Source: an optimization exercise on an open RTL-to-GDS flow (aim: small area, a short achievable clock period and few clock cycles). Production flows keep margins and buffers that such runs may drop.
At most, simulation tests tie the RTL to the original design; equivalence was not proved.
Some runs may be left out. An edit can pass the tests and still lose a function that they never use.
Only the layout flow was run in runs 1 and 15 to 17; the RTL was not checked for function there.

$ cat design.v
module cmul (
	input             clk,
	input      [15:0] x,
	input      [5:0]  idx,
	output reg [15:0] rs,
	output reg [15:0] rc,
	output reg [15:0] is,
	output reg [15:0] ic
);
	reg  [7:0] xr, xi;
	reg  [3:0] wr_neg, wr_one, wr_two, wi_neg, wi_one, wi_two, wn_neg;
	reg  [3:0] wq_neg, wq_one, wq_two;
	wire [3:0] wn_one = wi_one;
	wire [3:0] wn_two = wi_two;
	reg  [7:0] kr_k, ki_k;
	reg  [43:0] rom;
	always @(*)
		case (idx)
			6'd0: rom = 44'b00010001100000000000000000000000000100000001;    
			6'd1: rom = 44'b00010001100000110010000100000000000100000110;    
			6'd2: rom = 44'b00010000100101000110000000100000010100010001;    
			6'd3: rom = 44'b00010000100101100111000000010000001000010101;    
			6'd4: rom = 44'b00100011100001010001011000100000100000010101;    
			6'd5: rom = 44'b00110011100001000001010000010000011000010101;    
			6'd6: rom = 44'b00110010100110111011010001000001010101001010;    
			6'd7: rom = 44'b00100000101010001111000001110001100101000100;    
			6'd8: rom = 44'b01000111100010011101000001000010000001010001;    
			6'd9: rom = 44'b01010111100010111110000101000010000101010110;    
			6'd10: rom = 44'b01000100100010001010000000100001010001010000;    
			6'd11: rom = 44'b01100111100010011001000000000001010001010101;    
			6'd12: rom = 44'b01110110100110101001001000010001011001011001;    
			6'd13: rom = 44'b01010000111111001110000000100001010101100001;    
			6'd14: rom = 44'b01010010110111011101000000000001000101100010;    
			6'd15: rom = 44'b00011000010111111111000000000000000101010110;    
			6'd16: rom = 44'b00111010010111011000011100100000100101010110;    
			6'd17: rom = 44'b00001111000011011010010100100000010001010001;    
			6'd18: rom = 44'b00001101000010010000110101000001000001000001;    
			6'd19: rom = 44'b00101110000010110010110101000001010001001001;    
			6'd20: rom = 44'b00011001001010010100101101100001010101000010;    
			6'd21: rom = 44'b00001001000010010111100001100001010001000001;    
			6'd22: rom = 44'b00101010000010000100100001000001010001000100;    
			6'd23: rom = 44'b01011100001110100111100001010010001001010101;    
			6'd24: rom = 44'b01001101000010110111100001000010000001010101;    
			6'd25: rom = 44'b01111111000010100100101001000010010101011001;    
			6'd26: rom = 44'b01001011010010010000101100100001010001010001;    
			6'd27: rom = 44'b00010001010010000011100000110000011001000001;    
			6'd28: rom = 44'b00100001011010010011100000100000100001000101;    
			6'd29: rom = 44'b00010111000010010010100100100000010101000010;    
			6'd30: rom = 44'b00100110000010010010100100100000100001000101;    
			6'd31: rom = 44'b00010000001110000001100000010000001001000001;    
			6'd32: rom = 44'b00000000000010000001100000010000000101000000;    
			6'd33: rom = 44'b00110010000110000001100000010000011001000101;    
			6'd34: rom = 44'b01000110000010010010100100100001010001010001;    
			6'd35: rom = 44'b01100111000010010010100100100001100001010101;    
			6'd36: rom = 44'b01010001011010010011100000100001010101010010;    
			6'd37: rom = 44'b01000001010010000011100000110001010101010000;    
			6'd38: rom = 44'b10111011010010010000101100100100100110000110;    
			6'd39: rom = 44'b10001111000010100100101001000101000010000100;    
			6'd40: rom = 44'b10011101000010110111100001000101000110000110;    
			6'd41: rom = 44'b10111110000110100111100001010101011010001001;    
			6'd42: rom = 44'b10001010000010000100100001000101000010000000;    
			6'd43: rom = 44'b10011001000010010111100001100101010110000010;    
			6'd44: rom = 44'b10101001001010010100101101100101100010000101;    
			6'd45: rom = 44'b11001110000010110010110101000110000010010101;    
			6'd46: rom = 44'b11011101000010010000110101000110000110010010;    
			6'd47: rom = 44'b11111111000011011010010100100101100110100110;    
			6'd48: rom = 44'b11011000011111011000011100100101010110100010;    
			6'd49: rom = 44'b11011010010111111111000000000101000110100110;    
			6'd50: rom = 44'b10010000110111011101000000000100000110010010;    
			6'd51: rom = 44'b10110010110111001110000000100100100110010101;    
			6'd52: rom = 44'b10010100101110101001001000010100001010000101;    
			6'd53: rom = 44'b10010111100010011001000000000100000110000010;    
			6'd54: rom = 44'b10000100100010001010000000100100010010000000;    
			6'd55: rom = 44'b10100111100010111110000101000101010010001001;    
			6'd56: rom = 44'b10110111100010011101000001000101010110000110;    
			6'd57: rom = 44'b10100100101010001111000001110101100110000100;    
			6'd58: rom = 44'b10010000101110111011010001000101000110000110;    
			6'd59: rom = 44'b10000011100001000001010000010100000101010000;    
			6'd60: rom = 44'b10010011100001010001011000100100010101010010;    
			6'd61: rom = 44'b10010010100101100111000000010100001001010101;    
			6'd62: rom = 44'b10010010100101000110000000100100010101010001;    
			6'd63: rom = 44'b10000001100000110010000100000100000001000101;    
			default: rom = 44'd0;
		endcase
	always @(posedge clk) begin
		xr <= x[15:8];
		xi <= x[7:0];
		{wr_neg, wr_one, wr_two, wi_neg, wi_one, wi_two, wn_neg, kr_k, ki_k} <= rom;
		{wq_neg, wq_one, wq_two} <= ~rom[43:32];
	end
	wire t1 = ((wr_one[0] & xr[0]) ^ wr_neg[0]);
	wire t2 = (((wr_one[0] & xr[1]) | (wr_two[0] & xr[0])) ^ wr_neg[0]);
	wire t3 = (((wr_one[0] & xr[2]) | (wr_two[0] & xr[1])) ^ wr_neg[0]);
	wire t4 = (((wr_one[0] & xr[3]) | (wr_two[0] & xr[2])) ^ wr_neg[0]);
	wire t5 = (((wr_one[0] & xr[4]) | (wr_two[0] & xr[3])) ^ wr_neg[0]);
	wire t6 = (((wr_one[0] & xr[5]) | (wr_two[0] & xr[4])) ^ wr_neg[0]);
	wire t7 = (((wr_one[0] & xr[6]) | (wr_two[0] & xr[5])) ^ wr_neg[0]);
	wire t8 = (((wr_one[0] & xr[7]) | (wr_two[0] & xr[6])) ^ wr_neg[0]);
	wire t9 = ~(((wr_one[0] & xr[7]) | (wr_two[0] & xr[7])) ^ wr_neg[0]);
	wire t10 = ((wr_one[1] & xr[0]) ^ wr_neg[1]);
	wire t11 = (((wr_one[1] & xr[1]) | (wr_two[1] & xr[0])) ^ wr_neg[1]);
	wire t12 = (((wr_one[1] & xr[2]) | (wr_two[1] & xr[1])) ^ wr_neg[1]);
	wire t13 = (((wr_one[1] & xr[3]) | (wr_two[1] & xr[2])) ^ wr_neg[1]);
	wire t14 = (((wr_one[1] & xr[4]) | (wr_two[1] & xr[3])) ^ wr_neg[1]);
	wire t15 = (((wr_one[1] & xr[5]) | (wr_two[1] & xr[4])) ^ wr_neg[1]);
	wire t16 = (((wr_one[1] & xr[6]) | (wr_two[1] & xr[5])) ^ wr_neg[1]);
	wire t17 = (((wr_one[1] & xr[7]) | (wr_two[1] & xr[6])) ^ wr_neg[1]);
	wire t18 = ~(((wr_one[1] & xr[7]) | (wr_two[1] & xr[7])) ^ wr_neg[1]);
	wire t19 = ((wr_one[2] & xr[0]) ^ wr_neg[2]);
	wire t20 = (((wr_one[2] & xr[1]) | (wr_two[2] & xr[0])) ^ wr_neg[2]);
	wire t21 = (((wr_one[2] & xr[2]) | (wr_two[2] & xr[1])) ^ wr_neg[2]);
	wire t22 = (((wr_one[2] & xr[3]) | (wr_two[2] & xr[2])) ^ wr_neg[2]);
	wire t23 = (((wr_one[2] & xr[4]) | (wr_two[2] & xr[3])) ^ wr_neg[2]);
	wire t24 = (((wr_one[2] & xr[5]) | (wr_two[2] & xr[4])) ^ wr_neg[2]);
	wire t25 = (((wr_one[2] & xr[6]) | (wr_two[2] & xr[5])) ^ wr_neg[2]);
	wire t26 = (((wr_one[2] & xr[7]) | (wr_two[2] & xr[6])) ^ wr_neg[2]);
	wire t27 = ~(((wr_one[2] & xr[7]) | (wr_two[2] & xr[7])) ^ wr_neg[2]);
	wire t28 = ((wr_one[3] & xr[0]) ^ wr_neg[3]);
	wire t29 = (((wr_one[3] & xr[1]) | (wr_two[3] & xr[0])) ^ wr_neg[3]);
	wire t30 = (((wr_one[3] & xr[2]) | (wr_two[3] & xr[1])) ^ wr_neg[3]);
	wire t31 = (((wr_one[3] & xr[3]) | (wr_two[3] & xr[2])) ^ wr_neg[3]);
	wire t32 = (((wr_one[3] & xr[4]) | (wr_two[3] & xr[3])) ^ wr_neg[3]);
	wire t33 = (((wr_one[3] & xr[5]) | (wr_two[3] & xr[4])) ^ wr_neg[3]);
	wire t34 = (((wr_one[3] & xr[6]) | (wr_two[3] & xr[5])) ^ wr_neg[3]);
	wire t35 = (((wr_one[3] & xr[7]) | (wr_two[3] & xr[6])) ^ wr_neg[3]);
	wire t36 = ~(((wr_one[3] & xr[7]) | (wr_two[3] & xr[7])) ^ wr_neg[3]);
	wire t37 = ((wn_one[0] & xi[0]) ^ wn_neg[0]);
	wire t38 = (((wn_one[0] & xi[1]) | (wn_two[0] & xi[0])) ^ wn_neg[0]);
	wire t39 = (((wn_one[0] & xi[2]) | (wn_two[0] & xi[1])) ^ wn_neg[0]);
	wire t40 = (((wn_one[0] & xi[3]) | (wn_two[0] & xi[2])) ^ wn_neg[0]);
	wire t41 = (((wn_one[0] & xi[4]) | (wn_two[0] & xi[3])) ^ wn_neg[0]);
	wire t42 = (((wn_one[0] & xi[5]) | (wn_two[0] & xi[4])) ^ wn_neg[0]);
	wire t43 = (((wn_one[0] & xi[6]) | (wn_two[0] & xi[5])) ^ wn_neg[0]);
	wire t44 = (((wn_one[0] & xi[7]) | (wn_two[0] & xi[6])) ^ wn_neg[0]);
	wire t45 = ~(((wn_one[0] & xi[7]) | (wn_two[0] & xi[7])) ^ wn_neg[0]);
	wire t46 = ((wn_one[1] & xi[0]) ^ wn_neg[1]);
	wire t47 = (((wn_one[1] & xi[1]) | (wn_two[1] & xi[0])) ^ wn_neg[1]);
	wire t48 = (((wn_one[1] & xi[2]) | (wn_two[1] & xi[1])) ^ wn_neg[1]);
	wire t49 = (((wn_one[1] & xi[3]) | (wn_two[1] & xi[2])) ^ wn_neg[1]);
	wire t50 = (((wn_one[1] & xi[4]) | (wn_two[1] & xi[3])) ^ wn_neg[1]);
	wire t51 = (((wn_one[1] & xi[5]) | (wn_two[1] & xi[4])) ^ wn_neg[1]);
	wire t52 = (((wn_one[1] & xi[6]) | (wn_two[1] & xi[5])) ^ wn_neg[1]);
	wire t53 = (((wn_one[1] & xi[7]) | (wn_two[1] & xi[6])) ^ wn_neg[1]);
	wire t54 = ~(((wn_one[1] & xi[7]) | (wn_two[1] & xi[7])) ^ wn_neg[1]);
	wire t55 = ((wn_one[2] & xi[0]) ^ wn_neg[2]);
	wire t56 = (((wn_one[2] & xi[1]) | (wn_two[2] & xi[0])) ^ wn_neg[2]);
	wire t57 = (((wn_one[2] & xi[2]) | (wn_two[2] & xi[1])) ^ wn_neg[2]);
	wire t58 = (((wn_one[2] & xi[3]) | (wn_two[2] & xi[2])) ^ wn_neg[2]);
	wire t59 = (((wn_one[2] & xi[4]) | (wn_two[2] & xi[3])) ^ wn_neg[2]);
	wire t60 = (((wn_one[2] & xi[5]) | (wn_two[2] & xi[4])) ^ wn_neg[2]);
	wire t61 = (((wn_one[2] & xi[6]) | (wn_two[2] & xi[5])) ^ wn_neg[2]);
	wire t62 = (((wn_one[2] & xi[7]) | (wn_two[2] & xi[6])) ^ wn_neg[2]);
	wire t63 = ~(((wn_one[2] & xi[7]) | (wn_two[2] & xi[7])) ^ wn_neg[2]);
	wire t64 = ((wn_one[3] & xi[0]) ^ wn_neg[3]);
	wire t65 = (((wn_one[3] & xi[1]) | (wn_two[3] & xi[0])) ^ wn_neg[3]);
	wire t66 = (((wn_one[3] & xi[2]) | (wn_two[3] & xi[1])) ^ wn_neg[3]);
	wire t67 = (((wn_one[3] & xi[3]) | (wn_two[3] & xi[2])) ^ wn_neg[3]);
	wire t68 = (((wn_one[3] & xi[4]) | (wn_two[3] & xi[3])) ^ wn_neg[3]);
	wire t69 = (((wn_one[3] & xi[5]) | (wn_two[3] & xi[4])) ^ wn_neg[3]);
	wire t70 = (((wn_one[3] & xi[6]) | (wn_two[3] & xi[5])) ^ wn_neg[3]);
	wire t71 = (((wn_one[3] & xi[7]) | (wn_two[3] & xi[6])) ^ wn_neg[3]);
	wire t72 = ~(((wn_one[3] & xi[7]) | (wn_two[3] & xi[7])) ^ wn_neg[3]);
	wire t73 = t5 ^ t12;
	wire t74 = t5 & t12;
	wire t75 = t6 ^ t13 ^ t20;
	wire t76 = (t6 & t13) | (t6 & t20) | (t13 & t20);
	wire t77 = t7 ^ t14 ^ t21;
	wire t78 = (t7 & t14) | (t7 & t21) | (t14 & t21);
	wire t79 = t28 ^ t43 ^ t50;
	wire t80 = (t28 & t43) | (t28 & t50) | (t43 & t50);
	wire t81 = t8 ^ t15 ^ t22;
	wire t82 = (t8 & t15) | (t8 & t22) | (t15 & t22);
	wire t83 = t29 ^ t44 ^ t51;
	wire t84 = (t29 & t44) | (t29 & t51) | (t44 & t51);
	wire t85 = t58 ^ t65;
	wire t86 = t58 & t65;
	wire t87 = t9 ^ t16 ^ t23;
	wire t88 = (t9 & t16) | (t9 & t23) | (t16 & t23);
	wire t89 = t30 ^ t45 ^ t52;
	wire t90 = (t30 & t45) | (t30 & t52) | (t45 & t52);
	wire t91 = t59 ^ t66;
	wire t92 = t59 & t66;
	wire t93 = t17 ^ t24 ^ t31;
	wire t94 = (t17 & t24) | (t17 & t31) | (t24 & t31);
	wire t95 = t53 ^ t60 ^ t67;
	wire t96 = (t53 & t60) | (t53 & t67) | (t60 & t67);
	wire t97 = t18 ^ t25 ^ t32;
	wire t98 = (t18 & t25) | (t18 & t32) | (t25 & t32);
	wire t99 = t54 ^ t61;
	wire t100 = t54 & t61;
	wire t101 = t3 ^ t10;
	wire t102 = t3 & t10;
	wire t103 = t4 ^ t11 ^ t40;
	wire t104 = (t4 & t11) | (t4 & t40) | (t11 & t40);
	wire t105 = t73 ^ t19 ^ t41;
	wire t106 = (t73 & t19) | (t73 & t41) | (t19 & t41);
	wire t107 = t48 ^ t55;
	wire t108 = t48 & t55;
	wire t109 = t75 ^ t42 ^ t49;
	wire t110 = (t75 & t42) | (t75 & t49) | (t42 & t49);
	wire t111 = t56 ^ kr_k[5] ^ t74;
	wire t112 = (t56 & kr_k[5]) | (t56 & t74) | (kr_k[5] & t74);
	wire t113 = t77 ^ t79 ^ t57;
	wire t114 = (t77 & t79) | (t77 & t57) | (t79 & t57);
	wire t115 = t64 ^ kr_k[6] ^ t76;
	wire t116 = (t64 & kr_k[6]) | (t64 & t76) | (kr_k[6] & t76);
	wire t117 = t81 ^ t83 ^ t85;
	wire t118 = (t81 & t83) | (t81 & t85) | (t83 & t85);
	wire t119 = kr_k[7] ^ t78 ^ t80;
	wire t120 = (kr_k[7] & t78) | (kr_k[7] & t80) | (t78 & t80);
	wire t121 = t87 ^ t89 ^ t91;
	wire t122 = (t87 & t89) | (t87 & t91) | (t89 & t91);
	wire t123 = t82 ^ t84 ^ t86;
	wire t124 = (t82 & t84) | (t82 & t86) | (t84 & t86);
	wire t125 = t93 ^ t95 ^ 1'b1;
	wire t126 = (t93 & t95) | (t93 & 1'b1) | (t95 & 1'b1);
	wire t127 = t88 ^ t90 ^ t92;
	wire t128 = (t88 & t90) | (t88 & t92) | (t90 & t92);
	wire t129 = t97 ^ t99 ^ t68;
	wire t130 = (t97 & t99) | (t97 & t68) | (t99 & t68);
	wire t131 = 1'b1 ^ t94 ^ t96;
	wire t132 = (1'b1 & t94) | (1'b1 & t96) | (t94 & t96);
	wire t133 = t26 ^ t33 ^ t62;
	wire t134 = (t26 & t33) | (t26 & t62) | (t33 & t62);
	wire t135 = t69 ^ t98 ^ t100;
	wire t136 = (t69 & t98) | (t69 & t100) | (t98 & t100);
	wire t137 = t27 ^ t34 ^ t63;
	wire t138 = (t27 & t34) | (t27 & t63) | (t34 & t63);
	wire t139 = t70 ^ 1'b1;
	wire t140 = t70 & 1'b1;
	wire t141 = t101 ^ t39;
	wire t142 = t101 & t39;
	wire t143 = t103 ^ t47 ^ kr_k[3];
	wire t144 = (t103 & t47) | (t103 & kr_k[3]) | (t47 & kr_k[3]);
	wire t145 = t105 ^ t107 ^ kr_k[4];
	wire t146 = (t105 & t107) | (t105 & kr_k[4]) | (t107 & kr_k[4]);
	wire t147 = t109 ^ t111 ^ t106;
	wire t148 = (t109 & t111) | (t109 & t106) | (t111 & t106);
	wire t149 = t113 ^ t115 ^ t110;
	wire t150 = (t113 & t115) | (t113 & t110) | (t115 & t110);
	wire t151 = t117 ^ t119 ^ t114;
	wire t152 = (t117 & t119) | (t117 & t114) | (t119 & t114);
	wire t153 = t121 ^ t123 ^ t118;
	wire t154 = (t121 & t123) | (t121 & t118) | (t123 & t118);
	wire t155 = t125 ^ t127 ^ t122;
	wire t156 = (t125 & t127) | (t125 & t122) | (t127 & t122);
	wire t157 = t129 ^ t131 ^ t126;
	wire t158 = (t129 & t131) | (t129 & t126) | (t131 & t126);
	wire t159 = t133 ^ t135 ^ t130;
	wire t160 = (t133 & t135) | (t133 & t130) | (t135 & t130);
	wire t161 = t137 ^ t139 ^ t134;
	wire t162 = (t137 & t139) | (t137 & t134) | (t139 & t134);
	wire t163 = t35 ^ t71 ^ t138;
	wire t164 = (t35 & t71) | (t35 & t138) | (t71 & t138);
	wire t165 = t36 ^ t72;
	wire t166 = t36 & t72;
	wire t167 = t1 ^ t37;
	wire t168 = t1 & t37;
	wire t169 = t2 ^ t38 ^ kr_k[1];
	wire t170 = (t2 & t38) | (t2 & kr_k[1]) | (t38 & kr_k[1]);
	wire t171 = t141 ^ t46 ^ kr_k[2];
	wire t172 = (t141 & t46) | (t141 & kr_k[2]) | (t46 & kr_k[2]);
	wire t173 = t143 ^ t102 ^ t142;
	wire t174 = (t143 & t102) | (t143 & t142) | (t102 & t142);
	wire t175 = t145 ^ t104 ^ t144;
	wire t176 = (t145 & t104) | (t145 & t144) | (t104 & t144);
	wire t177 = t147 ^ t108 ^ t146;
	wire t178 = (t147 & t108) | (t147 & t146) | (t108 & t146);
	wire t179 = t149 ^ t112 ^ t148;
	wire t180 = (t149 & t112) | (t149 & t148) | (t112 & t148);
	wire t181 = t151 ^ t116 ^ t150;
	wire t182 = (t151 & t116) | (t151 & t150) | (t116 & t150);
	wire t183 = t153 ^ t120 ^ t152;
	wire t184 = (t153 & t120) | (t153 & t152) | (t120 & t152);
	wire t185 = t155 ^ t124 ^ t154;
	wire t186 = (t155 & t124) | (t155 & t154) | (t124 & t154);
	wire t187 = t157 ^ t128 ^ t156;
	wire t188 = (t157 & t128) | (t157 & t156) | (t128 & t156);
	wire t189 = t159 ^ t132 ^ t158;
	wire t190 = (t159 & t132) | (t159 & t158) | (t132 & t158);
	wire t191 = t161 ^ t136 ^ t160;
	wire t192 = (t161 & t136) | (t161 & t160) | (t136 & t160);
	wire t193 = t163 ^ t140 ^ t162;
	wire t194 = (t163 & t140) | (t163 & t162) | (t140 & t162);
	wire t195 = t165 ^ 1'b1 ^ t164;
	wire t196 = (t165 & 1'b1) | (t165 & t164) | (1'b1 & t164);
	wire t197 = ((~wq_one[0] & xi[0]) ^ ~wq_neg[0]);
	wire t198 = (((~wq_one[0] & xi[1]) | (~wq_two[0] & xi[0])) ^ ~wq_neg[0]);
	wire t199 = (((~wq_one[0] & xi[2]) | (~wq_two[0] & xi[1])) ^ ~wq_neg[0]);
	wire t200 = (((~wq_one[0] & xi[3]) | (~wq_two[0] & xi[2])) ^ ~wq_neg[0]);
	wire t201 = (((~wq_one[0] & xi[4]) | (~wq_two[0] & xi[3])) ^ ~wq_neg[0]);
	wire t202 = (((~wq_one[0] & xi[5]) | (~wq_two[0] & xi[4])) ^ ~wq_neg[0]);
	wire t203 = (((~wq_one[0] & xi[6]) | (~wq_two[0] & xi[5])) ^ ~wq_neg[0]);
	wire t204 = (((~wq_one[0] & xi[7]) | (~wq_two[0] & xi[6])) ^ ~wq_neg[0]);
	wire t205 = ~(((~wq_one[0] & xi[7]) | (~wq_two[0] & xi[7])) ^ ~wq_neg[0]);
	wire t206 = ((~wq_one[1] & xi[0]) ^ ~wq_neg[1]);
	wire t207 = (((~wq_one[1] & xi[1]) | (~wq_two[1] & xi[0])) ^ ~wq_neg[1]);
	wire t208 = (((~wq_one[1] & xi[2]) | (~wq_two[1] & xi[1])) ^ ~wq_neg[1]);
	wire t209 = (((~wq_one[1] & xi[3]) | (~wq_two[1] & xi[2])) ^ ~wq_neg[1]);
	wire t210 = (((~wq_one[1] & xi[4]) | (~wq_two[1] & xi[3])) ^ ~wq_neg[1]);
	wire t211 = (((~wq_one[1] & xi[5]) | (~wq_two[1] & xi[4])) ^ ~wq_neg[1]);
	wire t212 = (((~wq_one[1] & xi[6]) | (~wq_two[1] & xi[5])) ^ ~wq_neg[1]);
	wire t213 = (((~wq_one[1] & xi[7]) | (~wq_two[1] & xi[6])) ^ ~wq_neg[1]);
	wire t214 = ~(((~wq_one[1] & xi[7]) | (~wq_two[1] & xi[7])) ^ ~wq_neg[1]);
	wire t215 = ((~wq_one[2] & xi[0]) ^ ~wq_neg[2]);
	wire t216 = (((~wq_one[2] & xi[1]) | (~wq_two[2] & xi[0])) ^ ~wq_neg[2]);
	wire t217 = (((~wq_one[2] & xi[2]) | (~wq_two[2] & xi[1])) ^ ~wq_neg[2]);
	wire t218 = (((~wq_one[2] & xi[3]) | (~wq_two[2] & xi[2])) ^ ~wq_neg[2]);
	wire t219 = (((~wq_one[2] & xi[4]) | (~wq_two[2] & xi[3])) ^ ~wq_neg[2]);
	wire t220 = (((~wq_one[2] & xi[5]) | (~wq_two[2] & xi[4])) ^ ~wq_neg[2]);
	wire t221 = (((~wq_one[2] & xi[6]) | (~wq_two[2] & xi[5])) ^ ~wq_neg[2]);
	wire t222 = (((~wq_one[2] & xi[7]) | (~wq_two[2] & xi[6])) ^ ~wq_neg[2]);
	wire t223 = ~(((~wq_one[2] & xi[7]) | (~wq_two[2] & xi[7])) ^ ~wq_neg[2]);
	wire t224 = ((~wq_one[3] & xi[0]) ^ ~wq_neg[3]);
	wire t225 = (((~wq_one[3] & xi[1]) | (~wq_two[3] & xi[0])) ^ ~wq_neg[3]);
	wire t226 = (((~wq_one[3] & xi[2]) | (~wq_two[3] & xi[1])) ^ ~wq_neg[3]);
	wire t227 = (((~wq_one[3] & xi[3]) | (~wq_two[3] & xi[2])) ^ ~wq_neg[3]);
	wire t228 = (((~wq_one[3] & xi[4]) | (~wq_two[3] & xi[3])) ^ ~wq_neg[3]);
	wire t229 = (((~wq_one[3] & xi[5]) | (~wq_two[3] & xi[4])) ^ ~wq_neg[3]);
	wire t230 = (((~wq_one[3] & xi[6]) | (~wq_two[3] & xi[5])) ^ ~wq_neg[3]);
	wire t231 = (((~wq_one[3] & xi[7]) | (~wq_two[3] & xi[6])) ^ ~wq_neg[3]);
	wire t232 = ~(((~wq_one[3] & xi[7]) | (~wq_two[3] & xi[7])) ^ ~wq_neg[3]);
	wire t233 = ((wi_one[0] & xr[0]) ^ wi_neg[0]);
	wire t234 = (((wi_one[0] & xr[1]) | (wi_two[0] & xr[0])) ^ wi_neg[0]);
	wire t235 = (((wi_one[0] & xr[2]) | (wi_two[0] & xr[1])) ^ wi_neg[0]);
	wire t236 = (((wi_one[0] & xr[3]) | (wi_two[0] & xr[2])) ^ wi_neg[0]);
	wire t237 = (((wi_one[0] & xr[4]) | (wi_two[0] & xr[3])) ^ wi_neg[0]);
	wire t238 = (((wi_one[0] & xr[5]) | (wi_two[0] & xr[4])) ^ wi_neg[0]);
	wire t239 = (((wi_one[0] & xr[6]) | (wi_two[0] & xr[5])) ^ wi_neg[0]);
	wire t240 = (((wi_one[0] & xr[7]) | (wi_two[0] & xr[6])) ^ wi_neg[0]);
	wire t241 = ~(((wi_one[0] & xr[7]) | (wi_two[0] & xr[7])) ^ wi_neg[0]);
	wire t242 = ((wi_one[1] & xr[0]) ^ wi_neg[1]);
	wire t243 = (((wi_one[1] & xr[1]) | (wi_two[1] & xr[0])) ^ wi_neg[1]);
	wire t244 = (((wi_one[1] & xr[2]) | (wi_two[1] & xr[1])) ^ wi_neg[1]);
	wire t245 = (((wi_one[1] & xr[3]) | (wi_two[1] & xr[2])) ^ wi_neg[1]);
	wire t246 = (((wi_one[1] & xr[4]) | (wi_two[1] & xr[3])) ^ wi_neg[1]);
	wire t247 = (((wi_one[1] & xr[5]) | (wi_two[1] & xr[4])) ^ wi_neg[1]);
	wire t248 = (((wi_one[1] & xr[6]) | (wi_two[1] & xr[5])) ^ wi_neg[1]);
	wire t249 = (((wi_one[1] & xr[7]) | (wi_two[1] & xr[6])) ^ wi_neg[1]);
	wire t250 = ~(((wi_one[1] & xr[7]) | (wi_two[1] & xr[7])) ^ wi_neg[1]);
	wire t251 = ((wi_one[2] & xr[0]) ^ wi_neg[2]);
	wire t252 = (((wi_one[2] & xr[1]) | (wi_two[2] & xr[0])) ^ wi_neg[2]);
	wire t253 = (((wi_one[2] & xr[2]) | (wi_two[2] & xr[1])) ^ wi_neg[2]);
	wire t254 = (((wi_one[2] & xr[3]) | (wi_two[2] & xr[2])) ^ wi_neg[2]);
	wire t255 = (((wi_one[2] & xr[4]) | (wi_two[2] & xr[3])) ^ wi_neg[2]);
	wire t256 = (((wi_one[2] & xr[5]) | (wi_two[2] & xr[4])) ^ wi_neg[2]);
	wire t257 = (((wi_one[2] & xr[6]) | (wi_two[2] & xr[5])) ^ wi_neg[2]);
	wire t258 = (((wi_one[2] & xr[7]) | (wi_two[2] & xr[6])) ^ wi_neg[2]);
	wire t259 = ~(((wi_one[2] & xr[7]) | (wi_two[2] & xr[7])) ^ wi_neg[2]);
	wire t260 = ((wi_one[3] & xr[0]) ^ wi_neg[3]);
	wire t261 = (((wi_one[3] & xr[1]) | (wi_two[3] & xr[0])) ^ wi_neg[3]);
	wire t262 = (((wi_one[3] & xr[2]) | (wi_two[3] & xr[1])) ^ wi_neg[3]);
	wire t263 = (((wi_one[3] & xr[3]) | (wi_two[3] & xr[2])) ^ wi_neg[3]);
	wire t264 = (((wi_one[3] & xr[4]) | (wi_two[3] & xr[3])) ^ wi_neg[3]);
	wire t265 = (((wi_one[3] & xr[5]) | (wi_two[3] & xr[4])) ^ wi_neg[3]);
	wire t266 = (((wi_one[3] & xr[6]) | (wi_two[3] & xr[5])) ^ wi_neg[3]);
	wire t267 = (((wi_one[3] & xr[7]) | (wi_two[3] & xr[6])) ^ wi_neg[3]);
	wire t268 = ~(((wi_one[3] & xr[7]) | (wi_two[3] & xr[7])) ^ wi_neg[3]);
	wire t269 = t201 ^ t208;
	wire t270 = t201 & t208;
	wire t271 = t202 ^ t209 ^ t216;
	wire t272 = (t202 & t209) | (t202 & t216) | (t209 & t216);
	wire t273 = t203 ^ t210 ^ t217;
	wire t274 = (t203 & t210) | (t203 & t217) | (t210 & t217);
	wire t275 = t224 ^ t239 ^ t246;
	wire t276 = (t224 & t239) | (t224 & t246) | (t239 & t246);
	wire t277 = t204 ^ t211 ^ t218;
	wire t278 = (t204 & t211) | (t204 & t218) | (t211 & t218);
	wire t279 = t225 ^ t240 ^ t247;
	wire t280 = (t225 & t240) | (t225 & t247) | (t240 & t247);
	wire t281 = t254 ^ t261;
	wire t282 = t254 & t261;
	wire t283 = t205 ^ t212 ^ t219;
	wire t284 = (t205 & t212) | (t205 & t219) | (t212 & t219);
	wire t285 = t226 ^ t241 ^ t248;
	wire t286 = (t226 & t241) | (t226 & t248) | (t241 & t248);
	wire t287 = t255 ^ t262;
	wire t288 = t255 & t262;
	wire t289 = t213 ^ t220 ^ t227;
	wire t290 = (t213 & t220) | (t213 & t227) | (t220 & t227);
	wire t291 = t249 ^ t256 ^ t263;
	wire t292 = (t249 & t256) | (t249 & t263) | (t256 & t263);
	wire t293 = t214 ^ t221 ^ t228;
	wire t294 = (t214 & t221) | (t214 & t228) | (t221 & t228);
	wire t295 = t250 ^ t257;
	wire t296 = t250 & t257;
	wire t297 = t199 ^ t206;
	wire t298 = t199 & t206;
	wire t299 = t200 ^ t207 ^ t236;
	wire t300 = (t200 & t207) | (t200 & t236) | (t207 & t236);
	wire t301 = t269 ^ t215 ^ t237;
	wire t302 = (t269 & t215) | (t269 & t237) | (t215 & t237);
	wire t303 = t244 ^ t251;
	wire t304 = t244 & t251;
	wire t305 = t271 ^ t238 ^ t245;
	wire t306 = (t271 & t238) | (t271 & t245) | (t238 & t245);
	wire t307 = t252 ^ ki_k[5] ^ t270;
	wire t308 = (t252 & ki_k[5]) | (t252 & t270) | (ki_k[5] & t270);
	wire t309 = t273 ^ t275 ^ t253;
	wire t310 = (t273 & t275) | (t273 & t253) | (t275 & t253);
	wire t311 = t260 ^ ki_k[6] ^ t272;
	wire t312 = (t260 & ki_k[6]) | (t260 & t272) | (ki_k[6] & t272);
	wire t313 = t277 ^ t279 ^ t281;
	wire t314 = (t277 & t279) | (t277 & t281) | (t279 & t281);
	wire t315 = ki_k[7] ^ t274 ^ t276;
	wire t316 = (ki_k[7] & t274) | (ki_k[7] & t276) | (t274 & t276);
	wire t317 = t283 ^ t285 ^ t287;
	wire t318 = (t283 & t285) | (t283 & t287) | (t285 & t287);
	wire t319 = t278 ^ t280 ^ t282;
	wire t320 = (t278 & t280) | (t278 & t282) | (t280 & t282);
	wire t321 = t289 ^ t291 ^ 1'b1;
	wire t322 = (t289 & t291) | (t289 & 1'b1) | (t291 & 1'b1);
	wire t323 = t284 ^ t286 ^ t288;
	wire t324 = (t284 & t286) | (t284 & t288) | (t286 & t288);
	wire t325 = t293 ^ t295 ^ t264;
	wire t326 = (t293 & t295) | (t293 & t264) | (t295 & t264);
	wire t327 = 1'b1 ^ t290 ^ t292;
	wire t328 = (1'b1 & t290) | (1'b1 & t292) | (t290 & t292);
	wire t329 = t222 ^ t229 ^ t258;
	wire t330 = (t222 & t229) | (t222 & t258) | (t229 & t258);
	wire t331 = t265 ^ t294 ^ t296;
	wire t332 = (t265 & t294) | (t265 & t296) | (t294 & t296);
	wire t333 = t223 ^ t230 ^ t259;
	wire t334 = (t223 & t230) | (t223 & t259) | (t230 & t259);
	wire t335 = t266 ^ 1'b1;
	wire t336 = t266 & 1'b1;
	wire t337 = t297 ^ t235;
	wire t338 = t297 & t235;
	wire t339 = t299 ^ t243 ^ ki_k[3];
	wire t340 = (t299 & t243) | (t299 & ki_k[3]) | (t243 & ki_k[3]);
	wire t341 = t301 ^ t303 ^ ki_k[4];
	wire t342 = (t301 & t303) | (t301 & ki_k[4]) | (t303 & ki_k[4]);
	wire t343 = t305 ^ t307 ^ t302;
	wire t344 = (t305 & t307) | (t305 & t302) | (t307 & t302);
	wire t345 = t309 ^ t311 ^ t306;
	wire t346 = (t309 & t311) | (t309 & t306) | (t311 & t306);
	wire t347 = t313 ^ t315 ^ t310;
	wire t348 = (t313 & t315) | (t313 & t310) | (t315 & t310);
	wire t349 = t317 ^ t319 ^ t314;
	wire t350 = (t317 & t319) | (t317 & t314) | (t319 & t314);
	wire t351 = t321 ^ t323 ^ t318;
	wire t352 = (t321 & t323) | (t321 & t318) | (t323 & t318);
	wire t353 = t325 ^ t327 ^ t322;
	wire t354 = (t325 & t327) | (t325 & t322) | (t327 & t322);
	wire t355 = t329 ^ t331 ^ t326;
	wire t356 = (t329 & t331) | (t329 & t326) | (t331 & t326);
	wire t357 = t333 ^ t335 ^ t330;
	wire t358 = (t333 & t335) | (t333 & t330) | (t335 & t330);
	wire t359 = t231 ^ t267 ^ t334;
	wire t360 = (t231 & t267) | (t231 & t334) | (t267 & t334);
	wire t361 = t232 ^ t268;
	wire t362 = t232 & t268;
	wire t363 = t197 ^ t233;
	wire t364 = t197 & t233;
	wire t365 = t198 ^ t234 ^ ki_k[1];
	wire t366 = (t198 & t234) | (t198 & ki_k[1]) | (t234 & ki_k[1]);
	wire t367 = t337 ^ t242 ^ ki_k[2];
	wire t368 = (t337 & t242) | (t337 & ki_k[2]) | (t242 & ki_k[2]);
	wire t369 = t339 ^ t298 ^ t338;
	wire t370 = (t339 & t298) | (t339 & t338) | (t298 & t338);
	wire t371 = t341 ^ t300 ^ t340;
	wire t372 = (t341 & t300) | (t341 & t340) | (t300 & t340);
	wire t373 = t343 ^ t304 ^ t342;
	wire t374 = (t343 & t304) | (t343 & t342) | (t304 & t342);
	wire t375 = t345 ^ t308 ^ t344;
	wire t376 = (t345 & t308) | (t345 & t344) | (t308 & t344);
	wire t377 = t347 ^ t312 ^ t346;
	wire t378 = (t347 & t312) | (t347 & t346) | (t312 & t346);
	wire t379 = t349 ^ t316 ^ t348;
	wire t380 = (t349 & t316) | (t349 & t348) | (t316 & t348);
	wire t381 = t351 ^ t320 ^ t350;
	wire t382 = (t351 & t320) | (t351 & t350) | (t320 & t350);
	wire t383 = t353 ^ t324 ^ t352;
	wire t384 = (t353 & t324) | (t353 & t352) | (t324 & t352);
	wire t385 = t355 ^ t328 ^ t354;
	wire t386 = (t355 & t328) | (t355 & t354) | (t328 & t354);
	wire t387 = t357 ^ t332 ^ t356;
	wire t388 = (t357 & t332) | (t357 & t356) | (t332 & t356);
	wire t389 = t359 ^ t336 ^ t358;
	wire t390 = (t359 & t336) | (t359 & t358) | (t336 & t358);
	wire t391 = t361 ^ 1'b1 ^ t360;
	wire t392 = (t361 & 1'b1) | (t361 & t360) | (1'b1 & t360);
	always @(posedge clk) begin
		rs <= {t166, t195, t193, t191, t189, t187, t185, t183, t181, t179, t177, t175, t173, t171, t169, t167};
		rc <= {t196, t194, t192, t190, t188, t186, t184, t182, t180, t178, t176, t174, t172, t170, t168, kr_k[0]};
		is <= {t362, t391, t389, t387, t385, t383, t381, t379, t377, t375, t373, t371, t369, t367, t365, t363};
		ic <= {t392, t390, t388, t386, t384, t382, t380, t378, t376, t374, t372, t370, t368, t366, t364, ki_k[0]};
	end
endmodule
module butterfly_ra2 #(parameter S = 3) (
	input             clk,
	input             inj,
	input             osel,
	input      [15:0] rs,
	input      [15:0] rc,
	input      [15:0] is,
	input      [15:0] ic,
	input             ineg,
	input      [15:0] xin,
	output     [15:0] xout
);
	localparam D = 1 << S;
	localparam L = D + 2;
	reg  [16*L-1:0] sr;                  
	wire [15:0] x1 = sr[16*L-1 -: 16];
	wire [15:0] xr7 = {x1[15], x1[15:8], 7'd0};
	wire [15:0] xi7 = {x1[7], x1[7:0], 7'd0};
	wire [15:0] nrs = ~rs, nrc = ~rc, nis = ~is, nic = ~ic;
	wire [15:0] ps1 = rs ^ rc ^ xr7;
	wire [15:0] pc1 = {((rs & rc) | (rs & xr7) | (rc & xr7)), 1'b0};
	wire [15:0] us1 = nrs ^ nrc ^ xr7;
	wire [15:0] uc1 = {((nrs & nrc) | (nrs & xr7) | (nrc & xr7)), 1'b1};
	wire [15:0] us2 = us1 ^ uc1 ^ 16'h0080;
	wire [15:0] uc2 = {((us1 & uc1) | ((us1 | uc1) & 16'h0080)), 1'b0};
	wire [15:0] xq7 = {x1[7], x1[7:0], {7{ineg}}};
	wire [15:0] qs1 = is ^ ic ^ xq7;
	wire [15:0] qc1 = {((is & ic) | (is & xq7) | (ic & xq7)), 1'b0};
	wire [15:0] vs1 = nis ^ nic ^ xi7;
	wire [15:0] vc1 = {((nis & nic) | (nis & xi7) | (nic & xi7)), 1'b1};
	wire [15:0] vk = ineg ? 16'h0001 : 16'h0080;
	wire [15:0] vs2 = vs1 ^ vc1 ^ vk;
	wire [15:0] vc2 = {((vs1 & vc1) | ((vs1 | vc1) & vk)), 1'b0};
	wire [15:0] p = ps1 + pc1;
	wire [15:0] u = us2 + uc2;
	wire [15:0] q = qs1 + qc1;
	wire [15:0] v = vs2 + vc2;
	wire [15:0] a = {p[15:8], ineg ? v[15:8] : q[15:8]};
	wire [15:0] b = {u[15:8], ineg ? q[15:8] : v[15:8]};
	integer k;
	always @(posedge clk) begin
		sr[15:0] <= xin;
		for (k = 1; k < L; k = k + 1)
			sr[16*k +: 16] <= (k == 2 && inj) ? b : sr[16*(k-1) +: 16];
	end
	assign xout = osel ? x1 : a;
endmodule
module bf_s0 (
	input             clk,
	input             inj,
	input             osel,
	input      [7:0]  xin,
	input      [8:0]  r9,
	output     [7:0]  xout
);
	reg  [7:0] r0, r1;           
	reg  [7:0] ar, br;           
	wire [8:0] p = {r0[7], r0} + r9;
	wire [8:0] u = {r0[7], r0} - r9;
	always @(posedge clk) begin
		r0 <= xin;
		r1 <= inj ? br : r0;
		ar <= p[8:1];
		br <= u[8:1];
	end
	assign xout = osel ? r1 : ar;
endmodule
module bf_s1 (
	input             clk,
	input             lo,
	input             inj,
	input             osel,
	input      [7:0]  xin,
	output     [15:0] xout
);
	function automatic [8:0] mul127(input [7:0] x);
		begin
			if (x == 8'h80)
				mul127 = 9'h181;                     
			else if (!x[7] && x != 8'd0)
				mul127 = {1'b0, x} - 9'd1;           
			else
				mul127 = {x[7], x};                  
		end
	endfunction
	function automatic [8:0] mul127n(input [7:0] x);
		begin
			if (x[7])
				mul127n = 9'd0 - {x[7], x} - 9'd1;   
			else
				mul127n = 9'd0 - {1'b0, x};          
		end
	endfunction
	reg  [7:0]  r0, r1;
	reg  [15:0] r2, r3;
	reg  [8:0]  r9r, i9r;
	reg  [15:0] ar, br;
	wire [7:0] x1 = r2[15:8];    
	wire [8:0] p = {x1[7], x1} + r9r;
	wire [8:0] u = {x1[7], x1} - r9r;
	wire [8:0] v = 9'd0 - i9r;
	always @(posedge clk) begin
		r0 <= xin;
		r1 <= r0;
		r2 <= inj ? br : {r1, 8'd0};
		r3 <= r2;
		r9r <= lo ? 9'd0 : mul127(xin);
		i9r <= lo ? mul127n(xin) : 9'd0;
		ar <= {p[8:1], i9r[8:1]};
		br <= {u[8:1], v[8:1]};
	end
	assign xout = osel ? r3 : ar;
endmodule
module cmul2 (
	input             clk,
	input      [15:0] x,
	input      [1:0]  lo,
	output reg [15:0] rs,
	output reg [15:0] rc,
	output reg [15:0] is,
	output reg [15:0] ic,
	output reg        ineg
);
	reg  [9:0] ra, ia;           
	reg        k90;              
	reg        ineg0;
	wire [9:0] xr10 = {{2{x[15]}}, x[15:8]};
	wire [9:0] xi10 = {{2{x[7]}}, x[7:0]};
	wire [9:0] s = xr10 + xi10;
	wire [9:0] d = xi10 - xr10;
	reg  [9:0] ra_n, ia_n;
	always @(*)
		case (lo)
			2'd0: begin ra_n = xr10; ia_n = xi10; end
			2'd1: begin ra_n = s;    ia_n = d;    end
			2'd2: begin ra_n = xi10; ia_n = xr10; end
			default: begin ra_n = d; ia_n = s;    end
		endcase
	wire [15:0] ar = {{6{ra[9]}}, ra};
	wire [15:0] ai = {{6{ia[9]}}, ia};
	wire [15:0] r1 = k90 ? ar << 6 : ar << 7;
	wire [15:0] r2 = k90 ? ar << 4 : ~ar;
	wire [15:0] r3 = k90 ? ar << 3 : 16'd0;
	wire [15:0] r4 = k90 ? ar << 1 : 16'd0;
	wire [15:0] i1 = k90 ? ai << 6 : ai << 7;
	wire [15:0] i2 = k90 ? ai << 4 : ~ai;
	wire [15:0] i3 = k90 ? ai << 3 : 16'd0;
	wire [15:0] i4 = k90 ? ai << 1 : 16'd0;
	wire [15:0] rs1 = r1 ^ r2 ^ r3;
	wire [15:0] rc1 = {((r1 & r2) | (r1 & r3) | (r2 & r3)), ~k90};
	wire [15:0] is1 = i1 ^ i2 ^ i3;
	wire [15:0] ic1 = {((i1 & i2) | (i1 & i3) | (i2 & i3)), ~k90};
	always @(posedge clk) begin
		ra <= ra_n;
		ia <= ia_n;
		k90 <= lo[0];
		ineg0 <= lo[1];
		rs <= rs1 ^ rc1 ^ r4;
		rc <= {((rs1 & rc1) | (rs1 & r4) | (rc1 & r4)), 1'b0};
		is <= is1 ^ ic1 ^ i4;
		ic <= {((is1 & ic1) | (is1 & i4) | (ic1 & i4)), 1'b0};
		ineg <= ineg0;
	end
endmodule
module ram128 (
	input             clk,
	input             modeA,
	input             modeB,
	input             modeC,
	input             bypA,
	input             bypB,
	input             bypC,
	input      [7:0]  din,           
	output     [7:0]  dout,          
	input             inj,
	input             osel,
	input      [15:0] rs,            
	input      [15:0] rc,
	input      [15:0] is,
	input      [15:0] ic,
	input      [15:0] xin,
	output     [15:0] xout
);
	localparam D = 64;
	localparam L = D + 2;
	reg  [8*L-1:0] re;               
	reg  [8*L-1:0] im;
	wire [7:0] a_last = re[8*62 +: 8];
	wire [7:0] b_last = im[8*39 +: 8];
	wire [7:0] c_last = im[8*51 +: 8];
	wire [7:0] s_a = bypA ? din : a_last;
	wire [7:0] s_b = bypB ? s_a : b_last;
	assign dout = bypC ? s_b : c_last;
	wire [7:0] x1r = re[8*L-1 -: 8];
	wire [7:0] x1i = im[8*L-1 -: 8];
	wire [15:0] xr7 = {x1r[7], x1r, 7'd0};
	wire [15:0] xi7 = {x1i[7], x1i, 7'd0};
	wire [15:0] nrs = ~rs, nrc = ~rc, nis = ~is, nic = ~ic;
	wire [15:0] ps1 = rs ^ rc ^ xr7;
	wire [15:0] pc1 = {((rs & rc) | (rs & xr7) | (rc & xr7)), 1'b0};
	wire [15:0] us1 = nrs ^ nrc ^ xr7;
	wire [15:0] uc1 = {((nrs & nrc) | (nrs & xr7) | (nrc & xr7)), 1'b1};
	wire [15:0] us2 = us1 ^ uc1 ^ 16'h0080;
	wire [15:0] uc2 = {((us1 & uc1) | ((us1 | uc1) & 16'h0080)), 1'b0};
	wire [15:0] qs1 = is ^ ic ^ xi7;
	wire [15:0] qc1 = {((is & ic) | (is & xi7) | (ic & xi7)), 1'b0};
	wire [15:0] vs1 = nis ^ nic ^ xi7;
	wire [15:0] vc1 = {((nis & nic) | (nis & xi7) | (nic & xi7)), 1'b1};
	wire [15:0] vs2 = vs1 ^ vc1 ^ 16'h0080;
	wire [15:0] vc2 = {((vs1 & vc1) | ((vs1 | vc1) & 16'h0080)), 1'b0};
	wire [15:0] p = ps1 + pc1;
	wire [15:0] u = us2 + uc2;
	wire [15:0] q = qs1 + qc1;
	wire [15:0] v = vs2 + vc2;
	integer k;
	always @(posedge clk) begin
		re[7:0] <= modeA ? (bypA ? a_last : din) : xin[15:8];
		im[7:0] <= xin[7:0];
		for (k = 1; k < L; k = k + 1) begin
			if (k == 2 && inj) begin
				re[8*k +: 8] <= u[15:8];
				im[8*k +: 8] <= v[15:8];
			end else begin
				re[8*k +: 8] <= re[8*(k-1) +: 8];
				if (k == 10 && modeB)
					im[8*k +: 8] <= bypB ? b_last : s_a;
				else if (k == 40 && modeC)
					im[8*k +: 8] <= bypC ? c_last : s_b;
				else
					im[8*k +: 8] <= im[8*(k-1) +: 8];
			end
		end
	end
	assign xout = osel ? {x1r, x1i} : {p[15:8], q[15:8]};
endmodule
module wnp (
	input      [5:0]  address,
	output reg [15:0] q
);
	always @(*)
		case (address)
      6'd0: q = 16'h7f00;
      6'd1: q = 16'h7ffa;
      6'd2: q = 16'h7ef4;
      6'd3: q = 16'h7eed;
      6'd4: q = 16'h7de7;
      6'd5: q = 16'h7be1;
      6'd6: q = 16'h7adb;
      6'd7: q = 16'h78d5;
      6'd8: q = 16'h75cf;
      6'd9: q = 16'h73ca;
      6'd10: q = 16'h70c4;
      6'd11: q = 16'h6dbf;
      6'd12: q = 16'h6ab9;
      6'd13: q = 16'h66b4;
      6'd14: q = 16'h62af;
      6'd15: q = 16'h5eab;
      6'd16: q = 16'h5aa6;
      6'd17: q = 16'h55a2;
      6'd18: q = 16'h519e;
      6'd19: q = 16'h4c9a;
      6'd20: q = 16'h4796;
      6'd21: q = 16'h4193;
      6'd22: q = 16'h3c90;
      6'd23: q = 16'h368d;
      6'd24: q = 16'h318b;
      6'd25: q = 16'h2b88;
      6'd26: q = 16'h2586;
      6'd27: q = 16'h1f85;
      6'd28: q = 16'h1983;
      6'd29: q = 16'h1382;
      6'd30: q = 16'h0c82;
      6'd31: q = 16'h0681;
      6'd32: q = 16'h0081;
      6'd33: q = 16'hfa81;
      6'd34: q = 16'hf482;
      6'd35: q = 16'hed82;
      6'd36: q = 16'he783;
      6'd37: q = 16'he185;
      6'd38: q = 16'hdb86;
      6'd39: q = 16'hd588;
      6'd40: q = 16'hcf8b;
      6'd41: q = 16'hca8d;
      6'd42: q = 16'hc490;
      6'd43: q = 16'hbf93;
      6'd44: q = 16'hb996;
      6'd45: q = 16'hb49a;
      6'd46: q = 16'haf9e;
      6'd47: q = 16'haba2;
      6'd48: q = 16'ha6a6;
      6'd49: q = 16'ha2ab;
      6'd50: q = 16'h9eaf;
      6'd51: q = 16'h9ab4;
      6'd52: q = 16'h96b9;
      6'd53: q = 16'h93bf;
      6'd54: q = 16'h90c4;
      6'd55: q = 16'h8dca;
      6'd56: q = 16'h8bcf;
      6'd57: q = 16'h88d5;
      6'd58: q = 16'h86db;
      6'd59: q = 16'h85e1;
      6'd60: q = 16'h83e7;
      6'd61: q = 16'h82ed;
      6'd62: q = 16'h82f4;
      6'd63: q = 16'h81fa;
			default: q = 16'h0000;
		endcase
endmodule
module fft(
	rst_n,
	clk,
	data1,
	fft_go,
	fft_done,
	fft_res
);
	input rst_n;
	input clk;
	input signed [7:0] data1;
	input fft_go;
	output reg fft_done;
	output reg [15:0] fft_res;
	localparam [8:0] OUT0 = 9'd253;              
	localparam [8:0] LAST = OUT0 + 9'd127;       
	reg        run;
	reg  [8:0] cnt;
	always @(posedge clk or negedge rst_n)
		if (!rst_n) begin
			run <= 1'b0;
			cnt <= 9'd0;
		end else if (fft_go) begin
			run <= 1'b1;
			cnt <= 9'd1;
		end else if (run) begin
			cnt <= cnt + 9'd1;
			if (cnt == LAST)
				run <= 1'b0;
		end
	always @(posedge clk or negedge rst_n)
		if (!rst_n)
			fft_done <= 1'b0;
		else
			fft_done <= run & ~fft_go & (cnt >= OUT0 - 9'd1) & (cnt <= LAST - 9'd1);
	reg  bypA, bypB, bypC, modeA, modeB, modeC;
	reg  inj0, osel0, lo1, inj1, osel1, inj2, osel2;
	reg  [1:0] lo2;
	reg  inj3, osel3, inj4, osel4, inj5, osel5, inj6, osel6, sel6;
	reg  [5:0] tw3, tw4, tw5, tw6;
	wire [6:0] c7 = cnt[6:0];
	wire [6:0] pA = c7 - 7'd3;       
	wire [6:0] pB = c7 - 7'd66;
	wire [6:0] pC = c7 - 7'd96;
	wire [6:0] j0 = c7 - 7'd110, q0 = c7 - 7'd111;      
	wire [6:0] p1 = c7 - 7'd111, j1 = c7 - 7'd113, q1 = c7 - 7'd115;
	wire [6:0] p2 = c7 - 7'd115, j2 = c7 - 7'd117, q2 = c7 - 7'd121;
	wire [6:0] p3 = c7 - 7'd121, j3 = c7 - 7'd123, q3 = c7 - 7'd131;
	wire [6:0] p4 = c7 - 7'd131, j4 = c7 - 7'd133, q4 = c7 - 7'd149;
	wire [6:0] p5 = c7 - 7'd149, j5 = c7 - 7'd151, q5 = c7 - 7'd183;
	wire [6:0] p6 = c7 - 7'd185, j6 = c7 - 7'd187, q6 = c7 - 7'd251;
	always @(posedge clk) begin
		bypA <= pA[6] & ~pA[0];
		bypB <= pB[5] & ~pB[1];
		bypC <= pC[4] & ~pC[2];
		modeA <= cnt <= 9'd130;
		modeB <= cnt <= 9'd193;
		modeC <= cnt <= 9'd223;
		inj0 <= j0[0];  osel0 <= q0[0];
		lo1 <= p1[0];   inj1 <= j1[1];  osel1 <= q1[1];
		lo2 <= p2[1:0]; inj2 <= j2[2];  osel2 <= q2[2];
		tw3 <= {p3[2:0], 3'd0}; inj3 <= j3[3]; osel3 <= q3[3];
		tw4 <= {p4[3:0], 2'd0}; inj4 <= j4[4]; osel4 <= q4[4];
		tw5 <= {p5[4:0], 1'd0}; inj5 <= j5[5]; osel5 <= q5[5];
		tw6 <= p6[5:0];
		inj6 <= j6[6] & (cnt >= 9'd249);
		osel6 <= q6[6];
		sel6 <= cnt >= 9'd249;
	end
	function automatic [8:0] mul127(input [7:0] x);
		begin
			if (x == 8'h80)
				mul127 = 9'h181;                     
			else if (!x[7] && x != 8'd0)
				mul127 = {1'b0, x} - 9'd1;           
			else
				mul127 = {x[7], x};                  
		end
	endfunction
	reg  [7:0] din;
	reg  [7:0] sc;
	reg  [8:0] sc9;                  
	wire [7:0] sc_n;
	always @(posedge clk) begin
		din <= data1;
		sc <= sc_n;
		sc9 <= mul127(sc_n);
	end
	wire [7:0]  s_0;
	wire [15:0] s_1, s_2, s_3, s_4, s_5, s_6;
	wire [15:0] rsa, rca, isa, ica, rsb, rcb, isb, icb, rsc, rcc, isc, icc;
	wire [15:0] rs2, rc2, is2, ic2;
	wire        ineg2;
	reg  [15:0] s_5a, s_5d;
	bf_s0 st0(.clk(clk), .inj(inj0), .osel(osel0), .xin(sc), .r9(sc9), .xout(s_0));
	bf_s1 st1(.clk(clk), .lo(lo1), .inj(inj1), .osel(osel1), .xin(s_0), .xout(s_1));
	cmul2 mul2(.clk(clk), .x(s_1), .lo(lo2), .rs(rs2), .rc(rc2), .is(is2), .ic(ic2), .ineg(ineg2));
	butterfly_ra2 #(.S(2)) st2(.clk(clk), .inj(inj2), .osel(osel2), .rs(rs2), .rc(rc2), .is(is2), .ic(ic2), .ineg(ineg2), .xin(s_1), .xout(s_2));
	cmul mula(.clk(clk), .x(sel6 ? s_5d : s_2), .idx(sel6 ? tw6 : tw3), .rs(rsa), .rc(rca), .is(isa), .ic(ica));
	cmul mulb(.clk(clk), .x(s_3), .idx(tw4), .rs(rsb), .rc(rcb), .is(isb), .ic(icb));
	cmul mulc(.clk(clk), .x(s_4), .idx(tw5), .rs(rsc), .rc(rcc), .is(isc), .ic(icc));
	butterfly_ra2 #(.S(3)) st3(.clk(clk), .inj(inj3), .osel(osel3), .rs(rsa), .rc(rca), .is(isa), .ic(ica), .ineg(1'b0), .xin(s_2), .xout(s_3));
	butterfly_ra2 #(.S(4)) st4(.clk(clk), .inj(inj4), .osel(osel4), .rs(rsb), .rc(rcb), .is(isb), .ic(icb), .ineg(1'b0), .xin(s_3), .xout(s_4));
	butterfly_ra2 #(.S(5)) st5(.clk(clk), .inj(inj5), .osel(osel5), .rs(rsc), .rc(rcc), .is(isc), .ic(icc), .ineg(1'b0), .xin(s_4), .xout(s_5));
	always @(posedge clk) begin
		s_5a <= s_5;
		s_5d <= s_5a;
	end
	ram128 st6(.clk(clk), .modeA(modeA), .modeB(modeB), .modeC(modeC),
		.bypA(bypA), .bypB(bypB), .bypC(bypC), .din(din), .dout(sc_n),
		.inj(inj6), .osel(osel6), .rs(rsa), .rc(rca), .is(isa), .ic(ica), .xin(s_5d), .xout(s_6));
	always @(posedge clk)
		fft_res <= s_6;
endmodule
$ cat run.sh
#!/bin/bash
# synth_recipe.tcl (not shown) runs the flow's synth.tcl, then flattens the netlist and writes it again
# the make line also repeats each setting of config.mk as NAME=value (left out here)
make -C /OpenROAD-flow-scripts/flow DESIGN_CONFIG=/design/flow/config.mk WORK_HOME=/design/flow/orfs CLKGATE_MAP_FILE= SYNTH_SCRIPT=/design/flow/synth_recipe.tcl finish
$ cat config.mk
export PLATFORM = sky130hd
export DESIGN_NAME = fft
export DESIGN_NICKNAME = fft
export VERILOG_FILES = /design/flow/design.v
export SDC_FILE = /design/flow/constraint.sdc
export NUM_CORES = 4
export LEC_CHECK = 0
export CAP_MARGIN = 20
export CORE_MARGIN = 2
export CORE_UTILIZATION = 40
export CTS_CLUSTER_DIAMETER = 60
export CTS_CLUSTER_SIZE = 30
export SETUP_SLACK_MARGIN = 5.0
export SLEW_MARGIN = 20
$ cat constraint.sdc
create_clock -name core_clock -period 8.0 [get_ports {clk}]
set_input_delay 1.6000 -clock core_clock [delete_from_list [all_inputs] [get_ports {clk}]]
set_output_delay 1.6000 -clock core_clock [all_outputs]
set_load 0.01 [all_outputs]
==> out/summary.txt, run 1 <==
=====================================================================================
Run status                                                   timing/DRC/antenna clean
Post-synthesis share of cell area spent on and, or, nand and nor gates          4.54%
Required time at the endpoint of the critical path                            8.79 ns
Routed Antenna Nets                                                                 0
Number of buffers on the longest clock path                                         3
Parity-gate share of the synthesized area counting xor and xnor cells           5.72%
Clock latency of the later-clocked register in the worst-skew pair            0.87 ns
Worst Setup Path Type                                                      reg -> reg
Top routing layer in use                                                         met4
Multiplexer fraction of the synthesized cell area                               2.22%
Finished Cell Area                                                        0.119 sq mm
Initial antenna violation count                                                    19
GR Layer Usage met3                                                             2.54%
Slowest stage delay, CP                                                       0.48 ns
CTS clock-pin slew for the worst setup and hold paths                         0.10 ns
Final weighted congestion in routability-driven placement                       0.907
Die ar.                                                                   0.259 sq mm
Number of pins exceeding their max-slew limit in the final report                   0
Chain of cells forming the critical path                                 fa_1 -> fa_1 -> ha_2 -> nand3_1 -> a21oi_1 -> nor4_4 -> o41ai_2 -> xor2_1 -> mux2i_1 -> o21ai_2 -> mux2_4
Primary FF master, synth                                                 sky130_fd_sc_hd__dfxtp_1
Transition time at the pin with the least slew margin                         1.10 ns
Most common cell after layout, fill and taps aside                       sky130_fd_sc_hd__dfxtp_1
I/O pin total                                                                      28
Setup skew after layout                                                     0.0751 ns
R2R setup slack                                                               4.46 ns
Detailed-route via count                                                        58211
Setup repair after global routing missed its margin                               yes
Number of global-route vias before repair                                       58744
Detailed Route WL                                                           230000 um
Number of maximum-capacitance violations                                            0
First-pass GRT wire length                                                  352000 um
Post-route minimum period                                                     3.54 ns
Leading cell types in the layout, fill and taps excluded                 sky130_fd_sc_hd__dfxtp_1 (2658), sky130_fd_sc_hd__inv_1 (795), sky130_fd_sc_hd__ha_1 (582), sky130_fd_sc_hd__fa_1 (430), sky130_fd_sc_hd__xnor2_1 (428)
Worst slew slack as a fraction of its limit                                     26.4%
Mean post-synth cell area                                                  12.0 sq um
Util after Layout                                                               46.7%
Buffering stage count on the worst path with inverters included                     0
=====================================================================================
run 1: final cells by class:
| type | instances | area [sq um] |
|---|---|---|
| Clock buffer | 173 | 4270 |
| Sequential cell | 2910 | 58900 |
| Timing Repair inverter | 1 | 5.00 |
| Clock inverter | 113 | 2080 |
| Antenna cell | 15 | 37.5 |
| Inverter | 925 | 3670 |
| Timing Repair Buffer | 399 | 3600 |
| Tap cell | 3366 | 4210 |
| Multi-Input combinational cell | 4319 | 41900 |
| Fill cell | 22516 | 135000 |
run 1: worst paths after layout:
kind,end,cells after the start,startpoint
worst min register to register,st5.sr[464],0,st5.sr[448]
worst min-delay path,st5.sr[464],0,st5.sr[448]
min in group asynchronous,cnt[6],1,rst_n
worst max register to register,mula.xi[6],11,st2.sr[80]
max in group asynchronous,cnt[1],1,rst_n
worst max-delay path,mula.xi[6],11,st2.sr[80]
run 1: flip-flops by register name, indices dropped and copies added, names as in the netlist, 39 cells and up:
| signal | cells |
|---|---|
| mulc.rom | 41 |
| st6.re | 528 |
| st2.sr | 96 |
| st6.im | 528 |
| mulb.rom | 39 |
| st3.sr | 160 |
| st4.sr | 288 |
| st5.sr | 544 |
run_1/met1.png
(1 px per um) Supply wires on this layer in grey.
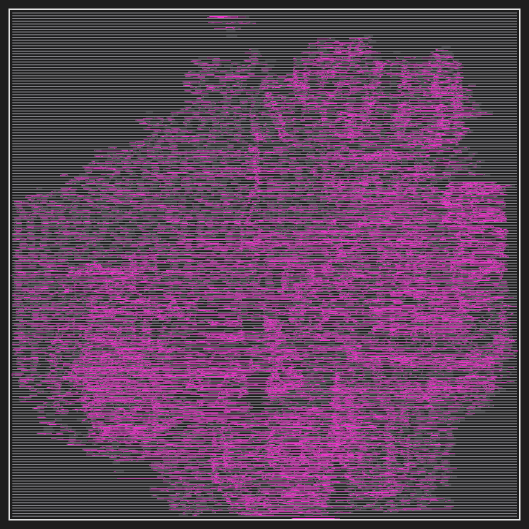
nets with wire on the layer: 9349
share of all routed wire: 46%
wire length on this layer: 107 mm
longest straight run: 115 um
main direction: horizontal

run_1/metal_stack.png
(1 px per um)
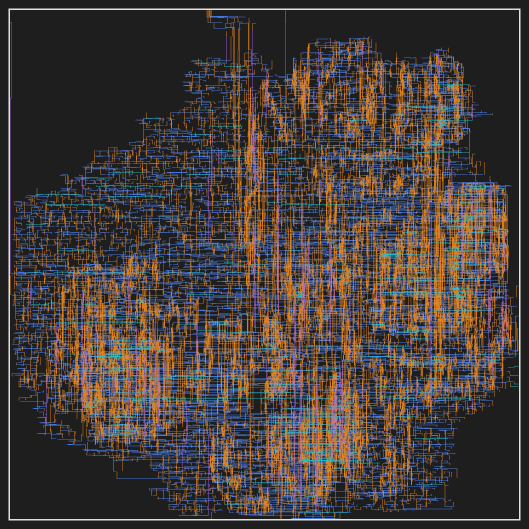
| colour | layer | wire length |
|---|---|---|
| cyan | met3 | 10100 um |
| orange | met2 | 104 mm |
| blue | met1 | 107 mm |
| purple | met4 | 9000 um |

run_1/registers.png
(1 px per um)
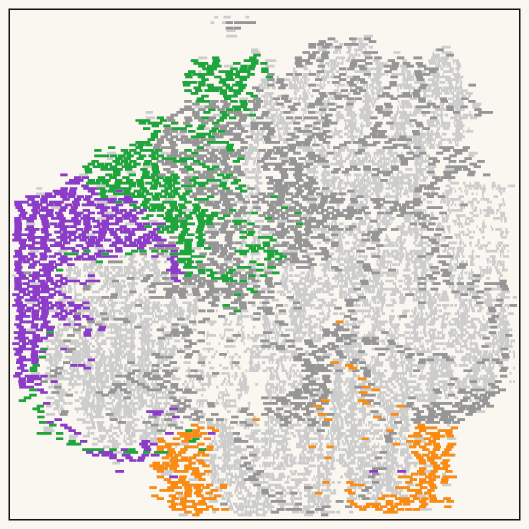
| colour | name in the netlist | sequential cells |
|---|---|---|
| orange | st4.sr | 288 |
| purple | st5.sr | 544 |
| green | st6.re | 528 |
not coloured: 1550

run_1/final_all.png
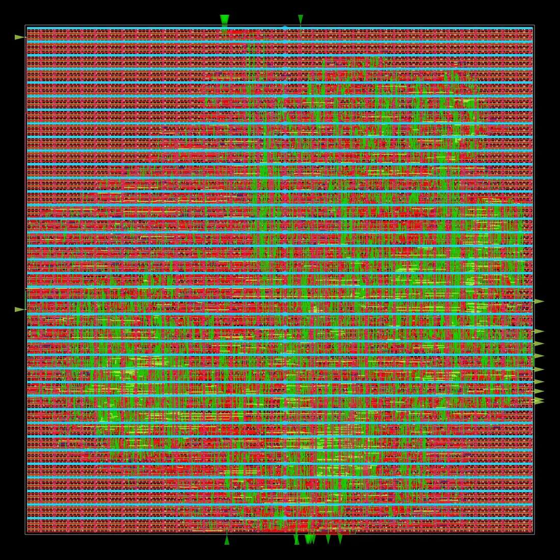

==> inputs of run 2 (changes only) <==
--- a/design.v
+++ b/design.v
@@ -14,71 +14,80 @@
 	wire [3:0] wn_two = wi_two;
-	reg  [7:0] kr_k, ki_k;
-	reg  [43:0] rom;
+	wire [7:0] kr_k, ki_k;
+	genvar gk;
+	generate
+		for (gk = 0; gk < 4; gk = gk + 1) begin : g_k
+			assign kr_k[2*gk]   = wr_neg[gk] ^ wn_neg[gk];
+			assign kr_k[2*gk+1] = wr_neg[gk] & wn_neg[gk];
+			assign ki_k[2*gk]   = ~wq_neg[gk] ^ wi_neg[gk];
+			assign ki_k[2*gk+1] = ~wq_neg[gk] & wi_neg[gk];
+		end
+	endgenerate
+	reg  [27:0] rom;
 	always @(*)
 		case (idx)
-			6'd0: rom = 44'b00010001100000000000000000000000000100000001;    
-			6'd1: rom = 44'b00010001100000110010000100000000000100000110;    
-			6'd2: rom = 44'b00010000100101000110000000100000010100010001;    
-			6'd3: rom = 44'b00010000100101100111000000010000001000010101;    
-			6'd4: rom = 44'b00100011100001010001011000100000100000010101;    
-			6'd5: rom = 44'b00110011100001000001010000010000011000010101;    
-			6'd6: rom = 44'b00110010100110111011010001000001010101001010;    
-			6'd7: rom = 44'b00100000101010001111000001110001100101000100;    
-			6'd8: rom = 44'b01000111100010011101000001000010000001010001;    
-			6'd9: rom = 44'b01010111100010111110000101000010000101010110;    
-			6'd10: rom = 44'b01000100100010001010000000100001010001010000;    
-			6'd11: rom = 44'b01100111100010011001000000000001010001010101;    
-			6'd12: rom = 44'b01110110100110101001001000010001011001011001;    
-			6'd13: rom = 44'b01010000111111001110000000100001010101100001;    
-			6'd14: rom = 44'b01010010110111011101000000000001000101100010;    
-			6'd15: rom = 44'b00011000010111111111000000000000000101010110;    
-			6'd16: rom = 44'b00111010010111011000011100100000100101010110;    
-			6'd17: rom = 44'b00001111000011011010010100100000010001010001;    
-			6'd18: rom = 44'b00001101000010010000110101000001000001000001;    
-			6'd19: rom = 44'b00101110000010110010110101000001010001001001;    
-			6'd20: rom = 44'b00011001001010010100101101100001010101000010;    
-			6'd21: rom = 44'b00001001000010010111100001100001010001000001;    
-			6'd22: rom = 44'b00101010000010000100100001000001010001000100;    
-			6'd23: rom = 44'b01011100001110100111100001010010001001010101;    
-			6'd24: rom = 44'b01001101000010110111100001000010000001010101;    
-			6'd25: rom = 44'b01111111000010100100101001000010010101011001;    
-			6'd26: rom = 44'b01001011010010010000101100100001010001010001;    
-			6'd27: rom = 44'b00010001010010000011100000110000011001000001;    
-			6'd28: rom = 44'b00100001011010010011100000100000100001000101;    
-			6'd29: rom = 44'b00010111000010010010100100100000010101000010;    
-			6'd30: rom = 44'b00100110000010010010100100100000100001000101;    
-			6'd31: rom = 44'b00010000001110000001100000010000001001000001;    
-			6'd32: rom = 44'b00000000000010000001100000010000000101000000;    
-			6'd33: rom = 44'b00110010000110000001100000010000011001000101;    
-			6'd34: rom = 44'b01000110000010010010100100100001010001010001;    
-			6'd35: rom = 44'b01100111000010010010100100100001100001010101;    
-			6'd36: rom = 44'b01010001011010010011100000100001010101010010;    
-			6'd37: rom = 44'b01000001010010000011100000110001010101010000;    
-			6'd38: rom = 44'b10111011010010010000101100100100100110000110;    
-			6'd39: rom = 44'b10001111000010100100101001000101000010000100;    
-			6'd40: rom = 44'b10011101000010110111100001000101000110000110;    
-			6'd41: rom = 44'b10111110000110100111100001010101011010001001;    
-			6'd42: rom = 44'b10001010000010000100100001000101000010000000;    
-			6'd43: rom = 44'b10011001000010010111100001100101010110000010;    
-			6'd44: rom = 44'b10101001001010010100101101100101100010000101;    
-			6'd45: rom = 44'b11001110000010110010110101000110000010010101;    
-			6'd46: rom = 44'b11011101000010010000110101000110000110010010;    
-			6'd47: rom = 44'b11111111000011011010010100100101100110100110;    
-			6'd48: rom = 44'b11011000011111011000011100100101010110100010;    
-			6'd49: rom = 44'b11011010010111111111000000000101000110100110;    
-			6'd50: rom = 44'b10010000110111011101000000000100000110010010;    
-			6'd51: rom = 44'b10110010110111001110000000100100100110010101;    
-			6'd52: rom = 44'b10010100101110101001001000010100001010000101;    
-			6'd53: rom = 44'b10010111100010011001000000000100000110000010;    
-			6'd54: rom = 44'b10000100100010001010000000100100010010000000;    
-			6'd55: rom = 44'b10100111100010111110000101000101010010001001;    
-			6'd56: rom = 44'b10110111100010011101000001000101010110000110;    
-			6'd57: rom = 44'b10100100101010001111000001110101100110000100;    
-			6'd58: rom = 44'b10010000101110111011010001000101000110000110;    
-			6'd59: rom = 44'b10000011100001000001010000010100000101010000;    
-			6'd60: rom = 44'b10010011100001010001011000100100010101010010;    
-			6'd61: rom = 44'b10010010100101100111000000010100001001010101;    
-			6'd62: rom = 44'b10010010100101000110000000100100010101010001;    
-			6'd63: rom = 44'b10000001100000110010000100000100000001000101;    
-			default: rom = 44'd0;
+			6'd0: rom = 28'b0001000110000000000000000000;    
+			6'd1: rom = 28'b0001000110000011001000010000;    
+			6'd2: rom = 28'b0001000010010100011000000010;    
+			6'd3: rom = 28'b0001000010010110011100000001;    
+			6'd4: rom = 28'b0010001110000101000101100010;    
+			6'd5: rom = 28'b0011001110000100000101000001;    
+			6'd6: rom = 28'b0011001010011011101101000100;    
+			6'd7: rom = 28'b0010000010101000111100000111;    
+			6'd8: rom = 28'b0100011110001001110100000100;    
+			6'd9: rom = 28'b0101011110001011111000010100;    
+			6'd10: rom = 28'b0100010010001000101000000010;    
+			6'd11: rom = 28'b0110011110001001100100000000;    
+			6'd12: rom = 28'b0111011010011010100100100001;    
+			6'd13: rom = 28'b0101000011111100111000000010;    
+			6'd14: rom = 28'b0101001011011101110100000000;    
+			6'd15: rom = 28'b0001100001011111111100000000;    
+			6'd16: rom = 28'b0011101001011101100001110010;    
+			6'd17: rom = 28'b0000111100001101101001010010;    
+			6'd18: rom = 28'b0000110100001001000011010100;    
+			6'd19: rom = 28'b0010111000001011001011010100;    
+			6'd20: rom = 28'b0001100100101001010010110110;    
+			6'd21: rom = 28'b0000100100001001011110000110;    
+			6'd22: rom = 28'b0010101000001000010010000100;    
+			6'd23: rom = 28'b0101110000111010011110000101;    
+			6'd24: rom = 28'b0100110100001011011110000100;    
+			6'd25: rom = 28'b0111111100001010010010100100;    
+			6'd26: rom = 28'b0100101101001001000010110010;    
+			6'd27: rom = 28'b0001000101001000001110000011;    
+			6'd28: rom = 28'b0010000101101001001110000010;    
+			6'd29: rom = 28'b0001011100001001001010010010;    
+			6'd30: rom = 28'b0010011000001001001010010010;    
+			6'd31: rom = 28'b0001000000111000000110000001;    
+			6'd32: rom = 28'b0000000000001000000110000001;    
+			6'd33: rom = 28'b0011001000011000000110000001;    
+			6'd34: rom = 28'b0100011000001001001010010010;    
+			6'd35: rom = 28'b0110011100001001001010010010;    
+			6'd36: rom = 28'b0101000101101001001110000010;    
+			6'd37: rom = 28'b0100000101001000001110000011;    
+			6'd38: rom = 28'b1011101101001001000010110010;    
+			6'd39: rom = 28'b1000111100001010010010100100;    
+			6'd40: rom = 28'b1001110100001011011110000100;    
+			6'd41: rom = 28'b1011111000011010011110000101;    
+			6'd42: rom = 28'b1000101000001000010010000100;    
+			6'd43: rom = 28'b1001100100001001011110000110;    
+			6'd44: rom = 28'b1010100100101001010010110110;    
+			6'd45: rom = 28'b1100111000001011001011010100;    
+			6'd46: rom = 28'b1101110100001001000011010100;    
+			6'd47: rom = 28'b1111111100001101101001010010;    
+			6'd48: rom = 28'b1101100001111101100001110010;    
+			6'd49: rom = 28'b1101101001011111111100000000;    
+			6'd50: rom = 28'b1001000011011101110100000000;    
+			6'd51: rom = 28'b1011001011011100111000000010;    
+			6'd52: rom = 28'b1001010010111010100100100001;    
+			6'd53: rom = 28'b1001011110001001100100000000;    
+			6'd54: rom = 28'b1000010010001000101000000010;    
+			6'd55: rom = 28'b1010011110001011111000010100;    
+			6'd56: rom = 28'b1011011110001001110100000100;    
+			6'd57: rom = 28'b1010010010101000111100000111;    
+			6'd58: rom = 28'b1001000010111011101101000100;    
+			6'd59: rom = 28'b1000001110000100000101000001;    
+			6'd60: rom = 28'b1001001110000101000101100010;    
+			6'd61: rom = 28'b1001001010010110011100000001;    
+			6'd62: rom = 28'b1001001010010100011000000010;    
+			6'd63: rom = 28'b1000000110000011001000010000;    
+			default: rom = 28'd0;
 		endcase
@@ -87,4 +96,4 @@
 		xi <= x[7:0];
-		{wr_neg, wr_one, wr_two, wi_neg, wi_one, wi_two, wn_neg, kr_k, ki_k} <= rom;
-		{wq_neg, wq_one, wq_two} <= ~rom[43:32];
+		{wr_neg, wr_one, wr_two, wi_neg, wi_one, wi_two, wn_neg} <= rom;
+		{wq_neg, wq_one, wq_two} <= ~rom[27:16];
 	end
@@ -497,3 +506,2 @@
 	input      [15:0] ic,
-	input             ineg,
 	input      [15:0] xin,
@@ -502,35 +510,21 @@
 	localparam D = 1 << S;
-	localparam L = D + 2;
+	localparam L = D + 3;
 	reg  [16*L-1:0] sr;                  
+	reg  [8:0]      r9, i9;
+	wire [15:0] rel = rs + rc;
+	wire [15:0] img = is + ic;
 	wire [15:0] x1 = sr[16*L-1 -: 16];
-	wire [15:0] xr7 = {x1[15], x1[15:8], 7'd0};
-	wire [15:0] xi7 = {x1[7], x1[7:0], 7'd0};
-	wire [15:0] nrs = ~rs, nrc = ~rc, nis = ~is, nic = ~ic;
-	wire [15:0] ps1 = rs ^ rc ^ xr7;
-	wire [15:0] pc1 = {((rs & rc) | (rs & xr7) | (rc & xr7)), 1'b0};
-	wire [15:0] us1 = nrs ^ nrc ^ xr7;
-	wire [15:0] uc1 = {((nrs & nrc) | (nrs & xr7) | (nrc & xr7)), 1'b1};
-	wire [15:0] us2 = us1 ^ uc1 ^ 16'h0080;
-	wire [15:0] uc2 = {((us1 & uc1) | ((us1 | uc1) & 16'h0080)), 1'b0};
-	wire [15:0] xq7 = {x1[7], x1[7:0], {7{ineg}}};
-	wire [15:0] qs1 = is ^ ic ^ xq7;
-	wire [15:0] qc1 = {((is & ic) | (is & xq7) | (ic & xq7)), 1'b0};
-	wire [15:0] vs1 = nis ^ nic ^ xi7;
-	wire [15:0] vc1 = {((nis & nic) | (nis & xi7) | (nic & xi7)), 1'b1};
-	wire [15:0] vk = ineg ? 16'h0001 : 16'h0080;
-	wire [15:0] vs2 = vs1 ^ vc1 ^ vk;
-	wire [15:0] vc2 = {((vs1 & vc1) | ((vs1 | vc1) & vk)), 1'b0};
-	wire [15:0] p = ps1 + pc1;
-	wire [15:0] u = us2 + uc2;
-	wire [15:0] q = qs1 + qc1;
-	wire [15:0] v = vs2 + vc2;
-	wire [15:0] a = {p[15:8], ineg ? v[15:8] : q[15:8]};
-	wire [15:0] b = {u[15:8], ineg ? q[15:8] : v[15:8]};
+	wire [8:0]  p = {x1[15], x1[15:8]} + r9;
+	wire [8:0]  u = {x1[15], x1[15:8]} - r9;
+	wire [8:0]  q = {x1[7], x1[7:0]} + i9;
+	wire [8:0]  v = {x1[7], x1[7:0]} - i9;
 	integer k;
 	always @(posedge clk) begin
+		r9 <= rel[15:7];
+		i9 <= img[15:7];
 		sr[15:0] <= xin;
 		for (k = 1; k < L; k = k + 1)
-			sr[16*k +: 16] <= (k == 2 && inj) ? b : sr[16*(k-1) +: 16];
+			sr[16*k +: 16] <= (k == 3 && inj) ? {u[8:1], v[8:1]} : sr[16*(k-1) +: 16];
 	end
-	assign xout = osel ? x1 : a;
+	assign xout = osel ? x1 : {p[8:1], q[8:1]};
 endmodule
@@ -609,8 +603,6 @@
 	output reg [15:0] is,
-	output reg [15:0] ic,
-	output reg        ineg
+	output reg [15:0] ic
 );
-	reg  [9:0] ra, ia;           
-	reg        k90;              
-	reg        ineg0;
+	reg  [9:0] ra, ib;           
+	reg        k90, ineg;        
 	wire [9:0] xr10 = {{2{x[15]}}, x[15:8]};
@@ -619,10 +611,11 @@
 	wire [9:0] d = xi10 - xr10;
-	reg  [9:0] ra_n, ia_n;
+	reg  [9:0] ra_n, ib_n;
 	always @(*)
 		case (lo)
-			2'd0: begin ra_n = xr10; ia_n = xi10; end
-			2'd1: begin ra_n = s;    ia_n = d;    end
-			2'd2: begin ra_n = xi10; ia_n = xr10; end
-			default: begin ra_n = d; ia_n = s;    end
+			2'd0: begin ra_n = xr10; ib_n = xi10; end
+			2'd1: begin ra_n = s;    ib_n = d;    end
+			2'd2: begin ra_n = xi10; ib_n = xr10; end
+			default: begin ra_n = d; ib_n = s;    end
 		endcase
+	wire [9:0]  ia = (ib ^ {10{ineg}}) + {9'd0, ineg};
 	wire [15:0] ar = {{6{ra[9]}}, ra};
@@ -643,5 +636,5 @@
 		ra <= ra_n;
-		ia <= ia_n;
+		ib <= ib_n;
 		k90 <= lo[0];
-		ineg0 <= lo[1];
+		ineg <= lo[1];
 		rs <= rs1 ^ rc1 ^ r4;
@@ -650,3 +643,2 @@
 		ic <= {((is1 & ic1) | (is1 & i4) | (ic1 & i4)), 1'b0};
-		ineg <= ineg0;
 	end
@@ -673,3 +665,3 @@
 	localparam D = 64;
-	localparam L = D + 2;
+	localparam L = D + 3;
 	reg  [8*L-1:0] re;               
@@ -682,23 +674,11 @@
 	assign dout = bypC ? s_b : c_last;
+	reg  [8:0]  r9, i9;
+	wire [15:0] rel = rs + rc;
+	wire [15:0] img = is + ic;
 	wire [7:0] x1r = re[8*L-1 -: 8];
 	wire [7:0] x1i = im[8*L-1 -: 8];
-	wire [15:0] xr7 = {x1r[7], x1r, 7'd0};
-	wire [15:0] xi7 = {x1i[7], x1i, 7'd0};
-	wire [15:0] nrs = ~rs, nrc = ~rc, nis = ~is, nic = ~ic;
-	wire [15:0] ps1 = rs ^ rc ^ xr7;
-	wire [15:0] pc1 = {((rs & rc) | (rs & xr7) | (rc & xr7)), 1'b0};
-	wire [15:0] us1 = nrs ^ nrc ^ xr7;
-	wire [15:0] uc1 = {((nrs & nrc) | (nrs & xr7) | (nrc & xr7)), 1'b1};
-	wire [15:0] us2 = us1 ^ uc1 ^ 16'h0080;
-	wire [15:0] uc2 = {((us1 & uc1) | ((us1 | uc1) & 16'h0080)), 1'b0};
-	wire [15:0] qs1 = is ^ ic ^ xi7;
-	wire [15:0] qc1 = {((is & ic) | (is & xi7) | (ic & xi7)), 1'b0};
-	wire [15:0] vs1 = nis ^ nic ^ xi7;
-	wire [15:0] vc1 = {((nis & nic) | (nis & xi7) | (nic & xi7)), 1'b1};
-	wire [15:0] vs2 = vs1 ^ vc1 ^ 16'h0080;
-	wire [15:0] vc2 = {((vs1 & vc1) | ((vs1 | vc1) & 16'h0080)), 1'b0};
-	wire [15:0] p = ps1 + pc1;
-	wire [15:0] u = us2 + uc2;
-	wire [15:0] q = qs1 + qc1;
-	wire [15:0] v = vs2 + vc2;
+	wire [8:0] p = {x1r[7], x1r} + r9;
+	wire [8:0] u = {x1r[7], x1r} - r9;
+	wire [8:0] q = {x1i[7], x1i} + i9;
+	wire [8:0] v = {x1i[7], x1i} - i9;
 	integer k;
@@ -708,5 +688,5 @@
 		for (k = 1; k < L; k = k + 1) begin
-			if (k == 2 && inj) begin
-				re[8*k +: 8] <= u[15:8];
-				im[8*k +: 8] <= v[15:8];
+			if (k == 3 && inj) begin
+				re[8*k +: 8] <= u[8:1];
+				im[8*k +: 8] <= v[8:1];
 			end else begin
@@ -722,3 +702,7 @@
 	end
-	assign xout = osel ? {x1r, x1i} : {p[15:8], q[15:8]};
+	always @(posedge clk) begin
+		r9 <= rel[15:7];
+		i9 <= img[15:7];
+	end
+	assign xout = osel ? {x1r, x1i} : {p[8:1], q[8:1]};
 endmodule
@@ -811,3 +795,3 @@
 	output reg [15:0] fft_res;
-	localparam [8:0] OUT0 = 9'd253;              
+	localparam [8:0] OUT0 = 9'd256;              
 	localparam [8:0] LAST = OUT0 + 9'd127;       
@@ -843,7 +827,7 @@
 	wire [6:0] p1 = c7 - 7'd111, j1 = c7 - 7'd113, q1 = c7 - 7'd115;
-	wire [6:0] p2 = c7 - 7'd115, j2 = c7 - 7'd117, q2 = c7 - 7'd121;
-	wire [6:0] p3 = c7 - 7'd121, j3 = c7 - 7'd123, q3 = c7 - 7'd131;
-	wire [6:0] p4 = c7 - 7'd131, j4 = c7 - 7'd133, q4 = c7 - 7'd149;
-	wire [6:0] p5 = c7 - 7'd149, j5 = c7 - 7'd151, q5 = c7 - 7'd183;
-	wire [6:0] p6 = c7 - 7'd185, j6 = c7 - 7'd187, q6 = c7 - 7'd251;
+	wire [6:0] p2 = c7 - 7'd115, j2 = c7 - 7'd118, q2 = c7 - 7'd122;
+	wire [6:0] p3 = c7 - 7'd122, j3 = c7 - 7'd125, q3 = c7 - 7'd133;
+	wire [6:0] p4 = c7 - 7'd133, j4 = c7 - 7'd136, q4 = c7 - 7'd152;
+	wire [6:0] p5 = c7 - 7'd152, j5 = c7 - 7'd155, q5 = c7 - 7'd187;
+	wire [6:0] p6 = c7 - 7'd187, j6 = c7 - 7'd190, q6 = c7 - 7'd254;
 	always @(posedge clk) begin
@@ -862,5 +846,5 @@
 		tw6 <= p6[5:0];
-		inj6 <= j6[6] & (cnt >= 9'd249);
+		inj6 <= j6[6] & (cnt >= 9'd251);
 		osel6 <= q6[6];
-		sel6 <= cnt >= 9'd249;
+		sel6 <= cnt >= 9'd250;
 	end
@@ -889,21 +873,15 @@
 	wire [15:0] rs2, rc2, is2, ic2;
-	wire        ineg2;
-	reg  [15:0] s_5a, s_5d;
 	bf_s0 st0(.clk(clk), .inj(inj0), .osel(osel0), .xin(sc), .r9(sc9), .xout(s_0));
 	bf_s1 st1(.clk(clk), .lo(lo1), .inj(inj1), .osel(osel1), .xin(s_0), .xout(s_1));
-	cmul2 mul2(.clk(clk), .x(s_1), .lo(lo2), .rs(rs2), .rc(rc2), .is(is2), .ic(ic2), .ineg(ineg2));
-	butterfly_ra2 #(.S(2)) st2(.clk(clk), .inj(inj2), .osel(osel2), .rs(rs2), .rc(rc2), .is(is2), .ic(ic2), .ineg(ineg2), .xin(s_1), .xout(s_2));
-	cmul mula(.clk(clk), .x(sel6 ? s_5d : s_2), .idx(sel6 ? tw6 : tw3), .rs(rsa), .rc(rca), .is(isa), .ic(ica));
+	cmul2 mul2(.clk(clk), .x(s_1), .lo(lo2), .rs(rs2), .rc(rc2), .is(is2), .ic(ic2));
+	butterfly_ra2 #(.S(2)) st2(.clk(clk), .inj(inj2), .osel(osel2), .rs(rs2), .rc(rc2), .is(is2), .ic(ic2), .xin(s_1), .xout(s_2));
+	cmul mula(.clk(clk), .x(sel6 ? s_5 : s_2), .idx(sel6 ? tw6 : tw3), .rs(rsa), .rc(rca), .is(isa), .ic(ica));
 	cmul mulb(.clk(clk), .x(s_3), .idx(tw4), .rs(rsb), .rc(rcb), .is(isb), .ic(icb));
 	cmul mulc(.clk(clk), .x(s_4), .idx(tw5), .rs(rsc), .rc(rcc), .is(isc), .ic(icc));
-	butterfly_ra2 #(.S(3)) st3(.clk(clk), .inj(inj3), .osel(osel3), .rs(rsa), .rc(rca), .is(isa), .ic(ica), .ineg(1'b0), .xin(s_2), .xout(s_3));
-	butterfly_ra2 #(.S(4)) st4(.clk(clk), .inj(inj4), .osel(osel4), .rs(rsb), .rc(rcb), .is(isb), .ic(icb), .ineg(1'b0), .xin(s_3), .xout(s_4));
-	butterfly_ra2 #(.S(5)) st5(.clk(clk), .inj(inj5), .osel(osel5), .rs(rsc), .rc(rcc), .is(isc), .ic(icc), .ineg(1'b0), .xin(s_4), .xout(s_5));
-	always @(posedge clk) begin
-		s_5a <= s_5;
-		s_5d <= s_5a;
-	end
+	butterfly_ra2 #(.S(3)) st3(.clk(clk), .inj(inj3), .osel(osel3), .rs(rsa), .rc(rca), .is(isa), .ic(ica), .xin(s_2), .xout(s_3));
+	butterfly_ra2 #(.S(4)) st4(.clk(clk), .inj(inj4), .osel(osel4), .rs(rsb), .rc(rcb), .is(isb), .ic(icb), .xin(s_3), .xout(s_4));
+	butterfly_ra2 #(.S(5)) st5(.clk(clk), .inj(inj5), .osel(osel5), .rs(rsc), .rc(rcc), .is(isc), .ic(icc), .xin(s_4), .xout(s_5));
 	ram128 st6(.clk(clk), .modeA(modeA), .modeB(modeB), .modeC(modeC),
 		.bypA(bypA), .bypB(bypB), .bypC(bypC), .din(din), .dout(sc_n),
-		.inj(inj6), .osel(osel6), .rs(rsa), .rc(rca), .is(isa), .ic(ica), .xin(s_5d), .xout(s_6));
+		.inj(inj6), .osel(osel6), .rs(rsa), .rc(rca), .is(isa), .ic(ica), .xin(s_5), .xout(s_6));
 	always @(posedge clk)
run_2/final_all.png
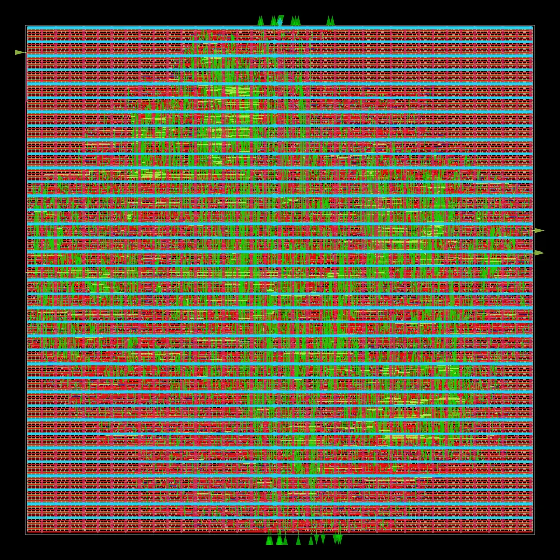
Util after Layout: 45.9%
Placement Rows: 180
DIE HEIGHT: 495 um
Die ar.: 0.245 sq mm

run_2/registers.png
(1 px per um)
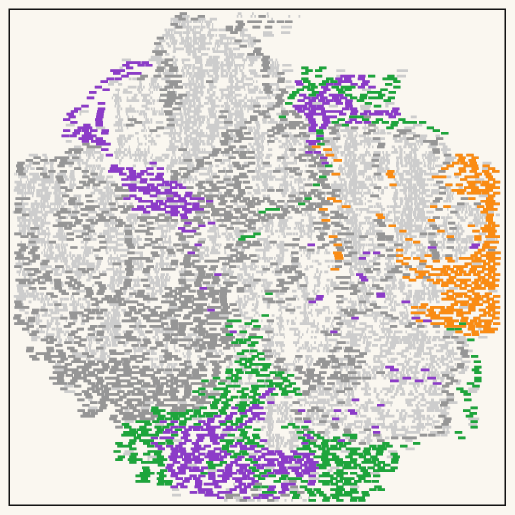
| colour | name in the netlist | sequential cells |
|---|---|---|
| orange | st4.sr | 304 |
| green | st6.re | 536 |
| purple | st5.sr | 560 |
not coloured: 1558

==> run 2 against run 1 <==
Net effect:
- largest cell class unchanged
- flip-flop and latch count up 48
- still clean on timing, DRC and antenna
- critical path type unchanged
- count of clock-buffer cells in the layout up 12
- worst hold slack worse by 0.017 ns
==> out/summary.txt, run 2 <==
=====================================================================================
First-pass GRT wire length                                                  305000 um   -13%
Crit. path cell count                                                              11   unchanged
Transition time at the pin with the least slew margin                        0.987 ns   -0.116 ns
Worst slew slack as a fraction of its limit                                     33.5%   +7.1 points
Finished Cell Area                                                        0.110 sq mm   -7.2%
End point of the critical path                                             mul2.is[9]
Required time at the endpoint of the critical path                            8.77 ns   -0.02 ns
Reg-to-reg critical path startpoint                                        mul2.ib[3]
Depth of the most critical reg-to-reg path                                         11   unchanged
Final Hold Viols                                                                    0
Setup repair after global routing missed its margin                               yes
Number of buffers on the longest clock path                                         3   unchanged
Post-synthesis share of cell area spent on and, or, nand and nor gates          4.69%   +0.16 points
Number of maximum-capacitance violations                                            0   unchanged
Slowest stage delay, CP                                                       0.57 ns   +0.09 ns
Endpoint of the worst register-to-register path                            mul2.is[9]
Horizontal extent of the die                                                   495 um
Most common cell after layout, fill and taps aside                       sky130_fd_sc_hd__dfxtp_1
I/O pin total                                                                      28   unchanged
Detailed-route via count                                                        52531   -9.8%
Worst Setup Path Type                                                      reg -> reg
Number of setup buffers added after CTS                                           123
Final weighted congestion in routability-driven placement                       0.862   -5.0%
Clock latency of the later-clocked register in the worst-skew pair            0.86 ns   about the same
Worst hold path startpoint                                                st5.sr[403]
Run status                                                   timing/DRC/antenna clean
Crit-path slowest cell                                                   sky130_fd_sc_hd__or4b_4
Initial antenna violation count                                                    13   -6
Post-route minimum period                                                     3.11 ns   -0.431 ns
Routed Antenna Nets                                                                 0   unchanged
Number of global-route vias before repair                                       52555   -11%
R2R setup slack                                                               4.89 ns   +0.43 ns
Post-synth top area cell                                                 sky130_fd_sc_hd__dfxtp_1
Register bank with the most flops                                              st5.sr
Worst Hold End                                                            st5.sr[419]
Startpoint of the worst setup timing path                                  mul2.ib[3]
Detailed Route WL                                                           200000 um   -13%
Setup skew after layout                                                     0.0708 ns   -0.00427 ns
Multiplexer fraction of the synthesized cell area                               2.31%   +0.084 points
Primary FF master, synth                                                 sky130_fd_sc_hd__dfxtp_1
Mean post-synth cell area                                                  12.3 sq um   +3.1%
Leading cell types in the layout, fill and taps excluded                 sky130_fd_sc_hd__dfxtp_1 (2767), sky130_fd_sc_hd__inv_1 (596), sky130_fd_sc_hd__xnor2_1 (439), sky130_fd_sc_hd__ha_1 (439), sky130_fd_sc_hd__fa_1 (317)
Number of flip-flops in the largest register                                      560   +2.9%
CTS clock-pin slew for the worst setup and hold paths                         0.08 ns   -0.02 ns
Largest family of logic cells by synthesized area                         adder cells
Parity-gate share of the synthesized area counting xor and xnor cells           6.17%   +0.45 points
Chain of cells forming the critical path                                 or4b_4 -> mux2i_4 -> nand2_2 -> nor4_2 -> nor3_1 -> a31o_1 -> inv_2 -> ha_4 -> nand2b_4 -> fa_1 -> fa_2
Buffering stage count on the worst path with inverters included                     1   +1
=====================================================================================
Testbench counts for the RTL of run 2, summed over its fixed seeds: cycles 18,432.
run 2: changes by cell type in the layout (fill, tap and decap cells not counted), moves of 62 or more:
cell / delta
sky130_fd_sc_hd__ha_1: -143
sky130_fd_sc_hd__nand2_1: -62
sky130_fd_sc_hd__inv_1: -199
sky130_fd_sc_hd__buf_4: -71
sky130_fd_sc_hd__inv_2: -63
sky130_fd_sc_hd__dfxtp_2: -72
sky130_fd_sc_hd__fa_1: -113
sky130_fd_sc_hd__dfxtp_1: +109
run 2: layout make-up:
| cell class | instances | area (sq um) |
|---|---|---|
| Antenna cell | 7 | 17.5 |
| Multi-Input combinational cell | 3819 | 34700 |
| Tap cell | 3185 | 3990 |
| Sequential cell | 2958 | 59800 |
| Clock buffer | 185 | 4450 |
| Fill cell | 21548 | 130000 |
| Inverter | 667 | 2700 |
| Clock inverter | 112 | 2030 |
| Timing Repair inverter | 1 | 5.00 |
| Timing Repair Buffer | 286 | 2410 |
run 2: layer usage:
metal / global-route usage [%] / up-vias / wire (um)
li1: - / 25557 / -
met3: 2.27 / 349 / 7930
met2: 26.6 / 1070 / 94100
met4: 5.05 / 0 / 5470
met1: 21.6 / 25555 / 92000
met5: 0 / - / 0
run_2/final_congestion.png
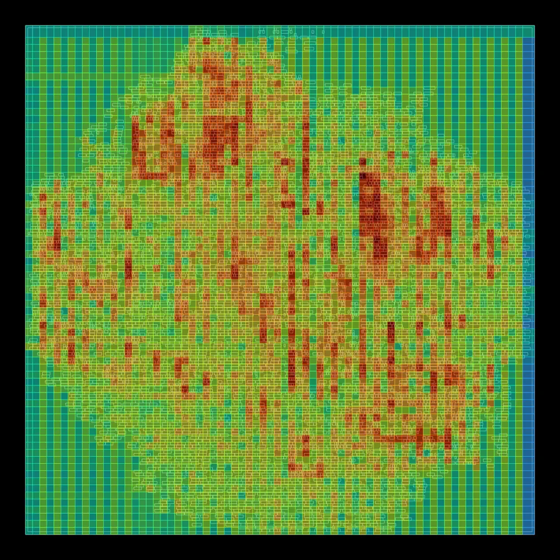

==> inputs of run 3 (changes only) <==
--- a/design.v
+++ b/design.v
@@ -795,3 +795,3 @@
 	output reg [15:0] fft_res;
-	localparam [8:0] OUT0 = 9'd256;              
+	localparam [8:0] OUT0 = 9'd255;              
 	localparam [8:0] LAST = OUT0 + 9'd127;       
@@ -822,12 +822,12 @@
 	wire [6:0] c7 = cnt[6:0];
-	wire [6:0] pA = c7 - 7'd3;       
-	wire [6:0] pB = c7 - 7'd66;
-	wire [6:0] pC = c7 - 7'd96;
-	wire [6:0] j0 = c7 - 7'd110, q0 = c7 - 7'd111;      
-	wire [6:0] p1 = c7 - 7'd111, j1 = c7 - 7'd113, q1 = c7 - 7'd115;
-	wire [6:0] p2 = c7 - 7'd115, j2 = c7 - 7'd118, q2 = c7 - 7'd122;
-	wire [6:0] p3 = c7 - 7'd122, j3 = c7 - 7'd125, q3 = c7 - 7'd133;
-	wire [6:0] p4 = c7 - 7'd133, j4 = c7 - 7'd136, q4 = c7 - 7'd152;
-	wire [6:0] p5 = c7 - 7'd152, j5 = c7 - 7'd155, q5 = c7 - 7'd187;
-	wire [6:0] p6 = c7 - 7'd187, j6 = c7 - 7'd190, q6 = c7 - 7'd254;
+	wire [6:0] pA = c7 - 7'd2;       
+	wire [6:0] pB = c7 - 7'd65;
+	wire [6:0] pC = c7 - 7'd95;
+	wire [6:0] j0 = c7 - 7'd109, q0 = c7 - 7'd110;      
+	wire [6:0] p1 = c7 - 7'd110, j1 = c7 - 7'd112, q1 = c7 - 7'd114;
+	wire [6:0] p2 = c7 - 7'd114, j2 = c7 - 7'd117, q2 = c7 - 7'd121;
+	wire [6:0] p3 = c7 - 7'd121, j3 = c7 - 7'd124, q3 = c7 - 7'd132;
+	wire [6:0] p4 = c7 - 7'd132, j4 = c7 - 7'd135, q4 = c7 - 7'd151;
+	wire [6:0] p5 = c7 - 7'd151, j5 = c7 - 7'd154, q5 = c7 - 7'd186;
+	wire [6:0] p6 = c7 - 7'd186, j6 = c7 - 7'd189, q6 = c7 - 7'd253;
 	always @(posedge clk) begin
@@ -836,5 +836,5 @@
 		bypC <= pC[4] & ~pC[2];
-		modeA <= cnt <= 9'd130;
-		modeB <= cnt <= 9'd193;
-		modeC <= cnt <= 9'd223;
+		modeA <= cnt <= 9'd129;
+		modeB <= cnt <= 9'd192;
+		modeC <= cnt <= 9'd222;
 		inj0 <= j0[0];  osel0 <= q0[0];
@@ -846,5 +846,5 @@
 		tw6 <= p6[5:0];
-		inj6 <= j6[6] & (cnt >= 9'd251);
+		inj6 <= j6[6] & (cnt >= 9'd250);
 		osel6 <= q6[6];
-		sel6 <= cnt >= 9'd250;
+		sel6 <= cnt >= 9'd249;
 	end
@@ -860,3 +860,2 @@
 	endfunction
-	reg  [7:0] din;
 	reg  [7:0] sc;
@@ -865,3 +864,2 @@
 	always @(posedge clk) begin
-		din <= data1;
 		sc <= sc_n;
@@ -884,3 +882,3 @@
 	ram128 st6(.clk(clk), .modeA(modeA), .modeB(modeB), .modeC(modeC),
-		.bypA(bypA), .bypB(bypB), .bypC(bypC), .din(din), .dout(sc_n),
+		.bypA(bypA), .bypB(bypB), .bypC(bypC), .din(data1), .dout(sc_n),
 		.inj(inj6), .osel(osel6), .rs(rsa), .rc(rca), .is(isa), .ic(ica), .xin(s_5), .xout(s_6));
--- a/config.mk
+++ b/config.mk
@@ -9,5 +9,6 @@
 export CORE_MARGIN = 2
-export CORE_UTILIZATION = 40
+export CORE_UTILIZATION = 55
 export CTS_CLUSTER_DIAMETER = 60
 export CTS_CLUSTER_SIZE = 30
+export PLACE_DENSITY = 0.65
 export SETUP_SLACK_MARGIN = 5.0
run_3/final_congestion.png
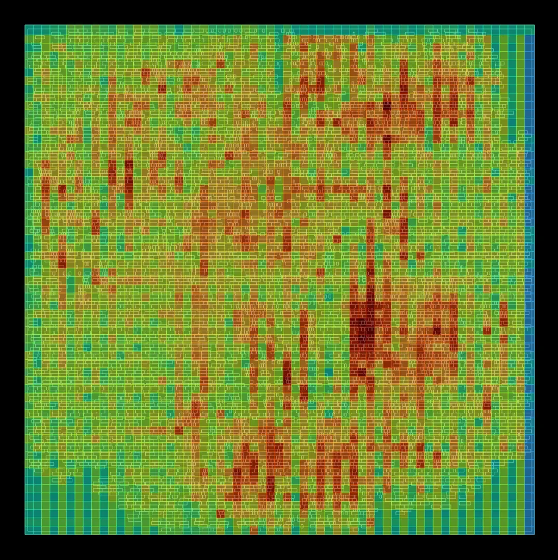
most congested layer reported by global routing: met2
Util after Layout: 62.3%
GRT Util Overall: 21.1%
GR Layer Usage met3: 2.84%
global routing met1 resource utilization: 30.1%

run_3/metal_stack.png
(1 px per um)
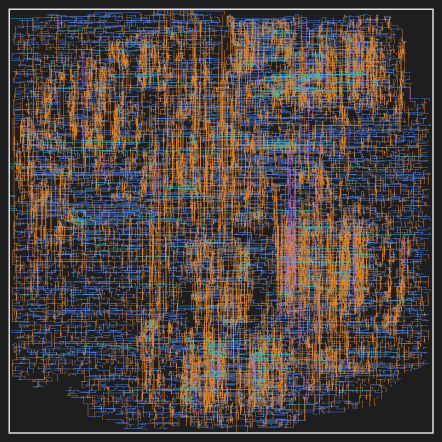
| colour | layer | wire length |
|---|---|---|
| cyan | met3 | 8410 um |
| blue | met1 | 90.9 mm |
| orange | met2 | 88.1 mm |
| purple | met4 | 4330 um |

==> run 3 against run 2 <==
Net effect:
- now fails the layout checks on antenna violations
- critical path depth increased by 1
- design area is 1.7% lower
- synthesized area about the same
- die area decreased by 27%
- non-clock buffer count is 21 lower
- critical endpoint unchanged
- largest cell class unchanged
- highest routed layer unchanged
==> out/summary.txt, run 3 <==
=================================================================================
Clock latency of the later-clocked register in the worst-skew pair        0.86 ns   about the same
I/O pin total                                                                  28   unchanged
Worst slew slack as a fraction of its limit                                 27.3%   -6.2 points
Mean post-synth cell area                                              12.3 sq um   -0.14%
First-pass GRT wire length                                              294000 um   -3.8%
Final Hold Viols                                                                0   unchanged
Initial antenna violation count                                                 5   -8
Placement Rows                                                                153   -15%
Leading cell types in the layout, fill and taps excluded             sky130_fd_sc_hd__dfxtp_1 (2770), sky130_fd_sc_hd__inv_1 (610), sky130_fd_sc_hd__ha_1 (441), sky130_fd_sc_hd__xnor2_1 (439), sky130_fd_sc_hd__fa_1 (314)
Met3 wirelength from detailed routing                                     8410 um   +6.1%
Detailed Route WL                                                       192000 um   -3.9%
Crit-path slowest cell                                               sky130_fd_sc_hd__or4b_4
Number of buffers on the longest clock path                                     3   unchanged
Required time at the endpoint of the critical path                        8.79 ns   +0.02 ns
Worst hold path startpoint                                            st5.sr[420]
Met1 WL                                                                  90900 um   -1.2%
Setup repair after global routing missed its margin                           yes
Routed Antenna Nets                                                             1   +1
Transition time at the pin with the least slew margin                     1.06 ns   +0.0731 ns
CTS clock-pin slew for the worst setup and hold paths                     0.10 ns   +0.02 ns
Post-route minimum period                                                 3.11 ns   +0.00216 ns
Die ar.                                                               0.178 sq mm   -27%
DIE HEIGHT                                                                 422 um   -15%
Layout violations                                                    antenna violations
Slowest stage delay, CP                                                   0.57 ns   about the same
Post-synth top area cell                                             sky130_fd_sc_hd__dfxtp_1
Top routing layer in use                                                     met4
Register bank with the most flops                                          st5.sr
Number of global-route vias before repair                                   51525   -2.0%
Run status                                                           finished with violations
Finished Cell Area                                                    0.108 sq mm   -1.7%
Primary FF master, synth                                             sky130_fd_sc_hd__dfxtp_1
Number of setup buffers added after CTS                                       103   -16%
Horizontal extent of the die                                               422 um   -15%
Met2 WL post-DR                                                          88100 um   -6.4%
Number of maximum-capacitance violations                                        0   unchanged
Setup skew after layout                                                 0.0616 ns   -0.00919 ns
Startpoint of the worst setup timing path                              mul2.ib[2]
Final weighted congestion in routability-driven placement                   0.873   +1.3%
Most common cell after layout, fill and taps aside                   sky130_fd_sc_hd__dfxtp_1
=================================================================================
Testbench counts for the RTL of run 3, summed over its fixed seeds: cycles 18,384.
## run 3: cell families (layout without fill, tap and decap cells)
kind of cell | count (synthesis) | count (layout) | share of synthesized area [%]
flops | 2950 | 2950 | 61.5
compound gates | 1234 | 1234 | 8.27
buf+inv | 1031 | 1211 | 4.03
simple gates | 909 | 909 | 4.50
fa+ha+maj | 801 | 801 | 13.1
xor+xnor | 674 | 674 | 6.14
mux | 201 | 201 | 2.49
other cells | 2 | 13 | 0.00781
## run 3: final timing paths
| path | endpoint | depth (start not counted) | slack [ns] |
|---|---|---|---|
| worst max register to register | mul2.is[9] | 12 | 4.89 |
| worst max-delay path | mul2.is[9] | 12 | 4.89 |
| worst min-delay path | st5.sr[436] | 0 | 0.27 |
| max in group asynchronous | cnt[2] | 1 | 6.29 |
| worst min register to register | st5.sr[436] | 0 | 0.27 |
| min in group asynchronous | fft_done | 1 | 1.16 |
## run 3: final cells by class
type                       count  area, sq um
antenna                        8         20.0
clock buffer                 177         4220
clock inverter                99         1700
fill                       13543        65600
inverter                     669         2680
multi-input combinational   3824        34700
sequential                  2950        59600
tap                         2325         2910
timing repair buffer         265         2380
timing repair inverter         1         7.51
run_3/met1.png
(1 px per um) Supply wires on this layer in grey.
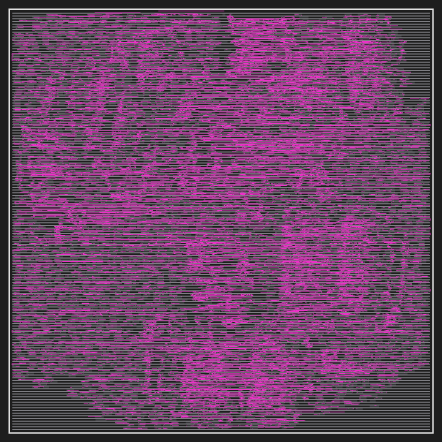

==> inputs of run 4 (changes only) <==
--- a/config.mk
+++ b/config.mk
@@ -9,6 +9,5 @@
 export CORE_MARGIN = 2
-export CORE_UTILIZATION = 55
+export CORE_UTILIZATION = 40
 export CTS_CLUSTER_DIAMETER = 60
 export CTS_CLUSTER_SIZE = 30
-export PLACE_DENSITY = 0.65
 export SETUP_SLACK_MARGIN = 5.0
run_4/met1.png
(1 px per um) Supply wires on this layer in grey.
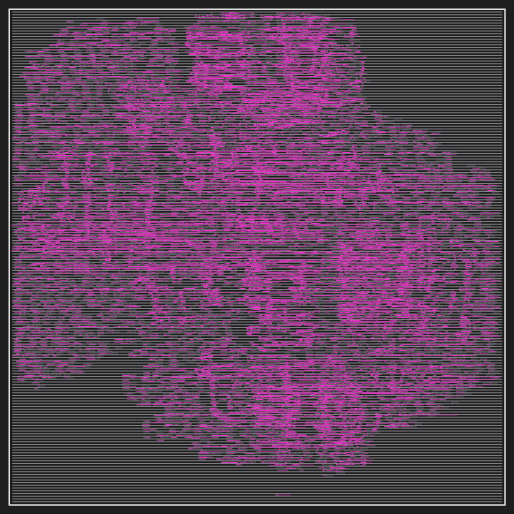
wire length on this layer: 91.4 mm
share of all routed wire: 46%

run_4/final_all.png
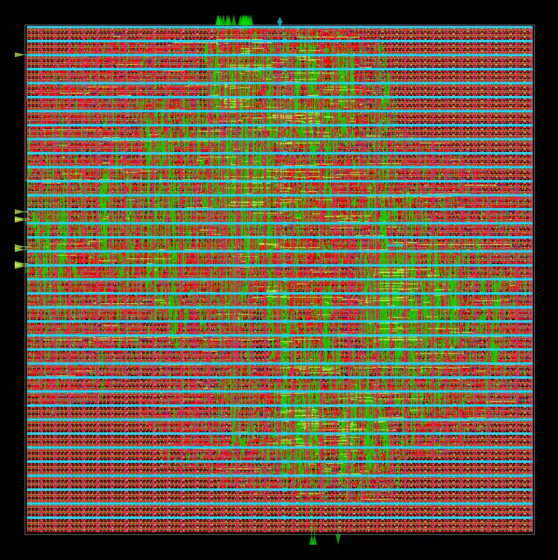
DIE HEIGHT: 494 um
Detailed Route WL: 198000 um
I/O pin total: 28
Die ar.: 0.244 sq mm

==> run 4 against run 3 <==
Net effect:
- the run now finishes clean
- synthesized area did not move
- final cell count up 8.1%
- wire length increased by 3.4%
- synthesized cell count unchanged
- sequential share of layout area fell by 0.41 points
- critical path depth down 3
- design area rose by 0.81%
- die area up 37%
- register-to-register slack about the same
- clock skew is 0.012 ns lower
==> out/summary.txt, run 4 <==
=================================================================================
Non-Clock Buffer Count                                                        246   -7.2%
Transition time at the pin with the least slew margin                     1.01 ns   -0.0542 ns
Clk_buf instances                                                             173   -2.3%
Endpoint of the worst register-to-register path                        mulc.rs[6]
Run status                                               timing/DRC/antenna clean
Depth of the most critical reg-to-reg path                                      9   -3
Worst Hold End                                                         st6.re[97]
Fillcell total                                                              21469   +59%
Most congested layer reported by global routing                              met2
Layout sequential cell count                                                 2950   unchanged
Post-route minimum period                                                 3.10 ns   -0.0130 ns
Tap Count                                                                    3185   +37%
Worst hold path startpoint                                             st6.re[89]
Setup skew after layout                                                 0.0495 ns   -0.0121 ns
Post-synth top area cell                                             sky130_fd_sc_hd__dfxtp_1
Area of combinational cells with multiple inputs                     0.0348 sq mm   +0.25%
Share of the final layout cell area in multi-input gates                    31.9%   -0.18 points
Placement Rows                                                                180   +18%
Most common cell after layout, fill and taps aside                   sky130_fd_sc_hd__dfxtp_1
Clock latency of the later-clocked register in the worst-skew pair        0.85 ns   about the same
Register bank with the most flops                                          st5.sr
Antenna diode count                                                             6   -2
Mean post-synth cell area                                              12.3 sq um   unchanged
Crit-path slowest cell                                               sky130_fd_sc_hd__fa_1
Initial antenna violation count                                                10   +5
Number of multi-input combinational cells                                    3824   unchanged
Reg area                                                             0.0596 sq mm   about the same
Util after Layout                                                           45.5%   -17 points
=================================================================================
[run 4: cell types whose count changed in the layout (fill, tap and decap cells not counted), sizes merged, moves of 2 or more]
cell / before / now
diode: 8 / 6
clkinvlp: 20 / 17
buf: 254 / 233
inv: 690 / 701
bufinv: 6 / 3
clkbuf: 177 / 174
clkinv: 53 / 50
[run 4: logic make-up after synthesis]
logic type,count (synthesis),synth area share (%)
muxes,201,2.49
xor gates and xnor gates,674,6.14
AOI/OAI and AO/OA,1234,8.27
DFF,2950,61.5
other,2,0.00781
adders and majority gates,801,13.1
and+or+nand+nor,909,4.50
buffers and inverters,1031,4.03
[run 4: metal layers]
metal / wire [um] / share of wire, %
met5: 12 / 0.0061
met4: 7820 / 3.9
met3: 8200 / 4.1
met2: 90800 / 46
met1: 91400 / 46
[run 4: worst max path at each step]
stage,start,to,slack [ns],cells after the start
global placement,cnt[2],mulc.rom[21],4.08,8
detailed placement,cnt[2],mulc.rom[21],4.02,8
CTS,st5.sr[11],mulc.rs[6],4.92,8
finish,st5.sr[3],mulc.rs[6],4.90,9
floorplan,mula.xr[2],mula.rs[8],4.99,9
global route,st5.sr[3],mulc.rs[6],4.80,9
run_4/final_congestion.png
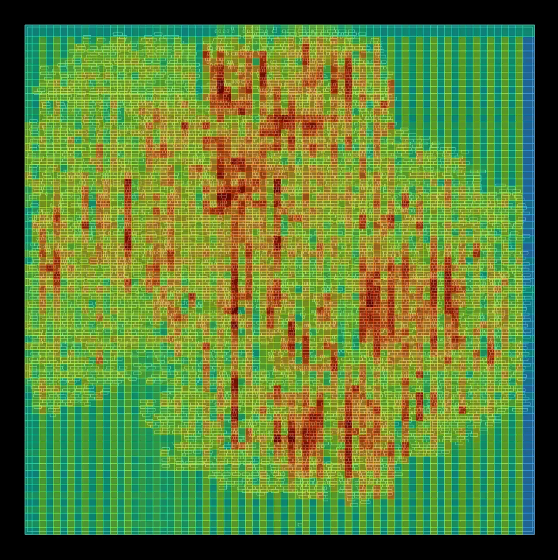

==> inputs of run 5 (changes only) <==
--- a/design.v
+++ b/design.v
@@ -576,21 +576,19 @@
 	endfunction
-	reg  [7:0]  r0, r1;
-	reg  [15:0] r2, r3;
-	reg  [8:0]  r9r, i9r;
+	reg  [7:0]  r0;
+	reg  [15:0] r1, r2;
 	reg  [15:0] ar, br;
-	wire [7:0] x1 = r2[15:8];    
-	wire [8:0] p = {x1[7], x1} + r9r;
-	wire [8:0] u = {x1[7], x1} - r9r;
-	wire [8:0] v = 9'd0 - i9r;
+	wire [7:0] x1 = r1[15:8];    
+	wire [8:0] r9 = lo ? 9'd0 : mul127(xin);
+	wire [8:0] i9 = lo ? mul127n(xin) : 9'd0;
+	wire [8:0] p = {x1[7], x1} + r9;
+	wire [8:0] u = {x1[7], x1} - r9;
+	wire [8:0] v = 9'd0 - i9;
 	always @(posedge clk) begin
 		r0 <= xin;
-		r1 <= r0;
-		r2 <= inj ? br : {r1, 8'd0};
-		r3 <= r2;
-		r9r <= lo ? 9'd0 : mul127(xin);
-		i9r <= lo ? mul127n(xin) : 9'd0;
-		ar <= {p[8:1], i9r[8:1]};
+		r1 <= inj ? br : {r0, 8'd0};
+		r2 <= r1;
+		ar <= {p[8:1], i9[8:1]};
 		br <= {u[8:1], v[8:1]};
 	end
-	assign xout = osel ? r3 : ar;
+	assign xout = osel ? r2 : ar;
 endmodule
@@ -795,3 +793,3 @@
 	output reg [15:0] fft_res;
-	localparam [8:0] OUT0 = 9'd255;              
+	localparam [8:0] OUT0 = 9'd254;              
 	localparam [8:0] LAST = OUT0 + 9'd127;       
@@ -826,8 +824,8 @@
 	wire [6:0] j0 = c7 - 7'd109, q0 = c7 - 7'd110;      
-	wire [6:0] p1 = c7 - 7'd110, j1 = c7 - 7'd112, q1 = c7 - 7'd114;
-	wire [6:0] p2 = c7 - 7'd114, j2 = c7 - 7'd117, q2 = c7 - 7'd121;
-	wire [6:0] p3 = c7 - 7'd121, j3 = c7 - 7'd124, q3 = c7 - 7'd132;
-	wire [6:0] p4 = c7 - 7'd132, j4 = c7 - 7'd135, q4 = c7 - 7'd151;
-	wire [6:0] p5 = c7 - 7'd151, j5 = c7 - 7'd154, q5 = c7 - 7'd186;
-	wire [6:0] p6 = c7 - 7'd186, j6 = c7 - 7'd189, q6 = c7 - 7'd253;
+	wire [6:0] p1 = c7 - 7'd110, j1 = c7 - 7'd111, q1 = c7 - 7'd113;
+	wire [6:0] p2 = c7 - 7'd113, j2 = c7 - 7'd116, q2 = c7 - 7'd120;
+	wire [6:0] p3 = c7 - 7'd120, j3 = c7 - 7'd123, q3 = c7 - 7'd131;
+	wire [6:0] p4 = c7 - 7'd131, j4 = c7 - 7'd134, q4 = c7 - 7'd150;
+	wire [6:0] p5 = c7 - 7'd150, j5 = c7 - 7'd153, q5 = c7 - 7'd185;
+	wire [6:0] p6 = c7 - 7'd185, j6 = c7 - 7'd188, q6 = c7 - 7'd252;
 	always @(posedge clk) begin
@@ -846,5 +844,5 @@
 		tw6 <= p6[5:0];
-		inj6 <= j6[6] & (cnt >= 9'd250);
+		inj6 <= j6[6] & (cnt >= 9'd249);
 		osel6 <= q6[6];
-		sel6 <= cnt >= 9'd249;
+		sel6 <= cnt >= 9'd248;
 	end
run_5/final_congestion.png
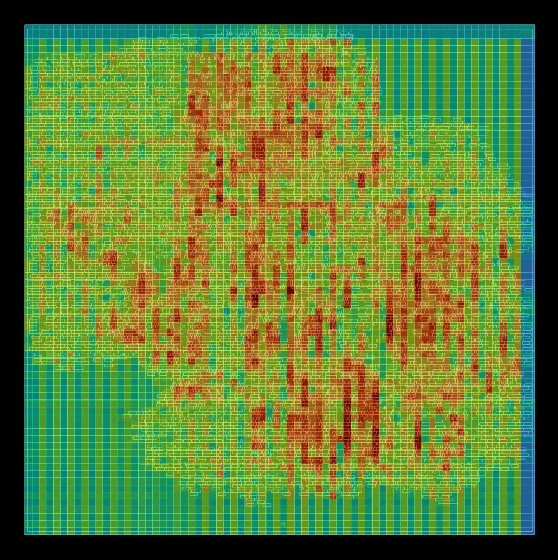
GR Layer Usage met3: 2.36%
GRT Util Overall: 16.8%
Util after Layout: 46.3%
routed length per instance: 18.1 um

==> run 5 against run 4 <==
Net effect:
- critical path depth is 2 higher
- register-to-register slack worse by 0.04 ns
- sequential share of layout area is 1.6 points lower
- fmax is 1.2% lower
- design area is 2.2% higher
- count of clock-buffer cells in the layout is 6 lower
- synthesized cell count is 4.2% higher
- non-clock buffer count is 76 higher
- global-route usage is 0.81 points higher
- flip-flop and latch count is 26 lower
- highest routed layer unchanged
- wire length is 5.6% higher
==> out/summary.txt, run 5 <==
=====================================================================================
Top cell types by occurrence after synthesis                             sky130_fd_sc_hd__dfxtp_1 (2913), sky130_fd_sc_hd__inv_1 (781), sky130_fd_sc_hd__xnor2_1 (482)
Parity-gate share of the synthesized area counting xor and xnor cells           5.78%   -0.35 points
Final Hold Slack                                                             0.266 ns
Initial antenna violation count                                                     9   -1
Multiplexer fraction of the synthesized cell area                               2.06%   -0.43 points
Register bank with the most flops                                              st5.sr
R2R setup slack                                                               4.86 ns
Run status                                                   timing/DRC/antenna clean
Most common cell after layout, fill and taps aside                       sky130_fd_sc_hd__dfxtp_1
Worst Hold End                                                             st2.sr[99]
Maximum number of pins on one net before global-route repair                       51
End point of the critical path                                            mulb.is[10]
Placement Rows                                                                    180   unchanged
Post-synthesis share of cell area spent on and, or, nand and nor gates          5.07%   +0.56 points
Worst hold path startpoint                                                 st2.sr[83]
Startpoint of the worst setup timing path                                   st4.sr[5]
Detailed Route WL                                                           209000 um   +5.6%
Detailed-route via count                                                        54914
Mapped Area                                                              0.0969 sq mm
Setup slack after placement                                                   4.19 ns
Post-synth top area cell                                                 sky130_fd_sc_hd__dfxtp_1
Post-route minimum period                                                     3.14 ns   +0.0391 ns
Depth of the most critical reg-to-reg path                                         11   +2
Reg area                                                                 0.0592 sq mm   -0.71%
Crit-path slowest cell                                                   sky130_fd_sc_hd__fa_2
Endpoint of the worst register-to-register path                           mulb.is[10]
Routed Antenna Nets                                                                 0
DIE HEIGHT                                                                     496 um   +0.37%
Setup skew after layout                                                     0.0782 ns   +0.0287 ns
Clock latency of the later-clocked register in the worst-skew pair            0.87 ns   +0.02 ns
Transition time at the pin with the least slew margin                         1.18 ns   +0.169 ns
Fillcell total                                                                  21384   -0.40%
Final setup violating endpoints                                                     0
Area of combinational cells with multiple inputs                         0.0362 sq mm   +3.9%
Mean post-synth cell area                                                  11.9 sq um   -3.3%
I/O pin total                                                                      28   unchanged
Crit. path cell count                                                              11   +2
Largest family of logic cells by synthesized area                         adder cells
Post-synthesis compound-gate area fraction                                      9.22%   +0.95 points
Die ar.                                                                   0.246 sq mm   +0.74%
Worst Setup Path Type                                                      reg -> reg
Most area-consuming cells after synthesis                                sky130_fd_sc_hd__dfxtp_1 (60%), sky130_fd_sc_hd__fa_1 (7.1%), sky130_fd_sc_hd__ha_1 (5.7%)
Post-synthesis adder-cell area fraction                                         12.9%   -0.25 points
=====================================================================================
Testbench counts for the RTL of run 5, summed over its fixed seeds: cycles 18,336.
run_5/registers.png
(1 px per um)
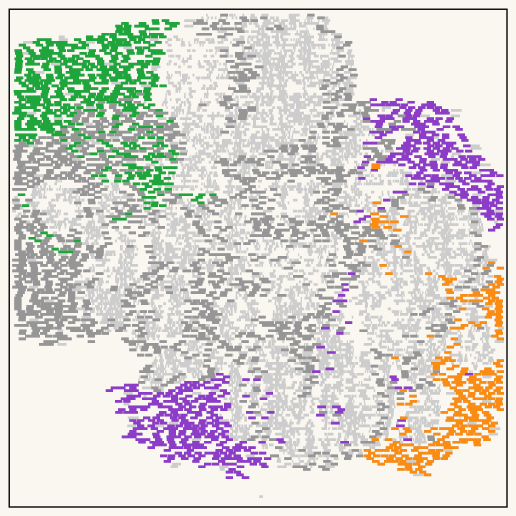
| colour | name in the netlist | sequential cells | where |
|---|---|---|---|
| orange | st4.sr | 304 | lower right |
| purple | st5.sr | 560 | widely spread |
| green | st6.re | 536 | upper left |

==> run 5: per-layer routing <==
layer | wire (um) | GRT usage [%] | part of all wire [%] | vias to the layer above
li1 | - | - | - | 26730
met1 | 98000 | 23.1 | 47 | 26708
met2 | 95000 | 26.8 | 45 | 1117
met3 | 8420 | 2.36 | 4.0 | 357
met4 | 7960 | 6.44 | 3.8 | 2
met5 | 13 | 0 | 0.0062 | -
==> run 5: area by class of cell <==
type	instances	share of cell area, %
diodes	4	0.00898
clock buffers	167	3.68
clock inverters	111	1.74
inverters	802	2.89
multi-input cells	4044	32.5
flip-flops and latches	2924	53.1
well taps	3185	3.57
repair buffers	322	2.58
repair inverters	1	0.0101
==> run 5: what timing repair did <==
action | in CTS | in global routing
gates resized for setup | 550 | 253
setup buffers | 196 | 67
pin swaps | 136 | 166
gates cloned | 3 | 1
setup endpoints to repair | 251 | 142
run_5/metal_stack.png
(1 px per um)
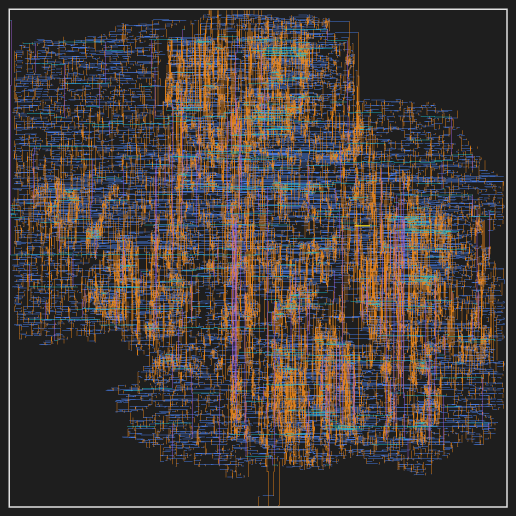

--- run 6 (changed files replaced; the others as in run 5) ---
==> design.v <==
module cmul (
	input             clk,
	input      [15:0] x,
	input      [5:0]  idx,
	output reg [15:0] r0,
	output reg [15:0] r1,
	output reg [15:0] r2,
	output reg [15:0] i0,
	output reg [15:0] i1,
	output reg [15:0] i2
);
	reg  [7:0] xr, xi;
	reg  [3:0] wr_neg, wr_one, wr_two, wi_neg, wi_one, wi_two, wn_neg;
	reg  [3:0] wq_neg, wq_one, wq_two;
	wire [3:0] wn_one = wi_one;
	wire [3:0] wn_two = wi_two;
	wire [7:0] kr_k, ki_k;
	genvar gk;
	generate
		for (gk = 0; gk < 4; gk = gk + 1) begin : g_k
			assign kr_k[2*gk]   = wr_neg[gk] ^ wn_neg[gk];
			assign kr_k[2*gk+1] = wr_neg[gk] & wn_neg[gk];
			assign ki_k[2*gk]   = ~wq_neg[gk] ^ wi_neg[gk];
			assign ki_k[2*gk+1] = ~wq_neg[gk] & wi_neg[gk];
		end
	endgenerate
	reg  [27:0] rom;
	always @(*)
		case (idx)
			6'd0: rom = 28'b0001000110000000000000000000;    
			6'd1: rom = 28'b0001000110000011001000010000;    
			6'd2: rom = 28'b0001000010010100011000000010;    
			6'd3: rom = 28'b0001000010010110011100000001;    
			6'd4: rom = 28'b0010001110000101000101100010;    
			6'd5: rom = 28'b0011001110000100000101000001;    
			6'd6: rom = 28'b0011001010011011101101000100;    
			6'd7: rom = 28'b0010000010101000111100000111;    
			6'd8: rom = 28'b0100011110001001110100000100;    
			6'd9: rom = 28'b0101011110001011111000010100;    
			6'd10: rom = 28'b0100010010001000101000000010;    
			6'd11: rom = 28'b0110011110001001100100000000;    
			6'd12: rom = 28'b0111011010011010100100100001;    
			6'd13: rom = 28'b0101000011111100111000000010;    
			6'd14: rom = 28'b0101001011011101110100000000;    
			6'd15: rom = 28'b0001100001011111111100000000;    
			6'd16: rom = 28'b0011101001011101100001110010;    
			6'd17: rom = 28'b0000111100001101101001010010;    
			6'd18: rom = 28'b0000110100001001000011010100;    
			6'd19: rom = 28'b0010111000001011001011010100;    
			6'd20: rom = 28'b0001100100101001010010110110;    
			6'd21: rom = 28'b0000100100001001011110000110;    
			6'd22: rom = 28'b0010101000001000010010000100;    
			6'd23: rom = 28'b0101110000111010011110000101;    
			6'd24: rom = 28'b0100110100001011011110000100;    
			6'd25: rom = 28'b0111111100001010010010100100;    
			6'd26: rom = 28'b0100101101001001000010110010;    
			6'd27: rom = 28'b0001000101001000001110000011;    
			6'd28: rom = 28'b0010000101101001001110000010;    
			6'd29: rom = 28'b0001011100001001001010010010;    
			6'd30: rom = 28'b0010011000001001001010010010;    
			6'd31: rom = 28'b0001000000111000000110000001;    
			6'd32: rom = 28'b0000000000001000000110000001;    
			6'd33: rom = 28'b0011001000011000000110000001;    
			6'd34: rom = 28'b0100011000001001001010010010;    
			6'd35: rom = 28'b0110011100001001001010010010;    
			6'd36: rom = 28'b0101000101101001001110000010;    
			6'd37: rom = 28'b0100000101001000001110000011;    
			6'd38: rom = 28'b1011101101001001000010110010;    
			6'd39: rom = 28'b1000111100001010010010100100;    
			6'd40: rom = 28'b1001110100001011011110000100;    
			6'd41: rom = 28'b1011111000011010011110000101;    
			6'd42: rom = 28'b1000101000001000010010000100;    
			6'd43: rom = 28'b1001100100001001011110000110;    
			6'd44: rom = 28'b1010100100101001010010110110;    
			6'd45: rom = 28'b1100111000001011001011010100;    
			6'd46: rom = 28'b1101110100001001000011010100;    
			6'd47: rom = 28'b1111111100001101101001010010;    
			6'd48: rom = 28'b1101100001111101100001110010;    
			6'd49: rom = 28'b1101101001011111111100000000;    
			6'd50: rom = 28'b1001000011011101110100000000;    
			6'd51: rom = 28'b1011001011011100111000000010;    
			6'd52: rom = 28'b1001010010111010100100100001;    
			6'd53: rom = 28'b1001011110001001100100000000;    
			6'd54: rom = 28'b1000010010001000101000000010;    
			6'd55: rom = 28'b1010011110001011111000010100;    
			6'd56: rom = 28'b1011011110001001110100000100;    
			6'd57: rom = 28'b1010010010101000111100000111;    
			6'd58: rom = 28'b1001000010111011101101000100;    
			6'd59: rom = 28'b1000001110000100000101000001;    
			6'd60: rom = 28'b1001001110000101000101100010;    
			6'd61: rom = 28'b1001001010010110011100000001;    
			6'd62: rom = 28'b1001001010010100011000000010;    
			6'd63: rom = 28'b1000000110000011001000010000;    
			default: rom = 28'd0;
		endcase
	always @(posedge clk) begin
		xr <= x[15:8];
		xi <= x[7:0];
		{wr_neg, wr_one, wr_two, wi_neg, wi_one, wi_two, wn_neg} <= rom;
		{wq_neg, wq_one, wq_two} <= ~rom[27:16];
	end
	wire t1 = ((wr_one[0] & xr[0]) ^ wr_neg[0]);
	wire t2 = (((wr_one[0] & xr[1]) | (wr_two[0] & xr[0])) ^ wr_neg[0]);
	wire t3 = (((wr_one[0] & xr[2]) | (wr_two[0] & xr[1])) ^ wr_neg[0]);
	wire t4 = (((wr_one[0] & xr[3]) | (wr_two[0] & xr[2])) ^ wr_neg[0]);
	wire t5 = (((wr_one[0] & xr[4]) | (wr_two[0] & xr[3])) ^ wr_neg[0]);
	wire t6 = (((wr_one[0] & xr[5]) | (wr_two[0] & xr[4])) ^ wr_neg[0]);
	wire t7 = (((wr_one[0] & xr[6]) | (wr_two[0] & xr[5])) ^ wr_neg[0]);
	wire t8 = (((wr_one[0] & xr[7]) | (wr_two[0] & xr[6])) ^ wr_neg[0]);
	wire t9 = ~(((wr_one[0] & xr[7]) | (wr_two[0] & xr[7])) ^ wr_neg[0]);
	wire t10 = ((wr_one[1] & xr[0]) ^ wr_neg[1]);
	wire t11 = (((wr_one[1] & xr[1]) | (wr_two[1] & xr[0])) ^ wr_neg[1]);
	wire t12 = (((wr_one[1] & xr[2]) | (wr_two[1] & xr[1])) ^ wr_neg[1]);
	wire t13 = (((wr_one[1] & xr[3]) | (wr_two[1] & xr[2])) ^ wr_neg[1]);
	wire t14 = (((wr_one[1] & xr[4]) | (wr_two[1] & xr[3])) ^ wr_neg[1]);
	wire t15 = (((wr_one[1] & xr[5]) | (wr_two[1] & xr[4])) ^ wr_neg[1]);
	wire t16 = (((wr_one[1] & xr[6]) | (wr_two[1] & xr[5])) ^ wr_neg[1]);
	wire t17 = (((wr_one[1] & xr[7]) | (wr_two[1] & xr[6])) ^ wr_neg[1]);
	wire t18 = ~(((wr_one[1] & xr[7]) | (wr_two[1] & xr[7])) ^ wr_neg[1]);
	wire t19 = ((wr_one[2] & xr[0]) ^ wr_neg[2]);
	wire t20 = (((wr_one[2] & xr[1]) | (wr_two[2] & xr[0])) ^ wr_neg[2]);
	wire t21 = (((wr_one[2] & xr[2]) | (wr_two[2] & xr[1])) ^ wr_neg[2]);
	wire t22 = (((wr_one[2] & xr[3]) | (wr_two[2] & xr[2])) ^ wr_neg[2]);
	wire t23 = (((wr_one[2] & xr[4]) | (wr_two[2] & xr[3])) ^ wr_neg[2]);
	wire t24 = (((wr_one[2] & xr[5]) | (wr_two[2] & xr[4])) ^ wr_neg[2]);
	wire t25 = (((wr_one[2] & xr[6]) | (wr_two[2] & xr[5])) ^ wr_neg[2]);
	wire t26 = (((wr_one[2] & xr[7]) | (wr_two[2] & xr[6])) ^ wr_neg[2]);
	wire t27 = ~(((wr_one[2] & xr[7]) | (wr_two[2] & xr[7])) ^ wr_neg[2]);
	wire t28 = ((wr_one[3] & xr[0]) ^ wr_neg[3]);
	wire t29 = (((wr_one[3] & xr[1]) | (wr_two[3] & xr[0])) ^ wr_neg[3]);
	wire t30 = (((wr_one[3] & xr[2]) | (wr_two[3] & xr[1])) ^ wr_neg[3]);
	wire t31 = (((wr_one[3] & xr[3]) | (wr_two[3] & xr[2])) ^ wr_neg[3]);
	wire t32 = (((wr_one[3] & xr[4]) | (wr_two[3] & xr[3])) ^ wr_neg[3]);
	wire t33 = (((wr_one[3] & xr[5]) | (wr_two[3] & xr[4])) ^ wr_neg[3]);
	wire t34 = (((wr_one[3] & xr[6]) | (wr_two[3] & xr[5])) ^ wr_neg[3]);
	wire t35 = (((wr_one[3] & xr[7]) | (wr_two[3] & xr[6])) ^ wr_neg[3]);
	wire t36 = ~(((wr_one[3] & xr[7]) | (wr_two[3] & xr[7])) ^ wr_neg[3]);
	wire t37 = ((wn_one[0] & xi[0]) ^ wn_neg[0]);
	wire t38 = (((wn_one[0] & xi[1]) | (wn_two[0] & xi[0])) ^ wn_neg[0]);
	wire t39 = (((wn_one[0] & xi[2]) | (wn_two[0] & xi[1])) ^ wn_neg[0]);
	wire t40 = (((wn_one[0] & xi[3]) | (wn_two[0] & xi[2])) ^ wn_neg[0]);
	wire t41 = (((wn_one[0] & xi[4]) | (wn_two[0] & xi[3])) ^ wn_neg[0]);
	wire t42 = (((wn_one[0] & xi[5]) | (wn_two[0] & xi[4])) ^ wn_neg[0]);
	wire t43 = (((wn_one[0] & xi[6]) | (wn_two[0] & xi[5])) ^ wn_neg[0]);
	wire t44 = (((wn_one[0] & xi[7]) | (wn_two[0] & xi[6])) ^ wn_neg[0]);
	wire t45 = ~(((wn_one[0] & xi[7]) | (wn_two[0] & xi[7])) ^ wn_neg[0]);
	wire t46 = ((wn_one[1] & xi[0]) ^ wn_neg[1]);
	wire t47 = (((wn_one[1] & xi[1]) | (wn_two[1] & xi[0])) ^ wn_neg[1]);
	wire t48 = (((wn_one[1] & xi[2]) | (wn_two[1] & xi[1])) ^ wn_neg[1]);
	wire t49 = (((wn_one[1] & xi[3]) | (wn_two[1] & xi[2])) ^ wn_neg[1]);
	wire t50 = (((wn_one[1] & xi[4]) | (wn_two[1] & xi[3])) ^ wn_neg[1]);
	wire t51 = (((wn_one[1] & xi[5]) | (wn_two[1] & xi[4])) ^ wn_neg[1]);
	wire t52 = (((wn_one[1] & xi[6]) | (wn_two[1] & xi[5])) ^ wn_neg[1]);
	wire t53 = (((wn_one[1] & xi[7]) | (wn_two[1] & xi[6])) ^ wn_neg[1]);
	wire t54 = ~(((wn_one[1] & xi[7]) | (wn_two[1] & xi[7])) ^ wn_neg[1]);
	wire t55 = ((wn_one[2] & xi[0]) ^ wn_neg[2]);
	wire t56 = (((wn_one[2] & xi[1]) | (wn_two[2] & xi[0])) ^ wn_neg[2]);
	wire t57 = (((wn_one[2] & xi[2]) | (wn_two[2] & xi[1])) ^ wn_neg[2]);
	wire t58 = (((wn_one[2] & xi[3]) | (wn_two[2] & xi[2])) ^ wn_neg[2]);
	wire t59 = (((wn_one[2] & xi[4]) | (wn_two[2] & xi[3])) ^ wn_neg[2]);
	wire t60 = (((wn_one[2] & xi[5]) | (wn_two[2] & xi[4])) ^ wn_neg[2]);
	wire t61 = (((wn_one[2] & xi[6]) | (wn_two[2] & xi[5])) ^ wn_neg[2]);
	wire t62 = (((wn_one[2] & xi[7]) | (wn_two[2] & xi[6])) ^ wn_neg[2]);
	wire t63 = ~(((wn_one[2] & xi[7]) | (wn_two[2] & xi[7])) ^ wn_neg[2]);
	wire t64 = ((wn_one[3] & xi[0]) ^ wn_neg[3]);
	wire t65 = (((wn_one[3] & xi[1]) | (wn_two[3] & xi[0])) ^ wn_neg[3]);
	wire t66 = (((wn_one[3] & xi[2]) | (wn_two[3] & xi[1])) ^ wn_neg[3]);
	wire t67 = (((wn_one[3] & xi[3]) | (wn_two[3] & xi[2])) ^ wn_neg[3]);
	wire t68 = (((wn_one[3] & xi[4]) | (wn_two[3] & xi[3])) ^ wn_neg[3]);
	wire t69 = (((wn_one[3] & xi[5]) | (wn_two[3] & xi[4])) ^ wn_neg[3]);
	wire t70 = (((wn_one[3] & xi[6]) | (wn_two[3] & xi[5])) ^ wn_neg[3]);
	wire t71 = (((wn_one[3] & xi[7]) | (wn_two[3] & xi[6])) ^ wn_neg[3]);
	wire t72 = ~(((wn_one[3] & xi[7]) | (wn_two[3] & xi[7])) ^ wn_neg[3]);
	wire t73 = t5 ^ t12;
	wire t74 = t5 & t12;
	wire t75 = t6 ^ t13 ^ t20;
	wire t76 = (t6 & t13) | (t6 & t20) | (t13 & t20);
	wire t77 = t7 ^ t14 ^ t21;
	wire t78 = (t7 & t14) | (t7 & t21) | (t14 & t21);
	wire t79 = t28 ^ t43 ^ t50;
	wire t80 = (t28 & t43) | (t28 & t50) | (t43 & t50);
	wire t81 = t8 ^ t15 ^ t22;
	wire t82 = (t8 & t15) | (t8 & t22) | (t15 & t22);
	wire t83 = t29 ^ t44 ^ t51;
	wire t84 = (t29 & t44) | (t29 & t51) | (t44 & t51);
	wire t85 = t58 ^ t65;
	wire t86 = t58 & t65;
	wire t87 = t9 ^ t16 ^ t23;
	wire t88 = (t9 & t16) | (t9 & t23) | (t16 & t23);
	wire t89 = t30 ^ t45 ^ t52;
	wire t90 = (t30 & t45) | (t30 & t52) | (t45 & t52);
	wire t91 = t59 ^ t66;
	wire t92 = t59 & t66;
	wire t93 = t17 ^ t24 ^ t31;
	wire t94 = (t17 & t24) | (t17 & t31) | (t24 & t31);
	wire t95 = t53 ^ t60 ^ t67;
	wire t96 = (t53 & t60) | (t53 & t67) | (t60 & t67);
	wire t97 = t18 ^ t25 ^ t32;
	wire t98 = (t18 & t25) | (t18 & t32) | (t25 & t32);
	wire t99 = t54 ^ t61;
	wire t100 = t54 & t61;
	wire t101 = t3 ^ t10;
	wire t102 = t3 & t10;
	wire t103 = t4 ^ t11 ^ t40;
	wire t104 = (t4 & t11) | (t4 & t40) | (t11 & t40);
	wire t105 = t73 ^ t19 ^ t41;
	wire t106 = (t73 & t19) | (t73 & t41) | (t19 & t41);
	wire t107 = t48 ^ t55;
	wire t108 = t48 & t55;
	wire t109 = t75 ^ t42 ^ t49;
	wire t110 = (t75 & t42) | (t75 & t49) | (t42 & t49);
	wire t111 = t56 ^ kr_k[5] ^ t74;
	wire t112 = (t56 & kr_k[5]) | (t56 & t74) | (kr_k[5] & t74);
	wire t113 = t77 ^ t79 ^ t57;
	wire t114 = (t77 & t79) | (t77 & t57) | (t79 & t57);
	wire t115 = t64 ^ kr_k[6] ^ t76;
	wire t116 = (t64 & kr_k[6]) | (t64 & t76) | (kr_k[6] & t76);
	wire t117 = t81 ^ t83 ^ t85;
	wire t118 = (t81 & t83) | (t81 & t85) | (t83 & t85);
	wire t119 = kr_k[7] ^ t78 ^ t80;
	wire t120 = (kr_k[7] & t78) | (kr_k[7] & t80) | (t78 & t80);
	wire t121 = t87 ^ t89 ^ t91;
	wire t122 = (t87 & t89) | (t87 & t91) | (t89 & t91);
	wire t123 = t82 ^ t84 ^ t86;
	wire t124 = (t82 & t84) | (t82 & t86) | (t84 & t86);
	wire t125 = t93 ^ t95 ^ 1'b1;
	wire t126 = (t93 & t95) | (t93 & 1'b1) | (t95 & 1'b1);
	wire t127 = t88 ^ t90 ^ t92;
	wire t128 = (t88 & t90) | (t88 & t92) | (t90 & t92);
	wire t129 = t97 ^ t99 ^ t68;
	wire t130 = (t97 & t99) | (t97 & t68) | (t99 & t68);
	wire t131 = 1'b1 ^ t94 ^ t96;
	wire t132 = (1'b1 & t94) | (1'b1 & t96) | (t94 & t96);
	wire t133 = t26 ^ t33 ^ t62;
	wire t134 = (t26 & t33) | (t26 & t62) | (t33 & t62);
	wire t135 = t69 ^ t98 ^ t100;
	wire t136 = (t69 & t98) | (t69 & t100) | (t98 & t100);
	wire t137 = t27 ^ t34 ^ t63;
	wire t138 = (t27 & t34) | (t27 & t63) | (t34 & t63);
	wire t139 = t70 ^ 1'b1;
	wire t140 = t70 & 1'b1;
	wire t141 = t101 ^ t39;
	wire t142 = t101 & t39;
	wire t143 = t103 ^ t47 ^ kr_k[3];
	wire t144 = (t103 & t47) | (t103 & kr_k[3]) | (t47 & kr_k[3]);
	wire t145 = t105 ^ t107 ^ kr_k[4];
	wire t146 = (t105 & t107) | (t105 & kr_k[4]) | (t107 & kr_k[4]);
	wire t147 = t109 ^ t111 ^ t106;
	wire t148 = (t109 & t111) | (t109 & t106) | (t111 & t106);
	wire t149 = t113 ^ t115 ^ t110;
	wire t150 = (t113 & t115) | (t113 & t110) | (t115 & t110);
	wire t151 = t117 ^ t119 ^ t114;
	wire t152 = (t117 & t119) | (t117 & t114) | (t119 & t114);
	wire t153 = t121 ^ t123 ^ t118;
	wire t154 = (t121 & t123) | (t121 & t118) | (t123 & t118);
	wire t155 = t125 ^ t127 ^ t122;
	wire t156 = (t125 & t127) | (t125 & t122) | (t127 & t122);
	wire t157 = t129 ^ t131 ^ t126;
	wire t158 = (t129 & t131) | (t129 & t126) | (t131 & t126);
	wire t159 = t133 ^ t135 ^ t130;
	wire t160 = (t133 & t135) | (t133 & t130) | (t135 & t130);
	wire t161 = t137 ^ t139 ^ t134;
	wire t162 = (t137 & t139) | (t137 & t134) | (t139 & t134);
	wire t163 = t35 ^ t71 ^ t138;
	wire t164 = (t35 & t71) | (t35 & t138) | (t71 & t138);
	wire t165 = t36 ^ t72;
	wire t166 = t36 & t72;
	wire t167 = ((~wq_one[0] & xi[0]) ^ ~wq_neg[0]);
	wire t168 = (((~wq_one[0] & xi[1]) | (~wq_two[0] & xi[0])) ^ ~wq_neg[0]);
	wire t169 = (((~wq_one[0] & xi[2]) | (~wq_two[0] & xi[1])) ^ ~wq_neg[0]);
	wire t170 = (((~wq_one[0] & xi[3]) | (~wq_two[0] & xi[2])) ^ ~wq_neg[0]);
	wire t171 = (((~wq_one[0] & xi[4]) | (~wq_two[0] & xi[3])) ^ ~wq_neg[0]);
	wire t172 = (((~wq_one[0] & xi[5]) | (~wq_two[0] & xi[4])) ^ ~wq_neg[0]);
	wire t173 = (((~wq_one[0] & xi[6]) | (~wq_two[0] & xi[5])) ^ ~wq_neg[0]);
	wire t174 = (((~wq_one[0] & xi[7]) | (~wq_two[0] & xi[6])) ^ ~wq_neg[0]);
	wire t175 = ~(((~wq_one[0] & xi[7]) | (~wq_two[0] & xi[7])) ^ ~wq_neg[0]);
	wire t176 = ((~wq_one[1] & xi[0]) ^ ~wq_neg[1]);
	wire t177 = (((~wq_one[1] & xi[1]) | (~wq_two[1] & xi[0])) ^ ~wq_neg[1]);
	wire t178 = (((~wq_one[1] & xi[2]) | (~wq_two[1] & xi[1])) ^ ~wq_neg[1]);
	wire t179 = (((~wq_one[1] & xi[3]) | (~wq_two[1] & xi[2])) ^ ~wq_neg[1]);
	wire t180 = (((~wq_one[1] & xi[4]) | (~wq_two[1] & xi[3])) ^ ~wq_neg[1]);
	wire t181 = (((~wq_one[1] & xi[5]) | (~wq_two[1] & xi[4])) ^ ~wq_neg[1]);
	wire t182 = (((~wq_one[1] & xi[6]) | (~wq_two[1] & xi[5])) ^ ~wq_neg[1]);
	wire t183 = (((~wq_one[1] & xi[7]) | (~wq_two[1] & xi[6])) ^ ~wq_neg[1]);
	wire t184 = ~(((~wq_one[1] & xi[7]) | (~wq_two[1] & xi[7])) ^ ~wq_neg[1]);
	wire t185 = ((~wq_one[2] & xi[0]) ^ ~wq_neg[2]);
	wire t186 = (((~wq_one[2] & xi[1]) | (~wq_two[2] & xi[0])) ^ ~wq_neg[2]);
	wire t187 = (((~wq_one[2] & xi[2]) | (~wq_two[2] & xi[1])) ^ ~wq_neg[2]);
	wire t188 = (((~wq_one[2] & xi[3]) | (~wq_two[2] & xi[2])) ^ ~wq_neg[2]);
	wire t189 = (((~wq_one[2] & xi[4]) | (~wq_two[2] & xi[3])) ^ ~wq_neg[2]);
	wire t190 = (((~wq_one[2] & xi[5]) | (~wq_two[2] & xi[4])) ^ ~wq_neg[2]);
	wire t191 = (((~wq_one[2] & xi[6]) | (~wq_two[2] & xi[5])) ^ ~wq_neg[2]);
	wire t192 = (((~wq_one[2] & xi[7]) | (~wq_two[2] & xi[6])) ^ ~wq_neg[2]);
	wire t193 = ~(((~wq_one[2] & xi[7]) | (~wq_two[2] & xi[7])) ^ ~wq_neg[2]);
	wire t194 = ((~wq_one[3] & xi[0]) ^ ~wq_neg[3]);
	wire t195 = (((~wq_one[3] & xi[1]) | (~wq_two[3] & xi[0])) ^ ~wq_neg[3]);
	wire t196 = (((~wq_one[3] & xi[2]) | (~wq_two[3] & xi[1])) ^ ~wq_neg[3]);
	wire t197 = (((~wq_one[3] & xi[3]) | (~wq_two[3] & xi[2])) ^ ~wq_neg[3]);
	wire t198 = (((~wq_one[3] & xi[4]) | (~wq_two[3] & xi[3])) ^ ~wq_neg[3]);
	wire t199 = (((~wq_one[3] & xi[5]) | (~wq_two[3] & xi[4])) ^ ~wq_neg[3]);
	wire t200 = (((~wq_one[3] & xi[6]) | (~wq_two[3] & xi[5])) ^ ~wq_neg[3]);
	wire t201 = (((~wq_one[3] & xi[7]) | (~wq_two[3] & xi[6])) ^ ~wq_neg[3]);
	wire t202 = ~(((~wq_one[3] & xi[7]) | (~wq_two[3] & xi[7])) ^ ~wq_neg[3]);
	wire t203 = ((wi_one[0] & xr[0]) ^ wi_neg[0]);
	wire t204 = (((wi_one[0] & xr[1]) | (wi_two[0] & xr[0])) ^ wi_neg[0]);
	wire t205 = (((wi_one[0] & xr[2]) | (wi_two[0] & xr[1])) ^ wi_neg[0]);
	wire t206 = (((wi_one[0] & xr[3]) | (wi_two[0] & xr[2])) ^ wi_neg[0]);
	wire t207 = (((wi_one[0] & xr[4]) | (wi_two[0] & xr[3])) ^ wi_neg[0]);
	wire t208 = (((wi_one[0] & xr[5]) | (wi_two[0] & xr[4])) ^ wi_neg[0]);
	wire t209 = (((wi_one[0] & xr[6]) | (wi_two[0] & xr[5])) ^ wi_neg[0]);
	wire t210 = (((wi_one[0] & xr[7]) | (wi_two[0] & xr[6])) ^ wi_neg[0]);
	wire t211 = ~(((wi_one[0] & xr[7]) | (wi_two[0] & xr[7])) ^ wi_neg[0]);
	wire t212 = ((wi_one[1] & xr[0]) ^ wi_neg[1]);
	wire t213 = (((wi_one[1] & xr[1]) | (wi_two[1] & xr[0])) ^ wi_neg[1]);
	wire t214 = (((wi_one[1] & xr[2]) | (wi_two[1] & xr[1])) ^ wi_neg[1]);
	wire t215 = (((wi_one[1] & xr[3]) | (wi_two[1] & xr[2])) ^ wi_neg[1]);
	wire t216 = (((wi_one[1] & xr[4]) | (wi_two[1] & xr[3])) ^ wi_neg[1]);
	wire t217 = (((wi_one[1] & xr[5]) | (wi_two[1] & xr[4])) ^ wi_neg[1]);
	wire t218 = (((wi_one[1] & xr[6]) | (wi_two[1] & xr[5])) ^ wi_neg[1]);
	wire t219 = (((wi_one[1] & xr[7]) | (wi_two[1] & xr[6])) ^ wi_neg[1]);
	wire t220 = ~(((wi_one[1] & xr[7]) | (wi_two[1] & xr[7])) ^ wi_neg[1]);
	wire t221 = ((wi_one[2] & xr[0]) ^ wi_neg[2]);
	wire t222 = (((wi_one[2] & xr[1]) | (wi_two[2] & xr[0])) ^ wi_neg[2]);
	wire t223 = (((wi_one[2] & xr[2]) | (wi_two[2] & xr[1])) ^ wi_neg[2]);
	wire t224 = (((wi_one[2] & xr[3]) | (wi_two[2] & xr[2])) ^ wi_neg[2]);
	wire t225 = (((wi_one[2] & xr[4]) | (wi_two[2] & xr[3])) ^ wi_neg[2]);
	wire t226 = (((wi_one[2] & xr[5]) | (wi_two[2] & xr[4])) ^ wi_neg[2]);
	wire t227 = (((wi_one[2] & xr[6]) | (wi_two[2] & xr[5])) ^ wi_neg[2]);
	wire t228 = (((wi_one[2] & xr[7]) | (wi_two[2] & xr[6])) ^ wi_neg[2]);
	wire t229 = ~(((wi_one[2] & xr[7]) | (wi_two[2] & xr[7])) ^ wi_neg[2]);
	wire t230 = ((wi_one[3] & xr[0]) ^ wi_neg[3]);
	wire t231 = (((wi_one[3] & xr[1]) | (wi_two[3] & xr[0])) ^ wi_neg[3]);
	wire t232 = (((wi_one[3] & xr[2]) | (wi_two[3] & xr[1])) ^ wi_neg[3]);
	wire t233 = (((wi_one[3] & xr[3]) | (wi_two[3] & xr[2])) ^ wi_neg[3]);
	wire t234 = (((wi_one[3] & xr[4]) | (wi_two[3] & xr[3])) ^ wi_neg[3]);
	wire t235 = (((wi_one[3] & xr[5]) | (wi_two[3] & xr[4])) ^ wi_neg[3]);
	wire t236 = (((wi_one[3] & xr[6]) | (wi_two[3] & xr[5])) ^ wi_neg[3]);
	wire t237 = (((wi_one[3] & xr[7]) | (wi_two[3] & xr[6])) ^ wi_neg[3]);
	wire t238 = ~(((wi_one[3] & xr[7]) | (wi_two[3] & xr[7])) ^ wi_neg[3]);
	wire t239 = t171 ^ t178;
	wire t240 = t171 & t178;
	wire t241 = t172 ^ t179 ^ t186;
	wire t242 = (t172 & t179) | (t172 & t186) | (t179 & t186);
	wire t243 = t173 ^ t180 ^ t187;
	wire t244 = (t173 & t180) | (t173 & t187) | (t180 & t187);
	wire t245 = t194 ^ t209 ^ t216;
	wire t246 = (t194 & t209) | (t194 & t216) | (t209 & t216);
	wire t247 = t174 ^ t181 ^ t188;
	wire t248 = (t174 & t181) | (t174 & t188) | (t181 & t188);
	wire t249 = t195 ^ t210 ^ t217;
	wire t250 = (t195 & t210) | (t195 & t217) | (t210 & t217);
	wire t251 = t224 ^ t231;
	wire t252 = t224 & t231;
	wire t253 = t175 ^ t182 ^ t189;
	wire t254 = (t175 & t182) | (t175 & t189) | (t182 & t189);
	wire t255 = t196 ^ t211 ^ t218;
	wire t256 = (t196 & t211) | (t196 & t218) | (t211 & t218);
	wire t257 = t225 ^ t232;
	wire t258 = t225 & t232;
	wire t259 = t183 ^ t190 ^ t197;
	wire t260 = (t183 & t190) | (t183 & t197) | (t190 & t197);
	wire t261 = t219 ^ t226 ^ t233;
	wire t262 = (t219 & t226) | (t219 & t233) | (t226 & t233);
	wire t263 = t184 ^ t191 ^ t198;
	wire t264 = (t184 & t191) | (t184 & t198) | (t191 & t198);
	wire t265 = t220 ^ t227;
	wire t266 = t220 & t227;
	wire t267 = t169 ^ t176;
	wire t268 = t169 & t176;
	wire t269 = t170 ^ t177 ^ t206;
	wire t270 = (t170 & t177) | (t170 & t206) | (t177 & t206);
	wire t271 = t239 ^ t185 ^ t207;
	wire t272 = (t239 & t185) | (t239 & t207) | (t185 & t207);
	wire t273 = t214 ^ t221;
	wire t274 = t214 & t221;
	wire t275 = t241 ^ t208 ^ t215;
	wire t276 = (t241 & t208) | (t241 & t215) | (t208 & t215);
	wire t277 = t222 ^ ki_k[5] ^ t240;
	wire t278 = (t222 & ki_k[5]) | (t222 & t240) | (ki_k[5] & t240);
	wire t279 = t243 ^ t245 ^ t223;
	wire t280 = (t243 & t245) | (t243 & t223) | (t245 & t223);
	wire t281 = t230 ^ ki_k[6] ^ t242;
	wire t282 = (t230 & ki_k[6]) | (t230 & t242) | (ki_k[6] & t242);
	wire t283 = t247 ^ t249 ^ t251;
	wire t284 = (t247 & t249) | (t247 & t251) | (t249 & t251);
	wire t285 = ki_k[7] ^ t244 ^ t246;
	wire t286 = (ki_k[7] & t244) | (ki_k[7] & t246) | (t244 & t246);
	wire t287 = t253 ^ t255 ^ t257;
	wire t288 = (t253 & t255) | (t253 & t257) | (t255 & t257);
	wire t289 = t248 ^ t250 ^ t252;
	wire t290 = (t248 & t250) | (t248 & t252) | (t250 & t252);
	wire t291 = t259 ^ t261 ^ 1'b1;
	wire t292 = (t259 & t261) | (t259 & 1'b1) | (t261 & 1'b1);
	wire t293 = t254 ^ t256 ^ t258;
	wire t294 = (t254 & t256) | (t254 & t258) | (t256 & t258);
	wire t295 = t263 ^ t265 ^ t234;
	wire t296 = (t263 & t265) | (t263 & t234) | (t265 & t234);
	wire t297 = 1'b1 ^ t260 ^ t262;
	wire t298 = (1'b1 & t260) | (1'b1 & t262) | (t260 & t262);
	wire t299 = t192 ^ t199 ^ t228;
	wire t300 = (t192 & t199) | (t192 & t228) | (t199 & t228);
	wire t301 = t235 ^ t264 ^ t266;
	wire t302 = (t235 & t264) | (t235 & t266) | (t264 & t266);
	wire t303 = t193 ^ t200 ^ t229;
	wire t304 = (t193 & t200) | (t193 & t229) | (t200 & t229);
	wire t305 = t236 ^ 1'b1;
	wire t306 = t236 & 1'b1;
	wire t307 = t267 ^ t205;
	wire t308 = t267 & t205;
	wire t309 = t269 ^ t213 ^ ki_k[3];
	wire t310 = (t269 & t213) | (t269 & ki_k[3]) | (t213 & ki_k[3]);
	wire t311 = t271 ^ t273 ^ ki_k[4];
	wire t312 = (t271 & t273) | (t271 & ki_k[4]) | (t273 & ki_k[4]);
	wire t313 = t275 ^ t277 ^ t272;
	wire t314 = (t275 & t277) | (t275 & t272) | (t277 & t272);
	wire t315 = t279 ^ t281 ^ t276;
	wire t316 = (t279 & t281) | (t279 & t276) | (t281 & t276);
	wire t317 = t283 ^ t285 ^ t280;
	wire t318 = (t283 & t285) | (t283 & t280) | (t285 & t280);
	wire t319 = t287 ^ t289 ^ t284;
	wire t320 = (t287 & t289) | (t287 & t284) | (t289 & t284);
	wire t321 = t291 ^ t293 ^ t288;
	wire t322 = (t291 & t293) | (t291 & t288) | (t293 & t288);
	wire t323 = t295 ^ t297 ^ t292;
	wire t324 = (t295 & t297) | (t295 & t292) | (t297 & t292);
	wire t325 = t299 ^ t301 ^ t296;
	wire t326 = (t299 & t301) | (t299 & t296) | (t301 & t296);
	wire t327 = t303 ^ t305 ^ t300;
	wire t328 = (t303 & t305) | (t303 & t300) | (t305 & t300);
	wire t329 = t201 ^ t237 ^ t304;
	wire t330 = (t201 & t237) | (t201 & t304) | (t237 & t304);
	wire t331 = t202 ^ t238;
	wire t332 = t202 & t238;
	always @(posedge clk) begin
		r0 <= {t166, t165, t163, t161, t159, t157, t155, t153, t151, t149, t147, t145, t143, t141, t2, t1};
		r1 <= {1'b0, 1'b1, t140, t136, t132, t128, t124, t120, t116, t112, t108, t104, t102, t46, t38, t37};
		r2 <= {1'b0, t164, t162, t160, t158, t156, t154, t152, t150, t148, t146, t144, t142, kr_k[2], kr_k[1], kr_k[0]};
		i0 <= {t332, t331, t329, t327, t325, t323, t321, t319, t317, t315, t313, t311, t309, t307, t168, t167};
		i1 <= {1'b0, 1'b1, t306, t302, t298, t294, t290, t286, t282, t278, t274, t270, t268, t212, t204, t203};
		i2 <= {1'b0, t330, t328, t326, t324, t322, t320, t318, t316, t314, t312, t310, t308, ki_k[2], ki_k[1], ki_k[0]};
	end
endmodule
module butterfly_ra2 #(parameter S = 3) (
	input             clk,
	input             inj,
	input             osel,
	input      [15:0] r0,
	input      [15:0] r1,
	input      [15:0] r2,
	input      [15:0] i0,
	input      [15:0] i1,
	input      [15:0] i2,
	input      [15:0] xin,
	output     [15:0] xout
);
	localparam D = 1 << S;
	localparam L = D + 3;
	reg  [16*L-1:0] sr;                  
	reg  [8:0]      r9, i9;
	wire [15:0] rs = r0 ^ r1 ^ r2;
	wire [15:0] rc = {((r0 & r1) | (r0 & r2) | (r1 & r2)), 1'b0};
	wire [15:0] is = i0 ^ i1 ^ i2;
	wire [15:0] ic = {((i0 & i1) | (i0 & i2) | (i1 & i2)), 1'b0};
	wire [15:0] rel = rs + rc;
	wire [15:0] img = is + ic;
	wire [15:0] x1 = sr[16*L-1 -: 16];
	wire [8:0]  p = {x1[15], x1[15:8]} + r9;
	wire [8:0]  u = {x1[15], x1[15:8]} - r9;
	wire [8:0]  q = {x1[7], x1[7:0]} + i9;
	wire [8:0]  v = {x1[7], x1[7:0]} - i9;
	integer k;
	always @(posedge clk) begin
		r9 <= rel[15:7];
		i9 <= img[15:7];
		sr[15:0] <= xin;
		for (k = 1; k < L; k = k + 1)
			sr[16*k +: 16] <= (k == 3 && inj) ? {u[8:1], v[8:1]} : sr[16*(k-1) +: 16];
	end
	assign xout = osel ? x1 : {p[8:1], q[8:1]};
endmodule
module bf_s0 (
	input             clk,
	input             inj,
	input             osel,
	input      [7:0]  xin,
	input      [8:0]  r9,
	output     [7:0]  xout
);
	reg  [7:0] r0, r1;           
	reg  [7:0] ar, br;           
	wire [8:0] p = {r0[7], r0} + r9;
	wire [8:0] u = {r0[7], r0} - r9;
	always @(posedge clk) begin
		r0 <= xin;
		r1 <= inj ? br : r0;
		ar <= p[8:1];
		br <= u[8:1];
	end
	assign xout = osel ? r1 : ar;
endmodule
module bf_s1 (
	input             clk,
	input             lo,
	input             inj,
	input             osel,
	input      [7:0]  xin,
	output     [15:0] xout
);
	function automatic [8:0] mul127(input [7:0] x);
		begin
			if (x == 8'h80)
				mul127 = 9'h181;                     
			else if (!x[7] && x != 8'd0)
				mul127 = {1'b0, x} - 9'd1;           
			else
				mul127 = {x[7], x};                  
		end
	endfunction
	function automatic [8:0] mul127n(input [7:0] x);
		begin
			if (x[7])
				mul127n = 9'd0 - {x[7], x} - 9'd1;   
			else
				mul127n = 9'd0 - {1'b0, x};          
		end
	endfunction
	reg  [7:0]  r0, r1;
	reg  [15:0] r2, r3;
	reg  [8:0]  r9r, i9r;
	reg  [15:0] ar, br;
	wire [7:0] x1 = r2[15:8];    
	wire [8:0] p = {x1[7], x1} + r9r;
	wire [8:0] u = {x1[7], x1} - r9r;
	wire [8:0] v = 9'd0 - i9r;
	always @(posedge clk) begin
		r0 <= xin;
		r1 <= r0;
		r2 <= inj ? br : {r1, 8'd0};
		r3 <= r2;
		r9r <= lo ? 9'd0 : mul127(xin);
		i9r <= lo ? mul127n(xin) : 9'd0;
		ar <= {p[8:1], i9r[8:1]};
		br <= {u[8:1], v[8:1]};
	end
	assign xout = osel ? r3 : ar;
endmodule
module cmul2 (
	input             clk,
	input      [15:0] x,
	input      [1:0]  lo,
	output reg [15:0] r0,
	output reg [15:0] r1,
	output     [15:0] r2,
	output reg [15:0] i0,
	output reg [15:0] i1,
	output     [15:0] i2
);
	reg  [9:0] ra, ib;           
	reg  [1:0] lr;
	wire [9:0] xr10 = {{2{x[15]}}, x[15:8]};
	wire [9:0] xi10 = {{2{x[7]}}, x[7:0]};
	wire [9:0] s = xr10 + xi10;
	wire [9:0] d = xi10 - xr10;
	reg  [9:0] ra_n, ib_n;
	always @(*)
		case (lo)
			2'd0: begin ra_n = xr10; ib_n = xi10; end
			2'd1: begin ra_n = s;    ib_n = d;    end
			2'd2: begin ra_n = xi10; ib_n = xr10; end
			default: begin ra_n = d; ib_n = s;    end
		endcase
	wire [15:0] a = {{6{ra[9]}}, ra};
	wire [15:0] b = {{6{ib[9]}}, ib};
	wire        k90 = lr[0];
	wire [15:0] ra1 = k90 ? a << 6 : a << 7;
	wire [15:0] ra2 = k90 ? a << 4 : ~a;
	wire [15:0] ra3 = k90 ? a << 3 : 16'd0;
	wire [15:0] ra4 = k90 ? a << 1 : 16'd0;
	reg  [15:0] ib1, ib2, ib3, ib4;
	always @(*)
		case (lr)
			2'd0: begin ib1 = b << 7;    ib2 = ~b;     ib3 = 16'd0;  ib4 = 16'd0;      end
			2'd1: begin ib1 = b << 6;    ib2 = b << 4; ib3 = b << 3; ib4 = b << 1;     end
			2'd2: begin ib1 = ~(b << 7); ib2 = b;      ib3 = 16'd0;  ib4 = 16'd0;      end
			default: begin ib1 = ~(b << 7); ib2 = b << 5; ib3 = b << 3; ib4 = ~(b << 1); end
		endcase
	wire [15:0] rs1 = ra1 ^ ra2 ^ ra3;
	wire [15:0] rc1 = {((ra1 & ra2) | (ra1 & ra3) | (ra2 & ra3)), ~k90};
	wire [15:0] is1 = ib1 ^ ib2 ^ ib3;
	wire [15:0] ic1 = {((ib1 & ib2) | (ib1 & ib3) | (ib2 & ib3)), lr != 2'd1};
	always @(posedge clk) begin
		ra <= ra_n;
		ib <= ib_n;
		lr <= lo;
		r0 <= rs1 ^ rc1 ^ ra4;
		r1 <= {((rs1 & rc1) | (rs1 & ra4) | (rc1 & ra4)), 1'b0};
		i0 <= is1 ^ ic1 ^ ib4;
		i1 <= {((is1 & ic1) | (is1 & ib4) | (ic1 & ib4)), lr == 2'd3};
	end
	assign r2 = 16'd0;
	assign i2 = 16'd0;
endmodule
module ram128 (
	input             clk,
	input             modeA,
	input             modeB,
	input             modeC,
	input             bypA,
	input             bypB,
	input             bypC,
	input      [7:0]  din,           
	output     [7:0]  dout,          
	input             inj,
	input             osel,
	input      [15:0] r0,            
	input      [15:0] r1,
	input      [15:0] r2,
	input      [15:0] i0,            
	input      [15:0] i1,
	input      [15:0] i2,
	input      [15:0] xin,
	output     [15:0] xout
);
	localparam D = 64;
	localparam L = D + 3;
	reg  [8*L-1:0] re;               
	reg  [8*L-1:0] im;
	wire [7:0] a_last = re[8*62 +: 8];
	wire [7:0] b_last = im[8*39 +: 8];
	wire [7:0] c_last = im[8*51 +: 8];
	wire [7:0] s_a = bypA ? din : a_last;
	wire [7:0] s_b = bypB ? s_a : b_last;
	assign dout = bypC ? s_b : c_last;
	reg  [8:0]  r9, i9;
	wire [15:0] rs = r0 ^ r1 ^ r2;
	wire [15:0] rc = {((r0 & r1) | (r0 & r2) | (r1 & r2)), 1'b0};
	wire [15:0] is = i0 ^ i1 ^ i2;
	wire [15:0] ic = {((i0 & i1) | (i0 & i2) | (i1 & i2)), 1'b0};
	wire [15:0] rel = rs + rc;
	wire [15:0] img = is + ic;
	wire [7:0] x1r = re[8*L-1 -: 8];
	wire [7:0] x1i = im[8*L-1 -: 8];
	wire [8:0] p = {x1r[7], x1r} + r9;
	wire [8:0] u = {x1r[7], x1r} - r9;
	wire [8:0] q = {x1i[7], x1i} + i9;
	wire [8:0] v = {x1i[7], x1i} - i9;
	integer k;
	always @(posedge clk) begin
		re[7:0] <= modeA ? (bypA ? a_last : din) : xin[15:8];
		im[7:0] <= xin[7:0];
		for (k = 1; k < L; k = k + 1) begin
			if (k == 3 && inj) begin
				re[8*k +: 8] <= u[8:1];
				im[8*k +: 8] <= v[8:1];
			end else begin
				re[8*k +: 8] <= re[8*(k-1) +: 8];
				if (k == 10 && modeB)
					im[8*k +: 8] <= bypB ? b_last : s_a;
				else if (k == 40 && modeC)
					im[8*k +: 8] <= bypC ? c_last : s_b;
				else
					im[8*k +: 8] <= im[8*(k-1) +: 8];
			end
		end
	end
	always @(posedge clk) begin
		r9 <= rel[15:7];
		i9 <= img[15:7];
	end
	assign xout = osel ? {x1r, x1i} : {p[8:1], q[8:1]};
endmodule
module wnp (
	input      [5:0]  address,
	output reg [15:0] q
);
	always @(*)
		case (address)
      6'd0: q = 16'h7f00;
      6'd1: q = 16'h7ffa;
      6'd2: q = 16'h7ef4;
      6'd3: q = 16'h7eed;
      6'd4: q = 16'h7de7;
      6'd5: q = 16'h7be1;
      6'd6: q = 16'h7adb;
      6'd7: q = 16'h78d5;
      6'd8: q = 16'h75cf;
      6'd9: q = 16'h73ca;
      6'd10: q = 16'h70c4;
      6'd11: q = 16'h6dbf;
      6'd12: q = 16'h6ab9;
      6'd13: q = 16'h66b4;
      6'd14: q = 16'h62af;
      6'd15: q = 16'h5eab;
      6'd16: q = 16'h5aa6;
      6'd17: q = 16'h55a2;
      6'd18: q = 16'h519e;
      6'd19: q = 16'h4c9a;
      6'd20: q = 16'h4796;
      6'd21: q = 16'h4193;
      6'd22: q = 16'h3c90;
      6'd23: q = 16'h368d;
      6'd24: q = 16'h318b;
      6'd25: q = 16'h2b88;
      6'd26: q = 16'h2586;
      6'd27: q = 16'h1f85;
      6'd28: q = 16'h1983;
      6'd29: q = 16'h1382;
      6'd30: q = 16'h0c82;
      6'd31: q = 16'h0681;
      6'd32: q = 16'h0081;
      6'd33: q = 16'hfa81;
      6'd34: q = 16'hf482;
      6'd35: q = 16'hed82;
      6'd36: q = 16'he783;
      6'd37: q = 16'he185;
      6'd38: q = 16'hdb86;
      6'd39: q = 16'hd588;
      6'd40: q = 16'hcf8b;
      6'd41: q = 16'hca8d;
      6'd42: q = 16'hc490;
      6'd43: q = 16'hbf93;
      6'd44: q = 16'hb996;
      6'd45: q = 16'hb49a;
      6'd46: q = 16'haf9e;
      6'd47: q = 16'haba2;
      6'd48: q = 16'ha6a6;
      6'd49: q = 16'ha2ab;
      6'd50: q = 16'h9eaf;
      6'd51: q = 16'h9ab4;
      6'd52: q = 16'h96b9;
      6'd53: q = 16'h93bf;
      6'd54: q = 16'h90c4;
      6'd55: q = 16'h8dca;
      6'd56: q = 16'h8bcf;
      6'd57: q = 16'h88d5;
      6'd58: q = 16'h86db;
      6'd59: q = 16'h85e1;
      6'd60: q = 16'h83e7;
      6'd61: q = 16'h82ed;
      6'd62: q = 16'h82f4;
      6'd63: q = 16'h81fa;
			default: q = 16'h0000;
		endcase
endmodule
module fft(
	rst_n,
	clk,
	data1,
	fft_go,
	fft_done,
	fft_res
);
	input rst_n;
	input clk;
	input signed [7:0] data1;
	input fft_go;
	output reg fft_done;
	output reg [15:0] fft_res;
	localparam [8:0] OUT0 = 9'd255;              
	localparam [8:0] LAST = OUT0 + 9'd127;       
	reg        run;
	reg  [8:0] cnt;
	always @(posedge clk or negedge rst_n)
		if (!rst_n) begin
			run <= 1'b0;
			cnt <= 9'd0;
		end else if (fft_go) begin
			run <= 1'b1;
			cnt <= 9'd1;
		end else if (run) begin
			cnt <= cnt + 9'd1;
			if (cnt == LAST)
				run <= 1'b0;
		end
	always @(posedge clk or negedge rst_n)
		if (!rst_n)
			fft_done <= 1'b0;
		else
			fft_done <= run & ~fft_go & (cnt >= OUT0 - 9'd1) & (cnt <= LAST - 9'd1);
	reg  bypA, bypB, bypC, modeA, modeB, modeC;
	reg  inj0, osel0, lo1, inj1, osel1, inj2, osel2;
	reg  [1:0] lo2;
	reg  inj3, osel3, inj4, osel4, inj5, osel5, inj6, osel6, sel6;
	reg  [5:0] tw3, tw4, tw5, tw6;
	wire [6:0] c7 = cnt[6:0];
	wire [6:0] pA = c7 - 7'd2;       
	wire [6:0] pB = c7 - 7'd65;
	wire [6:0] pC = c7 - 7'd95;
	wire [6:0] j0 = c7 - 7'd109, q0 = c7 - 7'd110;      
	wire [6:0] p1 = c7 - 7'd110, j1 = c7 - 7'd112, q1 = c7 - 7'd114;
	wire [6:0] p2 = c7 - 7'd114, j2 = c7 - 7'd117, q2 = c7 - 7'd121;
	wire [6:0] p3 = c7 - 7'd121, j3 = c7 - 7'd124, q3 = c7 - 7'd132;
	wire [6:0] p4 = c7 - 7'd132, j4 = c7 - 7'd135, q4 = c7 - 7'd151;
	wire [6:0] p5 = c7 - 7'd151, j5 = c7 - 7'd154, q5 = c7 - 7'd186;
	wire [6:0] p6 = c7 - 7'd186, j6 = c7 - 7'd189, q6 = c7 - 7'd253;
	always @(posedge clk) begin
		bypA <= pA[6] & ~pA[0];
		bypB <= pB[5] & ~pB[1];
		bypC <= pC[4] & ~pC[2];
		modeA <= cnt <= 9'd129;
		modeB <= cnt <= 9'd192;
		modeC <= cnt <= 9'd222;
		inj0 <= j0[0];  osel0 <= q0[0];
		lo1 <= p1[0];   inj1 <= j1[1];  osel1 <= q1[1];
		lo2 <= p2[1:0]; inj2 <= j2[2];  osel2 <= q2[2];
		tw3 <= {p3[2:0], 3'd0}; inj3 <= j3[3]; osel3 <= q3[3];
		tw4 <= {p4[3:0], 2'd0}; inj4 <= j4[4]; osel4 <= q4[4];
		tw5 <= {p5[4:0], 1'd0}; inj5 <= j5[5]; osel5 <= q5[5];
		tw6 <= p6[5:0];
		inj6 <= j6[6] & (cnt >= 9'd250);
		osel6 <= q6[6];
		sel6 <= cnt >= 9'd249;
	end
	function automatic [8:0] mul127(input [7:0] x);
		begin
			if (x == 8'h80)
				mul127 = 9'h181;                     
			else if (!x[7] && x != 8'd0)
				mul127 = {1'b0, x} - 9'd1;           
			else
				mul127 = {x[7], x};                  
		end
	endfunction
	reg  [7:0] sc;
	reg  [8:0] sc9;                  
	wire [7:0] sc_n;
	always @(posedge clk) begin
		sc <= sc_n;
		sc9 <= mul127(sc_n);
	end
	wire [7:0]  s_0;
	wire [15:0] s_1, s_2, s_3, s_4, s_5, s_6;
	wire [15:0] r0a, r1a, r2a, i0a, i1a, i2a, r0b, r1b, r2b, i0b, i1b, i2b;
	wire [15:0] r0c, r1c, r2c, i0c, i1c, i2c;
	wire [15:0] r02, r12, r22, i02, i12, i22;
	bf_s0 st0(.clk(clk), .inj(inj0), .osel(osel0), .xin(sc), .r9(sc9), .xout(s_0));
	bf_s1 st1(.clk(clk), .lo(lo1), .inj(inj1), .osel(osel1), .xin(s_0), .xout(s_1));
	cmul2 mul2(.clk(clk), .x(s_1), .lo(lo2), .r0(r02), .r1(r12), .r2(r22), .i0(i02), .i1(i12), .i2(i22));
	butterfly_ra2 #(.S(2)) st2(.clk(clk), .inj(inj2), .osel(osel2), .r0(r02), .r1(r12), .r2(r22), .i0(i02), .i1(i12), .i2(i22), .xin(s_1), .xout(s_2));
	cmul mula(.clk(clk), .x(sel6 ? s_5 : s_2), .idx(sel6 ? tw6 : tw3), .r0(r0a), .r1(r1a), .r2(r2a), .i0(i0a), .i1(i1a), .i2(i2a));
	cmul mulb(.clk(clk), .x(s_3), .idx(tw4), .r0(r0b), .r1(r1b), .r2(r2b), .i0(i0b), .i1(i1b), .i2(i2b));
	cmul mulc(.clk(clk), .x(s_4), .idx(tw5), .r0(r0c), .r1(r1c), .r2(r2c), .i0(i0c), .i1(i1c), .i2(i2c));
	butterfly_ra2 #(.S(3)) st3(.clk(clk), .inj(inj3), .osel(osel3), .r0(r0a), .r1(r1a), .r2(r2a), .i0(i0a), .i1(i1a), .i2(i2a), .xin(s_2), .xout(s_3));
	butterfly_ra2 #(.S(4)) st4(.clk(clk), .inj(inj4), .osel(osel4), .r0(r0b), .r1(r1b), .r2(r2b), .i0(i0b), .i1(i1b), .i2(i2b), .xin(s_3), .xout(s_4));
	butterfly_ra2 #(.S(5)) st5(.clk(clk), .inj(inj5), .osel(osel5), .r0(r0c), .r1(r1c), .r2(r2c), .i0(i0c), .i1(i1c), .i2(i2c), .xin(s_4), .xout(s_5));
	ram128 st6(.clk(clk), .modeA(modeA), .modeB(modeB), .modeC(modeC),
		.bypA(bypA), .bypB(bypB), .bypC(bypC), .din(data1), .dout(sc_n),
		.inj(inj6), .osel(osel6), .r0(r0a), .r1(r1a), .r2(r2a), .i0(i0a), .i1(i1a), .i2(i2a), .xin(s_5), .xout(s_6));
	always @(posedge clk)
		fft_res <= s_6;
endmodule
==> config.mk <==
export PLATFORM = sky130hd
export DESIGN_NAME = fft
export DESIGN_NICKNAME = fft
export VERILOG_FILES = /design/flow/design.v
export SDC_FILE = /design/flow/constraint.sdc
export NUM_CORES = 4
export LEC_CHECK = 0
export CAP_MARGIN = 20
export CORE_MARGIN = 2
export CORE_UTILIZATION = 40
export CTS_CLUSTER_DIAMETER = 70
export CTS_CLUSTER_SIZE = 35
export SETUP_SLACK_MARGIN = 5.0
export SLEW_MARGIN = 20
run_6/metal_stack.png
(1 px per um)
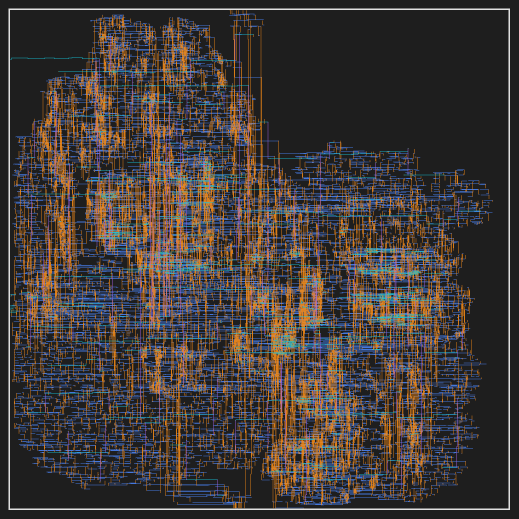
| colour | layer | wire length |
|---|---|---|
| blue | met1 | 91.5 mm |
| orange | met2 | 85.9 mm |
| purple | met4 | 5560 um |
| cyan | met3 | 8150 um |

run_6/met1.png
(1 px per um) Supply wires on this layer in grey.
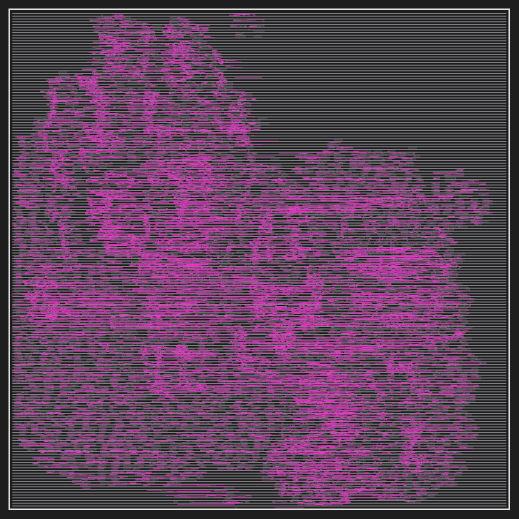
nets with wire on the layer: 8141
share of all routed wire: 48%
longest straight run: 185 um
main direction: horizontal

==> run 6 against run 5 <==
Net effect:
- still clean on timing, DRC and antenna
- fmax increased by 0.77%
- flip-flop and latch count is 106 higher
- utilization shrank 2.2 points
- count of clock-buffer cells in the layout down 14
- critical path type is now reg -> out
==> out/summary.txt, run 6 <==
=====================================================================================
Worst hold path startpoint                                                 st2.sr[74]
Post-synth top area cell                                                 sky130_fd_sc_hd__dfxtp_1
Share of final layout cell area taken by clock buffers and inverters            5.02%   -0.40 points
Maximum number of pins on one net before global-route repair                       79   +55%
Setup slack after placement                                                   4.13 ns   -0.0601 ns
Tap Count                                                                        3202   +0.53%
Placement Rows                                                                    181   +0.56%
Initial antenna violation count                                                    10   +1
Die ar.                                                                   0.249 sq mm   +0.98%
Post-synthesis share of cell area spent on and, or, nand and nor gates          4.53%   -0.54 points
Detailed Route WL                                                           191000 um   -8.7%
Transition time at the pin with the least slew margin                         1.13 ns   -0.0466 ns
Share of the final layout cell area in multi-input gates                        31.5%   -1.0 points
GRT Util Overall                                                                15.2%   -1.7 points
Most area-consuming cells after synthesis                                sky130_fd_sc_hd__dfxtp_1 (62%), sky130_fd_sc_hd__fa_1 (7.2%), sky130_fd_sc_hd__ha_1 (5.9%)
Non-Clock Buffer Count                                                             95   -70%
Layout sequential cell count                                                     3030   +3.6%
Met3 wirelength from detailed routing                                         8150 um   -3.3%
Antenna diode count                                                                 4   unchanged
Number of setup buffers added after CTS                                             0   -100%
Reg area                                                                 0.0608 sq mm   +2.9%
Non-clk buf share                                                              0.759%   -1.8 points
Endpoint of the worst register-to-register path                             st5.r9[1]
Fillcell total                                                                  22169   +3.7%
Run status                                                   timing/DRC/antenna clean
Depth of the most critical reg-to-reg path                                          9   -2
Met2 WL post-DR                                                              85900 um   -9.5%
Routed Antenna Nets                                                                 0   unchanged
Most common cell after layout, fill and taps aside                       sky130_fd_sc_hd__dfxtp_1
Post-synthesis compound-gate area fraction                                      8.27%   -0.95 points
Area of combinational cells with multiple inputs                         0.0337 sq mm   -6.8%
Mean post-synth cell area                                                  12.4 sq um   +4.1%
Crit-path slowest cell                                                   sky130_fd_sc_hd__dfrtp_2
Setup skew after layout                                                     0.0780 ns   -0.000260 ns
Top cell types by occurrence after synthesis                             sky130_fd_sc_hd__dfxtp_1 (3019), sky130_fd_sc_hd__inv_1 (620), sky130_fd_sc_hd__xnor2_1 (471)
Post-CTS Resized                                                                  163   -70%
Mapped Area                                                              0.0979 sq mm   +0.99%
GR Layer Usage met3                                                             2.09%   -0.27 points
DIE HEIGHT                                                                     499 um   +0.49%
Routed length per instance                                                    17.3 um   -4.7%
I/O pin total                                                                      28   unchanged
Multiplexer fraction of the synthesized cell area                               2.20%   +0.15 points
Final setup violating endpoints                                                     0   unchanged
=====================================================================================
Testbench counts for the RTL of run 6, summed over its fixed seeds: cycles 18,384.
run 6: cell types whose count changed in the layout (fill, tap and decap cells not counted), sizes merged, moves of 15 or more:
cell,delta
nor3,-19
inv,-180
a31oi,+15
a211oi,-21
mux2,+26
nand2,-100
o21ai,-15
o31ai,-19
nor2,-39
ha,+18
dfxtp,+106
buf,-226
xor2,+43
run 6: metrics by stage:
stage / instance area, sq um
global route: 107000
CTS: 107000
floorplan: 97900
finish: 107000
global placement: 101000
detailed placement: 101000
run 6: worst max path at each step:
stage	start	end	slack (ns)	cells past startpoint
final	fft_done	fft_done	4.88	1
after global routing	fft_done	fft_done	4.84	1
after detailed placement	data1[0]	sc9[1]	4.13	9
after global placement	data1[0]	sc9[4]	4.07	9
after CTS	fft_done	fft_done	4.81	1
after floorplan	data1[0]	sc9[1]	4.83	8
run_6/final_congestion.png
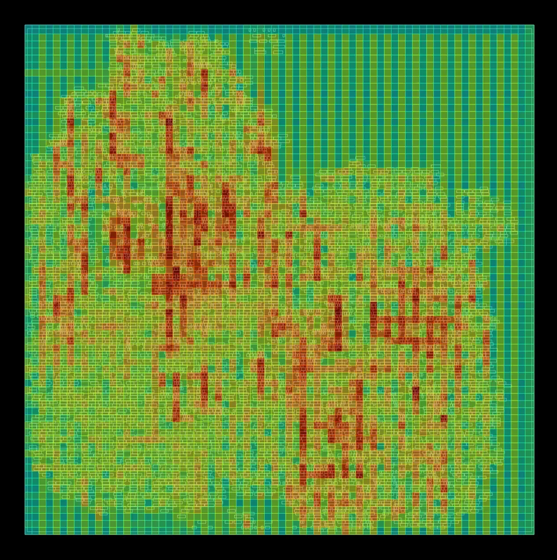

==> inputs of run 7 (changes only) <==
--- a/config.mk
+++ b/config.mk
@@ -10,4 +10,4 @@
 export CORE_UTILIZATION = 40
-export CTS_CLUSTER_DIAMETER = 70
-export CTS_CLUSTER_SIZE = 35
+export CTS_CLUSTER_DIAMETER = 60
+export CTS_CLUSTER_SIZE = 30
 export SETUP_SLACK_MARGIN = 5.0
run_7/final_congestion.png
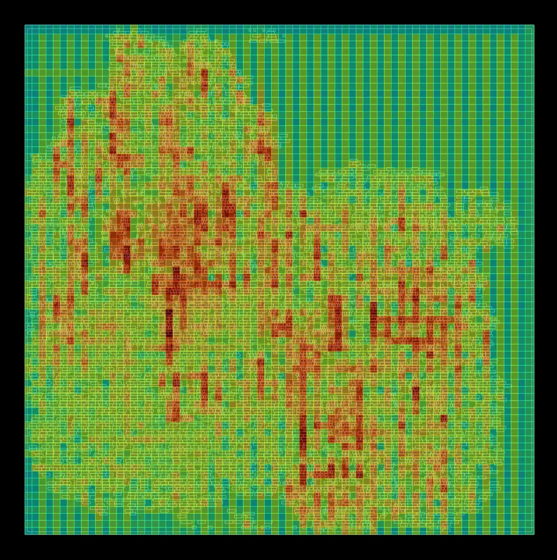
routed length per instance: 17.2 um
met2 GRT Util: 24.4%

run_7/final_all.png
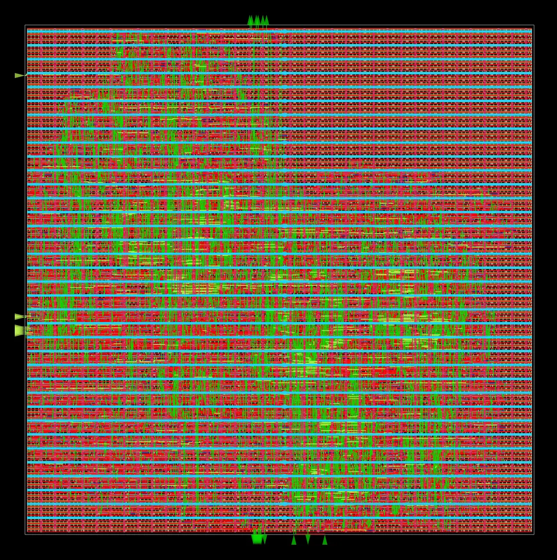
Finished Cell Area: 0.108 sq mm
Util after Layout: 44.3%
Detailed Route WL: 191000 um
Placement Rows: 181
horizontal extent of the die: 499 um

==> run 7 against run 6 <==
Net effect:
- synthesized cell count stayed put
- utilization is 0.27 points higher
- critical path depth stayed put
- fmax is 0.93% higher
- worst hold slack better by 0.025 ns
- wire length is 0.13% higher
- largest cell class unchanged
- design area is 0.61% higher
- highest routed layer unchanged
- final cell count is 0.26% higher
- flip-flop and latch count stayed put
- setup slack better by 0.029 ns
- synthesized area stayed put
==> out/summary.txt, run 7 <==
=====================================================================================
Run status                                                   timing/DRC/antenna clean
Startpoint of the worst setup timing path                                    fft_done
Depth of the most critical reg-to-reg path                                          9   unchanged
Die ar.                                                                   0.249 sq mm   unchanged
End point of the critical path                                               fft_done
Final setup violating endpoints                                                     0   unchanged
CP delay by family, top                                                    flip-flops
I/O pin total                                                                      28   unchanged
Placed Instance Area                                                      0.101 sq mm   unchanged
Post-synth top area cell                                                 sky130_fd_sc_hd__dfxtp_1
Most area-consuming cells after synthesis                                sky130_fd_sc_hd__dfxtp_1 (62%), sky130_fd_sc_hd__fa_1 (7.2%), sky130_fd_sc_hd__ha_1 (5.9%)
Primary FF master, synth                                                 sky130_fd_sc_hd__dfxtp_1
Most common cell after layout, fill and taps aside                       sky130_fd_sc_hd__dfxtp_1
GRT Util Overall                                                                15.2%   +0.053 points
Crit. path cell count                                                               1   unchanged
Worst hold path startpoint                                                 st2.sr[74]
Final worst path period share                                                   38.6%
Initial antenna violation count                                                     9   -1
Mean post-synth cell area                                                  12.4 sq um   unchanged
Post-synthesis share of cell area spent on and, or, nand and nor gates          4.53%   unchanged
Top cell types by occurrence after synthesis                             sky130_fd_sc_hd__dfxtp_1 (3019), sky130_fd_sc_hd__inv_1 (620), sky130_fd_sc_hd__xnor2_1 (471)
Transition time at the pin with the least slew margin                         1.09 ns   -0.0353 ns
Routed Antenna Nets                                                                 0   unchanged
Crit-path slowest cell                                                   sky130_fd_sc_hd__dfrtp_2
Endpoint of the worst register-to-register path                             st5.r9[1]
Setup skew after layout                                                     0.0789 ns   +0.000938 ns
Maximum number of pins on one net before global-route repair                       79   unchanged
=====================================================================================
[run 7: cell counts after synthesis]
Identical to the previous run, type by type.
[run 7: cell type report]
| class | instances | area, sq um |
|---|---|---|
| multi-input cells | 3872 | 33700 |
| repair buffers | 95 | 815 |
| flip-flops and latches | 3030 | 60800 |
| clock buffers | 170 | 4170 |
| clock inverters | 102 | 1910 |
| diodes | 1 | 2.50 |
| fillers | 22113 | 135000 |
| inverters | 633 | 2410 |
| well taps | 3202 | 4010 |
[run 7: metal layers]
metal / part of all wire (%) / GRT usage, % / vias to the layer above
li1: - / - / 25481
met1: 47 / 21.2 / 25358
met5: 0 / 0 / -
met3: 4.5 / 2.18 / 326
met4: 3.0 / 4.74 / 0
met2: 45 / 24.4 / 1154
[run 7: timing repair]
| action | in CTS | in global routing |
|---|---|---|
| hold buffers | 0 | 0 |
| gates resized for setup | 159 | 64 |
| pin swaps | 9 | 19 |
| setup endpoints to repair | 178 | 102 |
| hold endpoints to repair | 0 | 0 |
| cloned | 2 | 0 |
| buffers inserted | 0 | 25 |
run_7/met1.png
(1 px per um) Supply wires on this layer in grey.
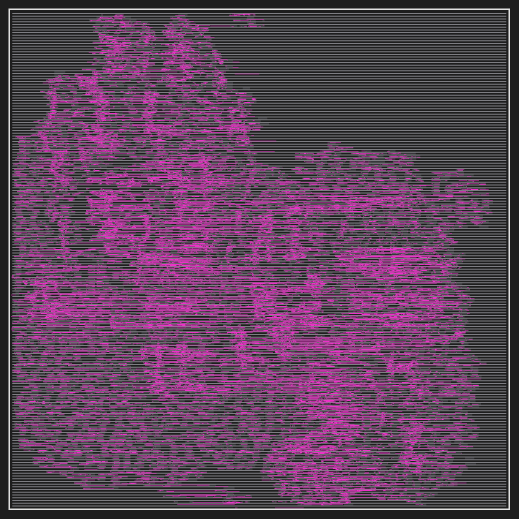

==> inputs of run 8 (changes only) <==
--- a/design.v
+++ b/design.v
@@ -774,7 +774,4 @@
 		end
-	always @(posedge clk or negedge rst_n)
-		if (!rst_n)
-			fft_done <= 1'b0;
-		else
-			fft_done <= run & ~fft_go & (cnt >= OUT0 - 9'd1) & (cnt <= LAST - 9'd1);
+	always @(posedge clk)
+		fft_done <= run & ~fft_go & (cnt >= OUT0 - 9'd1) & (cnt <= LAST - 9'd1);
 	reg  bypA, bypB, bypC, modeA, modeB, modeC;
run_8/met1.png
(1 px per um) Supply wires on this layer in grey.
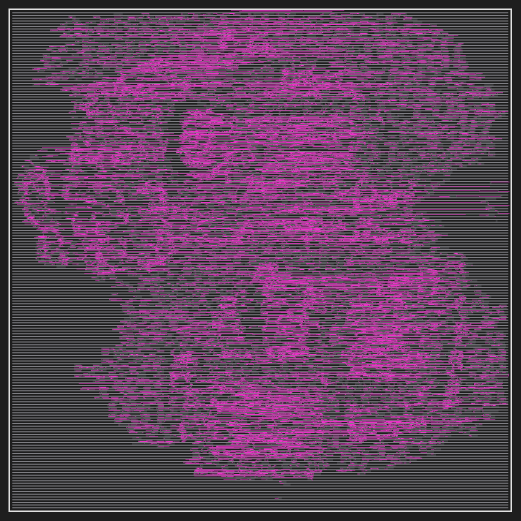
main direction: horizontal
share of all routed wire: 49%
longest straight run: 121 um
wire length on this layer: 95.2 mm
nets with wire on the layer: 8316

run_8/registers.png
(1 px per um)
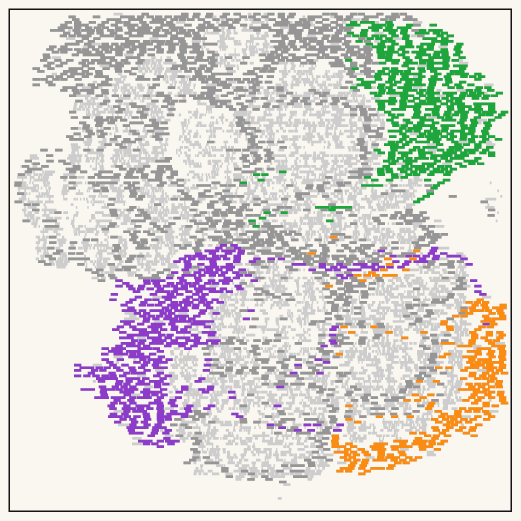
| colour | name in the netlist | sequential cells |
|---|---|---|
| green | st6.re | 536 |
| purple | st5.sr | 560 |
| orange | st4.sr | 304 |

==> run 8 against run 7 <==
Net effect:
- setup slack improved by 0.13 ns
- global-route usage increased by 0.21 points
- flip-flop and latch count did not move
- largest cell class unchanged
- utilization shrank 0.14 points
- die area is 0.78% higher
- via count increased by 2.6%
- critical path type unchanged
- critical path depth did not move
- still clean
==> out/summary.txt, run 8 <==
===========================================================================
Run status                                         timing/DRC/antenna clean
Met3 wirelength from detailed routing                               9130 um   +6.5%
GRT Util Overall                                                      15.4%   +0.21 points
Most area-consuming cells after synthesis                      sky130_fd_sc_hd__dfxtp_1 (61%), sky130_fd_sc_hd__fa_1 (7.2%), sky130_fd_sc_hd__ha_1 (5.8%)
Post-synth top area cell                                       sky130_fd_sc_hd__dfxtp_1
Reg area                                                       0.0608 sq mm   about the same
Final setup violating endpoints                                           0   unchanged
Area of combinational cells with multiple inputs               0.0342 sq mm   +1.7%
Placement Rows                                                          182   +0.55%
CP delay by family, top                                          flip-flops
Most congested layer reported by global routing                        met2
Maximum number of pins on one net before global-route repair             60   -24%
Util after Layout                                                     44.2%   -0.14 points
Setup skew after layout                                           0.0672 ns   -0.0117 ns
Primary FF master, synth                                       sky130_fd_sc_hd__dfxtp_1
GR Layer Usage met3                                                   2.25%   +0.072 points
Detailed Route WL                                                 196000 um   +2.4%
Die ar.                                                         0.251 sq mm   +0.78%
Transition time at the pin with the least slew margin              0.932 ns   -0.162 ns
Most common cell after layout, fill and taps aside             sky130_fd_sc_hd__dfxtp_1
Mean post-synth cell area                                        12.2 sq um   -1.4%
I/O pin total                                                            28   unchanged
Horizontal extent of the die                                         501 um   +0.39%
Count of hold-fix buffers inserted at cts                                 0   unchanged
===========================================================================
Testbench counts for the RTL of run 8, summed over its fixed seeds: cycles 18,384.
-- run 8: worst max-delay path by stage --
stage,startpoint,to,slack [ns],cells after the start
final,fft_res[1],fft_res[1],5.04,1
after detailed placement,cnt[1],mulc.rom[21],3.83,9
after floorplan,data1[5],sc9[5],4.93,7
after global routing,fft_res[1],fft_res[1],4.98,1
after global placement,cnt[1],mulc.rom[21],3.82,9
after CTS,cnt[0],mulc.rom[21],4.85,10
-- run 8: area by class of cell --
| class | count | share of cell area [%] |
|---|---|---|
| well taps | 3220 | 3.71 |
| clock buffers | 178 | 3.99 |
| clock inverters | 115 | 1.64 |
| diodes | 10 | 0.0231 |
| inverters | 665 | 2.33 |
| flip-flops and latches | 3030 | 56.1 |
| repair buffers | 83 | 0.660 |
| multi-input cells | 4007 | 31.6 |
-- run 8: repair_timing --
| action | in CTS | in global routing |
|---|---|---|
| endpoints found under the hold margin | 0 | 0 |
| gates resized for setup | 171 | 44 |
| setup buffers | 3 | 15 |
| pin swaps | 9 | 8 |
| gates cloned | 0 | 2 |
| endpoints found under the setup margin | 160 | 100 |
run_8/final_congestion.png
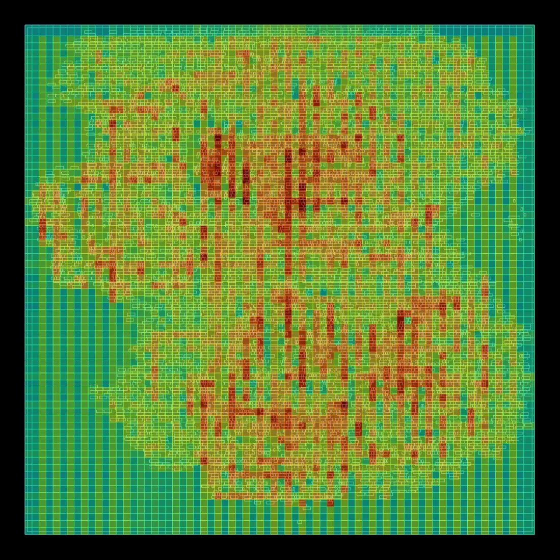

==> inputs of run 9 (changes only) <==
--- a/config.mk
+++ b/config.mk
@@ -9,5 +9,6 @@
 export CORE_MARGIN = 2
-export CORE_UTILIZATION = 40
+export CORE_UTILIZATION = 48
 export CTS_CLUSTER_DIAMETER = 60
 export CTS_CLUSTER_SIZE = 30
+export PLACE_DENSITY = 0.62
 export SETUP_SLACK_MARGIN = 5.0
run_9/final_congestion.png
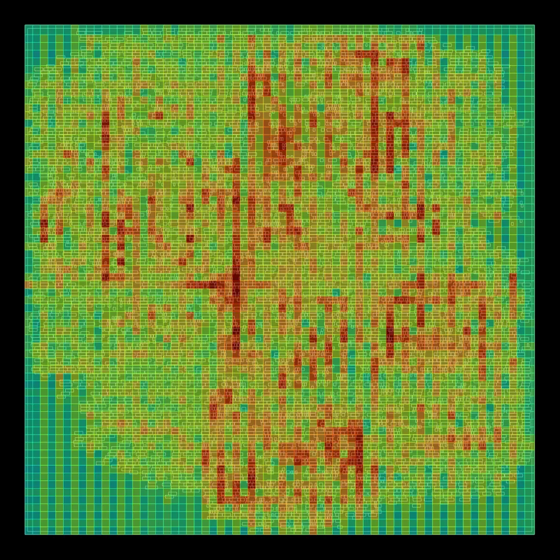
GR Layer Usage met3: 2.75%
met2 GRT Util: 28.9%
routed length per instance: 18.2 um
GRT Util Overall: 18.8%

==> run 9 against run 8 <==
Net effect:
- count of clock-buffer cells in the layout rose by 8
- global-route usage rose by 3.3 points
- clock skew fell by 0.035 ns
- setup slack got worse by 0.034 ns
- non-clock buffer count rose by 12
- flip-flop and latch count did not move
- largest cell class unchanged
- via count fell by 0.16%
- synthesized area did not move
- register-to-register slack got worse by 0.05 ns
- wire length rose by 0.41%
- first-iteration DRC count fell by 8.0%
==> out/summary.txt, run 9 <==
=====================================================================================
Run status                                                   timing/DRC/antenna clean
Largest family of logic cells by synthesized area                         adder cells
Post-synthesis share of cell area spent on and, or, nand and nor gates          4.74%
Maximum number of pins on one net before global-route repair                       60   unchanged
Placement Rows                                                                    166   -8.8%
Transition time at the pin with the least slew margin                         1.03 ns   +0.0998 ns
Final worst path period share                                                   37.4%
Post-synthesis compound-gate area fraction                                      8.97%
Crit. path cell count                                                               1   unchanged
Detailed Route WL                                                           197000 um   +0.41%
Library cells used by synthesis                                                    91
Share of final-layout standard cells stronger than drive strength 1             8.07%
Number of flip-flops in the largest register                                      560
Reg area                                                                 0.0608 sq mm   about the same
Final Hold Viols                                                                    0
Area of combinational cells with multiple inputs                         0.0344 sq mm   +0.55%
Register bank with the most flops                                              st5.sr
Leading cell types in the layout, fill and taps excluded                 sky130_fd_sc_hd__dfxtp_1 (2960), sky130_fd_sc_hd__inv_1 (645), sky130_fd_sc_hd__xnor2_1 (453), sky130_fd_sc_hd__ha_1 (451), sky130_fd_sc_hd__fa_1 (354)
Count of hold-fix buffers inserted at cts                                           0   unchanged
Final setup violating endpoints                                                     0   unchanged
Post-synthesis adder-cell area fraction                                         13.1%
Largest registers ranked by flip-flop count                              st5.sr x560, st6.im x536, st6.re x536
Class of the tightest hold or removal check                                reg -> reg
Most area-consuming cells after synthesis                                sky130_fd_sc_hd__dfxtp_1 (61%), sky130_fd_sc_hd__fa_1 (7.2%), sky130_fd_sc_hd__ha_1 (5.8%)
CP delay by family, top                                                    flip-flops
Startpoint of the worst setup timing path                                 fft_res[13]
Primary FF master, synth                                                 sky130_fd_sc_hd__dfxtp_1
Synthesis-to-layout area growth                                                 9.74%
Die ar.                                                                   0.209 sq mm   -17%
Mean post-synth cell area                                                  12.2 sq um   unchanged
Synthesized flop and latch total                                                 3030
Multiplexer fraction of the synthesized cell area                               2.03%
Core footprint                                                            0.204 sq mm
Post-synth top area cell                                                 sky130_fd_sc_hd__dfxtp_1
End point of the critical path                                            fft_res[13]
Setup skew after layout                                                     0.0319 ns   -0.0353 ns
Top cell types by occurrence after synthesis                             sky130_fd_sc_hd__dfxtp_1 (3020), sky130_fd_sc_hd__inv_1 (650), sky130_fd_sc_hd__ha_1 (459)
I/O pin total                                                                      28   unchanged
Setup repair after global routing missed its margin                               yes
Most common cell after layout, fill and taps aside                       sky130_fd_sc_hd__dfxtp_1
Util after Layout                                                               53.0%   +8.8 points
Horizontal extent of the die                                                   457 um   -8.6%
=====================================================================================
run_9/zoom.png
Window x 204 to 254, y 295 to 345 um. Cells in grey, sequential cells in the stronger grey; small squares are vias.
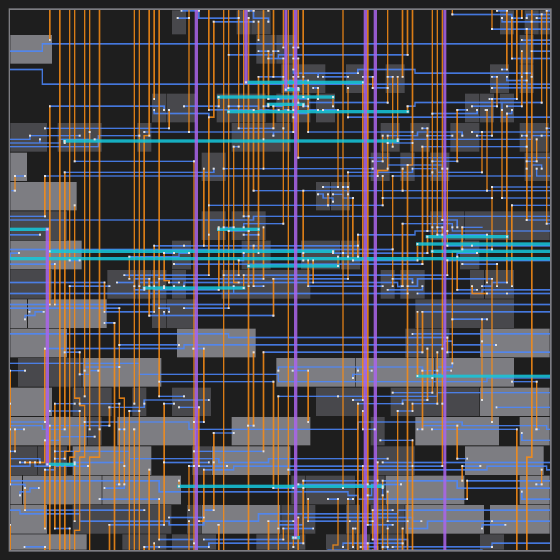
| colour | layer |
|---|---|
| purple | met4 |
| orange | met2 |
| cyan | met3 |
| blue | met1 |
sequential cells in the window: 27
most frequent: dfxtp_1 (25), nor2_1 (13), a21oi_1 (13)
netlist names of flops here include: st3.sr (19), st6.re (3), st6.im (2)
cells with their middle in the window: 117

-- run 9: cell count changes in the layout (fill, tap and decap cells not counted), sizes merged, moves of 4 or more --
cell      change
bufinv        +5
inv           -7
clkinv        -6
clkbuf        +6
buf          +12
diode         -4
clkinvlp      +6
-- run 9: stage by stage --
stage	setup WS [ns]	cell area [sq um]
floorplan	4.93	98700
global placement	3.84	101000
detailed placement	3.87	101000
CTS	4.77	108000
global route	4.92	108000
finish	5.01	108000
-- run 9: final cells by class --
cell class              count  area share, %
flip-flops and latches   3030           56.2
repair buffers             95          0.750
multi-input cells        4007           31.8
well taps                2688           3.11
inverters                 665           2.34
clock inverters           113           1.64
clock buffers             186           4.15
diodes                      6         0.0139
-- run 9: metal layers --
metal | vias up | track usage, % | wire [um]
li1 | 26171 | - | -
met1 | 25906 | 26.9 | 95200
met2 | 1183 | 28.9 | 86100
met3 | 302 | 2.75 | 9020
met4 | 4 | 6.54 | 6390
met5 | - | 0 | 27
-- run 9: what timing repair did --
action | in CTS | in global routing
resized for setup | 154 | 84
setup buffers | 8 | 17
gates cloned | 2 | 0
setup endpoints to repair | 200 | 110
pin swaps | 7 | 23
run_9/met1.png
(1 px per um) Supply wires on this layer in grey.
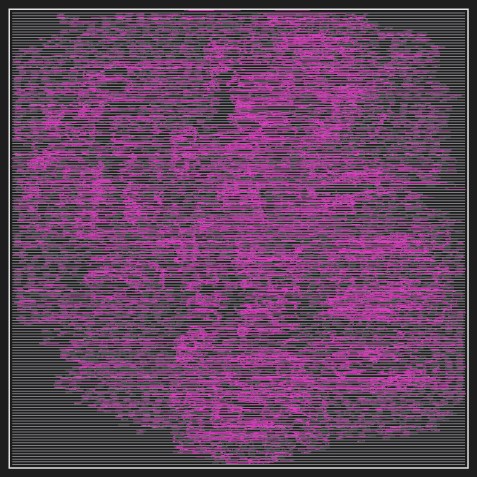

==> inputs of run 10 (changes only) <==
--- a/config.mk
+++ b/config.mk
@@ -9,5 +9,5 @@
 export CORE_MARGIN = 2
-export CORE_UTILIZATION = 48
-export CTS_CLUSTER_DIAMETER = 60
-export CTS_CLUSTER_SIZE = 30
+export CORE_UTILIZATION = 46
+export CTS_CLUSTER_DIAMETER = 70
+export CTS_CLUSTER_SIZE = 35
 export PLACE_DENSITY = 0.62
run_10/met1.png
(1 px per um) Supply wires on this layer in grey.
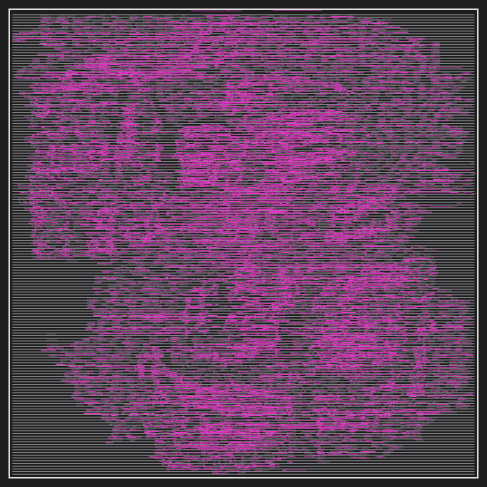
share of all routed wire: 49%
nets with wire on the layer: 8266
main direction: horizontal
wire length on this layer: 94.2 mm

==> run 10 against run 9 <==
Net effect:
- non-clock buffer count grew 1
- register-to-register slack better by 0.05 ns
- design area fell by 0.70%
- wire length fell by 2.0%
- count of clock-buffer cells in the layout is 27 lower
- synthesized cell count unchanged
- highest routed layer is now met4
==> out/summary.txt, run 10 <==
===================================================================================
Startpoint of the worst setup timing path                               fft_res[14]
Run status                                                 timing/DRC/antenna clean
Post-synth top area cell                                               sky130_fd_sc_hd__dfxtp_1
Leading cell types in the layout, fill and taps excluded               sky130_fd_sc_hd__dfxtp_1 (2951), sky130_fd_sc_hd__inv_1 (644), sky130_fd_sc_hd__xnor2_1 (455), sky130_fd_sc_hd__ha_1 (452), sky130_fd_sc_hd__fa_1 (354)
End point of the critical path                                          fft_res[14]
Clk_buf instances                                                               159   -15%
Final setup violating endpoints                                                   0   unchanged
Initial antenna violation count                                                  13
Sequential portion of the cell area                                           56.6%   +0.43 points
Share of final-layout standard cells stronger than drive strength 1           7.31%   -0.76 points
Library cells used by synthesis                                                  91   unchanged
Transition time at the pin with the least slew margin                      0.930 ns   -0.102 ns
Layout sequential cell count                                                   3030   unchanged
CP delay by family, top                                                  flip-flops
Synthesized flop and latch total                                               3030   unchanged
Placement Rows                                                                  169   +1.8%
I/O pin total                                                                    28   unchanged
GR Layer Usage met3                                                           2.59%   -0.16 points
Share of final layout cell area taken by clock buffers and inverters          5.04%   -0.75 points
Die ar.                                                                 0.218 sq mm   +4.3%
Reg area                                                               0.0608 sq mm   about the same
Leading cell kind                                                         registers
HPWL after DPL                                                            138000 um
Setup repair after global routing missed its margin                             yes
Class of the tightest hold or removal check                              reg -> reg
Final worst path period share                                                 36.9%   -0.50 points
Top cell types by occurrence after synthesis                           sky130_fd_sc_hd__dfxtp_1 (3020), sky130_fd_sc_hd__inv_1 (650), sky130_fd_sc_hd__ha_1 (459)
Crit. path cell count                                                             1   unchanged
Number of flip-flops in the largest register                                    560   unchanged
Setup slack after placement                                                 4.18 ns   +0.308 ns
Number of multi-input combinational cells                                      4007   unchanged
Non-Clock Buffer Count                                                           96   +1.1%
Synthesis-to-layout area growth                                               8.97%
Share of the final layout cell area in multi-input gates                      31.9%   +0.12 points
Largest registers ranked by flip-flop count                            st5.sr x560, st6.im x536, st6.re x536
Antenna diode count                                                              10   +4
Most area-consuming cells after synthesis                              sky130_fd_sc_hd__dfxtp_1 (61%), sky130_fd_sc_hd__fa_1 (7.2%), sky130_fd_sc_hd__ha_1 (5.8%)
Detailed Route WL                                                         193000 um   -2.0%
Core footprint                                                          0.213 sq mm   +4.0%
Area of combinational cells with multiple inputs                       0.0343 sq mm   -0.32%
Register bank with the most flops                                            st5.sr
Tap Count                                                                      2821   +4.9%
Most common cell after layout, fill and taps aside                     sky130_fd_sc_hd__dfxtp_1
Post-layout worst setup margin                                              5.05 ns   +0.0404 ns
GRT Util Overall                                                              17.6%   -1.1 points
Final Hold Viols                                                                  0   unchanged
Mean post-synth cell area                                                12.2 sq um   unchanged
===================================================================================
run_10/final_congestion.png
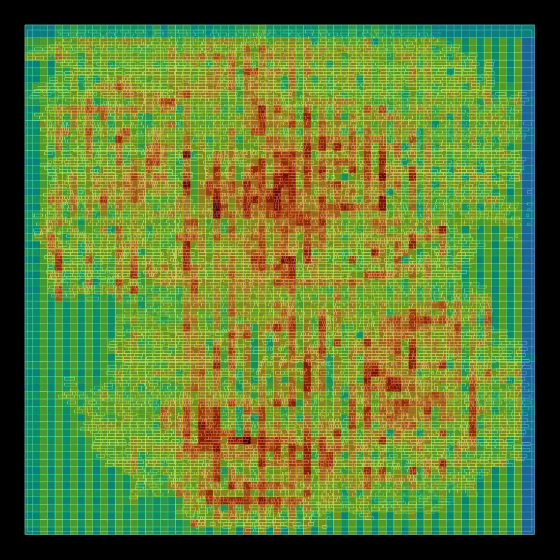
global routing met1 resource utilization: 25.5%
Util after Layout: 50.6%

run 10: cell counts after synthesis:
Identical to the previous run, type by type.
run 10: layer usage:
metal | wire, um | share of wire, % | vias up
li1 | - | - | 26069
met1 | 94200 | 49 | 25811
met4 | 6050 | 3.1 | 0
met3 | 8330 | 4.3 | 281
met2 | 84200 | 44 | 1150
met5 | 0 | 0 | -
run 10: stage by stage:
step	cell area, sq um
4_1_cts	107000
3_3_place_gp	101000
3_5_place_dp	101000
6_report	107000
5_1_grt	107000
2_1_floorplan	98700
run 10: cell families (layout without fill, tap and decap cells):
logic type	after synthesis	after routing	share of synthesized area (%)
DFF	3030	3030	61.6
AOI/OAI and AO/OA	1363	1363	8.97
buffers and inverters	1026	1006	3.93
and+or+nand+nor	1003	1003	4.74
adders and majority gates	819	819	13.1
xor gates and xnor gates	641	641	5.69
muxes	178	178	2.03
other	2	13	0.00761
run 10: timing repair:
item | in CTS | in global routing
pin swaps | 7 | 19
gates resized for setup | 156 | 74
hold endpoints to repair | 0 | 0
setup endpoints to repair | 185 | 85
setup buffers | 5 | 26
run_10/metal_stack.png
(1 px per um)
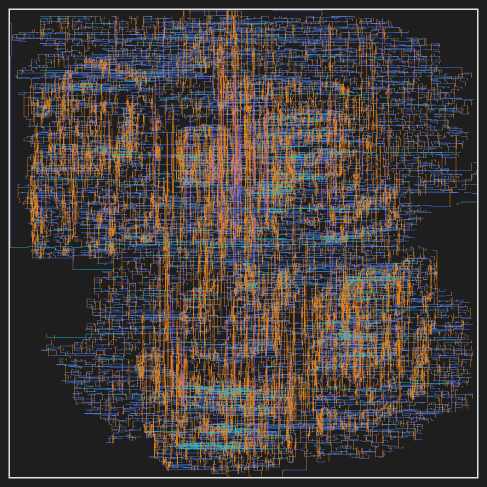

==> inputs of run 11 (changes only) <==
--- a/config.mk
+++ b/config.mk
@@ -9,6 +9,5 @@
 export CORE_MARGIN = 2
-export CORE_UTILIZATION = 46
+export CORE_UTILIZATION = 40
 export CTS_CLUSTER_DIAMETER = 70
 export CTS_CLUSTER_SIZE = 35
-export PLACE_DENSITY = 0.62
 export SETUP_SLACK_MARGIN = 5.0
run_11/metal_stack.png
(1 px per um)
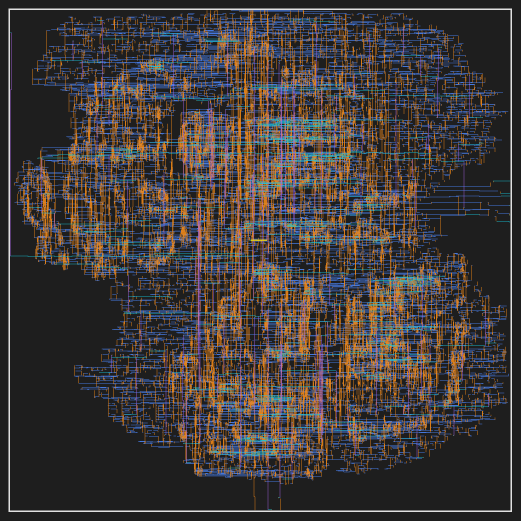
| colour | layer | wire length |
|---|---|---|
| blue | met1 | 94.4 mm |
| yellow | met5 | 14.7 um |
| purple | met4 | 6940 um |
| cyan | met3 | 9680 um |
| orange | met2 | 84.4 mm |

==> run 11 against run 10 <==
Net effect:
- sequential share of layout area is 0.099 points lower
- via count hardly changed
- clock skew is 0.012 ns higher
- still clean on timing, DRC and antenna
- critical path depth stayed put
- setup slack worse by 0.0060 ns
==> out/summary.txt, run 11 <==
=====================================================================================
Run status                                                   timing/DRC/antenna clean
Final setup violating endpoints                                                     0   unchanged
Most area-consuming cells after synthesis                                sky130_fd_sc_hd__dfxtp_1 (61%), sky130_fd_sc_hd__fa_1 (7.2%), sky130_fd_sc_hd__ha_1 (5.8%)
I/O pin total                                                                      28   unchanged
Transition time at the pin with the least slew margin                         1.13 ns   +0.200 ns
Mean post-synth cell area                                                  12.2 sq um   unchanged
CP delay by family, top                                                    flip-flops
Post-synthesis share of cell area spent on and, or, nand and nor gates          4.74%   unchanged
GRT Util Overall                                                                15.4%   -2.3 points
Largest registers ranked by flip-flop count                              st5.sr x560, st6.im x536, st6.re x536
Setup repair after global routing missed its margin                               yes
Startpoint of the worst setup timing path                                  fft_res[1]
Number of flip-flops in the largest register                                      560   unchanged
Placement Rows                                                                    182   +7.7%
Leading cell types in the layout, fill and taps excluded                 sky130_fd_sc_hd__dfxtp_1 (2948), sky130_fd_sc_hd__inv_1 (644), sky130_fd_sc_hd__xnor2_1 (456), sky130_fd_sc_hd__ha_1 (454), sky130_fd_sc_hd__fa_1 (354)
Setup slack after placement                                                   3.83 ns   -0.343 ns
End point of the critical path                                             fft_res[1]
Final Hold Viols                                                                    0   unchanged
HPWL after DPL                                                              140000 um   +1.8%
Crit. path cell count                                                               1   unchanged
Initial antenna violation count                                                    16   +3
Largest family of logic cells by synthesized area                         adder cells
Post-synthesis adder-cell area fraction                                         13.1%   unchanged
Final worst path period share                                                   37.0%   +0.074 points
Top cell types by occurrence after synthesis                             sky130_fd_sc_hd__dfxtp_1 (3020), sky130_fd_sc_hd__inv_1 (650), sky130_fd_sc_hd__ha_1 (459)
Die ar.                                                                   0.251 sq mm   +15%
Post-synthesis compound-gate area fraction                                      8.97%   unchanged
Met2 WL post-DR                                                              84400 um   +0.14%
Post-layout worst setup margin                                                5.04 ns   -0.00595 ns
Reg area                                                                 0.0608 sq mm   about the same
Finished Cell Area                                                        0.108 sq mm   +0.16%
Class of the tightest hold or removal check                                reg -> reg
Most common cell after layout, fill and taps aside                       sky130_fd_sc_hd__dfxtp_1
=====================================================================================
run_11/registers.png
(1 px per um)
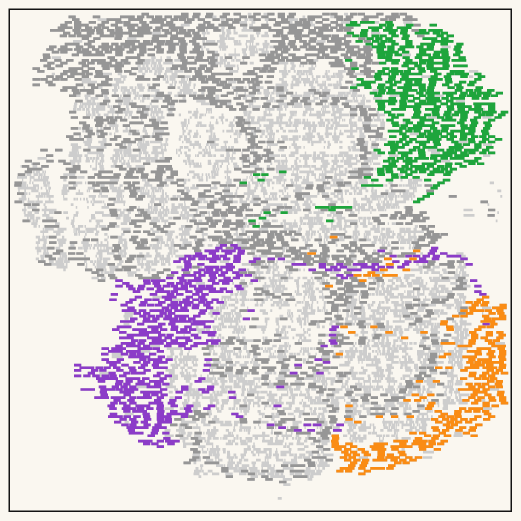
| colour | name in the netlist | sequential cells |
|---|---|---|
| orange | st4.sr | 304 |
| green | st6.re | 536 |
| purple | st5.sr | 560 |

[run 11: cell families (layout without fill, tap and decap cells)]
| group | after synthesis | after routing |
|---|---|---|
| compound gates | 1363 | 1363 |
| fa+ha+maj | 819 | 819 |
| flops | 3030 | 3030 |
| other cells | 2 | 11 |
| mux | 178 | 178 |
| xor+xnor | 641 | 641 |
| simple gates | 1003 | 1003 |
| buf+inv | 1026 | 991 |
[run 11: per-layer routing]
layer	vias up	GRT usage, %
met5	-	0
met4	2	5.71
met3	280	2.37
met2	1177	23.3
met1	25801	22.1
li1	26074	-
[run 11: final cells by class]
class,instances,share of cell area (%)
sequential,3030,56.5
multi-input combinational,4007,31.8
tap,3220,3.74
clock buffer,156,3.53
inverter,665,2.35
clock inverter,84,1.33
timing repair buffer,86,0.694
antenna,8,0.0186
[run 11: repair_timing]
item	4_1_cts	5_1_grt
hold endpoints to repair	0	0
gates resized for setup	168	56
gates cloned	0	2
pin swaps	4	13
setup endpoints to repair	158	94
setup buffers	2	19
run_11/final_congestion.png
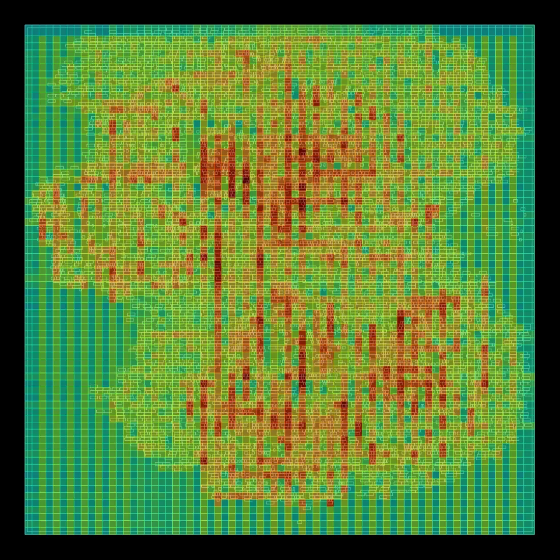

==> inputs of run 12 (changes only) <==
--- a/config.mk
+++ b/config.mk
@@ -10,4 +10,4 @@
 export CORE_UTILIZATION = 40
-export CTS_CLUSTER_DIAMETER = 70
-export CTS_CLUSTER_SIZE = 35
+export CTS_CLUSTER_DIAMETER = 80
+export CTS_CLUSTER_SIZE = 32
 export SETUP_SLACK_MARGIN = 5.0
run_12/final_congestion.png
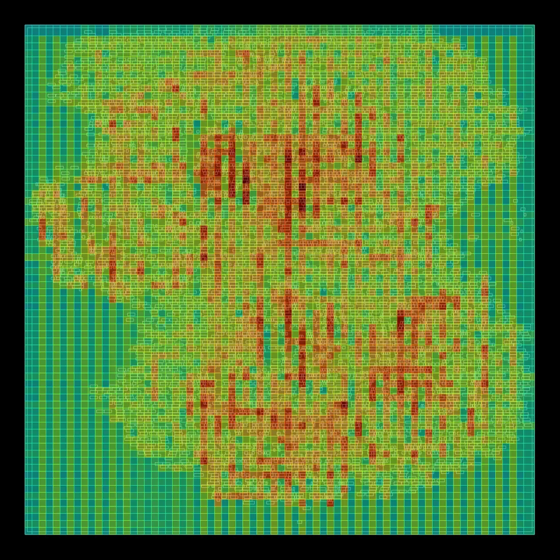
GR Layer Usage met3: 2.02%
GRT Util Overall: 15.4%
global routing met1 resource utilization: 22.3%

==> run 12 against run 11 <==
Net effect:
- synthesized area stayed put
- fmax is 0.86% higher
- clock skew is 0.031 ns lower
- largest cell class unchanged
==> out/summary.txt, run 12 <==
=====================================================================================
Run status                                                   timing/DRC/antenna clean
Non-clk buf share                                                              0.677%   -0.017 points
Met2 GRT Util                                                                   23.9%   +0.60 points
I/O pin total                                                                      28   unchanged
Top cell types by occurrence after synthesis                             sky130_fd_sc_hd__dfxtp_1 (3020), sky130_fd_sc_hd__inv_1 (650), sky130_fd_sc_hd__ha_1 (459)
Crit. path cell count                                                               1   unchanged
Final Hold Viols                                                                    0   unchanged
Largest family of logic cells by synthesized area                         adder cells
Sequential portion of the cell area                                             56.9%   +0.35 points
Startpoint of the worst setup timing path                                  fft_res[2]
Most congested layer reported by global routing                                  met2
Buffering stage count on the worst path with inverters included                     1
Post-synthesis adder-cell area fraction                                         13.1%   unchanged
Most area-consuming cells after synthesis                                sky130_fd_sc_hd__dfxtp_1 (61%), sky130_fd_sc_hd__fa_1 (7.2%), sky130_fd_sc_hd__ha_1 (5.8%)
Leading cell kind                                                           registers
Number of multi-input combinational cells                                        4007   unchanged
Core footprint                                                            0.245 sq mm
Overall overflow remaining after global route                                       0
Layout sequential cell count                                                     3030   unchanged
Chain of cells forming the critical path                                        buf_6
Share of the final layout cell area in multi-input gates                        32.0%   +0.22 points
Setup slack after placement                                                   3.83 ns   unchanged
Share of final layout cell area taken by clock buffers and inverters            4.27%   -0.59 points
Util after Layout                                                               43.6%
Finished Cell Area                                                        0.107 sq mm   -0.62%
Post-synthesis share of cell area spent on and, or, nand and nor gates          4.74%   unchanged
End point of the critical path                                             fft_res[2]
Class of the tightest hold or removal check                                reg -> reg
Leading cell types in the layout, fill and taps excluded                 sky130_fd_sc_hd__dfxtp_1 (2951), sky130_fd_sc_hd__inv_1 (644), sky130_fd_sc_hd__xnor2_1 (456), sky130_fd_sc_hd__ha_1 (454), sky130_fd_sc_hd__fa_1 (354)
Primary FF master, synth                                                 sky130_fd_sc_hd__dfxtp_1
Largest registers ranked by flip-flop count                              st5.sr x560, st6.im x536, st6.re x536
Mean post-synth cell area                                                  12.2 sq um   unchanged
Reg area                                                                 0.0608 sq mm   about the same
Final worst path period share                                                   36.7%   -0.31 points
Initial antenna violation count                                                    17   +1
First-pass GRT wire length                                                  303000 um
Setup repair after global routing missed its margin                               yes
Register bank with the most flops                                              st5.sr
Placement Rows                                                                    182   unchanged
Post-synthesis compound-gate area fraction                                      8.97%   unchanged
Clk_buf instances                                                                 142   -9.0%
Non-clock inverters                                                               665   unchanged
Most common cell after layout, fill and taps aside                       sky130_fd_sc_hd__dfxtp_1
CTS tree                                                                        built
Non-Clock Buffer Count                                                             84   -2.3%
Final setup violating endpoints                                                     0   unchanged
Number of flip-flops in the largest register                                      560   unchanged
Horizontal extent of the die                                                   501 um
Met2 WL post-DR                                                              86000 um   +1.9%
Post-layout worst setup margin                                                5.07 ns   +0.0252 ns
HPWL after DPL                                                              140000 um   unchanged
Transition time at the pin with the least slew margin                        0.959 ns   -0.171 ns
Tap Count                                                                        3220   unchanged
Antenna diode count                                                                 8   unchanged
CP delay by family, top                                                    flip-flops
=====================================================================================
run_12/met1.png
(1 px per um) Supply wires on this layer in grey.
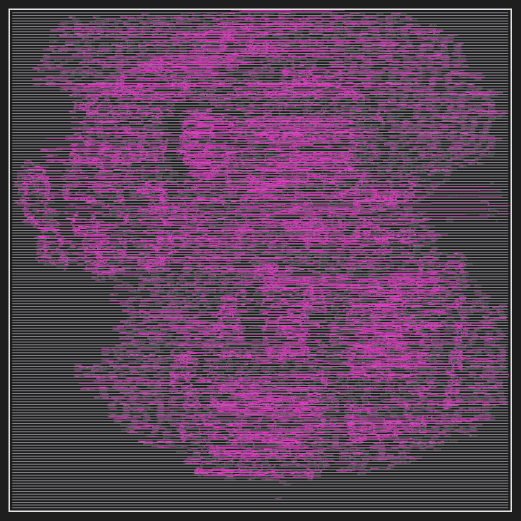
nets with wire on the layer: 8289
main direction: horizontal

run 12: changes by cell type in the layout (fill, tap and decap cells not counted), moves of 2 or more:
| cell | previous run | this run |
|---|---|---|
| sky130_fd_sc_hd__clkbuf_16 | 151 | 139 |
| sky130_fd_sc_hd__clkinv_16 | 16 | 7 |
| sky130_fd_sc_hd__inv_12 | 13 | 5 |
| sky130_fd_sc_hd__clkinv_8 | 8 | 14 |
| sky130_fd_sc_hd__clkinv_2 | 8 | 4 |
| sky130_fd_sc_hd__inv_6 | 11 | 15 |
| sky130_fd_sc_hd__buf_2 | 5 | 8 |
| sky130_fd_sc_hd__buf_4 | 56 | 53 |
| sky130_fd_sc_hd__clkbuf_8 | 5 | 2 |
| sky130_fd_sc_hd__dfxtp_1 | 2948 | 2951 |
| sky130_fd_sc_hd__dfxtp_2 | 59 | 56 |
| sky130_fd_sc_hd__inv_16 | 16 | 14 |
| sky130_fd_sc_hd__inv_8 | 7 | 5 |
run 12: repair_timing:
item / 4_1_cts / 5_1_grt
setup buffers: 3 / 16
resized for setup: 168 / 52
pin swaps: 9 / 10
cloned: 0 / 2
setup endpoints to repair: 155 / 88
run_12/zoom.png
Window x 225 to 275, y 325 to 375 um. Cells in grey, sequential cells in the stronger grey; small squares are vias.
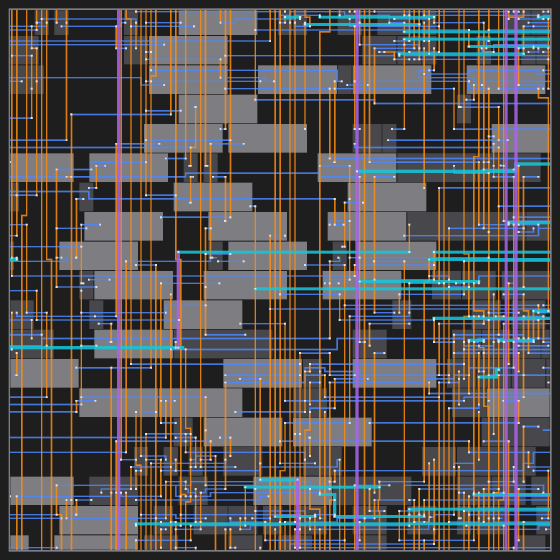

==> inputs of run 13 (changes only) <==
--- a/config.mk
+++ b/config.mk
@@ -7,3 +7,3 @@
 export LEC_CHECK = 0
-export CAP_MARGIN = 20
+export CAP_MARGIN = 10
 export CORE_MARGIN = 2
@@ -13,2 +13,2 @@
 export SETUP_SLACK_MARGIN = 5.0
-export SLEW_MARGIN = 20
+export SLEW_MARGIN = 10
run_13/zoom.png
Window x 225 to 275, y 325 to 375 um. Cells in grey, sequential cells in the stronger grey; small squares are vias.
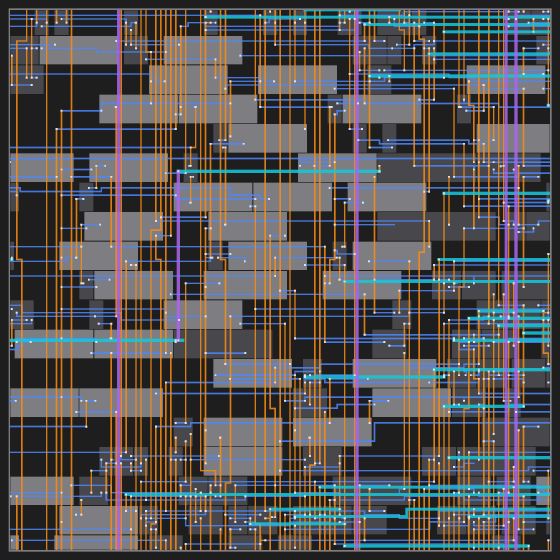
| colour | layer |
|---|---|
| purple | met4 |
| orange | met2 |
| blue | met1 |
| cyan | met3 |
most frequent: dfxtp_1 (34), inv_1 (13), a22oi_1 (13)
netlist names of flops here include: st6.re (5), mula.wq_one (4), mula.wr_neg (4)
cells with their middle in the window: 121
sequential cells in the window: 38

run_13/final_congestion.png
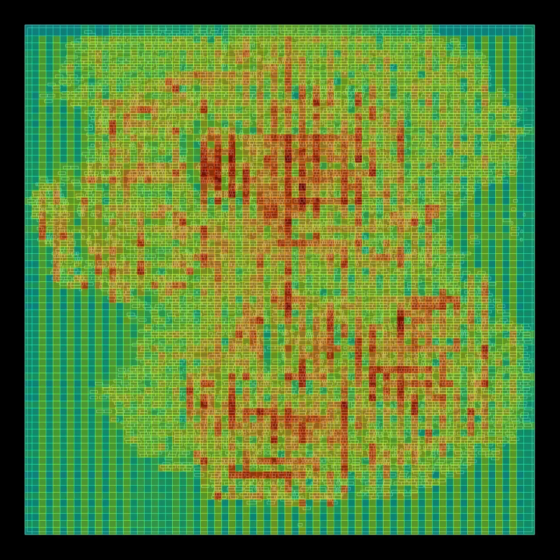
Util after Layout: 43.6%
routed length per instance: 17.4 um

==> run 13 against run 12 <==
Net effect:
- largest cell class unchanged
- via count hardly changed
- flip-flop and latch count stayed put
- highest routed layer unchanged
- critical path depth stayed put
==> out/summary.txt, run 13 <==
=====================================================================================
Highest Clock Rate                                                            339 MHz
Run status                                                   timing/DRC/antenna clean
Placement Rows                                                                    182   unchanged
Register bank with the most flops                                              st5.sr
I/O pin total                                                                      28   unchanged
Worst Setup Path Type                                                      reg -> out
Chain of cells forming the critical path                                        buf_6
CP delay by family, top                                                    flip-flops
Post-synthesis adder-cell area fraction                                         13.1%   unchanged
Post-synthesis compound-gate area fraction                                      8.97%   unchanged
Required time at the endpoint of the critical path                            6.40 ns
Class of the tightest hold or removal check                                reg -> reg
Overall overflow remaining after global route                                       0   unchanged
Initial antenna violation count                                                    13   -4
Synthesized instance count                                                       8062
GRT Util Overall                                                                15.4%   about the same
Top-count cell post-synth                                                sky130_fd_sc_hd__dfxtp_1
Met3 wirelength from detailed routing                                         9530 um
CTS tree                                                                        built
Top cell types by occurrence after synthesis                             sky130_fd_sc_hd__dfxtp_1 (3020), sky130_fd_sc_hd__inv_1 (650), sky130_fd_sc_hd__ha_1 (459)
Final Hold Viols                                                                    0   unchanged
Met1 WL                                                                      94700 um
Finished Cell Area                                                        0.107 sq mm   about the same
Share of final-layout standard cells stronger than drive strength 1             6.73%
Largest family of logic cells by synthesized area                         adder cells
Final setup violating endpoints                                                     0   unchanged
Reg-to-reg critical path startpoint                                         st4.sr[5]
First-pass GRT wire length                                                  303000 um   about the same
Slowest stage delay, CP                                                       0.42 ns
Leading cell types in the layout, fill and taps excluded                 sky130_fd_sc_hd__dfxtp_1 (2949), sky130_fd_sc_hd__inv_1 (647), sky130_fd_sc_hd__xnor2_1 (455), sky130_fd_sc_hd__ha_1 (454), sky130_fd_sc_hd__fa_1 (354)
Setup skew after layout                                                     0.0447 ns
HPWL after DPL                                                              140000 um   about the same
Post-layout worst setup margin                                                5.05 ns   -0.0134 ns
Number of flip-flops in the largest register                                      560   unchanged
Mean post-synth cell area                                                  12.2 sq um   unchanged
Most area-consuming cells after synthesis                                sky130_fd_sc_hd__dfxtp_1 (61%), sky130_fd_sc_hd__fa_1 (7.2%), sky130_fd_sc_hd__ha_1 (5.8%)
Transition time at the pin with the least slew margin                         1.21 ns   +0.255 ns
End point of the critical path                                               fft_done
Largest registers ranked by flip-flop count                              st5.sr x560, st6.im x536, st6.re x536
Met2 WL post-DR                                                              86100 um   +0.15%
Startpoint of the worst setup timing path                                    fft_done
Post-synthesis share of cell area spent on and, or, nand and nor gates          4.74%   unchanged
Core footprint                                                            0.245 sq mm   unchanged
Final worst path period share                                                   36.8%   +0.17 points
Setup repair after global routing missed its margin                               yes
=====================================================================================
[run 13: routing by layer]
metal	GRT usage (%)	vias up
met3	2.32	256
met4	4.44	0
met2	23.8	1179
met1	22.2	25738
li1	-	26044
met5	0	-
[run 13: area by class of cell]
| cell class | count | area [sq um] | area share [%] |
|---|---|---|---|
| Antenna cell | 10 | 25.0 | 0.0234 |
| Clock buffer | 141 | 3440 | 3.22 |
| Clock inverter | 70 | 1070 | 1.00 |
| Inverter | 665 | 2520 | 2.36 |
| Multi-Input combinational cell | 4007 | 34300 | 32.1 |
| Sequential cell | 3030 | 60800 | 56.9 |
| Tap cell | 3220 | 4030 | 3.77 |
| Timing Repair Buffer | 82 | 721 | 0.674 |
[run 13: what timing repair did]
item                                    in CTS  in global routing
buffers inserted                             5                 12
endpoints found under the setup margin     162                113
resized for setup                          169                 52
pin swaps                                    9                 13
cloned                                       0                  2
run_13/registers.png
(1 px per um)
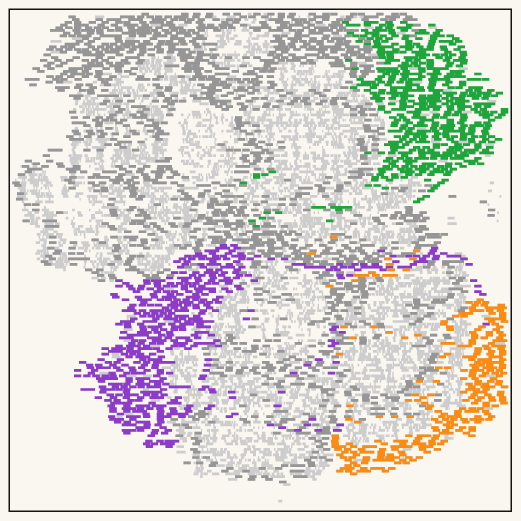

==> inputs of run 14 (changes only) <==
--- a/config.mk
+++ b/config.mk
@@ -7,8 +7,8 @@
 export LEC_CHECK = 0
-export CAP_MARGIN = 10
+export CAP_MARGIN = 20
 export CORE_MARGIN = 2
-export CORE_UTILIZATION = 40
-export CTS_CLUSTER_DIAMETER = 80
+export CORE_UTILIZATION = 42
+export CTS_CLUSTER_DIAMETER = 90
 export CTS_CLUSTER_SIZE = 32
 export SETUP_SLACK_MARGIN = 5.0
-export SLEW_MARGIN = 10
+export SLEW_MARGIN = 20
run_14/registers.png
(1 px per um)
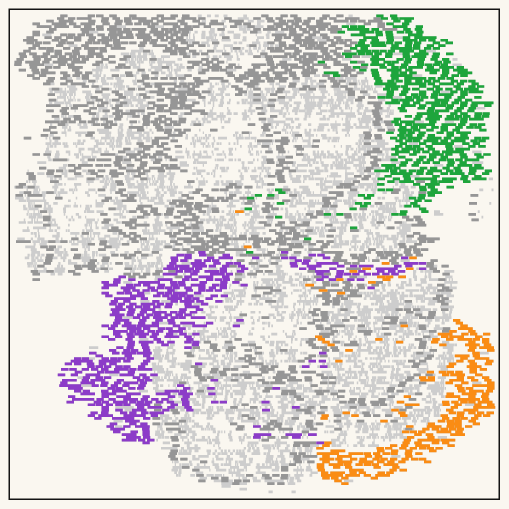
| colour | name in the netlist | sequential cells |
|---|---|---|
| green | st6.re | 536 |
| purple | st5.sr | 560 |
| orange | st4.sr | 304 |

run_14/met1.png
(1 px per um) Supply wires on this layer in grey.
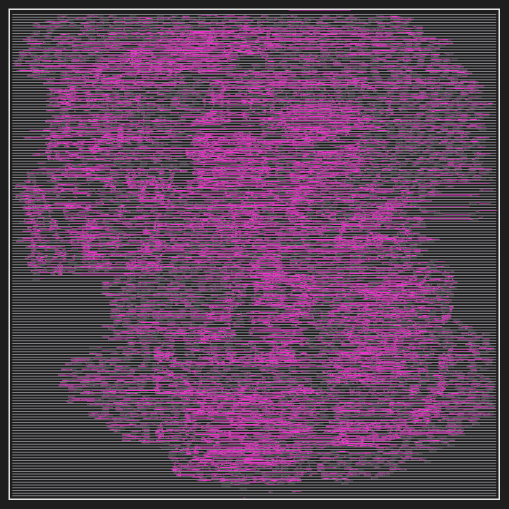
main direction: horizontal
nets with wire on the layer: 8266
share of all routed wire: 49%
wire length on this layer: 97.0 mm
longest straight run: 182 um

==> run 14 against run 13 <==
Net effect:
- still clean
- register-to-register slack is essentially flat
- sequential share of layout area grew 0.083 points
- critical path depth is the same
- design area shrank 0.10%
- fmax shrank 0.93%
==> out/summary.txt, run 14 <==
=====================================================================================
Met2 GRT Util                                                                   25.5%   +1.7 points
HPWL after DPL                                                              141000 um   +0.96%
I/O pin total                                                                      28   unchanged
Most congested layer reported by global routing                                  met2
CP delay by family, top                                                    flip-flops
Top cell types by occurrence after synthesis                             sky130_fd_sc_hd__dfxtp_1 (3020), sky130_fd_sc_hd__inv_1 (650), sky130_fd_sc_hd__ha_1 (459)
Number of flip-flops in the largest register                                      560   unchanged
Routed length per instance                                                    17.7 um   +1.8%
Util after Layout                                                               45.8%   +2.3 points
Run status                                                   timing/DRC/antenna clean
First-pass GRT wire length                                                  307000 um   +1.4%
Post-synthesis adder-cell area fraction                                         13.1%   unchanged
Post-synthesis compound-gate area fraction                                      8.97%   unchanged
Leading cell types in the layout, fill and taps excluded                 sky130_fd_sc_hd__dfxtp_1 (2944), sky130_fd_sc_hd__inv_1 (645), sky130_fd_sc_hd__xnor2_1 (457), sky130_fd_sc_hd__ha_1 (452), sky130_fd_sc_hd__fa_1 (354)
Global routing met1 resource utilization                                        24.0%   +1.8 points
Largest registers ranked by flip-flop count                              st5.sr x560, st6.im x536, st6.re x536
Reg area                                                                 0.0609 sq mm   about the same
Non-Clock Buffer Count                                                             93   +13%
Post-layout worst setup margin                                                5.02 ns   -0.0277 ns
Top-count cell post-synth                                                sky130_fd_sc_hd__dfxtp_1
Overall overflow remaining after global route                                       0   unchanged
Final worst path period share                                                   37.2%   +0.35 points
Slowest stage delay, CP                                                       0.42 ns   about the same
GR Layer Usage met3                                                             2.23%   -0.092 points
CTS tree                                                                        built
Antenna diode count                                                                 4   -6
Area of combinational cells with multiple inputs                         0.0343 sq mm   about the same
Leading cell kind                                                           registers
Layout sequential cell count                                                     3030   unchanged
Initial antenna violation count                                                    18   +5
Most area-consuming cells after synthesis                                sky130_fd_sc_hd__dfxtp_1 (61%), sky130_fd_sc_hd__fa_1 (7.2%), sky130_fd_sc_hd__ha_1 (5.8%)
Required time at the endpoint of the critical path                            6.40 ns   about the same
Post-synthesis share of cell area spent on and, or, nand and nor gates          4.74%   unchanged
Clk_buf instances                                                                 139   -1.4%
Placement Rows                                                                    177   -2.7%
Share of the final layout cell area in multi-input gates                        32.1%   +0.046 points
Non-clk buf share                                                              0.792%   +0.12 points
Synthesized instance count                                                       8062   unchanged
Highest Clock Rate                                                            336 MHz   -0.93%
Core footprint                                                            0.233 sq mm   -5.1%
Largest family of logic cells by synthesized area                         adder cells
=====================================================================================
==> run 14: cell counts after synthesis <==
Identical to the previous run, type by type.
==> run 14: cells by family after synthesis <==
logic type / Yosys count
compound gates: 1363
other cells: 2
mux: 178
simple gates: 1003
flops: 3030
buf+inv: 1026
xor+xnor: 641
fa+ha+maj: 819
==> run 14: final timing paths <==
| check | startpoint | endpoint | slack (ns) | cells past startpoint |
|---|---|---|---|---|
| max | fft_res[15] | fft_res[15] | 5.02 | 1 |
| min | st6.im[32] | st6.im[40] | 0.31 | 0 |
| max reg2reg | st3.i9[0] | st4.sr[7] | 5.10 | 10 |
| min reg2reg | st6.im[32] | st6.im[40] | 0.31 | 0 |
| max in group asynchronous | rst_n | cnt[1] | 6.48 | 1 |
| min in group asynchronous | rst_n | cnt[6] | 1.12 | 1 |
==> run 14: timing repair <==
item / CTS / global route
pin swaps: 4 / 18
resized for setup: 163 / 72
gates cloned: 1 / 2
hold buffers: 0 / 0
buffers inserted: 4 / 19
hold endpoints to repair: 0 / 0
setup endpoints to repair: 176 / 108
==> run 14: routing by layer <==
metal	up-vias	routed length (um)
met5	-	20
met4	2	5590
met3	255	8210
met2	1090	86300
met1	25818	97000
li1	26043	-
run_14/final_congestion.png
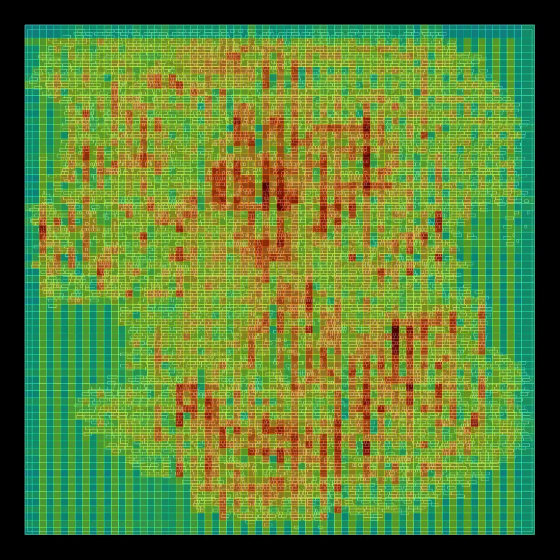

==> inputs of run 15 (changes only) <==
--- a/design.v
+++ b/design.v
@@ -485,7 +485,17 @@
 	input      [7:0]  xin,
-	input      [8:0]  r9,
 	output     [7:0]  xout
 );
+	function automatic [8:0] mul127(input [7:0] x);
+		begin
+			if (x == 8'h80)
+				mul127 = 9'h181;                     
+			else if (!x[7] && x != 8'd0)
+				mul127 = {1'b0, x} - 9'd1;           
+			else
+				mul127 = {x[7], x};                  
+		end
+	endfunction
 	reg  [7:0] r0, r1;           
 	reg  [7:0] ar, br;           
+	wire [8:0] r9 = mul127(xin);
 	wire [8:0] p = {r0[7], r0} + r9;
@@ -774,4 +784,7 @@
 		end
-	always @(posedge clk)
-		fft_done <= run & ~fft_go & (cnt >= OUT0 - 9'd1) & (cnt <= LAST - 9'd1);
+	always @(posedge clk or negedge rst_n)
+		if (!rst_n)
+			fft_done <= 1'b0;
+		else
+			fft_done <= run & ~fft_go & (cnt >= OUT0 - 9'd1) & (cnt <= LAST - 9'd1);
 	reg  bypA, bypB, bypC, modeA, modeB, modeC;
@@ -810,14 +823,3 @@
 	end
-	function automatic [8:0] mul127(input [7:0] x);
-		begin
-			if (x == 8'h80)
-				mul127 = 9'h181;                     
-			else if (!x[7] && x != 8'd0)
-				mul127 = {1'b0, x} - 9'd1;           
-			else
-				mul127 = {x[7], x};                  
-		end
-	endfunction
 	reg  [7:0] sc;
-	reg  [8:0] sc9;                  
 	wire [7:0] sc_n;
@@ -825,3 +827,2 @@
 		sc <= sc_n;
-		sc9 <= mul127(sc_n);
 	end
@@ -832,3 +833,3 @@
 	wire [15:0] r02, r12, r22, i02, i12, i22;
-	bf_s0 st0(.clk(clk), .inj(inj0), .osel(osel0), .xin(sc), .r9(sc9), .xout(s_0));
+	bf_s0 st0(.clk(clk), .inj(inj0), .osel(osel0), .xin(sc), .xout(s_0));
 	bf_s1 st1(.clk(clk), .lo(lo1), .inj(inj1), .osel(osel1), .xin(s_0), .xout(s_1));
--- a/config.mk
+++ b/config.mk
@@ -9,5 +9,5 @@
 export CORE_MARGIN = 2
-export CORE_UTILIZATION = 42
-export CTS_CLUSTER_DIAMETER = 90
-export CTS_CLUSTER_SIZE = 32
+export CORE_UTILIZATION = 40
+export CTS_CLUSTER_DIAMETER = 60
+export CTS_CLUSTER_SIZE = 30
 export SETUP_SLACK_MARGIN = 5.0
run_15/final_congestion.png
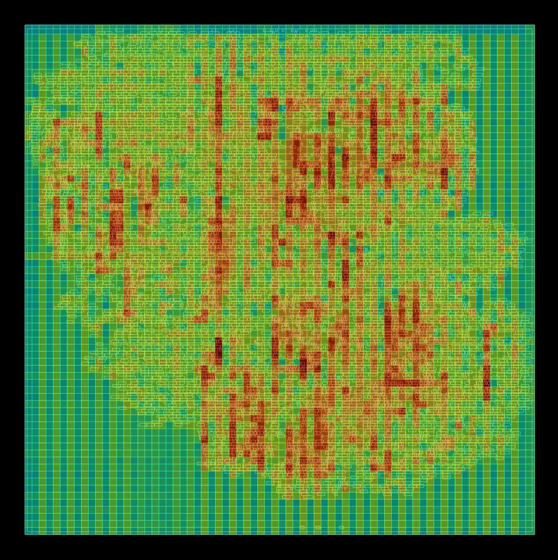
met2 GRT Util: 24.1%
routed length per instance: 17.1 um
GRT Util Overall: 15.2%
global routing met1 resource utilization: 20.9%
Util after Layout: 44.4%

==> run 15 against run 14 <==
Net effect:
- still clean
- worst hold slack got worse by 0.010 ns
- first-iteration DRC count decreased by 11%
- design area grew 1.2%
- sequential share of layout area fell by 0.82 points
- synthesized area fell by 0.73%
- flip-flop and latch count fell by 9
- via count decreased by 2.7%
- global-route usage is 1.3 points lower
- fmax is 3.5% lower
- highest routed layer unchanged
==> out/summary.txt, run 15 <==
=====================================================================================
Leading cell types in the layout, fill and taps excluded                 sky130_fd_sc_hd__dfxtp_1 (2940), sky130_fd_sc_hd__inv_1 (616), sky130_fd_sc_hd__xnor2_1 (495), sky130_fd_sc_hd__ha_1 (451), sky130_fd_sc_hd__fa_1 (353)
CP delay by family, top                                                    flip-flops
Worst hold path startpoint                                                st6.im[376]
Post-layout worst setup margin                                                4.92 ns   -0.109 ns
Overall overflow remaining after global route                                       0   unchanged
Post-CTS Resized                                                                  169   +3.7%
Met2 WL post-DR                                                              85100 um   -1.4%
GR Layer Usage met3                                                             2.32%   +0.092 points
Run status                                                   timing/DRC/antenna clean
Top-count cell post-synth                                                sky130_fd_sc_hd__dfxtp_1
Number of setup buffers added after CTS                                             7   +3
Post-synthesis compound-gate area fraction                                      8.45%   -0.52 points
First-pass GRT wire length                                                  298000 um   -3.0%
Post-route minimum period                                                     3.08 ns
Crit. path cell count                                                               1   unchanged
Most area-consuming cells after synthesis                                sky130_fd_sc_hd__dfxtp_1 (62%), sky130_fd_sc_hd__fa_1 (7.2%), sky130_fd_sc_hd__ha_1 (5.9%)
Met3 wirelength from detailed routing                                         8230 um   +0.30%
R2R setup slack                                                               5.03 ns   -0.07 ns
Post-synthesis share of cell area spent on and, or, nand and nor gates          4.40%   -0.34 points
I/O pin total                                                                      28   unchanged
Synthesized instance count                                                       7891   -2.1%
Highest Clock Rate                                                            324 MHz   -3.5%
Met1 WL                                                                      89400 um   -7.9%
Top cell types by occurrence after synthesis                             sky130_fd_sc_hd__dfxtp_1 (3010), sky130_fd_sc_hd__inv_1 (625), sky130_fd_sc_hd__xnor2_1 (500)
CTS tree                                                                        built
Top routing layer in use                                                         met5
Post-synthesis adder-cell area fraction                                         13.2%   +0.13 points
Required time at the endpoint of the critical path                            6.40 ns   about the same
Largest family of logic cells by synthesized area                         adder cells
Proportion of synthesized flip-flops having asynchronous set or reset          0.364%
Chain of cells forming the critical path                                        buf_6
Reg-to-reg critical path startpoint                                             sc[1]
Core footprint                                                            0.243 sq mm   +4.4%
Number of flip-flops in the largest register                                      560   unchanged
Worst Hold End                                                            st6.im[384]
Depth of the most critical reg-to-reg path                                         16   +6
Count of hold-fix buffers inserted at cts                                           0   unchanged
=====================================================================================
run_15/met1.png
(1 px per um) Supply wires on this layer in grey.
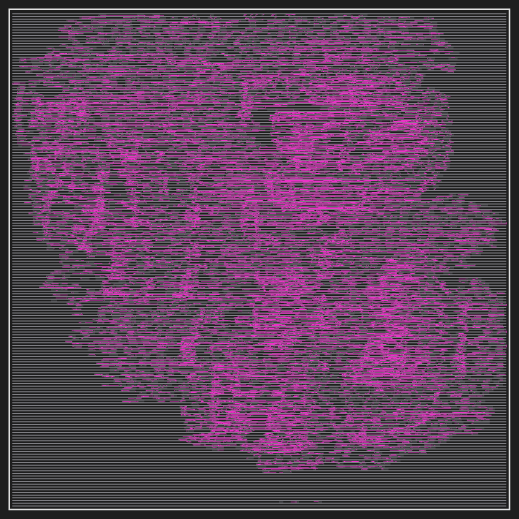
main direction: horizontal
share of all routed wire: 47%
wire length on this layer: 89.4 mm

==> run 15: changes by cell type after synthesis, moves of 23 or more <==
cell / delta
sky130_fd_sc_hd__mux2_2: +24
sky130_fd_sc_hd__inv_1: -25
sky130_fd_sc_hd__a21oi_1: -29
sky130_fd_sc_hd__o21ai_1: +23
sky130_fd_sc_hd__nand2_1: -37
sky130_fd_sc_hd__nor3_1: -24
sky130_fd_sc_hd__nor2_1: -52
sky130_fd_sc_hd__xnor2_1: +42
sky130_fd_sc_hd__o21ai_0: -52
==> run 15: area by class of cell <==
cell class / count / area (sq um) / area share (%)
Timing Repair inverter: 1 / 5.00 / 0.00463
Sequential cell: 3021 / 60700 / 56.2
Multi-Input combinational cell: 3861 / 34000 / 31.5
Timing Repair Buffer: 103 / 848 / 0.785
Tap cell: 3202 / 4010 / 3.71
Inverter: 642 / 2450 / 2.27
Clock buffer: 174 / 4190 / 3.88
Clock inverter: 104 / 1860 / 1.72
Antenna cell: 4 / 10.0 / 0.00927
run_15/registers.png
(1 px per um)
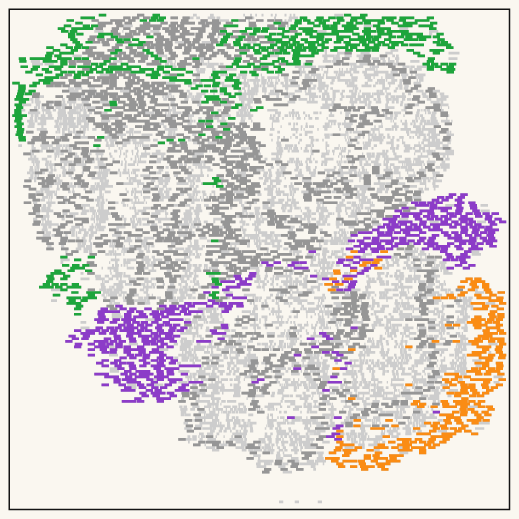

==> inputs of run 16 (changes only) <==
--- a/design.v
+++ b/design.v
@@ -13,3 +13,2 @@
 	reg  [3:0] wr_neg, wr_one, wr_two, wi_neg, wi_one, wi_two, wn_neg;
-	reg  [3:0] wq_neg, wq_one, wq_two;
 	wire [3:0] wn_one = wi_one;
@@ -22,4 +21,4 @@
 			assign kr_k[2*gk+1] = wr_neg[gk] & wn_neg[gk];
-			assign ki_k[2*gk]   = ~wq_neg[gk] ^ wi_neg[gk];
-			assign ki_k[2*gk+1] = ~wq_neg[gk] & wi_neg[gk];
+			assign ki_k[2*gk]   = wr_neg[gk] ^ wi_neg[gk];
+			assign ki_k[2*gk+1] = wr_neg[gk] & wi_neg[gk];
 		end
@@ -99,3 +98,2 @@
 		{wr_neg, wr_one, wr_two, wi_neg, wi_one, wi_two, wn_neg} <= rom;
-		{wq_neg, wq_one, wq_two} <= ~rom[27:16];
 	end
@@ -267,38 +265,38 @@
 	wire t166 = t36 & t72;
-	wire t167 = ((~wq_one[0] & xi[0]) ^ ~wq_neg[0]);
-	wire t168 = (((~wq_one[0] & xi[1]) | (~wq_two[0] & xi[0])) ^ ~wq_neg[0]);
-	wire t169 = (((~wq_one[0] & xi[2]) | (~wq_two[0] & xi[1])) ^ ~wq_neg[0]);
-	wire t170 = (((~wq_one[0] & xi[3]) | (~wq_two[0] & xi[2])) ^ ~wq_neg[0]);
-	wire t171 = (((~wq_one[0] & xi[4]) | (~wq_two[0] & xi[3])) ^ ~wq_neg[0]);
-	wire t172 = (((~wq_one[0] & xi[5]) | (~wq_two[0] & xi[4])) ^ ~wq_neg[0]);
-	wire t173 = (((~wq_one[0] & xi[6]) | (~wq_two[0] & xi[5])) ^ ~wq_neg[0]);
-	wire t174 = (((~wq_one[0] & xi[7]) | (~wq_two[0] & xi[6])) ^ ~wq_neg[0]);
-	wire t175 = ~(((~wq_one[0] & xi[7]) | (~wq_two[0] & xi[7])) ^ ~wq_neg[0]);
-	wire t176 = ((~wq_one[1] & xi[0]) ^ ~wq_neg[1]);
-	wire t177 = (((~wq_one[1] & xi[1]) | (~wq_two[1] & xi[0])) ^ ~wq_neg[1]);
-	wire t178 = (((~wq_one[1] & xi[2]) | (~wq_two[1] & xi[1])) ^ ~wq_neg[1]);
-	wire t179 = (((~wq_one[1] & xi[3]) | (~wq_two[1] & xi[2])) ^ ~wq_neg[1]);
-	wire t180 = (((~wq_one[1] & xi[4]) | (~wq_two[1] & xi[3])) ^ ~wq_neg[1]);
-	wire t181 = (((~wq_one[1] & xi[5]) | (~wq_two[1] & xi[4])) ^ ~wq_neg[1]);
-	wire t182 = (((~wq_one[1] & xi[6]) | (~wq_two[1] & xi[5])) ^ ~wq_neg[1]);
-	wire t183 = (((~wq_one[1] & xi[7]) | (~wq_two[1] & xi[6])) ^ ~wq_neg[1]);
-	wire t184 = ~(((~wq_one[1] & xi[7]) | (~wq_two[1] & xi[7])) ^ ~wq_neg[1]);
-	wire t185 = ((~wq_one[2] & xi[0]) ^ ~wq_neg[2]);
-	wire t186 = (((~wq_one[2] & xi[1]) | (~wq_two[2] & xi[0])) ^ ~wq_neg[2]);
-	wire t187 = (((~wq_one[2] & xi[2]) | (~wq_two[2] & xi[1])) ^ ~wq_neg[2]);
-	wire t188 = (((~wq_one[2] & xi[3]) | (~wq_two[2] & xi[2])) ^ ~wq_neg[2]);
-	wire t189 = (((~wq_one[2] & xi[4]) | (~wq_two[2] & xi[3])) ^ ~wq_neg[2]);
-	wire t190 = (((~wq_one[2] & xi[5]) | (~wq_two[2] & xi[4])) ^ ~wq_neg[2]);
-	wire t191 = (((~wq_one[2] & xi[6]) | (~wq_two[2] & xi[5])) ^ ~wq_neg[2]);
-	wire t192 = (((~wq_one[2] & xi[7]) | (~wq_two[2] & xi[6])) ^ ~wq_neg[2]);
-	wire t193 = ~(((~wq_one[2] & xi[7]) | (~wq_two[2] & xi[7])) ^ ~wq_neg[2]);
-	wire t194 = ((~wq_one[3] & xi[0]) ^ ~wq_neg[3]);
-	wire t195 = (((~wq_one[3] & xi[1]) | (~wq_two[3] & xi[0])) ^ ~wq_neg[3]);
-	wire t196 = (((~wq_one[3] & xi[2]) | (~wq_two[3] & xi[1])) ^ ~wq_neg[3]);
-	wire t197 = (((~wq_one[3] & xi[3]) | (~wq_two[3] & xi[2])) ^ ~wq_neg[3]);
-	wire t198 = (((~wq_one[3] & xi[4]) | (~wq_two[3] & xi[3])) ^ ~wq_neg[3]);
-	wire t199 = (((~wq_one[3] & xi[5]) | (~wq_two[3] & xi[4])) ^ ~wq_neg[3]);
-	wire t200 = (((~wq_one[3] & xi[6]) | (~wq_two[3] & xi[5])) ^ ~wq_neg[3]);
-	wire t201 = (((~wq_one[3] & xi[7]) | (~wq_two[3] & xi[6])) ^ ~wq_neg[3]);
-	wire t202 = ~(((~wq_one[3] & xi[7]) | (~wq_two[3] & xi[7])) ^ ~wq_neg[3]);
+	wire t167 = ((wr_one[0] & xi[0]) ^ wr_neg[0]);
+	wire t168 = (((wr_one[0] & xi[1]) | (wr_two[0] & xi[0])) ^ wr_neg[0]);
+	wire t169 = (((wr_one[0] & xi[2]) | (wr_two[0] & xi[1])) ^ wr_neg[0]);
+	wire t170 = (((wr_one[0] & xi[3]) | (wr_two[0] & xi[2])) ^ wr_neg[0]);
+	wire t171 = (((wr_one[0] & xi[4]) | (wr_two[0] & xi[3])) ^ wr_neg[0]);
+	wire t172 = (((wr_one[0] & xi[5]) | (wr_two[0] & xi[4])) ^ wr_neg[0]);
+	wire t173 = (((wr_one[0] & xi[6]) | (wr_two[0] & xi[5])) ^ wr_neg[0]);
+	wire t174 = (((wr_one[0] & xi[7]) | (wr_two[0] & xi[6])) ^ wr_neg[0]);
+	wire t175 = ~(((wr_one[0] & xi[7]) | (wr_two[0] & xi[7])) ^ wr_neg[0]);
+	wire t176 = ((wr_one[1] & xi[0]) ^ wr_neg[1]);
+	wire t177 = (((wr_one[1] & xi[1]) | (wr_two[1] & xi[0])) ^ wr_neg[1]);
+	wire t178 = (((wr_one[1] & xi[2]) | (wr_two[1] & xi[1])) ^ wr_neg[1]);
+	wire t179 = (((wr_one[1] & xi[3]) | (wr_two[1] & xi[2])) ^ wr_neg[1]);
+	wire t180 = (((wr_one[1] & xi[4]) | (wr_two[1] & xi[3])) ^ wr_neg[1]);
+	wire t181 = (((wr_one[1] & xi[5]) | (wr_two[1] & xi[4])) ^ wr_neg[1]);
+	wire t182 = (((wr_one[1] & xi[6]) | (wr_two[1] & xi[5])) ^ wr_neg[1]);
+	wire t183 = (((wr_one[1] & xi[7]) | (wr_two[1] & xi[6])) ^ wr_neg[1]);
+	wire t184 = ~(((wr_one[1] & xi[7]) | (wr_two[1] & xi[7])) ^ wr_neg[1]);
+	wire t185 = ((wr_one[2] & xi[0]) ^ wr_neg[2]);
+	wire t186 = (((wr_one[2] & xi[1]) | (wr_two[2] & xi[0])) ^ wr_neg[2]);
+	wire t187 = (((wr_one[2] & xi[2]) | (wr_two[2] & xi[1])) ^ wr_neg[2]);
+	wire t188 = (((wr_one[2] & xi[3]) | (wr_two[2] & xi[2])) ^ wr_neg[2]);
+	wire t189 = (((wr_one[2] & xi[4]) | (wr_two[2] & xi[3])) ^ wr_neg[2]);
+	wire t190 = (((wr_one[2] & xi[5]) | (wr_two[2] & xi[4])) ^ wr_neg[2]);
+	wire t191 = (((wr_one[2] & xi[6]) | (wr_two[2] & xi[5])) ^ wr_neg[2]);
+	wire t192 = (((wr_one[2] & xi[7]) | (wr_two[2] & xi[6])) ^ wr_neg[2]);
+	wire t193 = ~(((wr_one[2] & xi[7]) | (wr_two[2] & xi[7])) ^ wr_neg[2]);
+	wire t194 = ((wr_one[3] & xi[0]) ^ wr_neg[3]);
+	wire t195 = (((wr_one[3] & xi[1]) | (wr_two[3] & xi[0])) ^ wr_neg[3]);
+	wire t196 = (((wr_one[3] & xi[2]) | (wr_two[3] & xi[1])) ^ wr_neg[3]);
+	wire t197 = (((wr_one[3] & xi[3]) | (wr_two[3] & xi[2])) ^ wr_neg[3]);
+	wire t198 = (((wr_one[3] & xi[4]) | (wr_two[3] & xi[3])) ^ wr_neg[3]);
+	wire t199 = (((wr_one[3] & xi[5]) | (wr_two[3] & xi[4])) ^ wr_neg[3]);
+	wire t200 = (((wr_one[3] & xi[6]) | (wr_two[3] & xi[5])) ^ wr_neg[3]);
+	wire t201 = (((wr_one[3] & xi[7]) | (wr_two[3] & xi[6])) ^ wr_neg[3]);
+	wire t202 = ~(((wr_one[3] & xi[7]) | (wr_two[3] & xi[7])) ^ wr_neg[3]);
 	wire t203 = ((wi_one[0] & xr[0]) ^ wi_neg[0]);
@@ -784,7 +782,4 @@
 		end
-	always @(posedge clk or negedge rst_n)
-		if (!rst_n)
-			fft_done <= 1'b0;
-		else
-			fft_done <= run & ~fft_go & (cnt >= OUT0 - 9'd1) & (cnt <= LAST - 9'd1);
+	always @(posedge clk)
+		fft_done <= run & ~fft_go & (cnt >= OUT0 - 9'd1) & (cnt <= LAST - 9'd1);
 	reg  bypA, bypB, bypC, modeA, modeB, modeC;
run_16/registers.png
(1 px per um)
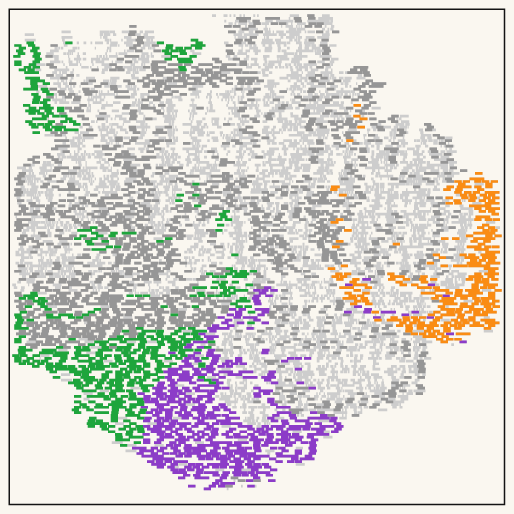
| colour | name in the netlist | sequential cells |
|---|---|---|
| purple | st5.sr | 560 |
| orange | st4.sr | 304 |
| green | st6.re | 536 |

==> run 16 against run 15 <==
Net effect:
- still clean
- first-iteration DRC count up 3.5%
- setup slack worse by 0.10 ns
- critical path depth increased by 7
- critical path type is now reg -> reg
- largest cell class unchanged
==> out/summary.txt, run 16 <==
====================================================================================
Run status                                                  timing/DRC/antenna clean
Met2 WL post-DR                                                             86400 um   +1.5%
Top cell types by occurrence after synthesis                            sky130_fd_sc_hd__dfxtp_1 (2927), sky130_fd_sc_hd__inv_1 (548), sky130_fd_sc_hd__ha_1 (466)
Highest Clock Rate                                                           314 MHz   -3.2%
Antenna diode count                                                                5   +1
Depth of the most critical reg-to-reg path                                         8   -8
CP delay by family, top                                                 compound AO/OA/AOI/OAI gates
First-pass GRT wire length                                                 299000 um   +0.40%
Leading cell kind                                                          registers
Number of multi-input combinational cells                                       3867   +0.16%
Clock Root Buffer                                                       sky130_fd_sc_hd__clkbuf_16
I/O pin total                                                                     28   unchanged
Post-route minimum period                                                    3.18 ns   +0.101 ns
Crit. path cell count                                                              8   +7
Layout sequential cell count                                                    2937   -2.8%
Global routing met1 resource utilization                                       21.2%   +0.35 points
Met2 GRT Util                                                                  24.9%   +0.78 points
Number of maximum-capacitance violations                                           0
Count of hold-fix buffers inserted at cts                                          0   unchanged
Leading cell types in the layout, fill and taps excluded                sky130_fd_sc_hd__dfxtp_1 (2832), sky130_fd_sc_hd__inv_1 (543), sky130_fd_sc_hd__xnor2_1 (462), sky130_fd_sc_hd__ha_1 (457), sky130_fd_sc_hd__fa_1 (351)
Non-clk buf share                                                             0.837%   +0.052 points
Routed length per instance                                                   17.5 um   +2.3%
Worst-path maximum fanout                                                          5
Met3 wirelength from detailed routing                                        9110 um   +11%
GRT Util Overall                                                               15.6%   +0.36 points
GR Layer Usage met3                                                            2.66%   +0.35 points
Tap Count                                                                       3167   -1.1%
Most area-consuming cells after synthesis                               sky130_fd_sc_hd__dfxtp_1 (61%), sky130_fd_sc_hd__fa_1 (7.4%), sky130_fd_sc_hd__ha_1 (6.1%)
Chain of cells forming the critical path                                inv_1 -> ha_1 -> o21bai_1 -> a21oi_1 -> o21bai_1 -> a21oi_1 -> xnor2_1 -> o21ai_0
Overall overflow remaining after global route                                      0   unchanged
Crit start category                                                             flop
Met1 WL                                                                     89100 um   -0.34%
Reg-to-reg critical path startpoint                                        st3.r9[1]
Sequential portion of the cell area                                            55.6%   -0.59 points
Non-Clock Buffer Count                                                           106   +2.9%
Number of synthesized flops with an enable pin                                     0
R2R setup slack                                                              4.82 ns   -0.21 ns
Share of the final layout cell area in multi-input gates                       32.1%   +0.66 points
Number of flip-flops in the largest register                                     560   unchanged
Reg area                                                                0.0590 sq mm   -2.8%
Required time at the endpoint of the critical path                           8.62 ns   +2.22 ns
CTS tree                                                                       built
First-pass DRT Iterations                                                          6
Worst Hold End                                                            st4.sr[82]
Area of combinational cells with multiple inputs                        0.0341 sq mm   +0.32%
Top routing layer in use                                                        met4
Proportion of synthesized flip-flops having asynchronous set or reset         0.340%   -0.024 points
Share of final layout cell area taken by clock buffers and inverters           5.76%   +0.16 points
Worst hold path startpoint                                                st4.sr[66]
====================================================================================
run_16/met1.png
(1 px per um) Supply wires on this layer in grey.
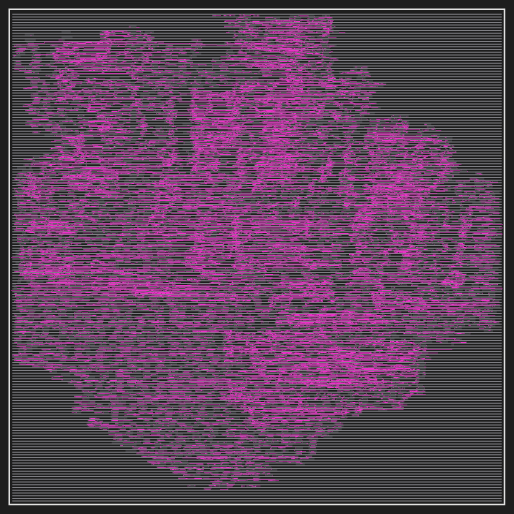
main direction: horizontal
wire length on this layer: 89.1 mm
longest straight run: 144 um

==> run 16: changes by cell type in the layout (fill, tap and decap cells not counted), sizes merged, moves of 12 or more <==
cell	previous run	this run
inv	672	585
clkinvlp	16	4
a22oi	233	312
dfxtp	3010	2927
o22ai	101	9
nand2	283	295
mux2	123	135
o21ai	282	304
nor2	257	241
xnor2	500	464
xor2	174	210
==> run 16: cells by family after synthesis <==
kind of cell,count (synthesis),synth area share [%]
adders and majority gates,825,13.5
other,2,0.00783
xor gates and xnor gates,674,6.15
AOI/OAI and AO/OA,1260,8.47
DFF,2937,61.3
buffers and inverters,927,3.63
and+or+nand+nor,889,4.43
muxes,216,2.49
==> run 16: repair_timing <==
item | in CTS | in global routing
gates cloned | 2 | 0
pin swaps | 13 | 38
buffers inserted | 8 | 12
setup endpoints to repair | 128 | 99
gates resized for setup | 189 | 84
==> run 16: stage by stage <==
stage	hold WS [ns]	area, sq um	util, %	std cells	setup slack [ns]
final	0.290	106000	44.5	10907	4.82
after global routing	0.286	106000	44.5	10903	4.81
after detailed placement	0.312	99300	41.7	10608	4.55
after CTS	0.290	106000	44.4	10890	4.86
after global placement	0.310	99300	41.6	10608	4.31
after floorplan	0.310	96000	-	7731	4.99
run_16/metal_stack.png
(1 px per um)
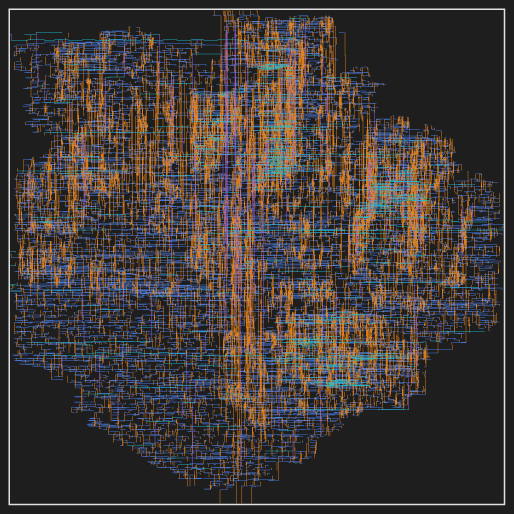

==> inputs of run 17 (changes only) <==
--- a/config.mk
+++ b/config.mk
@@ -9,5 +9,6 @@
 export CORE_MARGIN = 2
-export CORE_UTILIZATION = 40
+export CORE_UTILIZATION = 48
 export CTS_CLUSTER_DIAMETER = 60
 export CTS_CLUSTER_SIZE = 30
+export PLACE_DENSITY = 0.62
 export SETUP_SLACK_MARGIN = 5.0
run_17/metal_stack.png
(1 px per um)
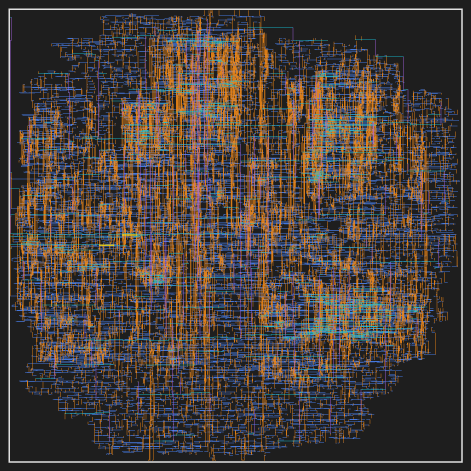
| colour | layer | wire length |
|---|---|---|
| purple | met4 | 5890 um |
| orange | met2 | 87.1 mm |
| yellow | met5 | 27.6 um |
| blue | met1 | 85.0 mm |
| cyan | met3 | 8500 um |

run_17/met1.png
(1 px per um) Supply wires on this layer in grey.
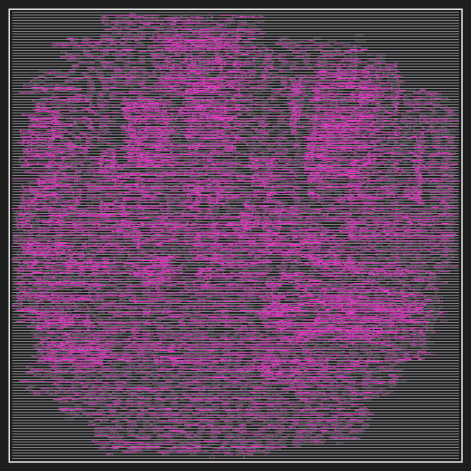
share of all routed wire: 46%
nets with wire on the layer: 7969
main direction: horizontal
longest straight run: 113 um

==> run 17 against run 16 <==
Net effect:
- still clean
- worst hold slack gained 0.014 ns
- utilization grew 8.3 points
- design area shrank 0.74%
- critical path depth grew 5
- via count is essentially flat
- synthesized cell count is the same
==> out/summary.txt, run 17 <==
=====================================================================================
Clock Root Buffer                                                        sky130_fd_sc_hd__clkbuf_16
Number of synthesized flops with an enable pin                                      0   unchanged
Chain of cells forming the critical path                                 or4_4 -> nor2_4 -> mux2_4 -> o22a_1 -> buf_6 -> fa_2 -> o21bai_1 -> a21oi_2 -> o21bai_1 -> a21oi_2 -> o21bai_1 -> a21oi_1 -> xnor2_1
Post-route minimum period                                                     3.07 ns   -0.111 ns
Reg area                                                                 0.0590 sq mm   about the same
I/O pin total                                                                      28   unchanged
Proportion of synthesized flip-flops having asynchronous set or reset          0.340%   unchanged
Number of maximum-capacitance violations                                            0   unchanged
Worst Hold End                                                             st2.sr[41]
Placed Instance Area                                                     0.0986 sq mm   -0.67%
Area of combinational cells with multiple inputs                         0.0340 sq mm   -0.26%
Required time at the endpoint of the critical path                            8.71 ns   +0.09 ns
First-pass DRT Iterations                                                           6   unchanged
Run status                                                   timing/DRC/antenna clean
GRT Util Overall                                                                18.3%   +2.7 points
Number of flip-flops in the largest register                                      560   unchanged
Post-synthesis share of cell area spent on and, or, nand and nor gates          4.43%   unchanged
R2R setup slack                                                               4.93 ns   +0.11 ns
Reg-to-reg critical path startpoint                                             sc[4]
Worst-path maximum fanout                                                           3   -2
Finished Cell Area                                                        0.105 sq mm   -0.74%
Post-synthesis compound-gate area fraction                                      8.47%   unchanged
Leading cell types in the layout, fill and taps excluded                 sky130_fd_sc_hd__dfxtp_1 (2833), sky130_fd_sc_hd__inv_1 (545), sky130_fd_sc_hd__xnor2_1 (462), sky130_fd_sc_hd__ha_1 (460), sky130_fd_sc_hd__fa_1 (351)
Multiplexer fraction of the synthesized cell area                               2.49%   unchanged
Crit. path cell count                                                              13   +5
Post-synthesis adder-cell area fraction                                         13.5%   unchanged
First-pass GRT wire length                                                  293000 um   -1.9%
Worst hold path startpoint                                                 st2.sr[25]
Top cell types by occurrence after synthesis                             sky130_fd_sc_hd__dfxtp_1 (2927), sky130_fd_sc_hd__inv_1 (548), sky130_fd_sc_hd__ha_1 (466)
Routed length per instance                                                    17.9 um   +2.2%
Depth of the most critical reg-to-reg path                                         13   +5
CP delay by family, top                                                  compound AO/OA/AOI/OAI gates
Overall overflow remaining after global route                                       0   unchanged
=====================================================================================
## run 17: cell counts after synthesis
Identical to the previous run, type by type.
## run 17: final cells by class
class / count / area share [%]
Tap cell: 2656 / 3.15
Multi-Input combinational cell: 3867 / 32.3
Antenna cell: 7 / 0.0166
Clock buffer: 174 / 3.97
Clock inverter: 115 / 1.80
Timing Repair Buffer: 105 / 0.822
Sequential cell: 2937 / 56.0
Inverter: 553 / 1.98
## run 17: stage by stage
stage | setup WS (ns) | instances | hold slack [ns]
after floorplan | 4.99 | 7731 | 0.310
after global placement | 4.67 | 10094 | 0.310
after detailed placement | 4.66 | 10094 | 0.312
after CTS | 4.87 | 10397 | 0.294
after global routing | 4.74 | 10409 | 0.309
final | 4.93 | 10414 | 0.304
## run 17: metal layers
metal,track usage (%),wire (um)
met1,24.5,85000
met2,30.0,87100
met3,2.90,8500
met4,6.27,5890
met5,0,27
## run 17: timing repair
| item | in CTS | in global routing |
|---|---|---|
| buffers inserted | 13 | 9 |
| gates resized for setup | 182 | 76 |
| hold buffers | 0 | 0 |
| gates cloned | 1 | 1 |
| endpoints found under the setup margin | 132 | 99 |
| pin swaps | 19 | 34 |

-- port drivers added, routing unchanged --
Ports are ideal in the flow. The routed layouts listed here were re-timed in OpenROAD. Step 1, drivers: a clkbuf_16 drives clk and a buf_2 each remaining input, both assumed. Step 2 times the ports against the registers' clock, not the clock port: input delays grow and output delays shrink by t, the midpoint of the rising clock arrivals with the driver on. Three values: ideal, step 1, step 2; two values: the first two.
run | t, ns | setup WS [ns] | worst slew at a driven data input, ns
run 1 | 0.924 | 4.457 / 4.457 / 4.457 | 0.25
run 2 | 0.909 | 4.889 / 4.889 / 4.889 | 0.11
run 3 | 0.924 | 4.886 / 4.886 / 4.299 | 0.12
run 4 | 0.907 | 4.899 / 4.899 / 4.400 | 0.16
run 5 | 0.921 | 4.860 / 4.860 / 4.227 | 0.16
run 6 | 0.914 | 4.884 / 4.791 / 4.177 | 0.07
run 7 | 0.923 | 4.913 / 4.820 / 4.166 | 0.07
run 8 | 0.911 | 5.040 / 4.946 / 4.215 | 0.17
run 9 | 0.912 | 5.006 / 4.919 / 4.165 | 0.14
run 10 | 0.908 | 5.046 / 4.962 / 4.242 | 0.16
run 11 | 0.897 | 5.040 / 4.957 / 4.238 | 0.18
run 12 | 0.888 | 5.066 / 4.980 / 4.237 | 0.16
run 13 | 0.887 | 5.052 / 4.968 / 4.230 | 0.17
run 14 | 0.913 | 5.025 / 4.938 / 4.200 | 0.15
run 15 | 0.909 | 4.916 / 4.831 / 4.887 | 0.15
run 16 | 0.920 | 4.815 / 4.815 / 4.815 | 0.26
run 17 | 0.903 | 4.926 / 4.926 / 4.630 | 0.18
For run 9, which loses most, drivers alone change the setup slack by -0.087 ns; drivers and shift together by -0.841 ns.
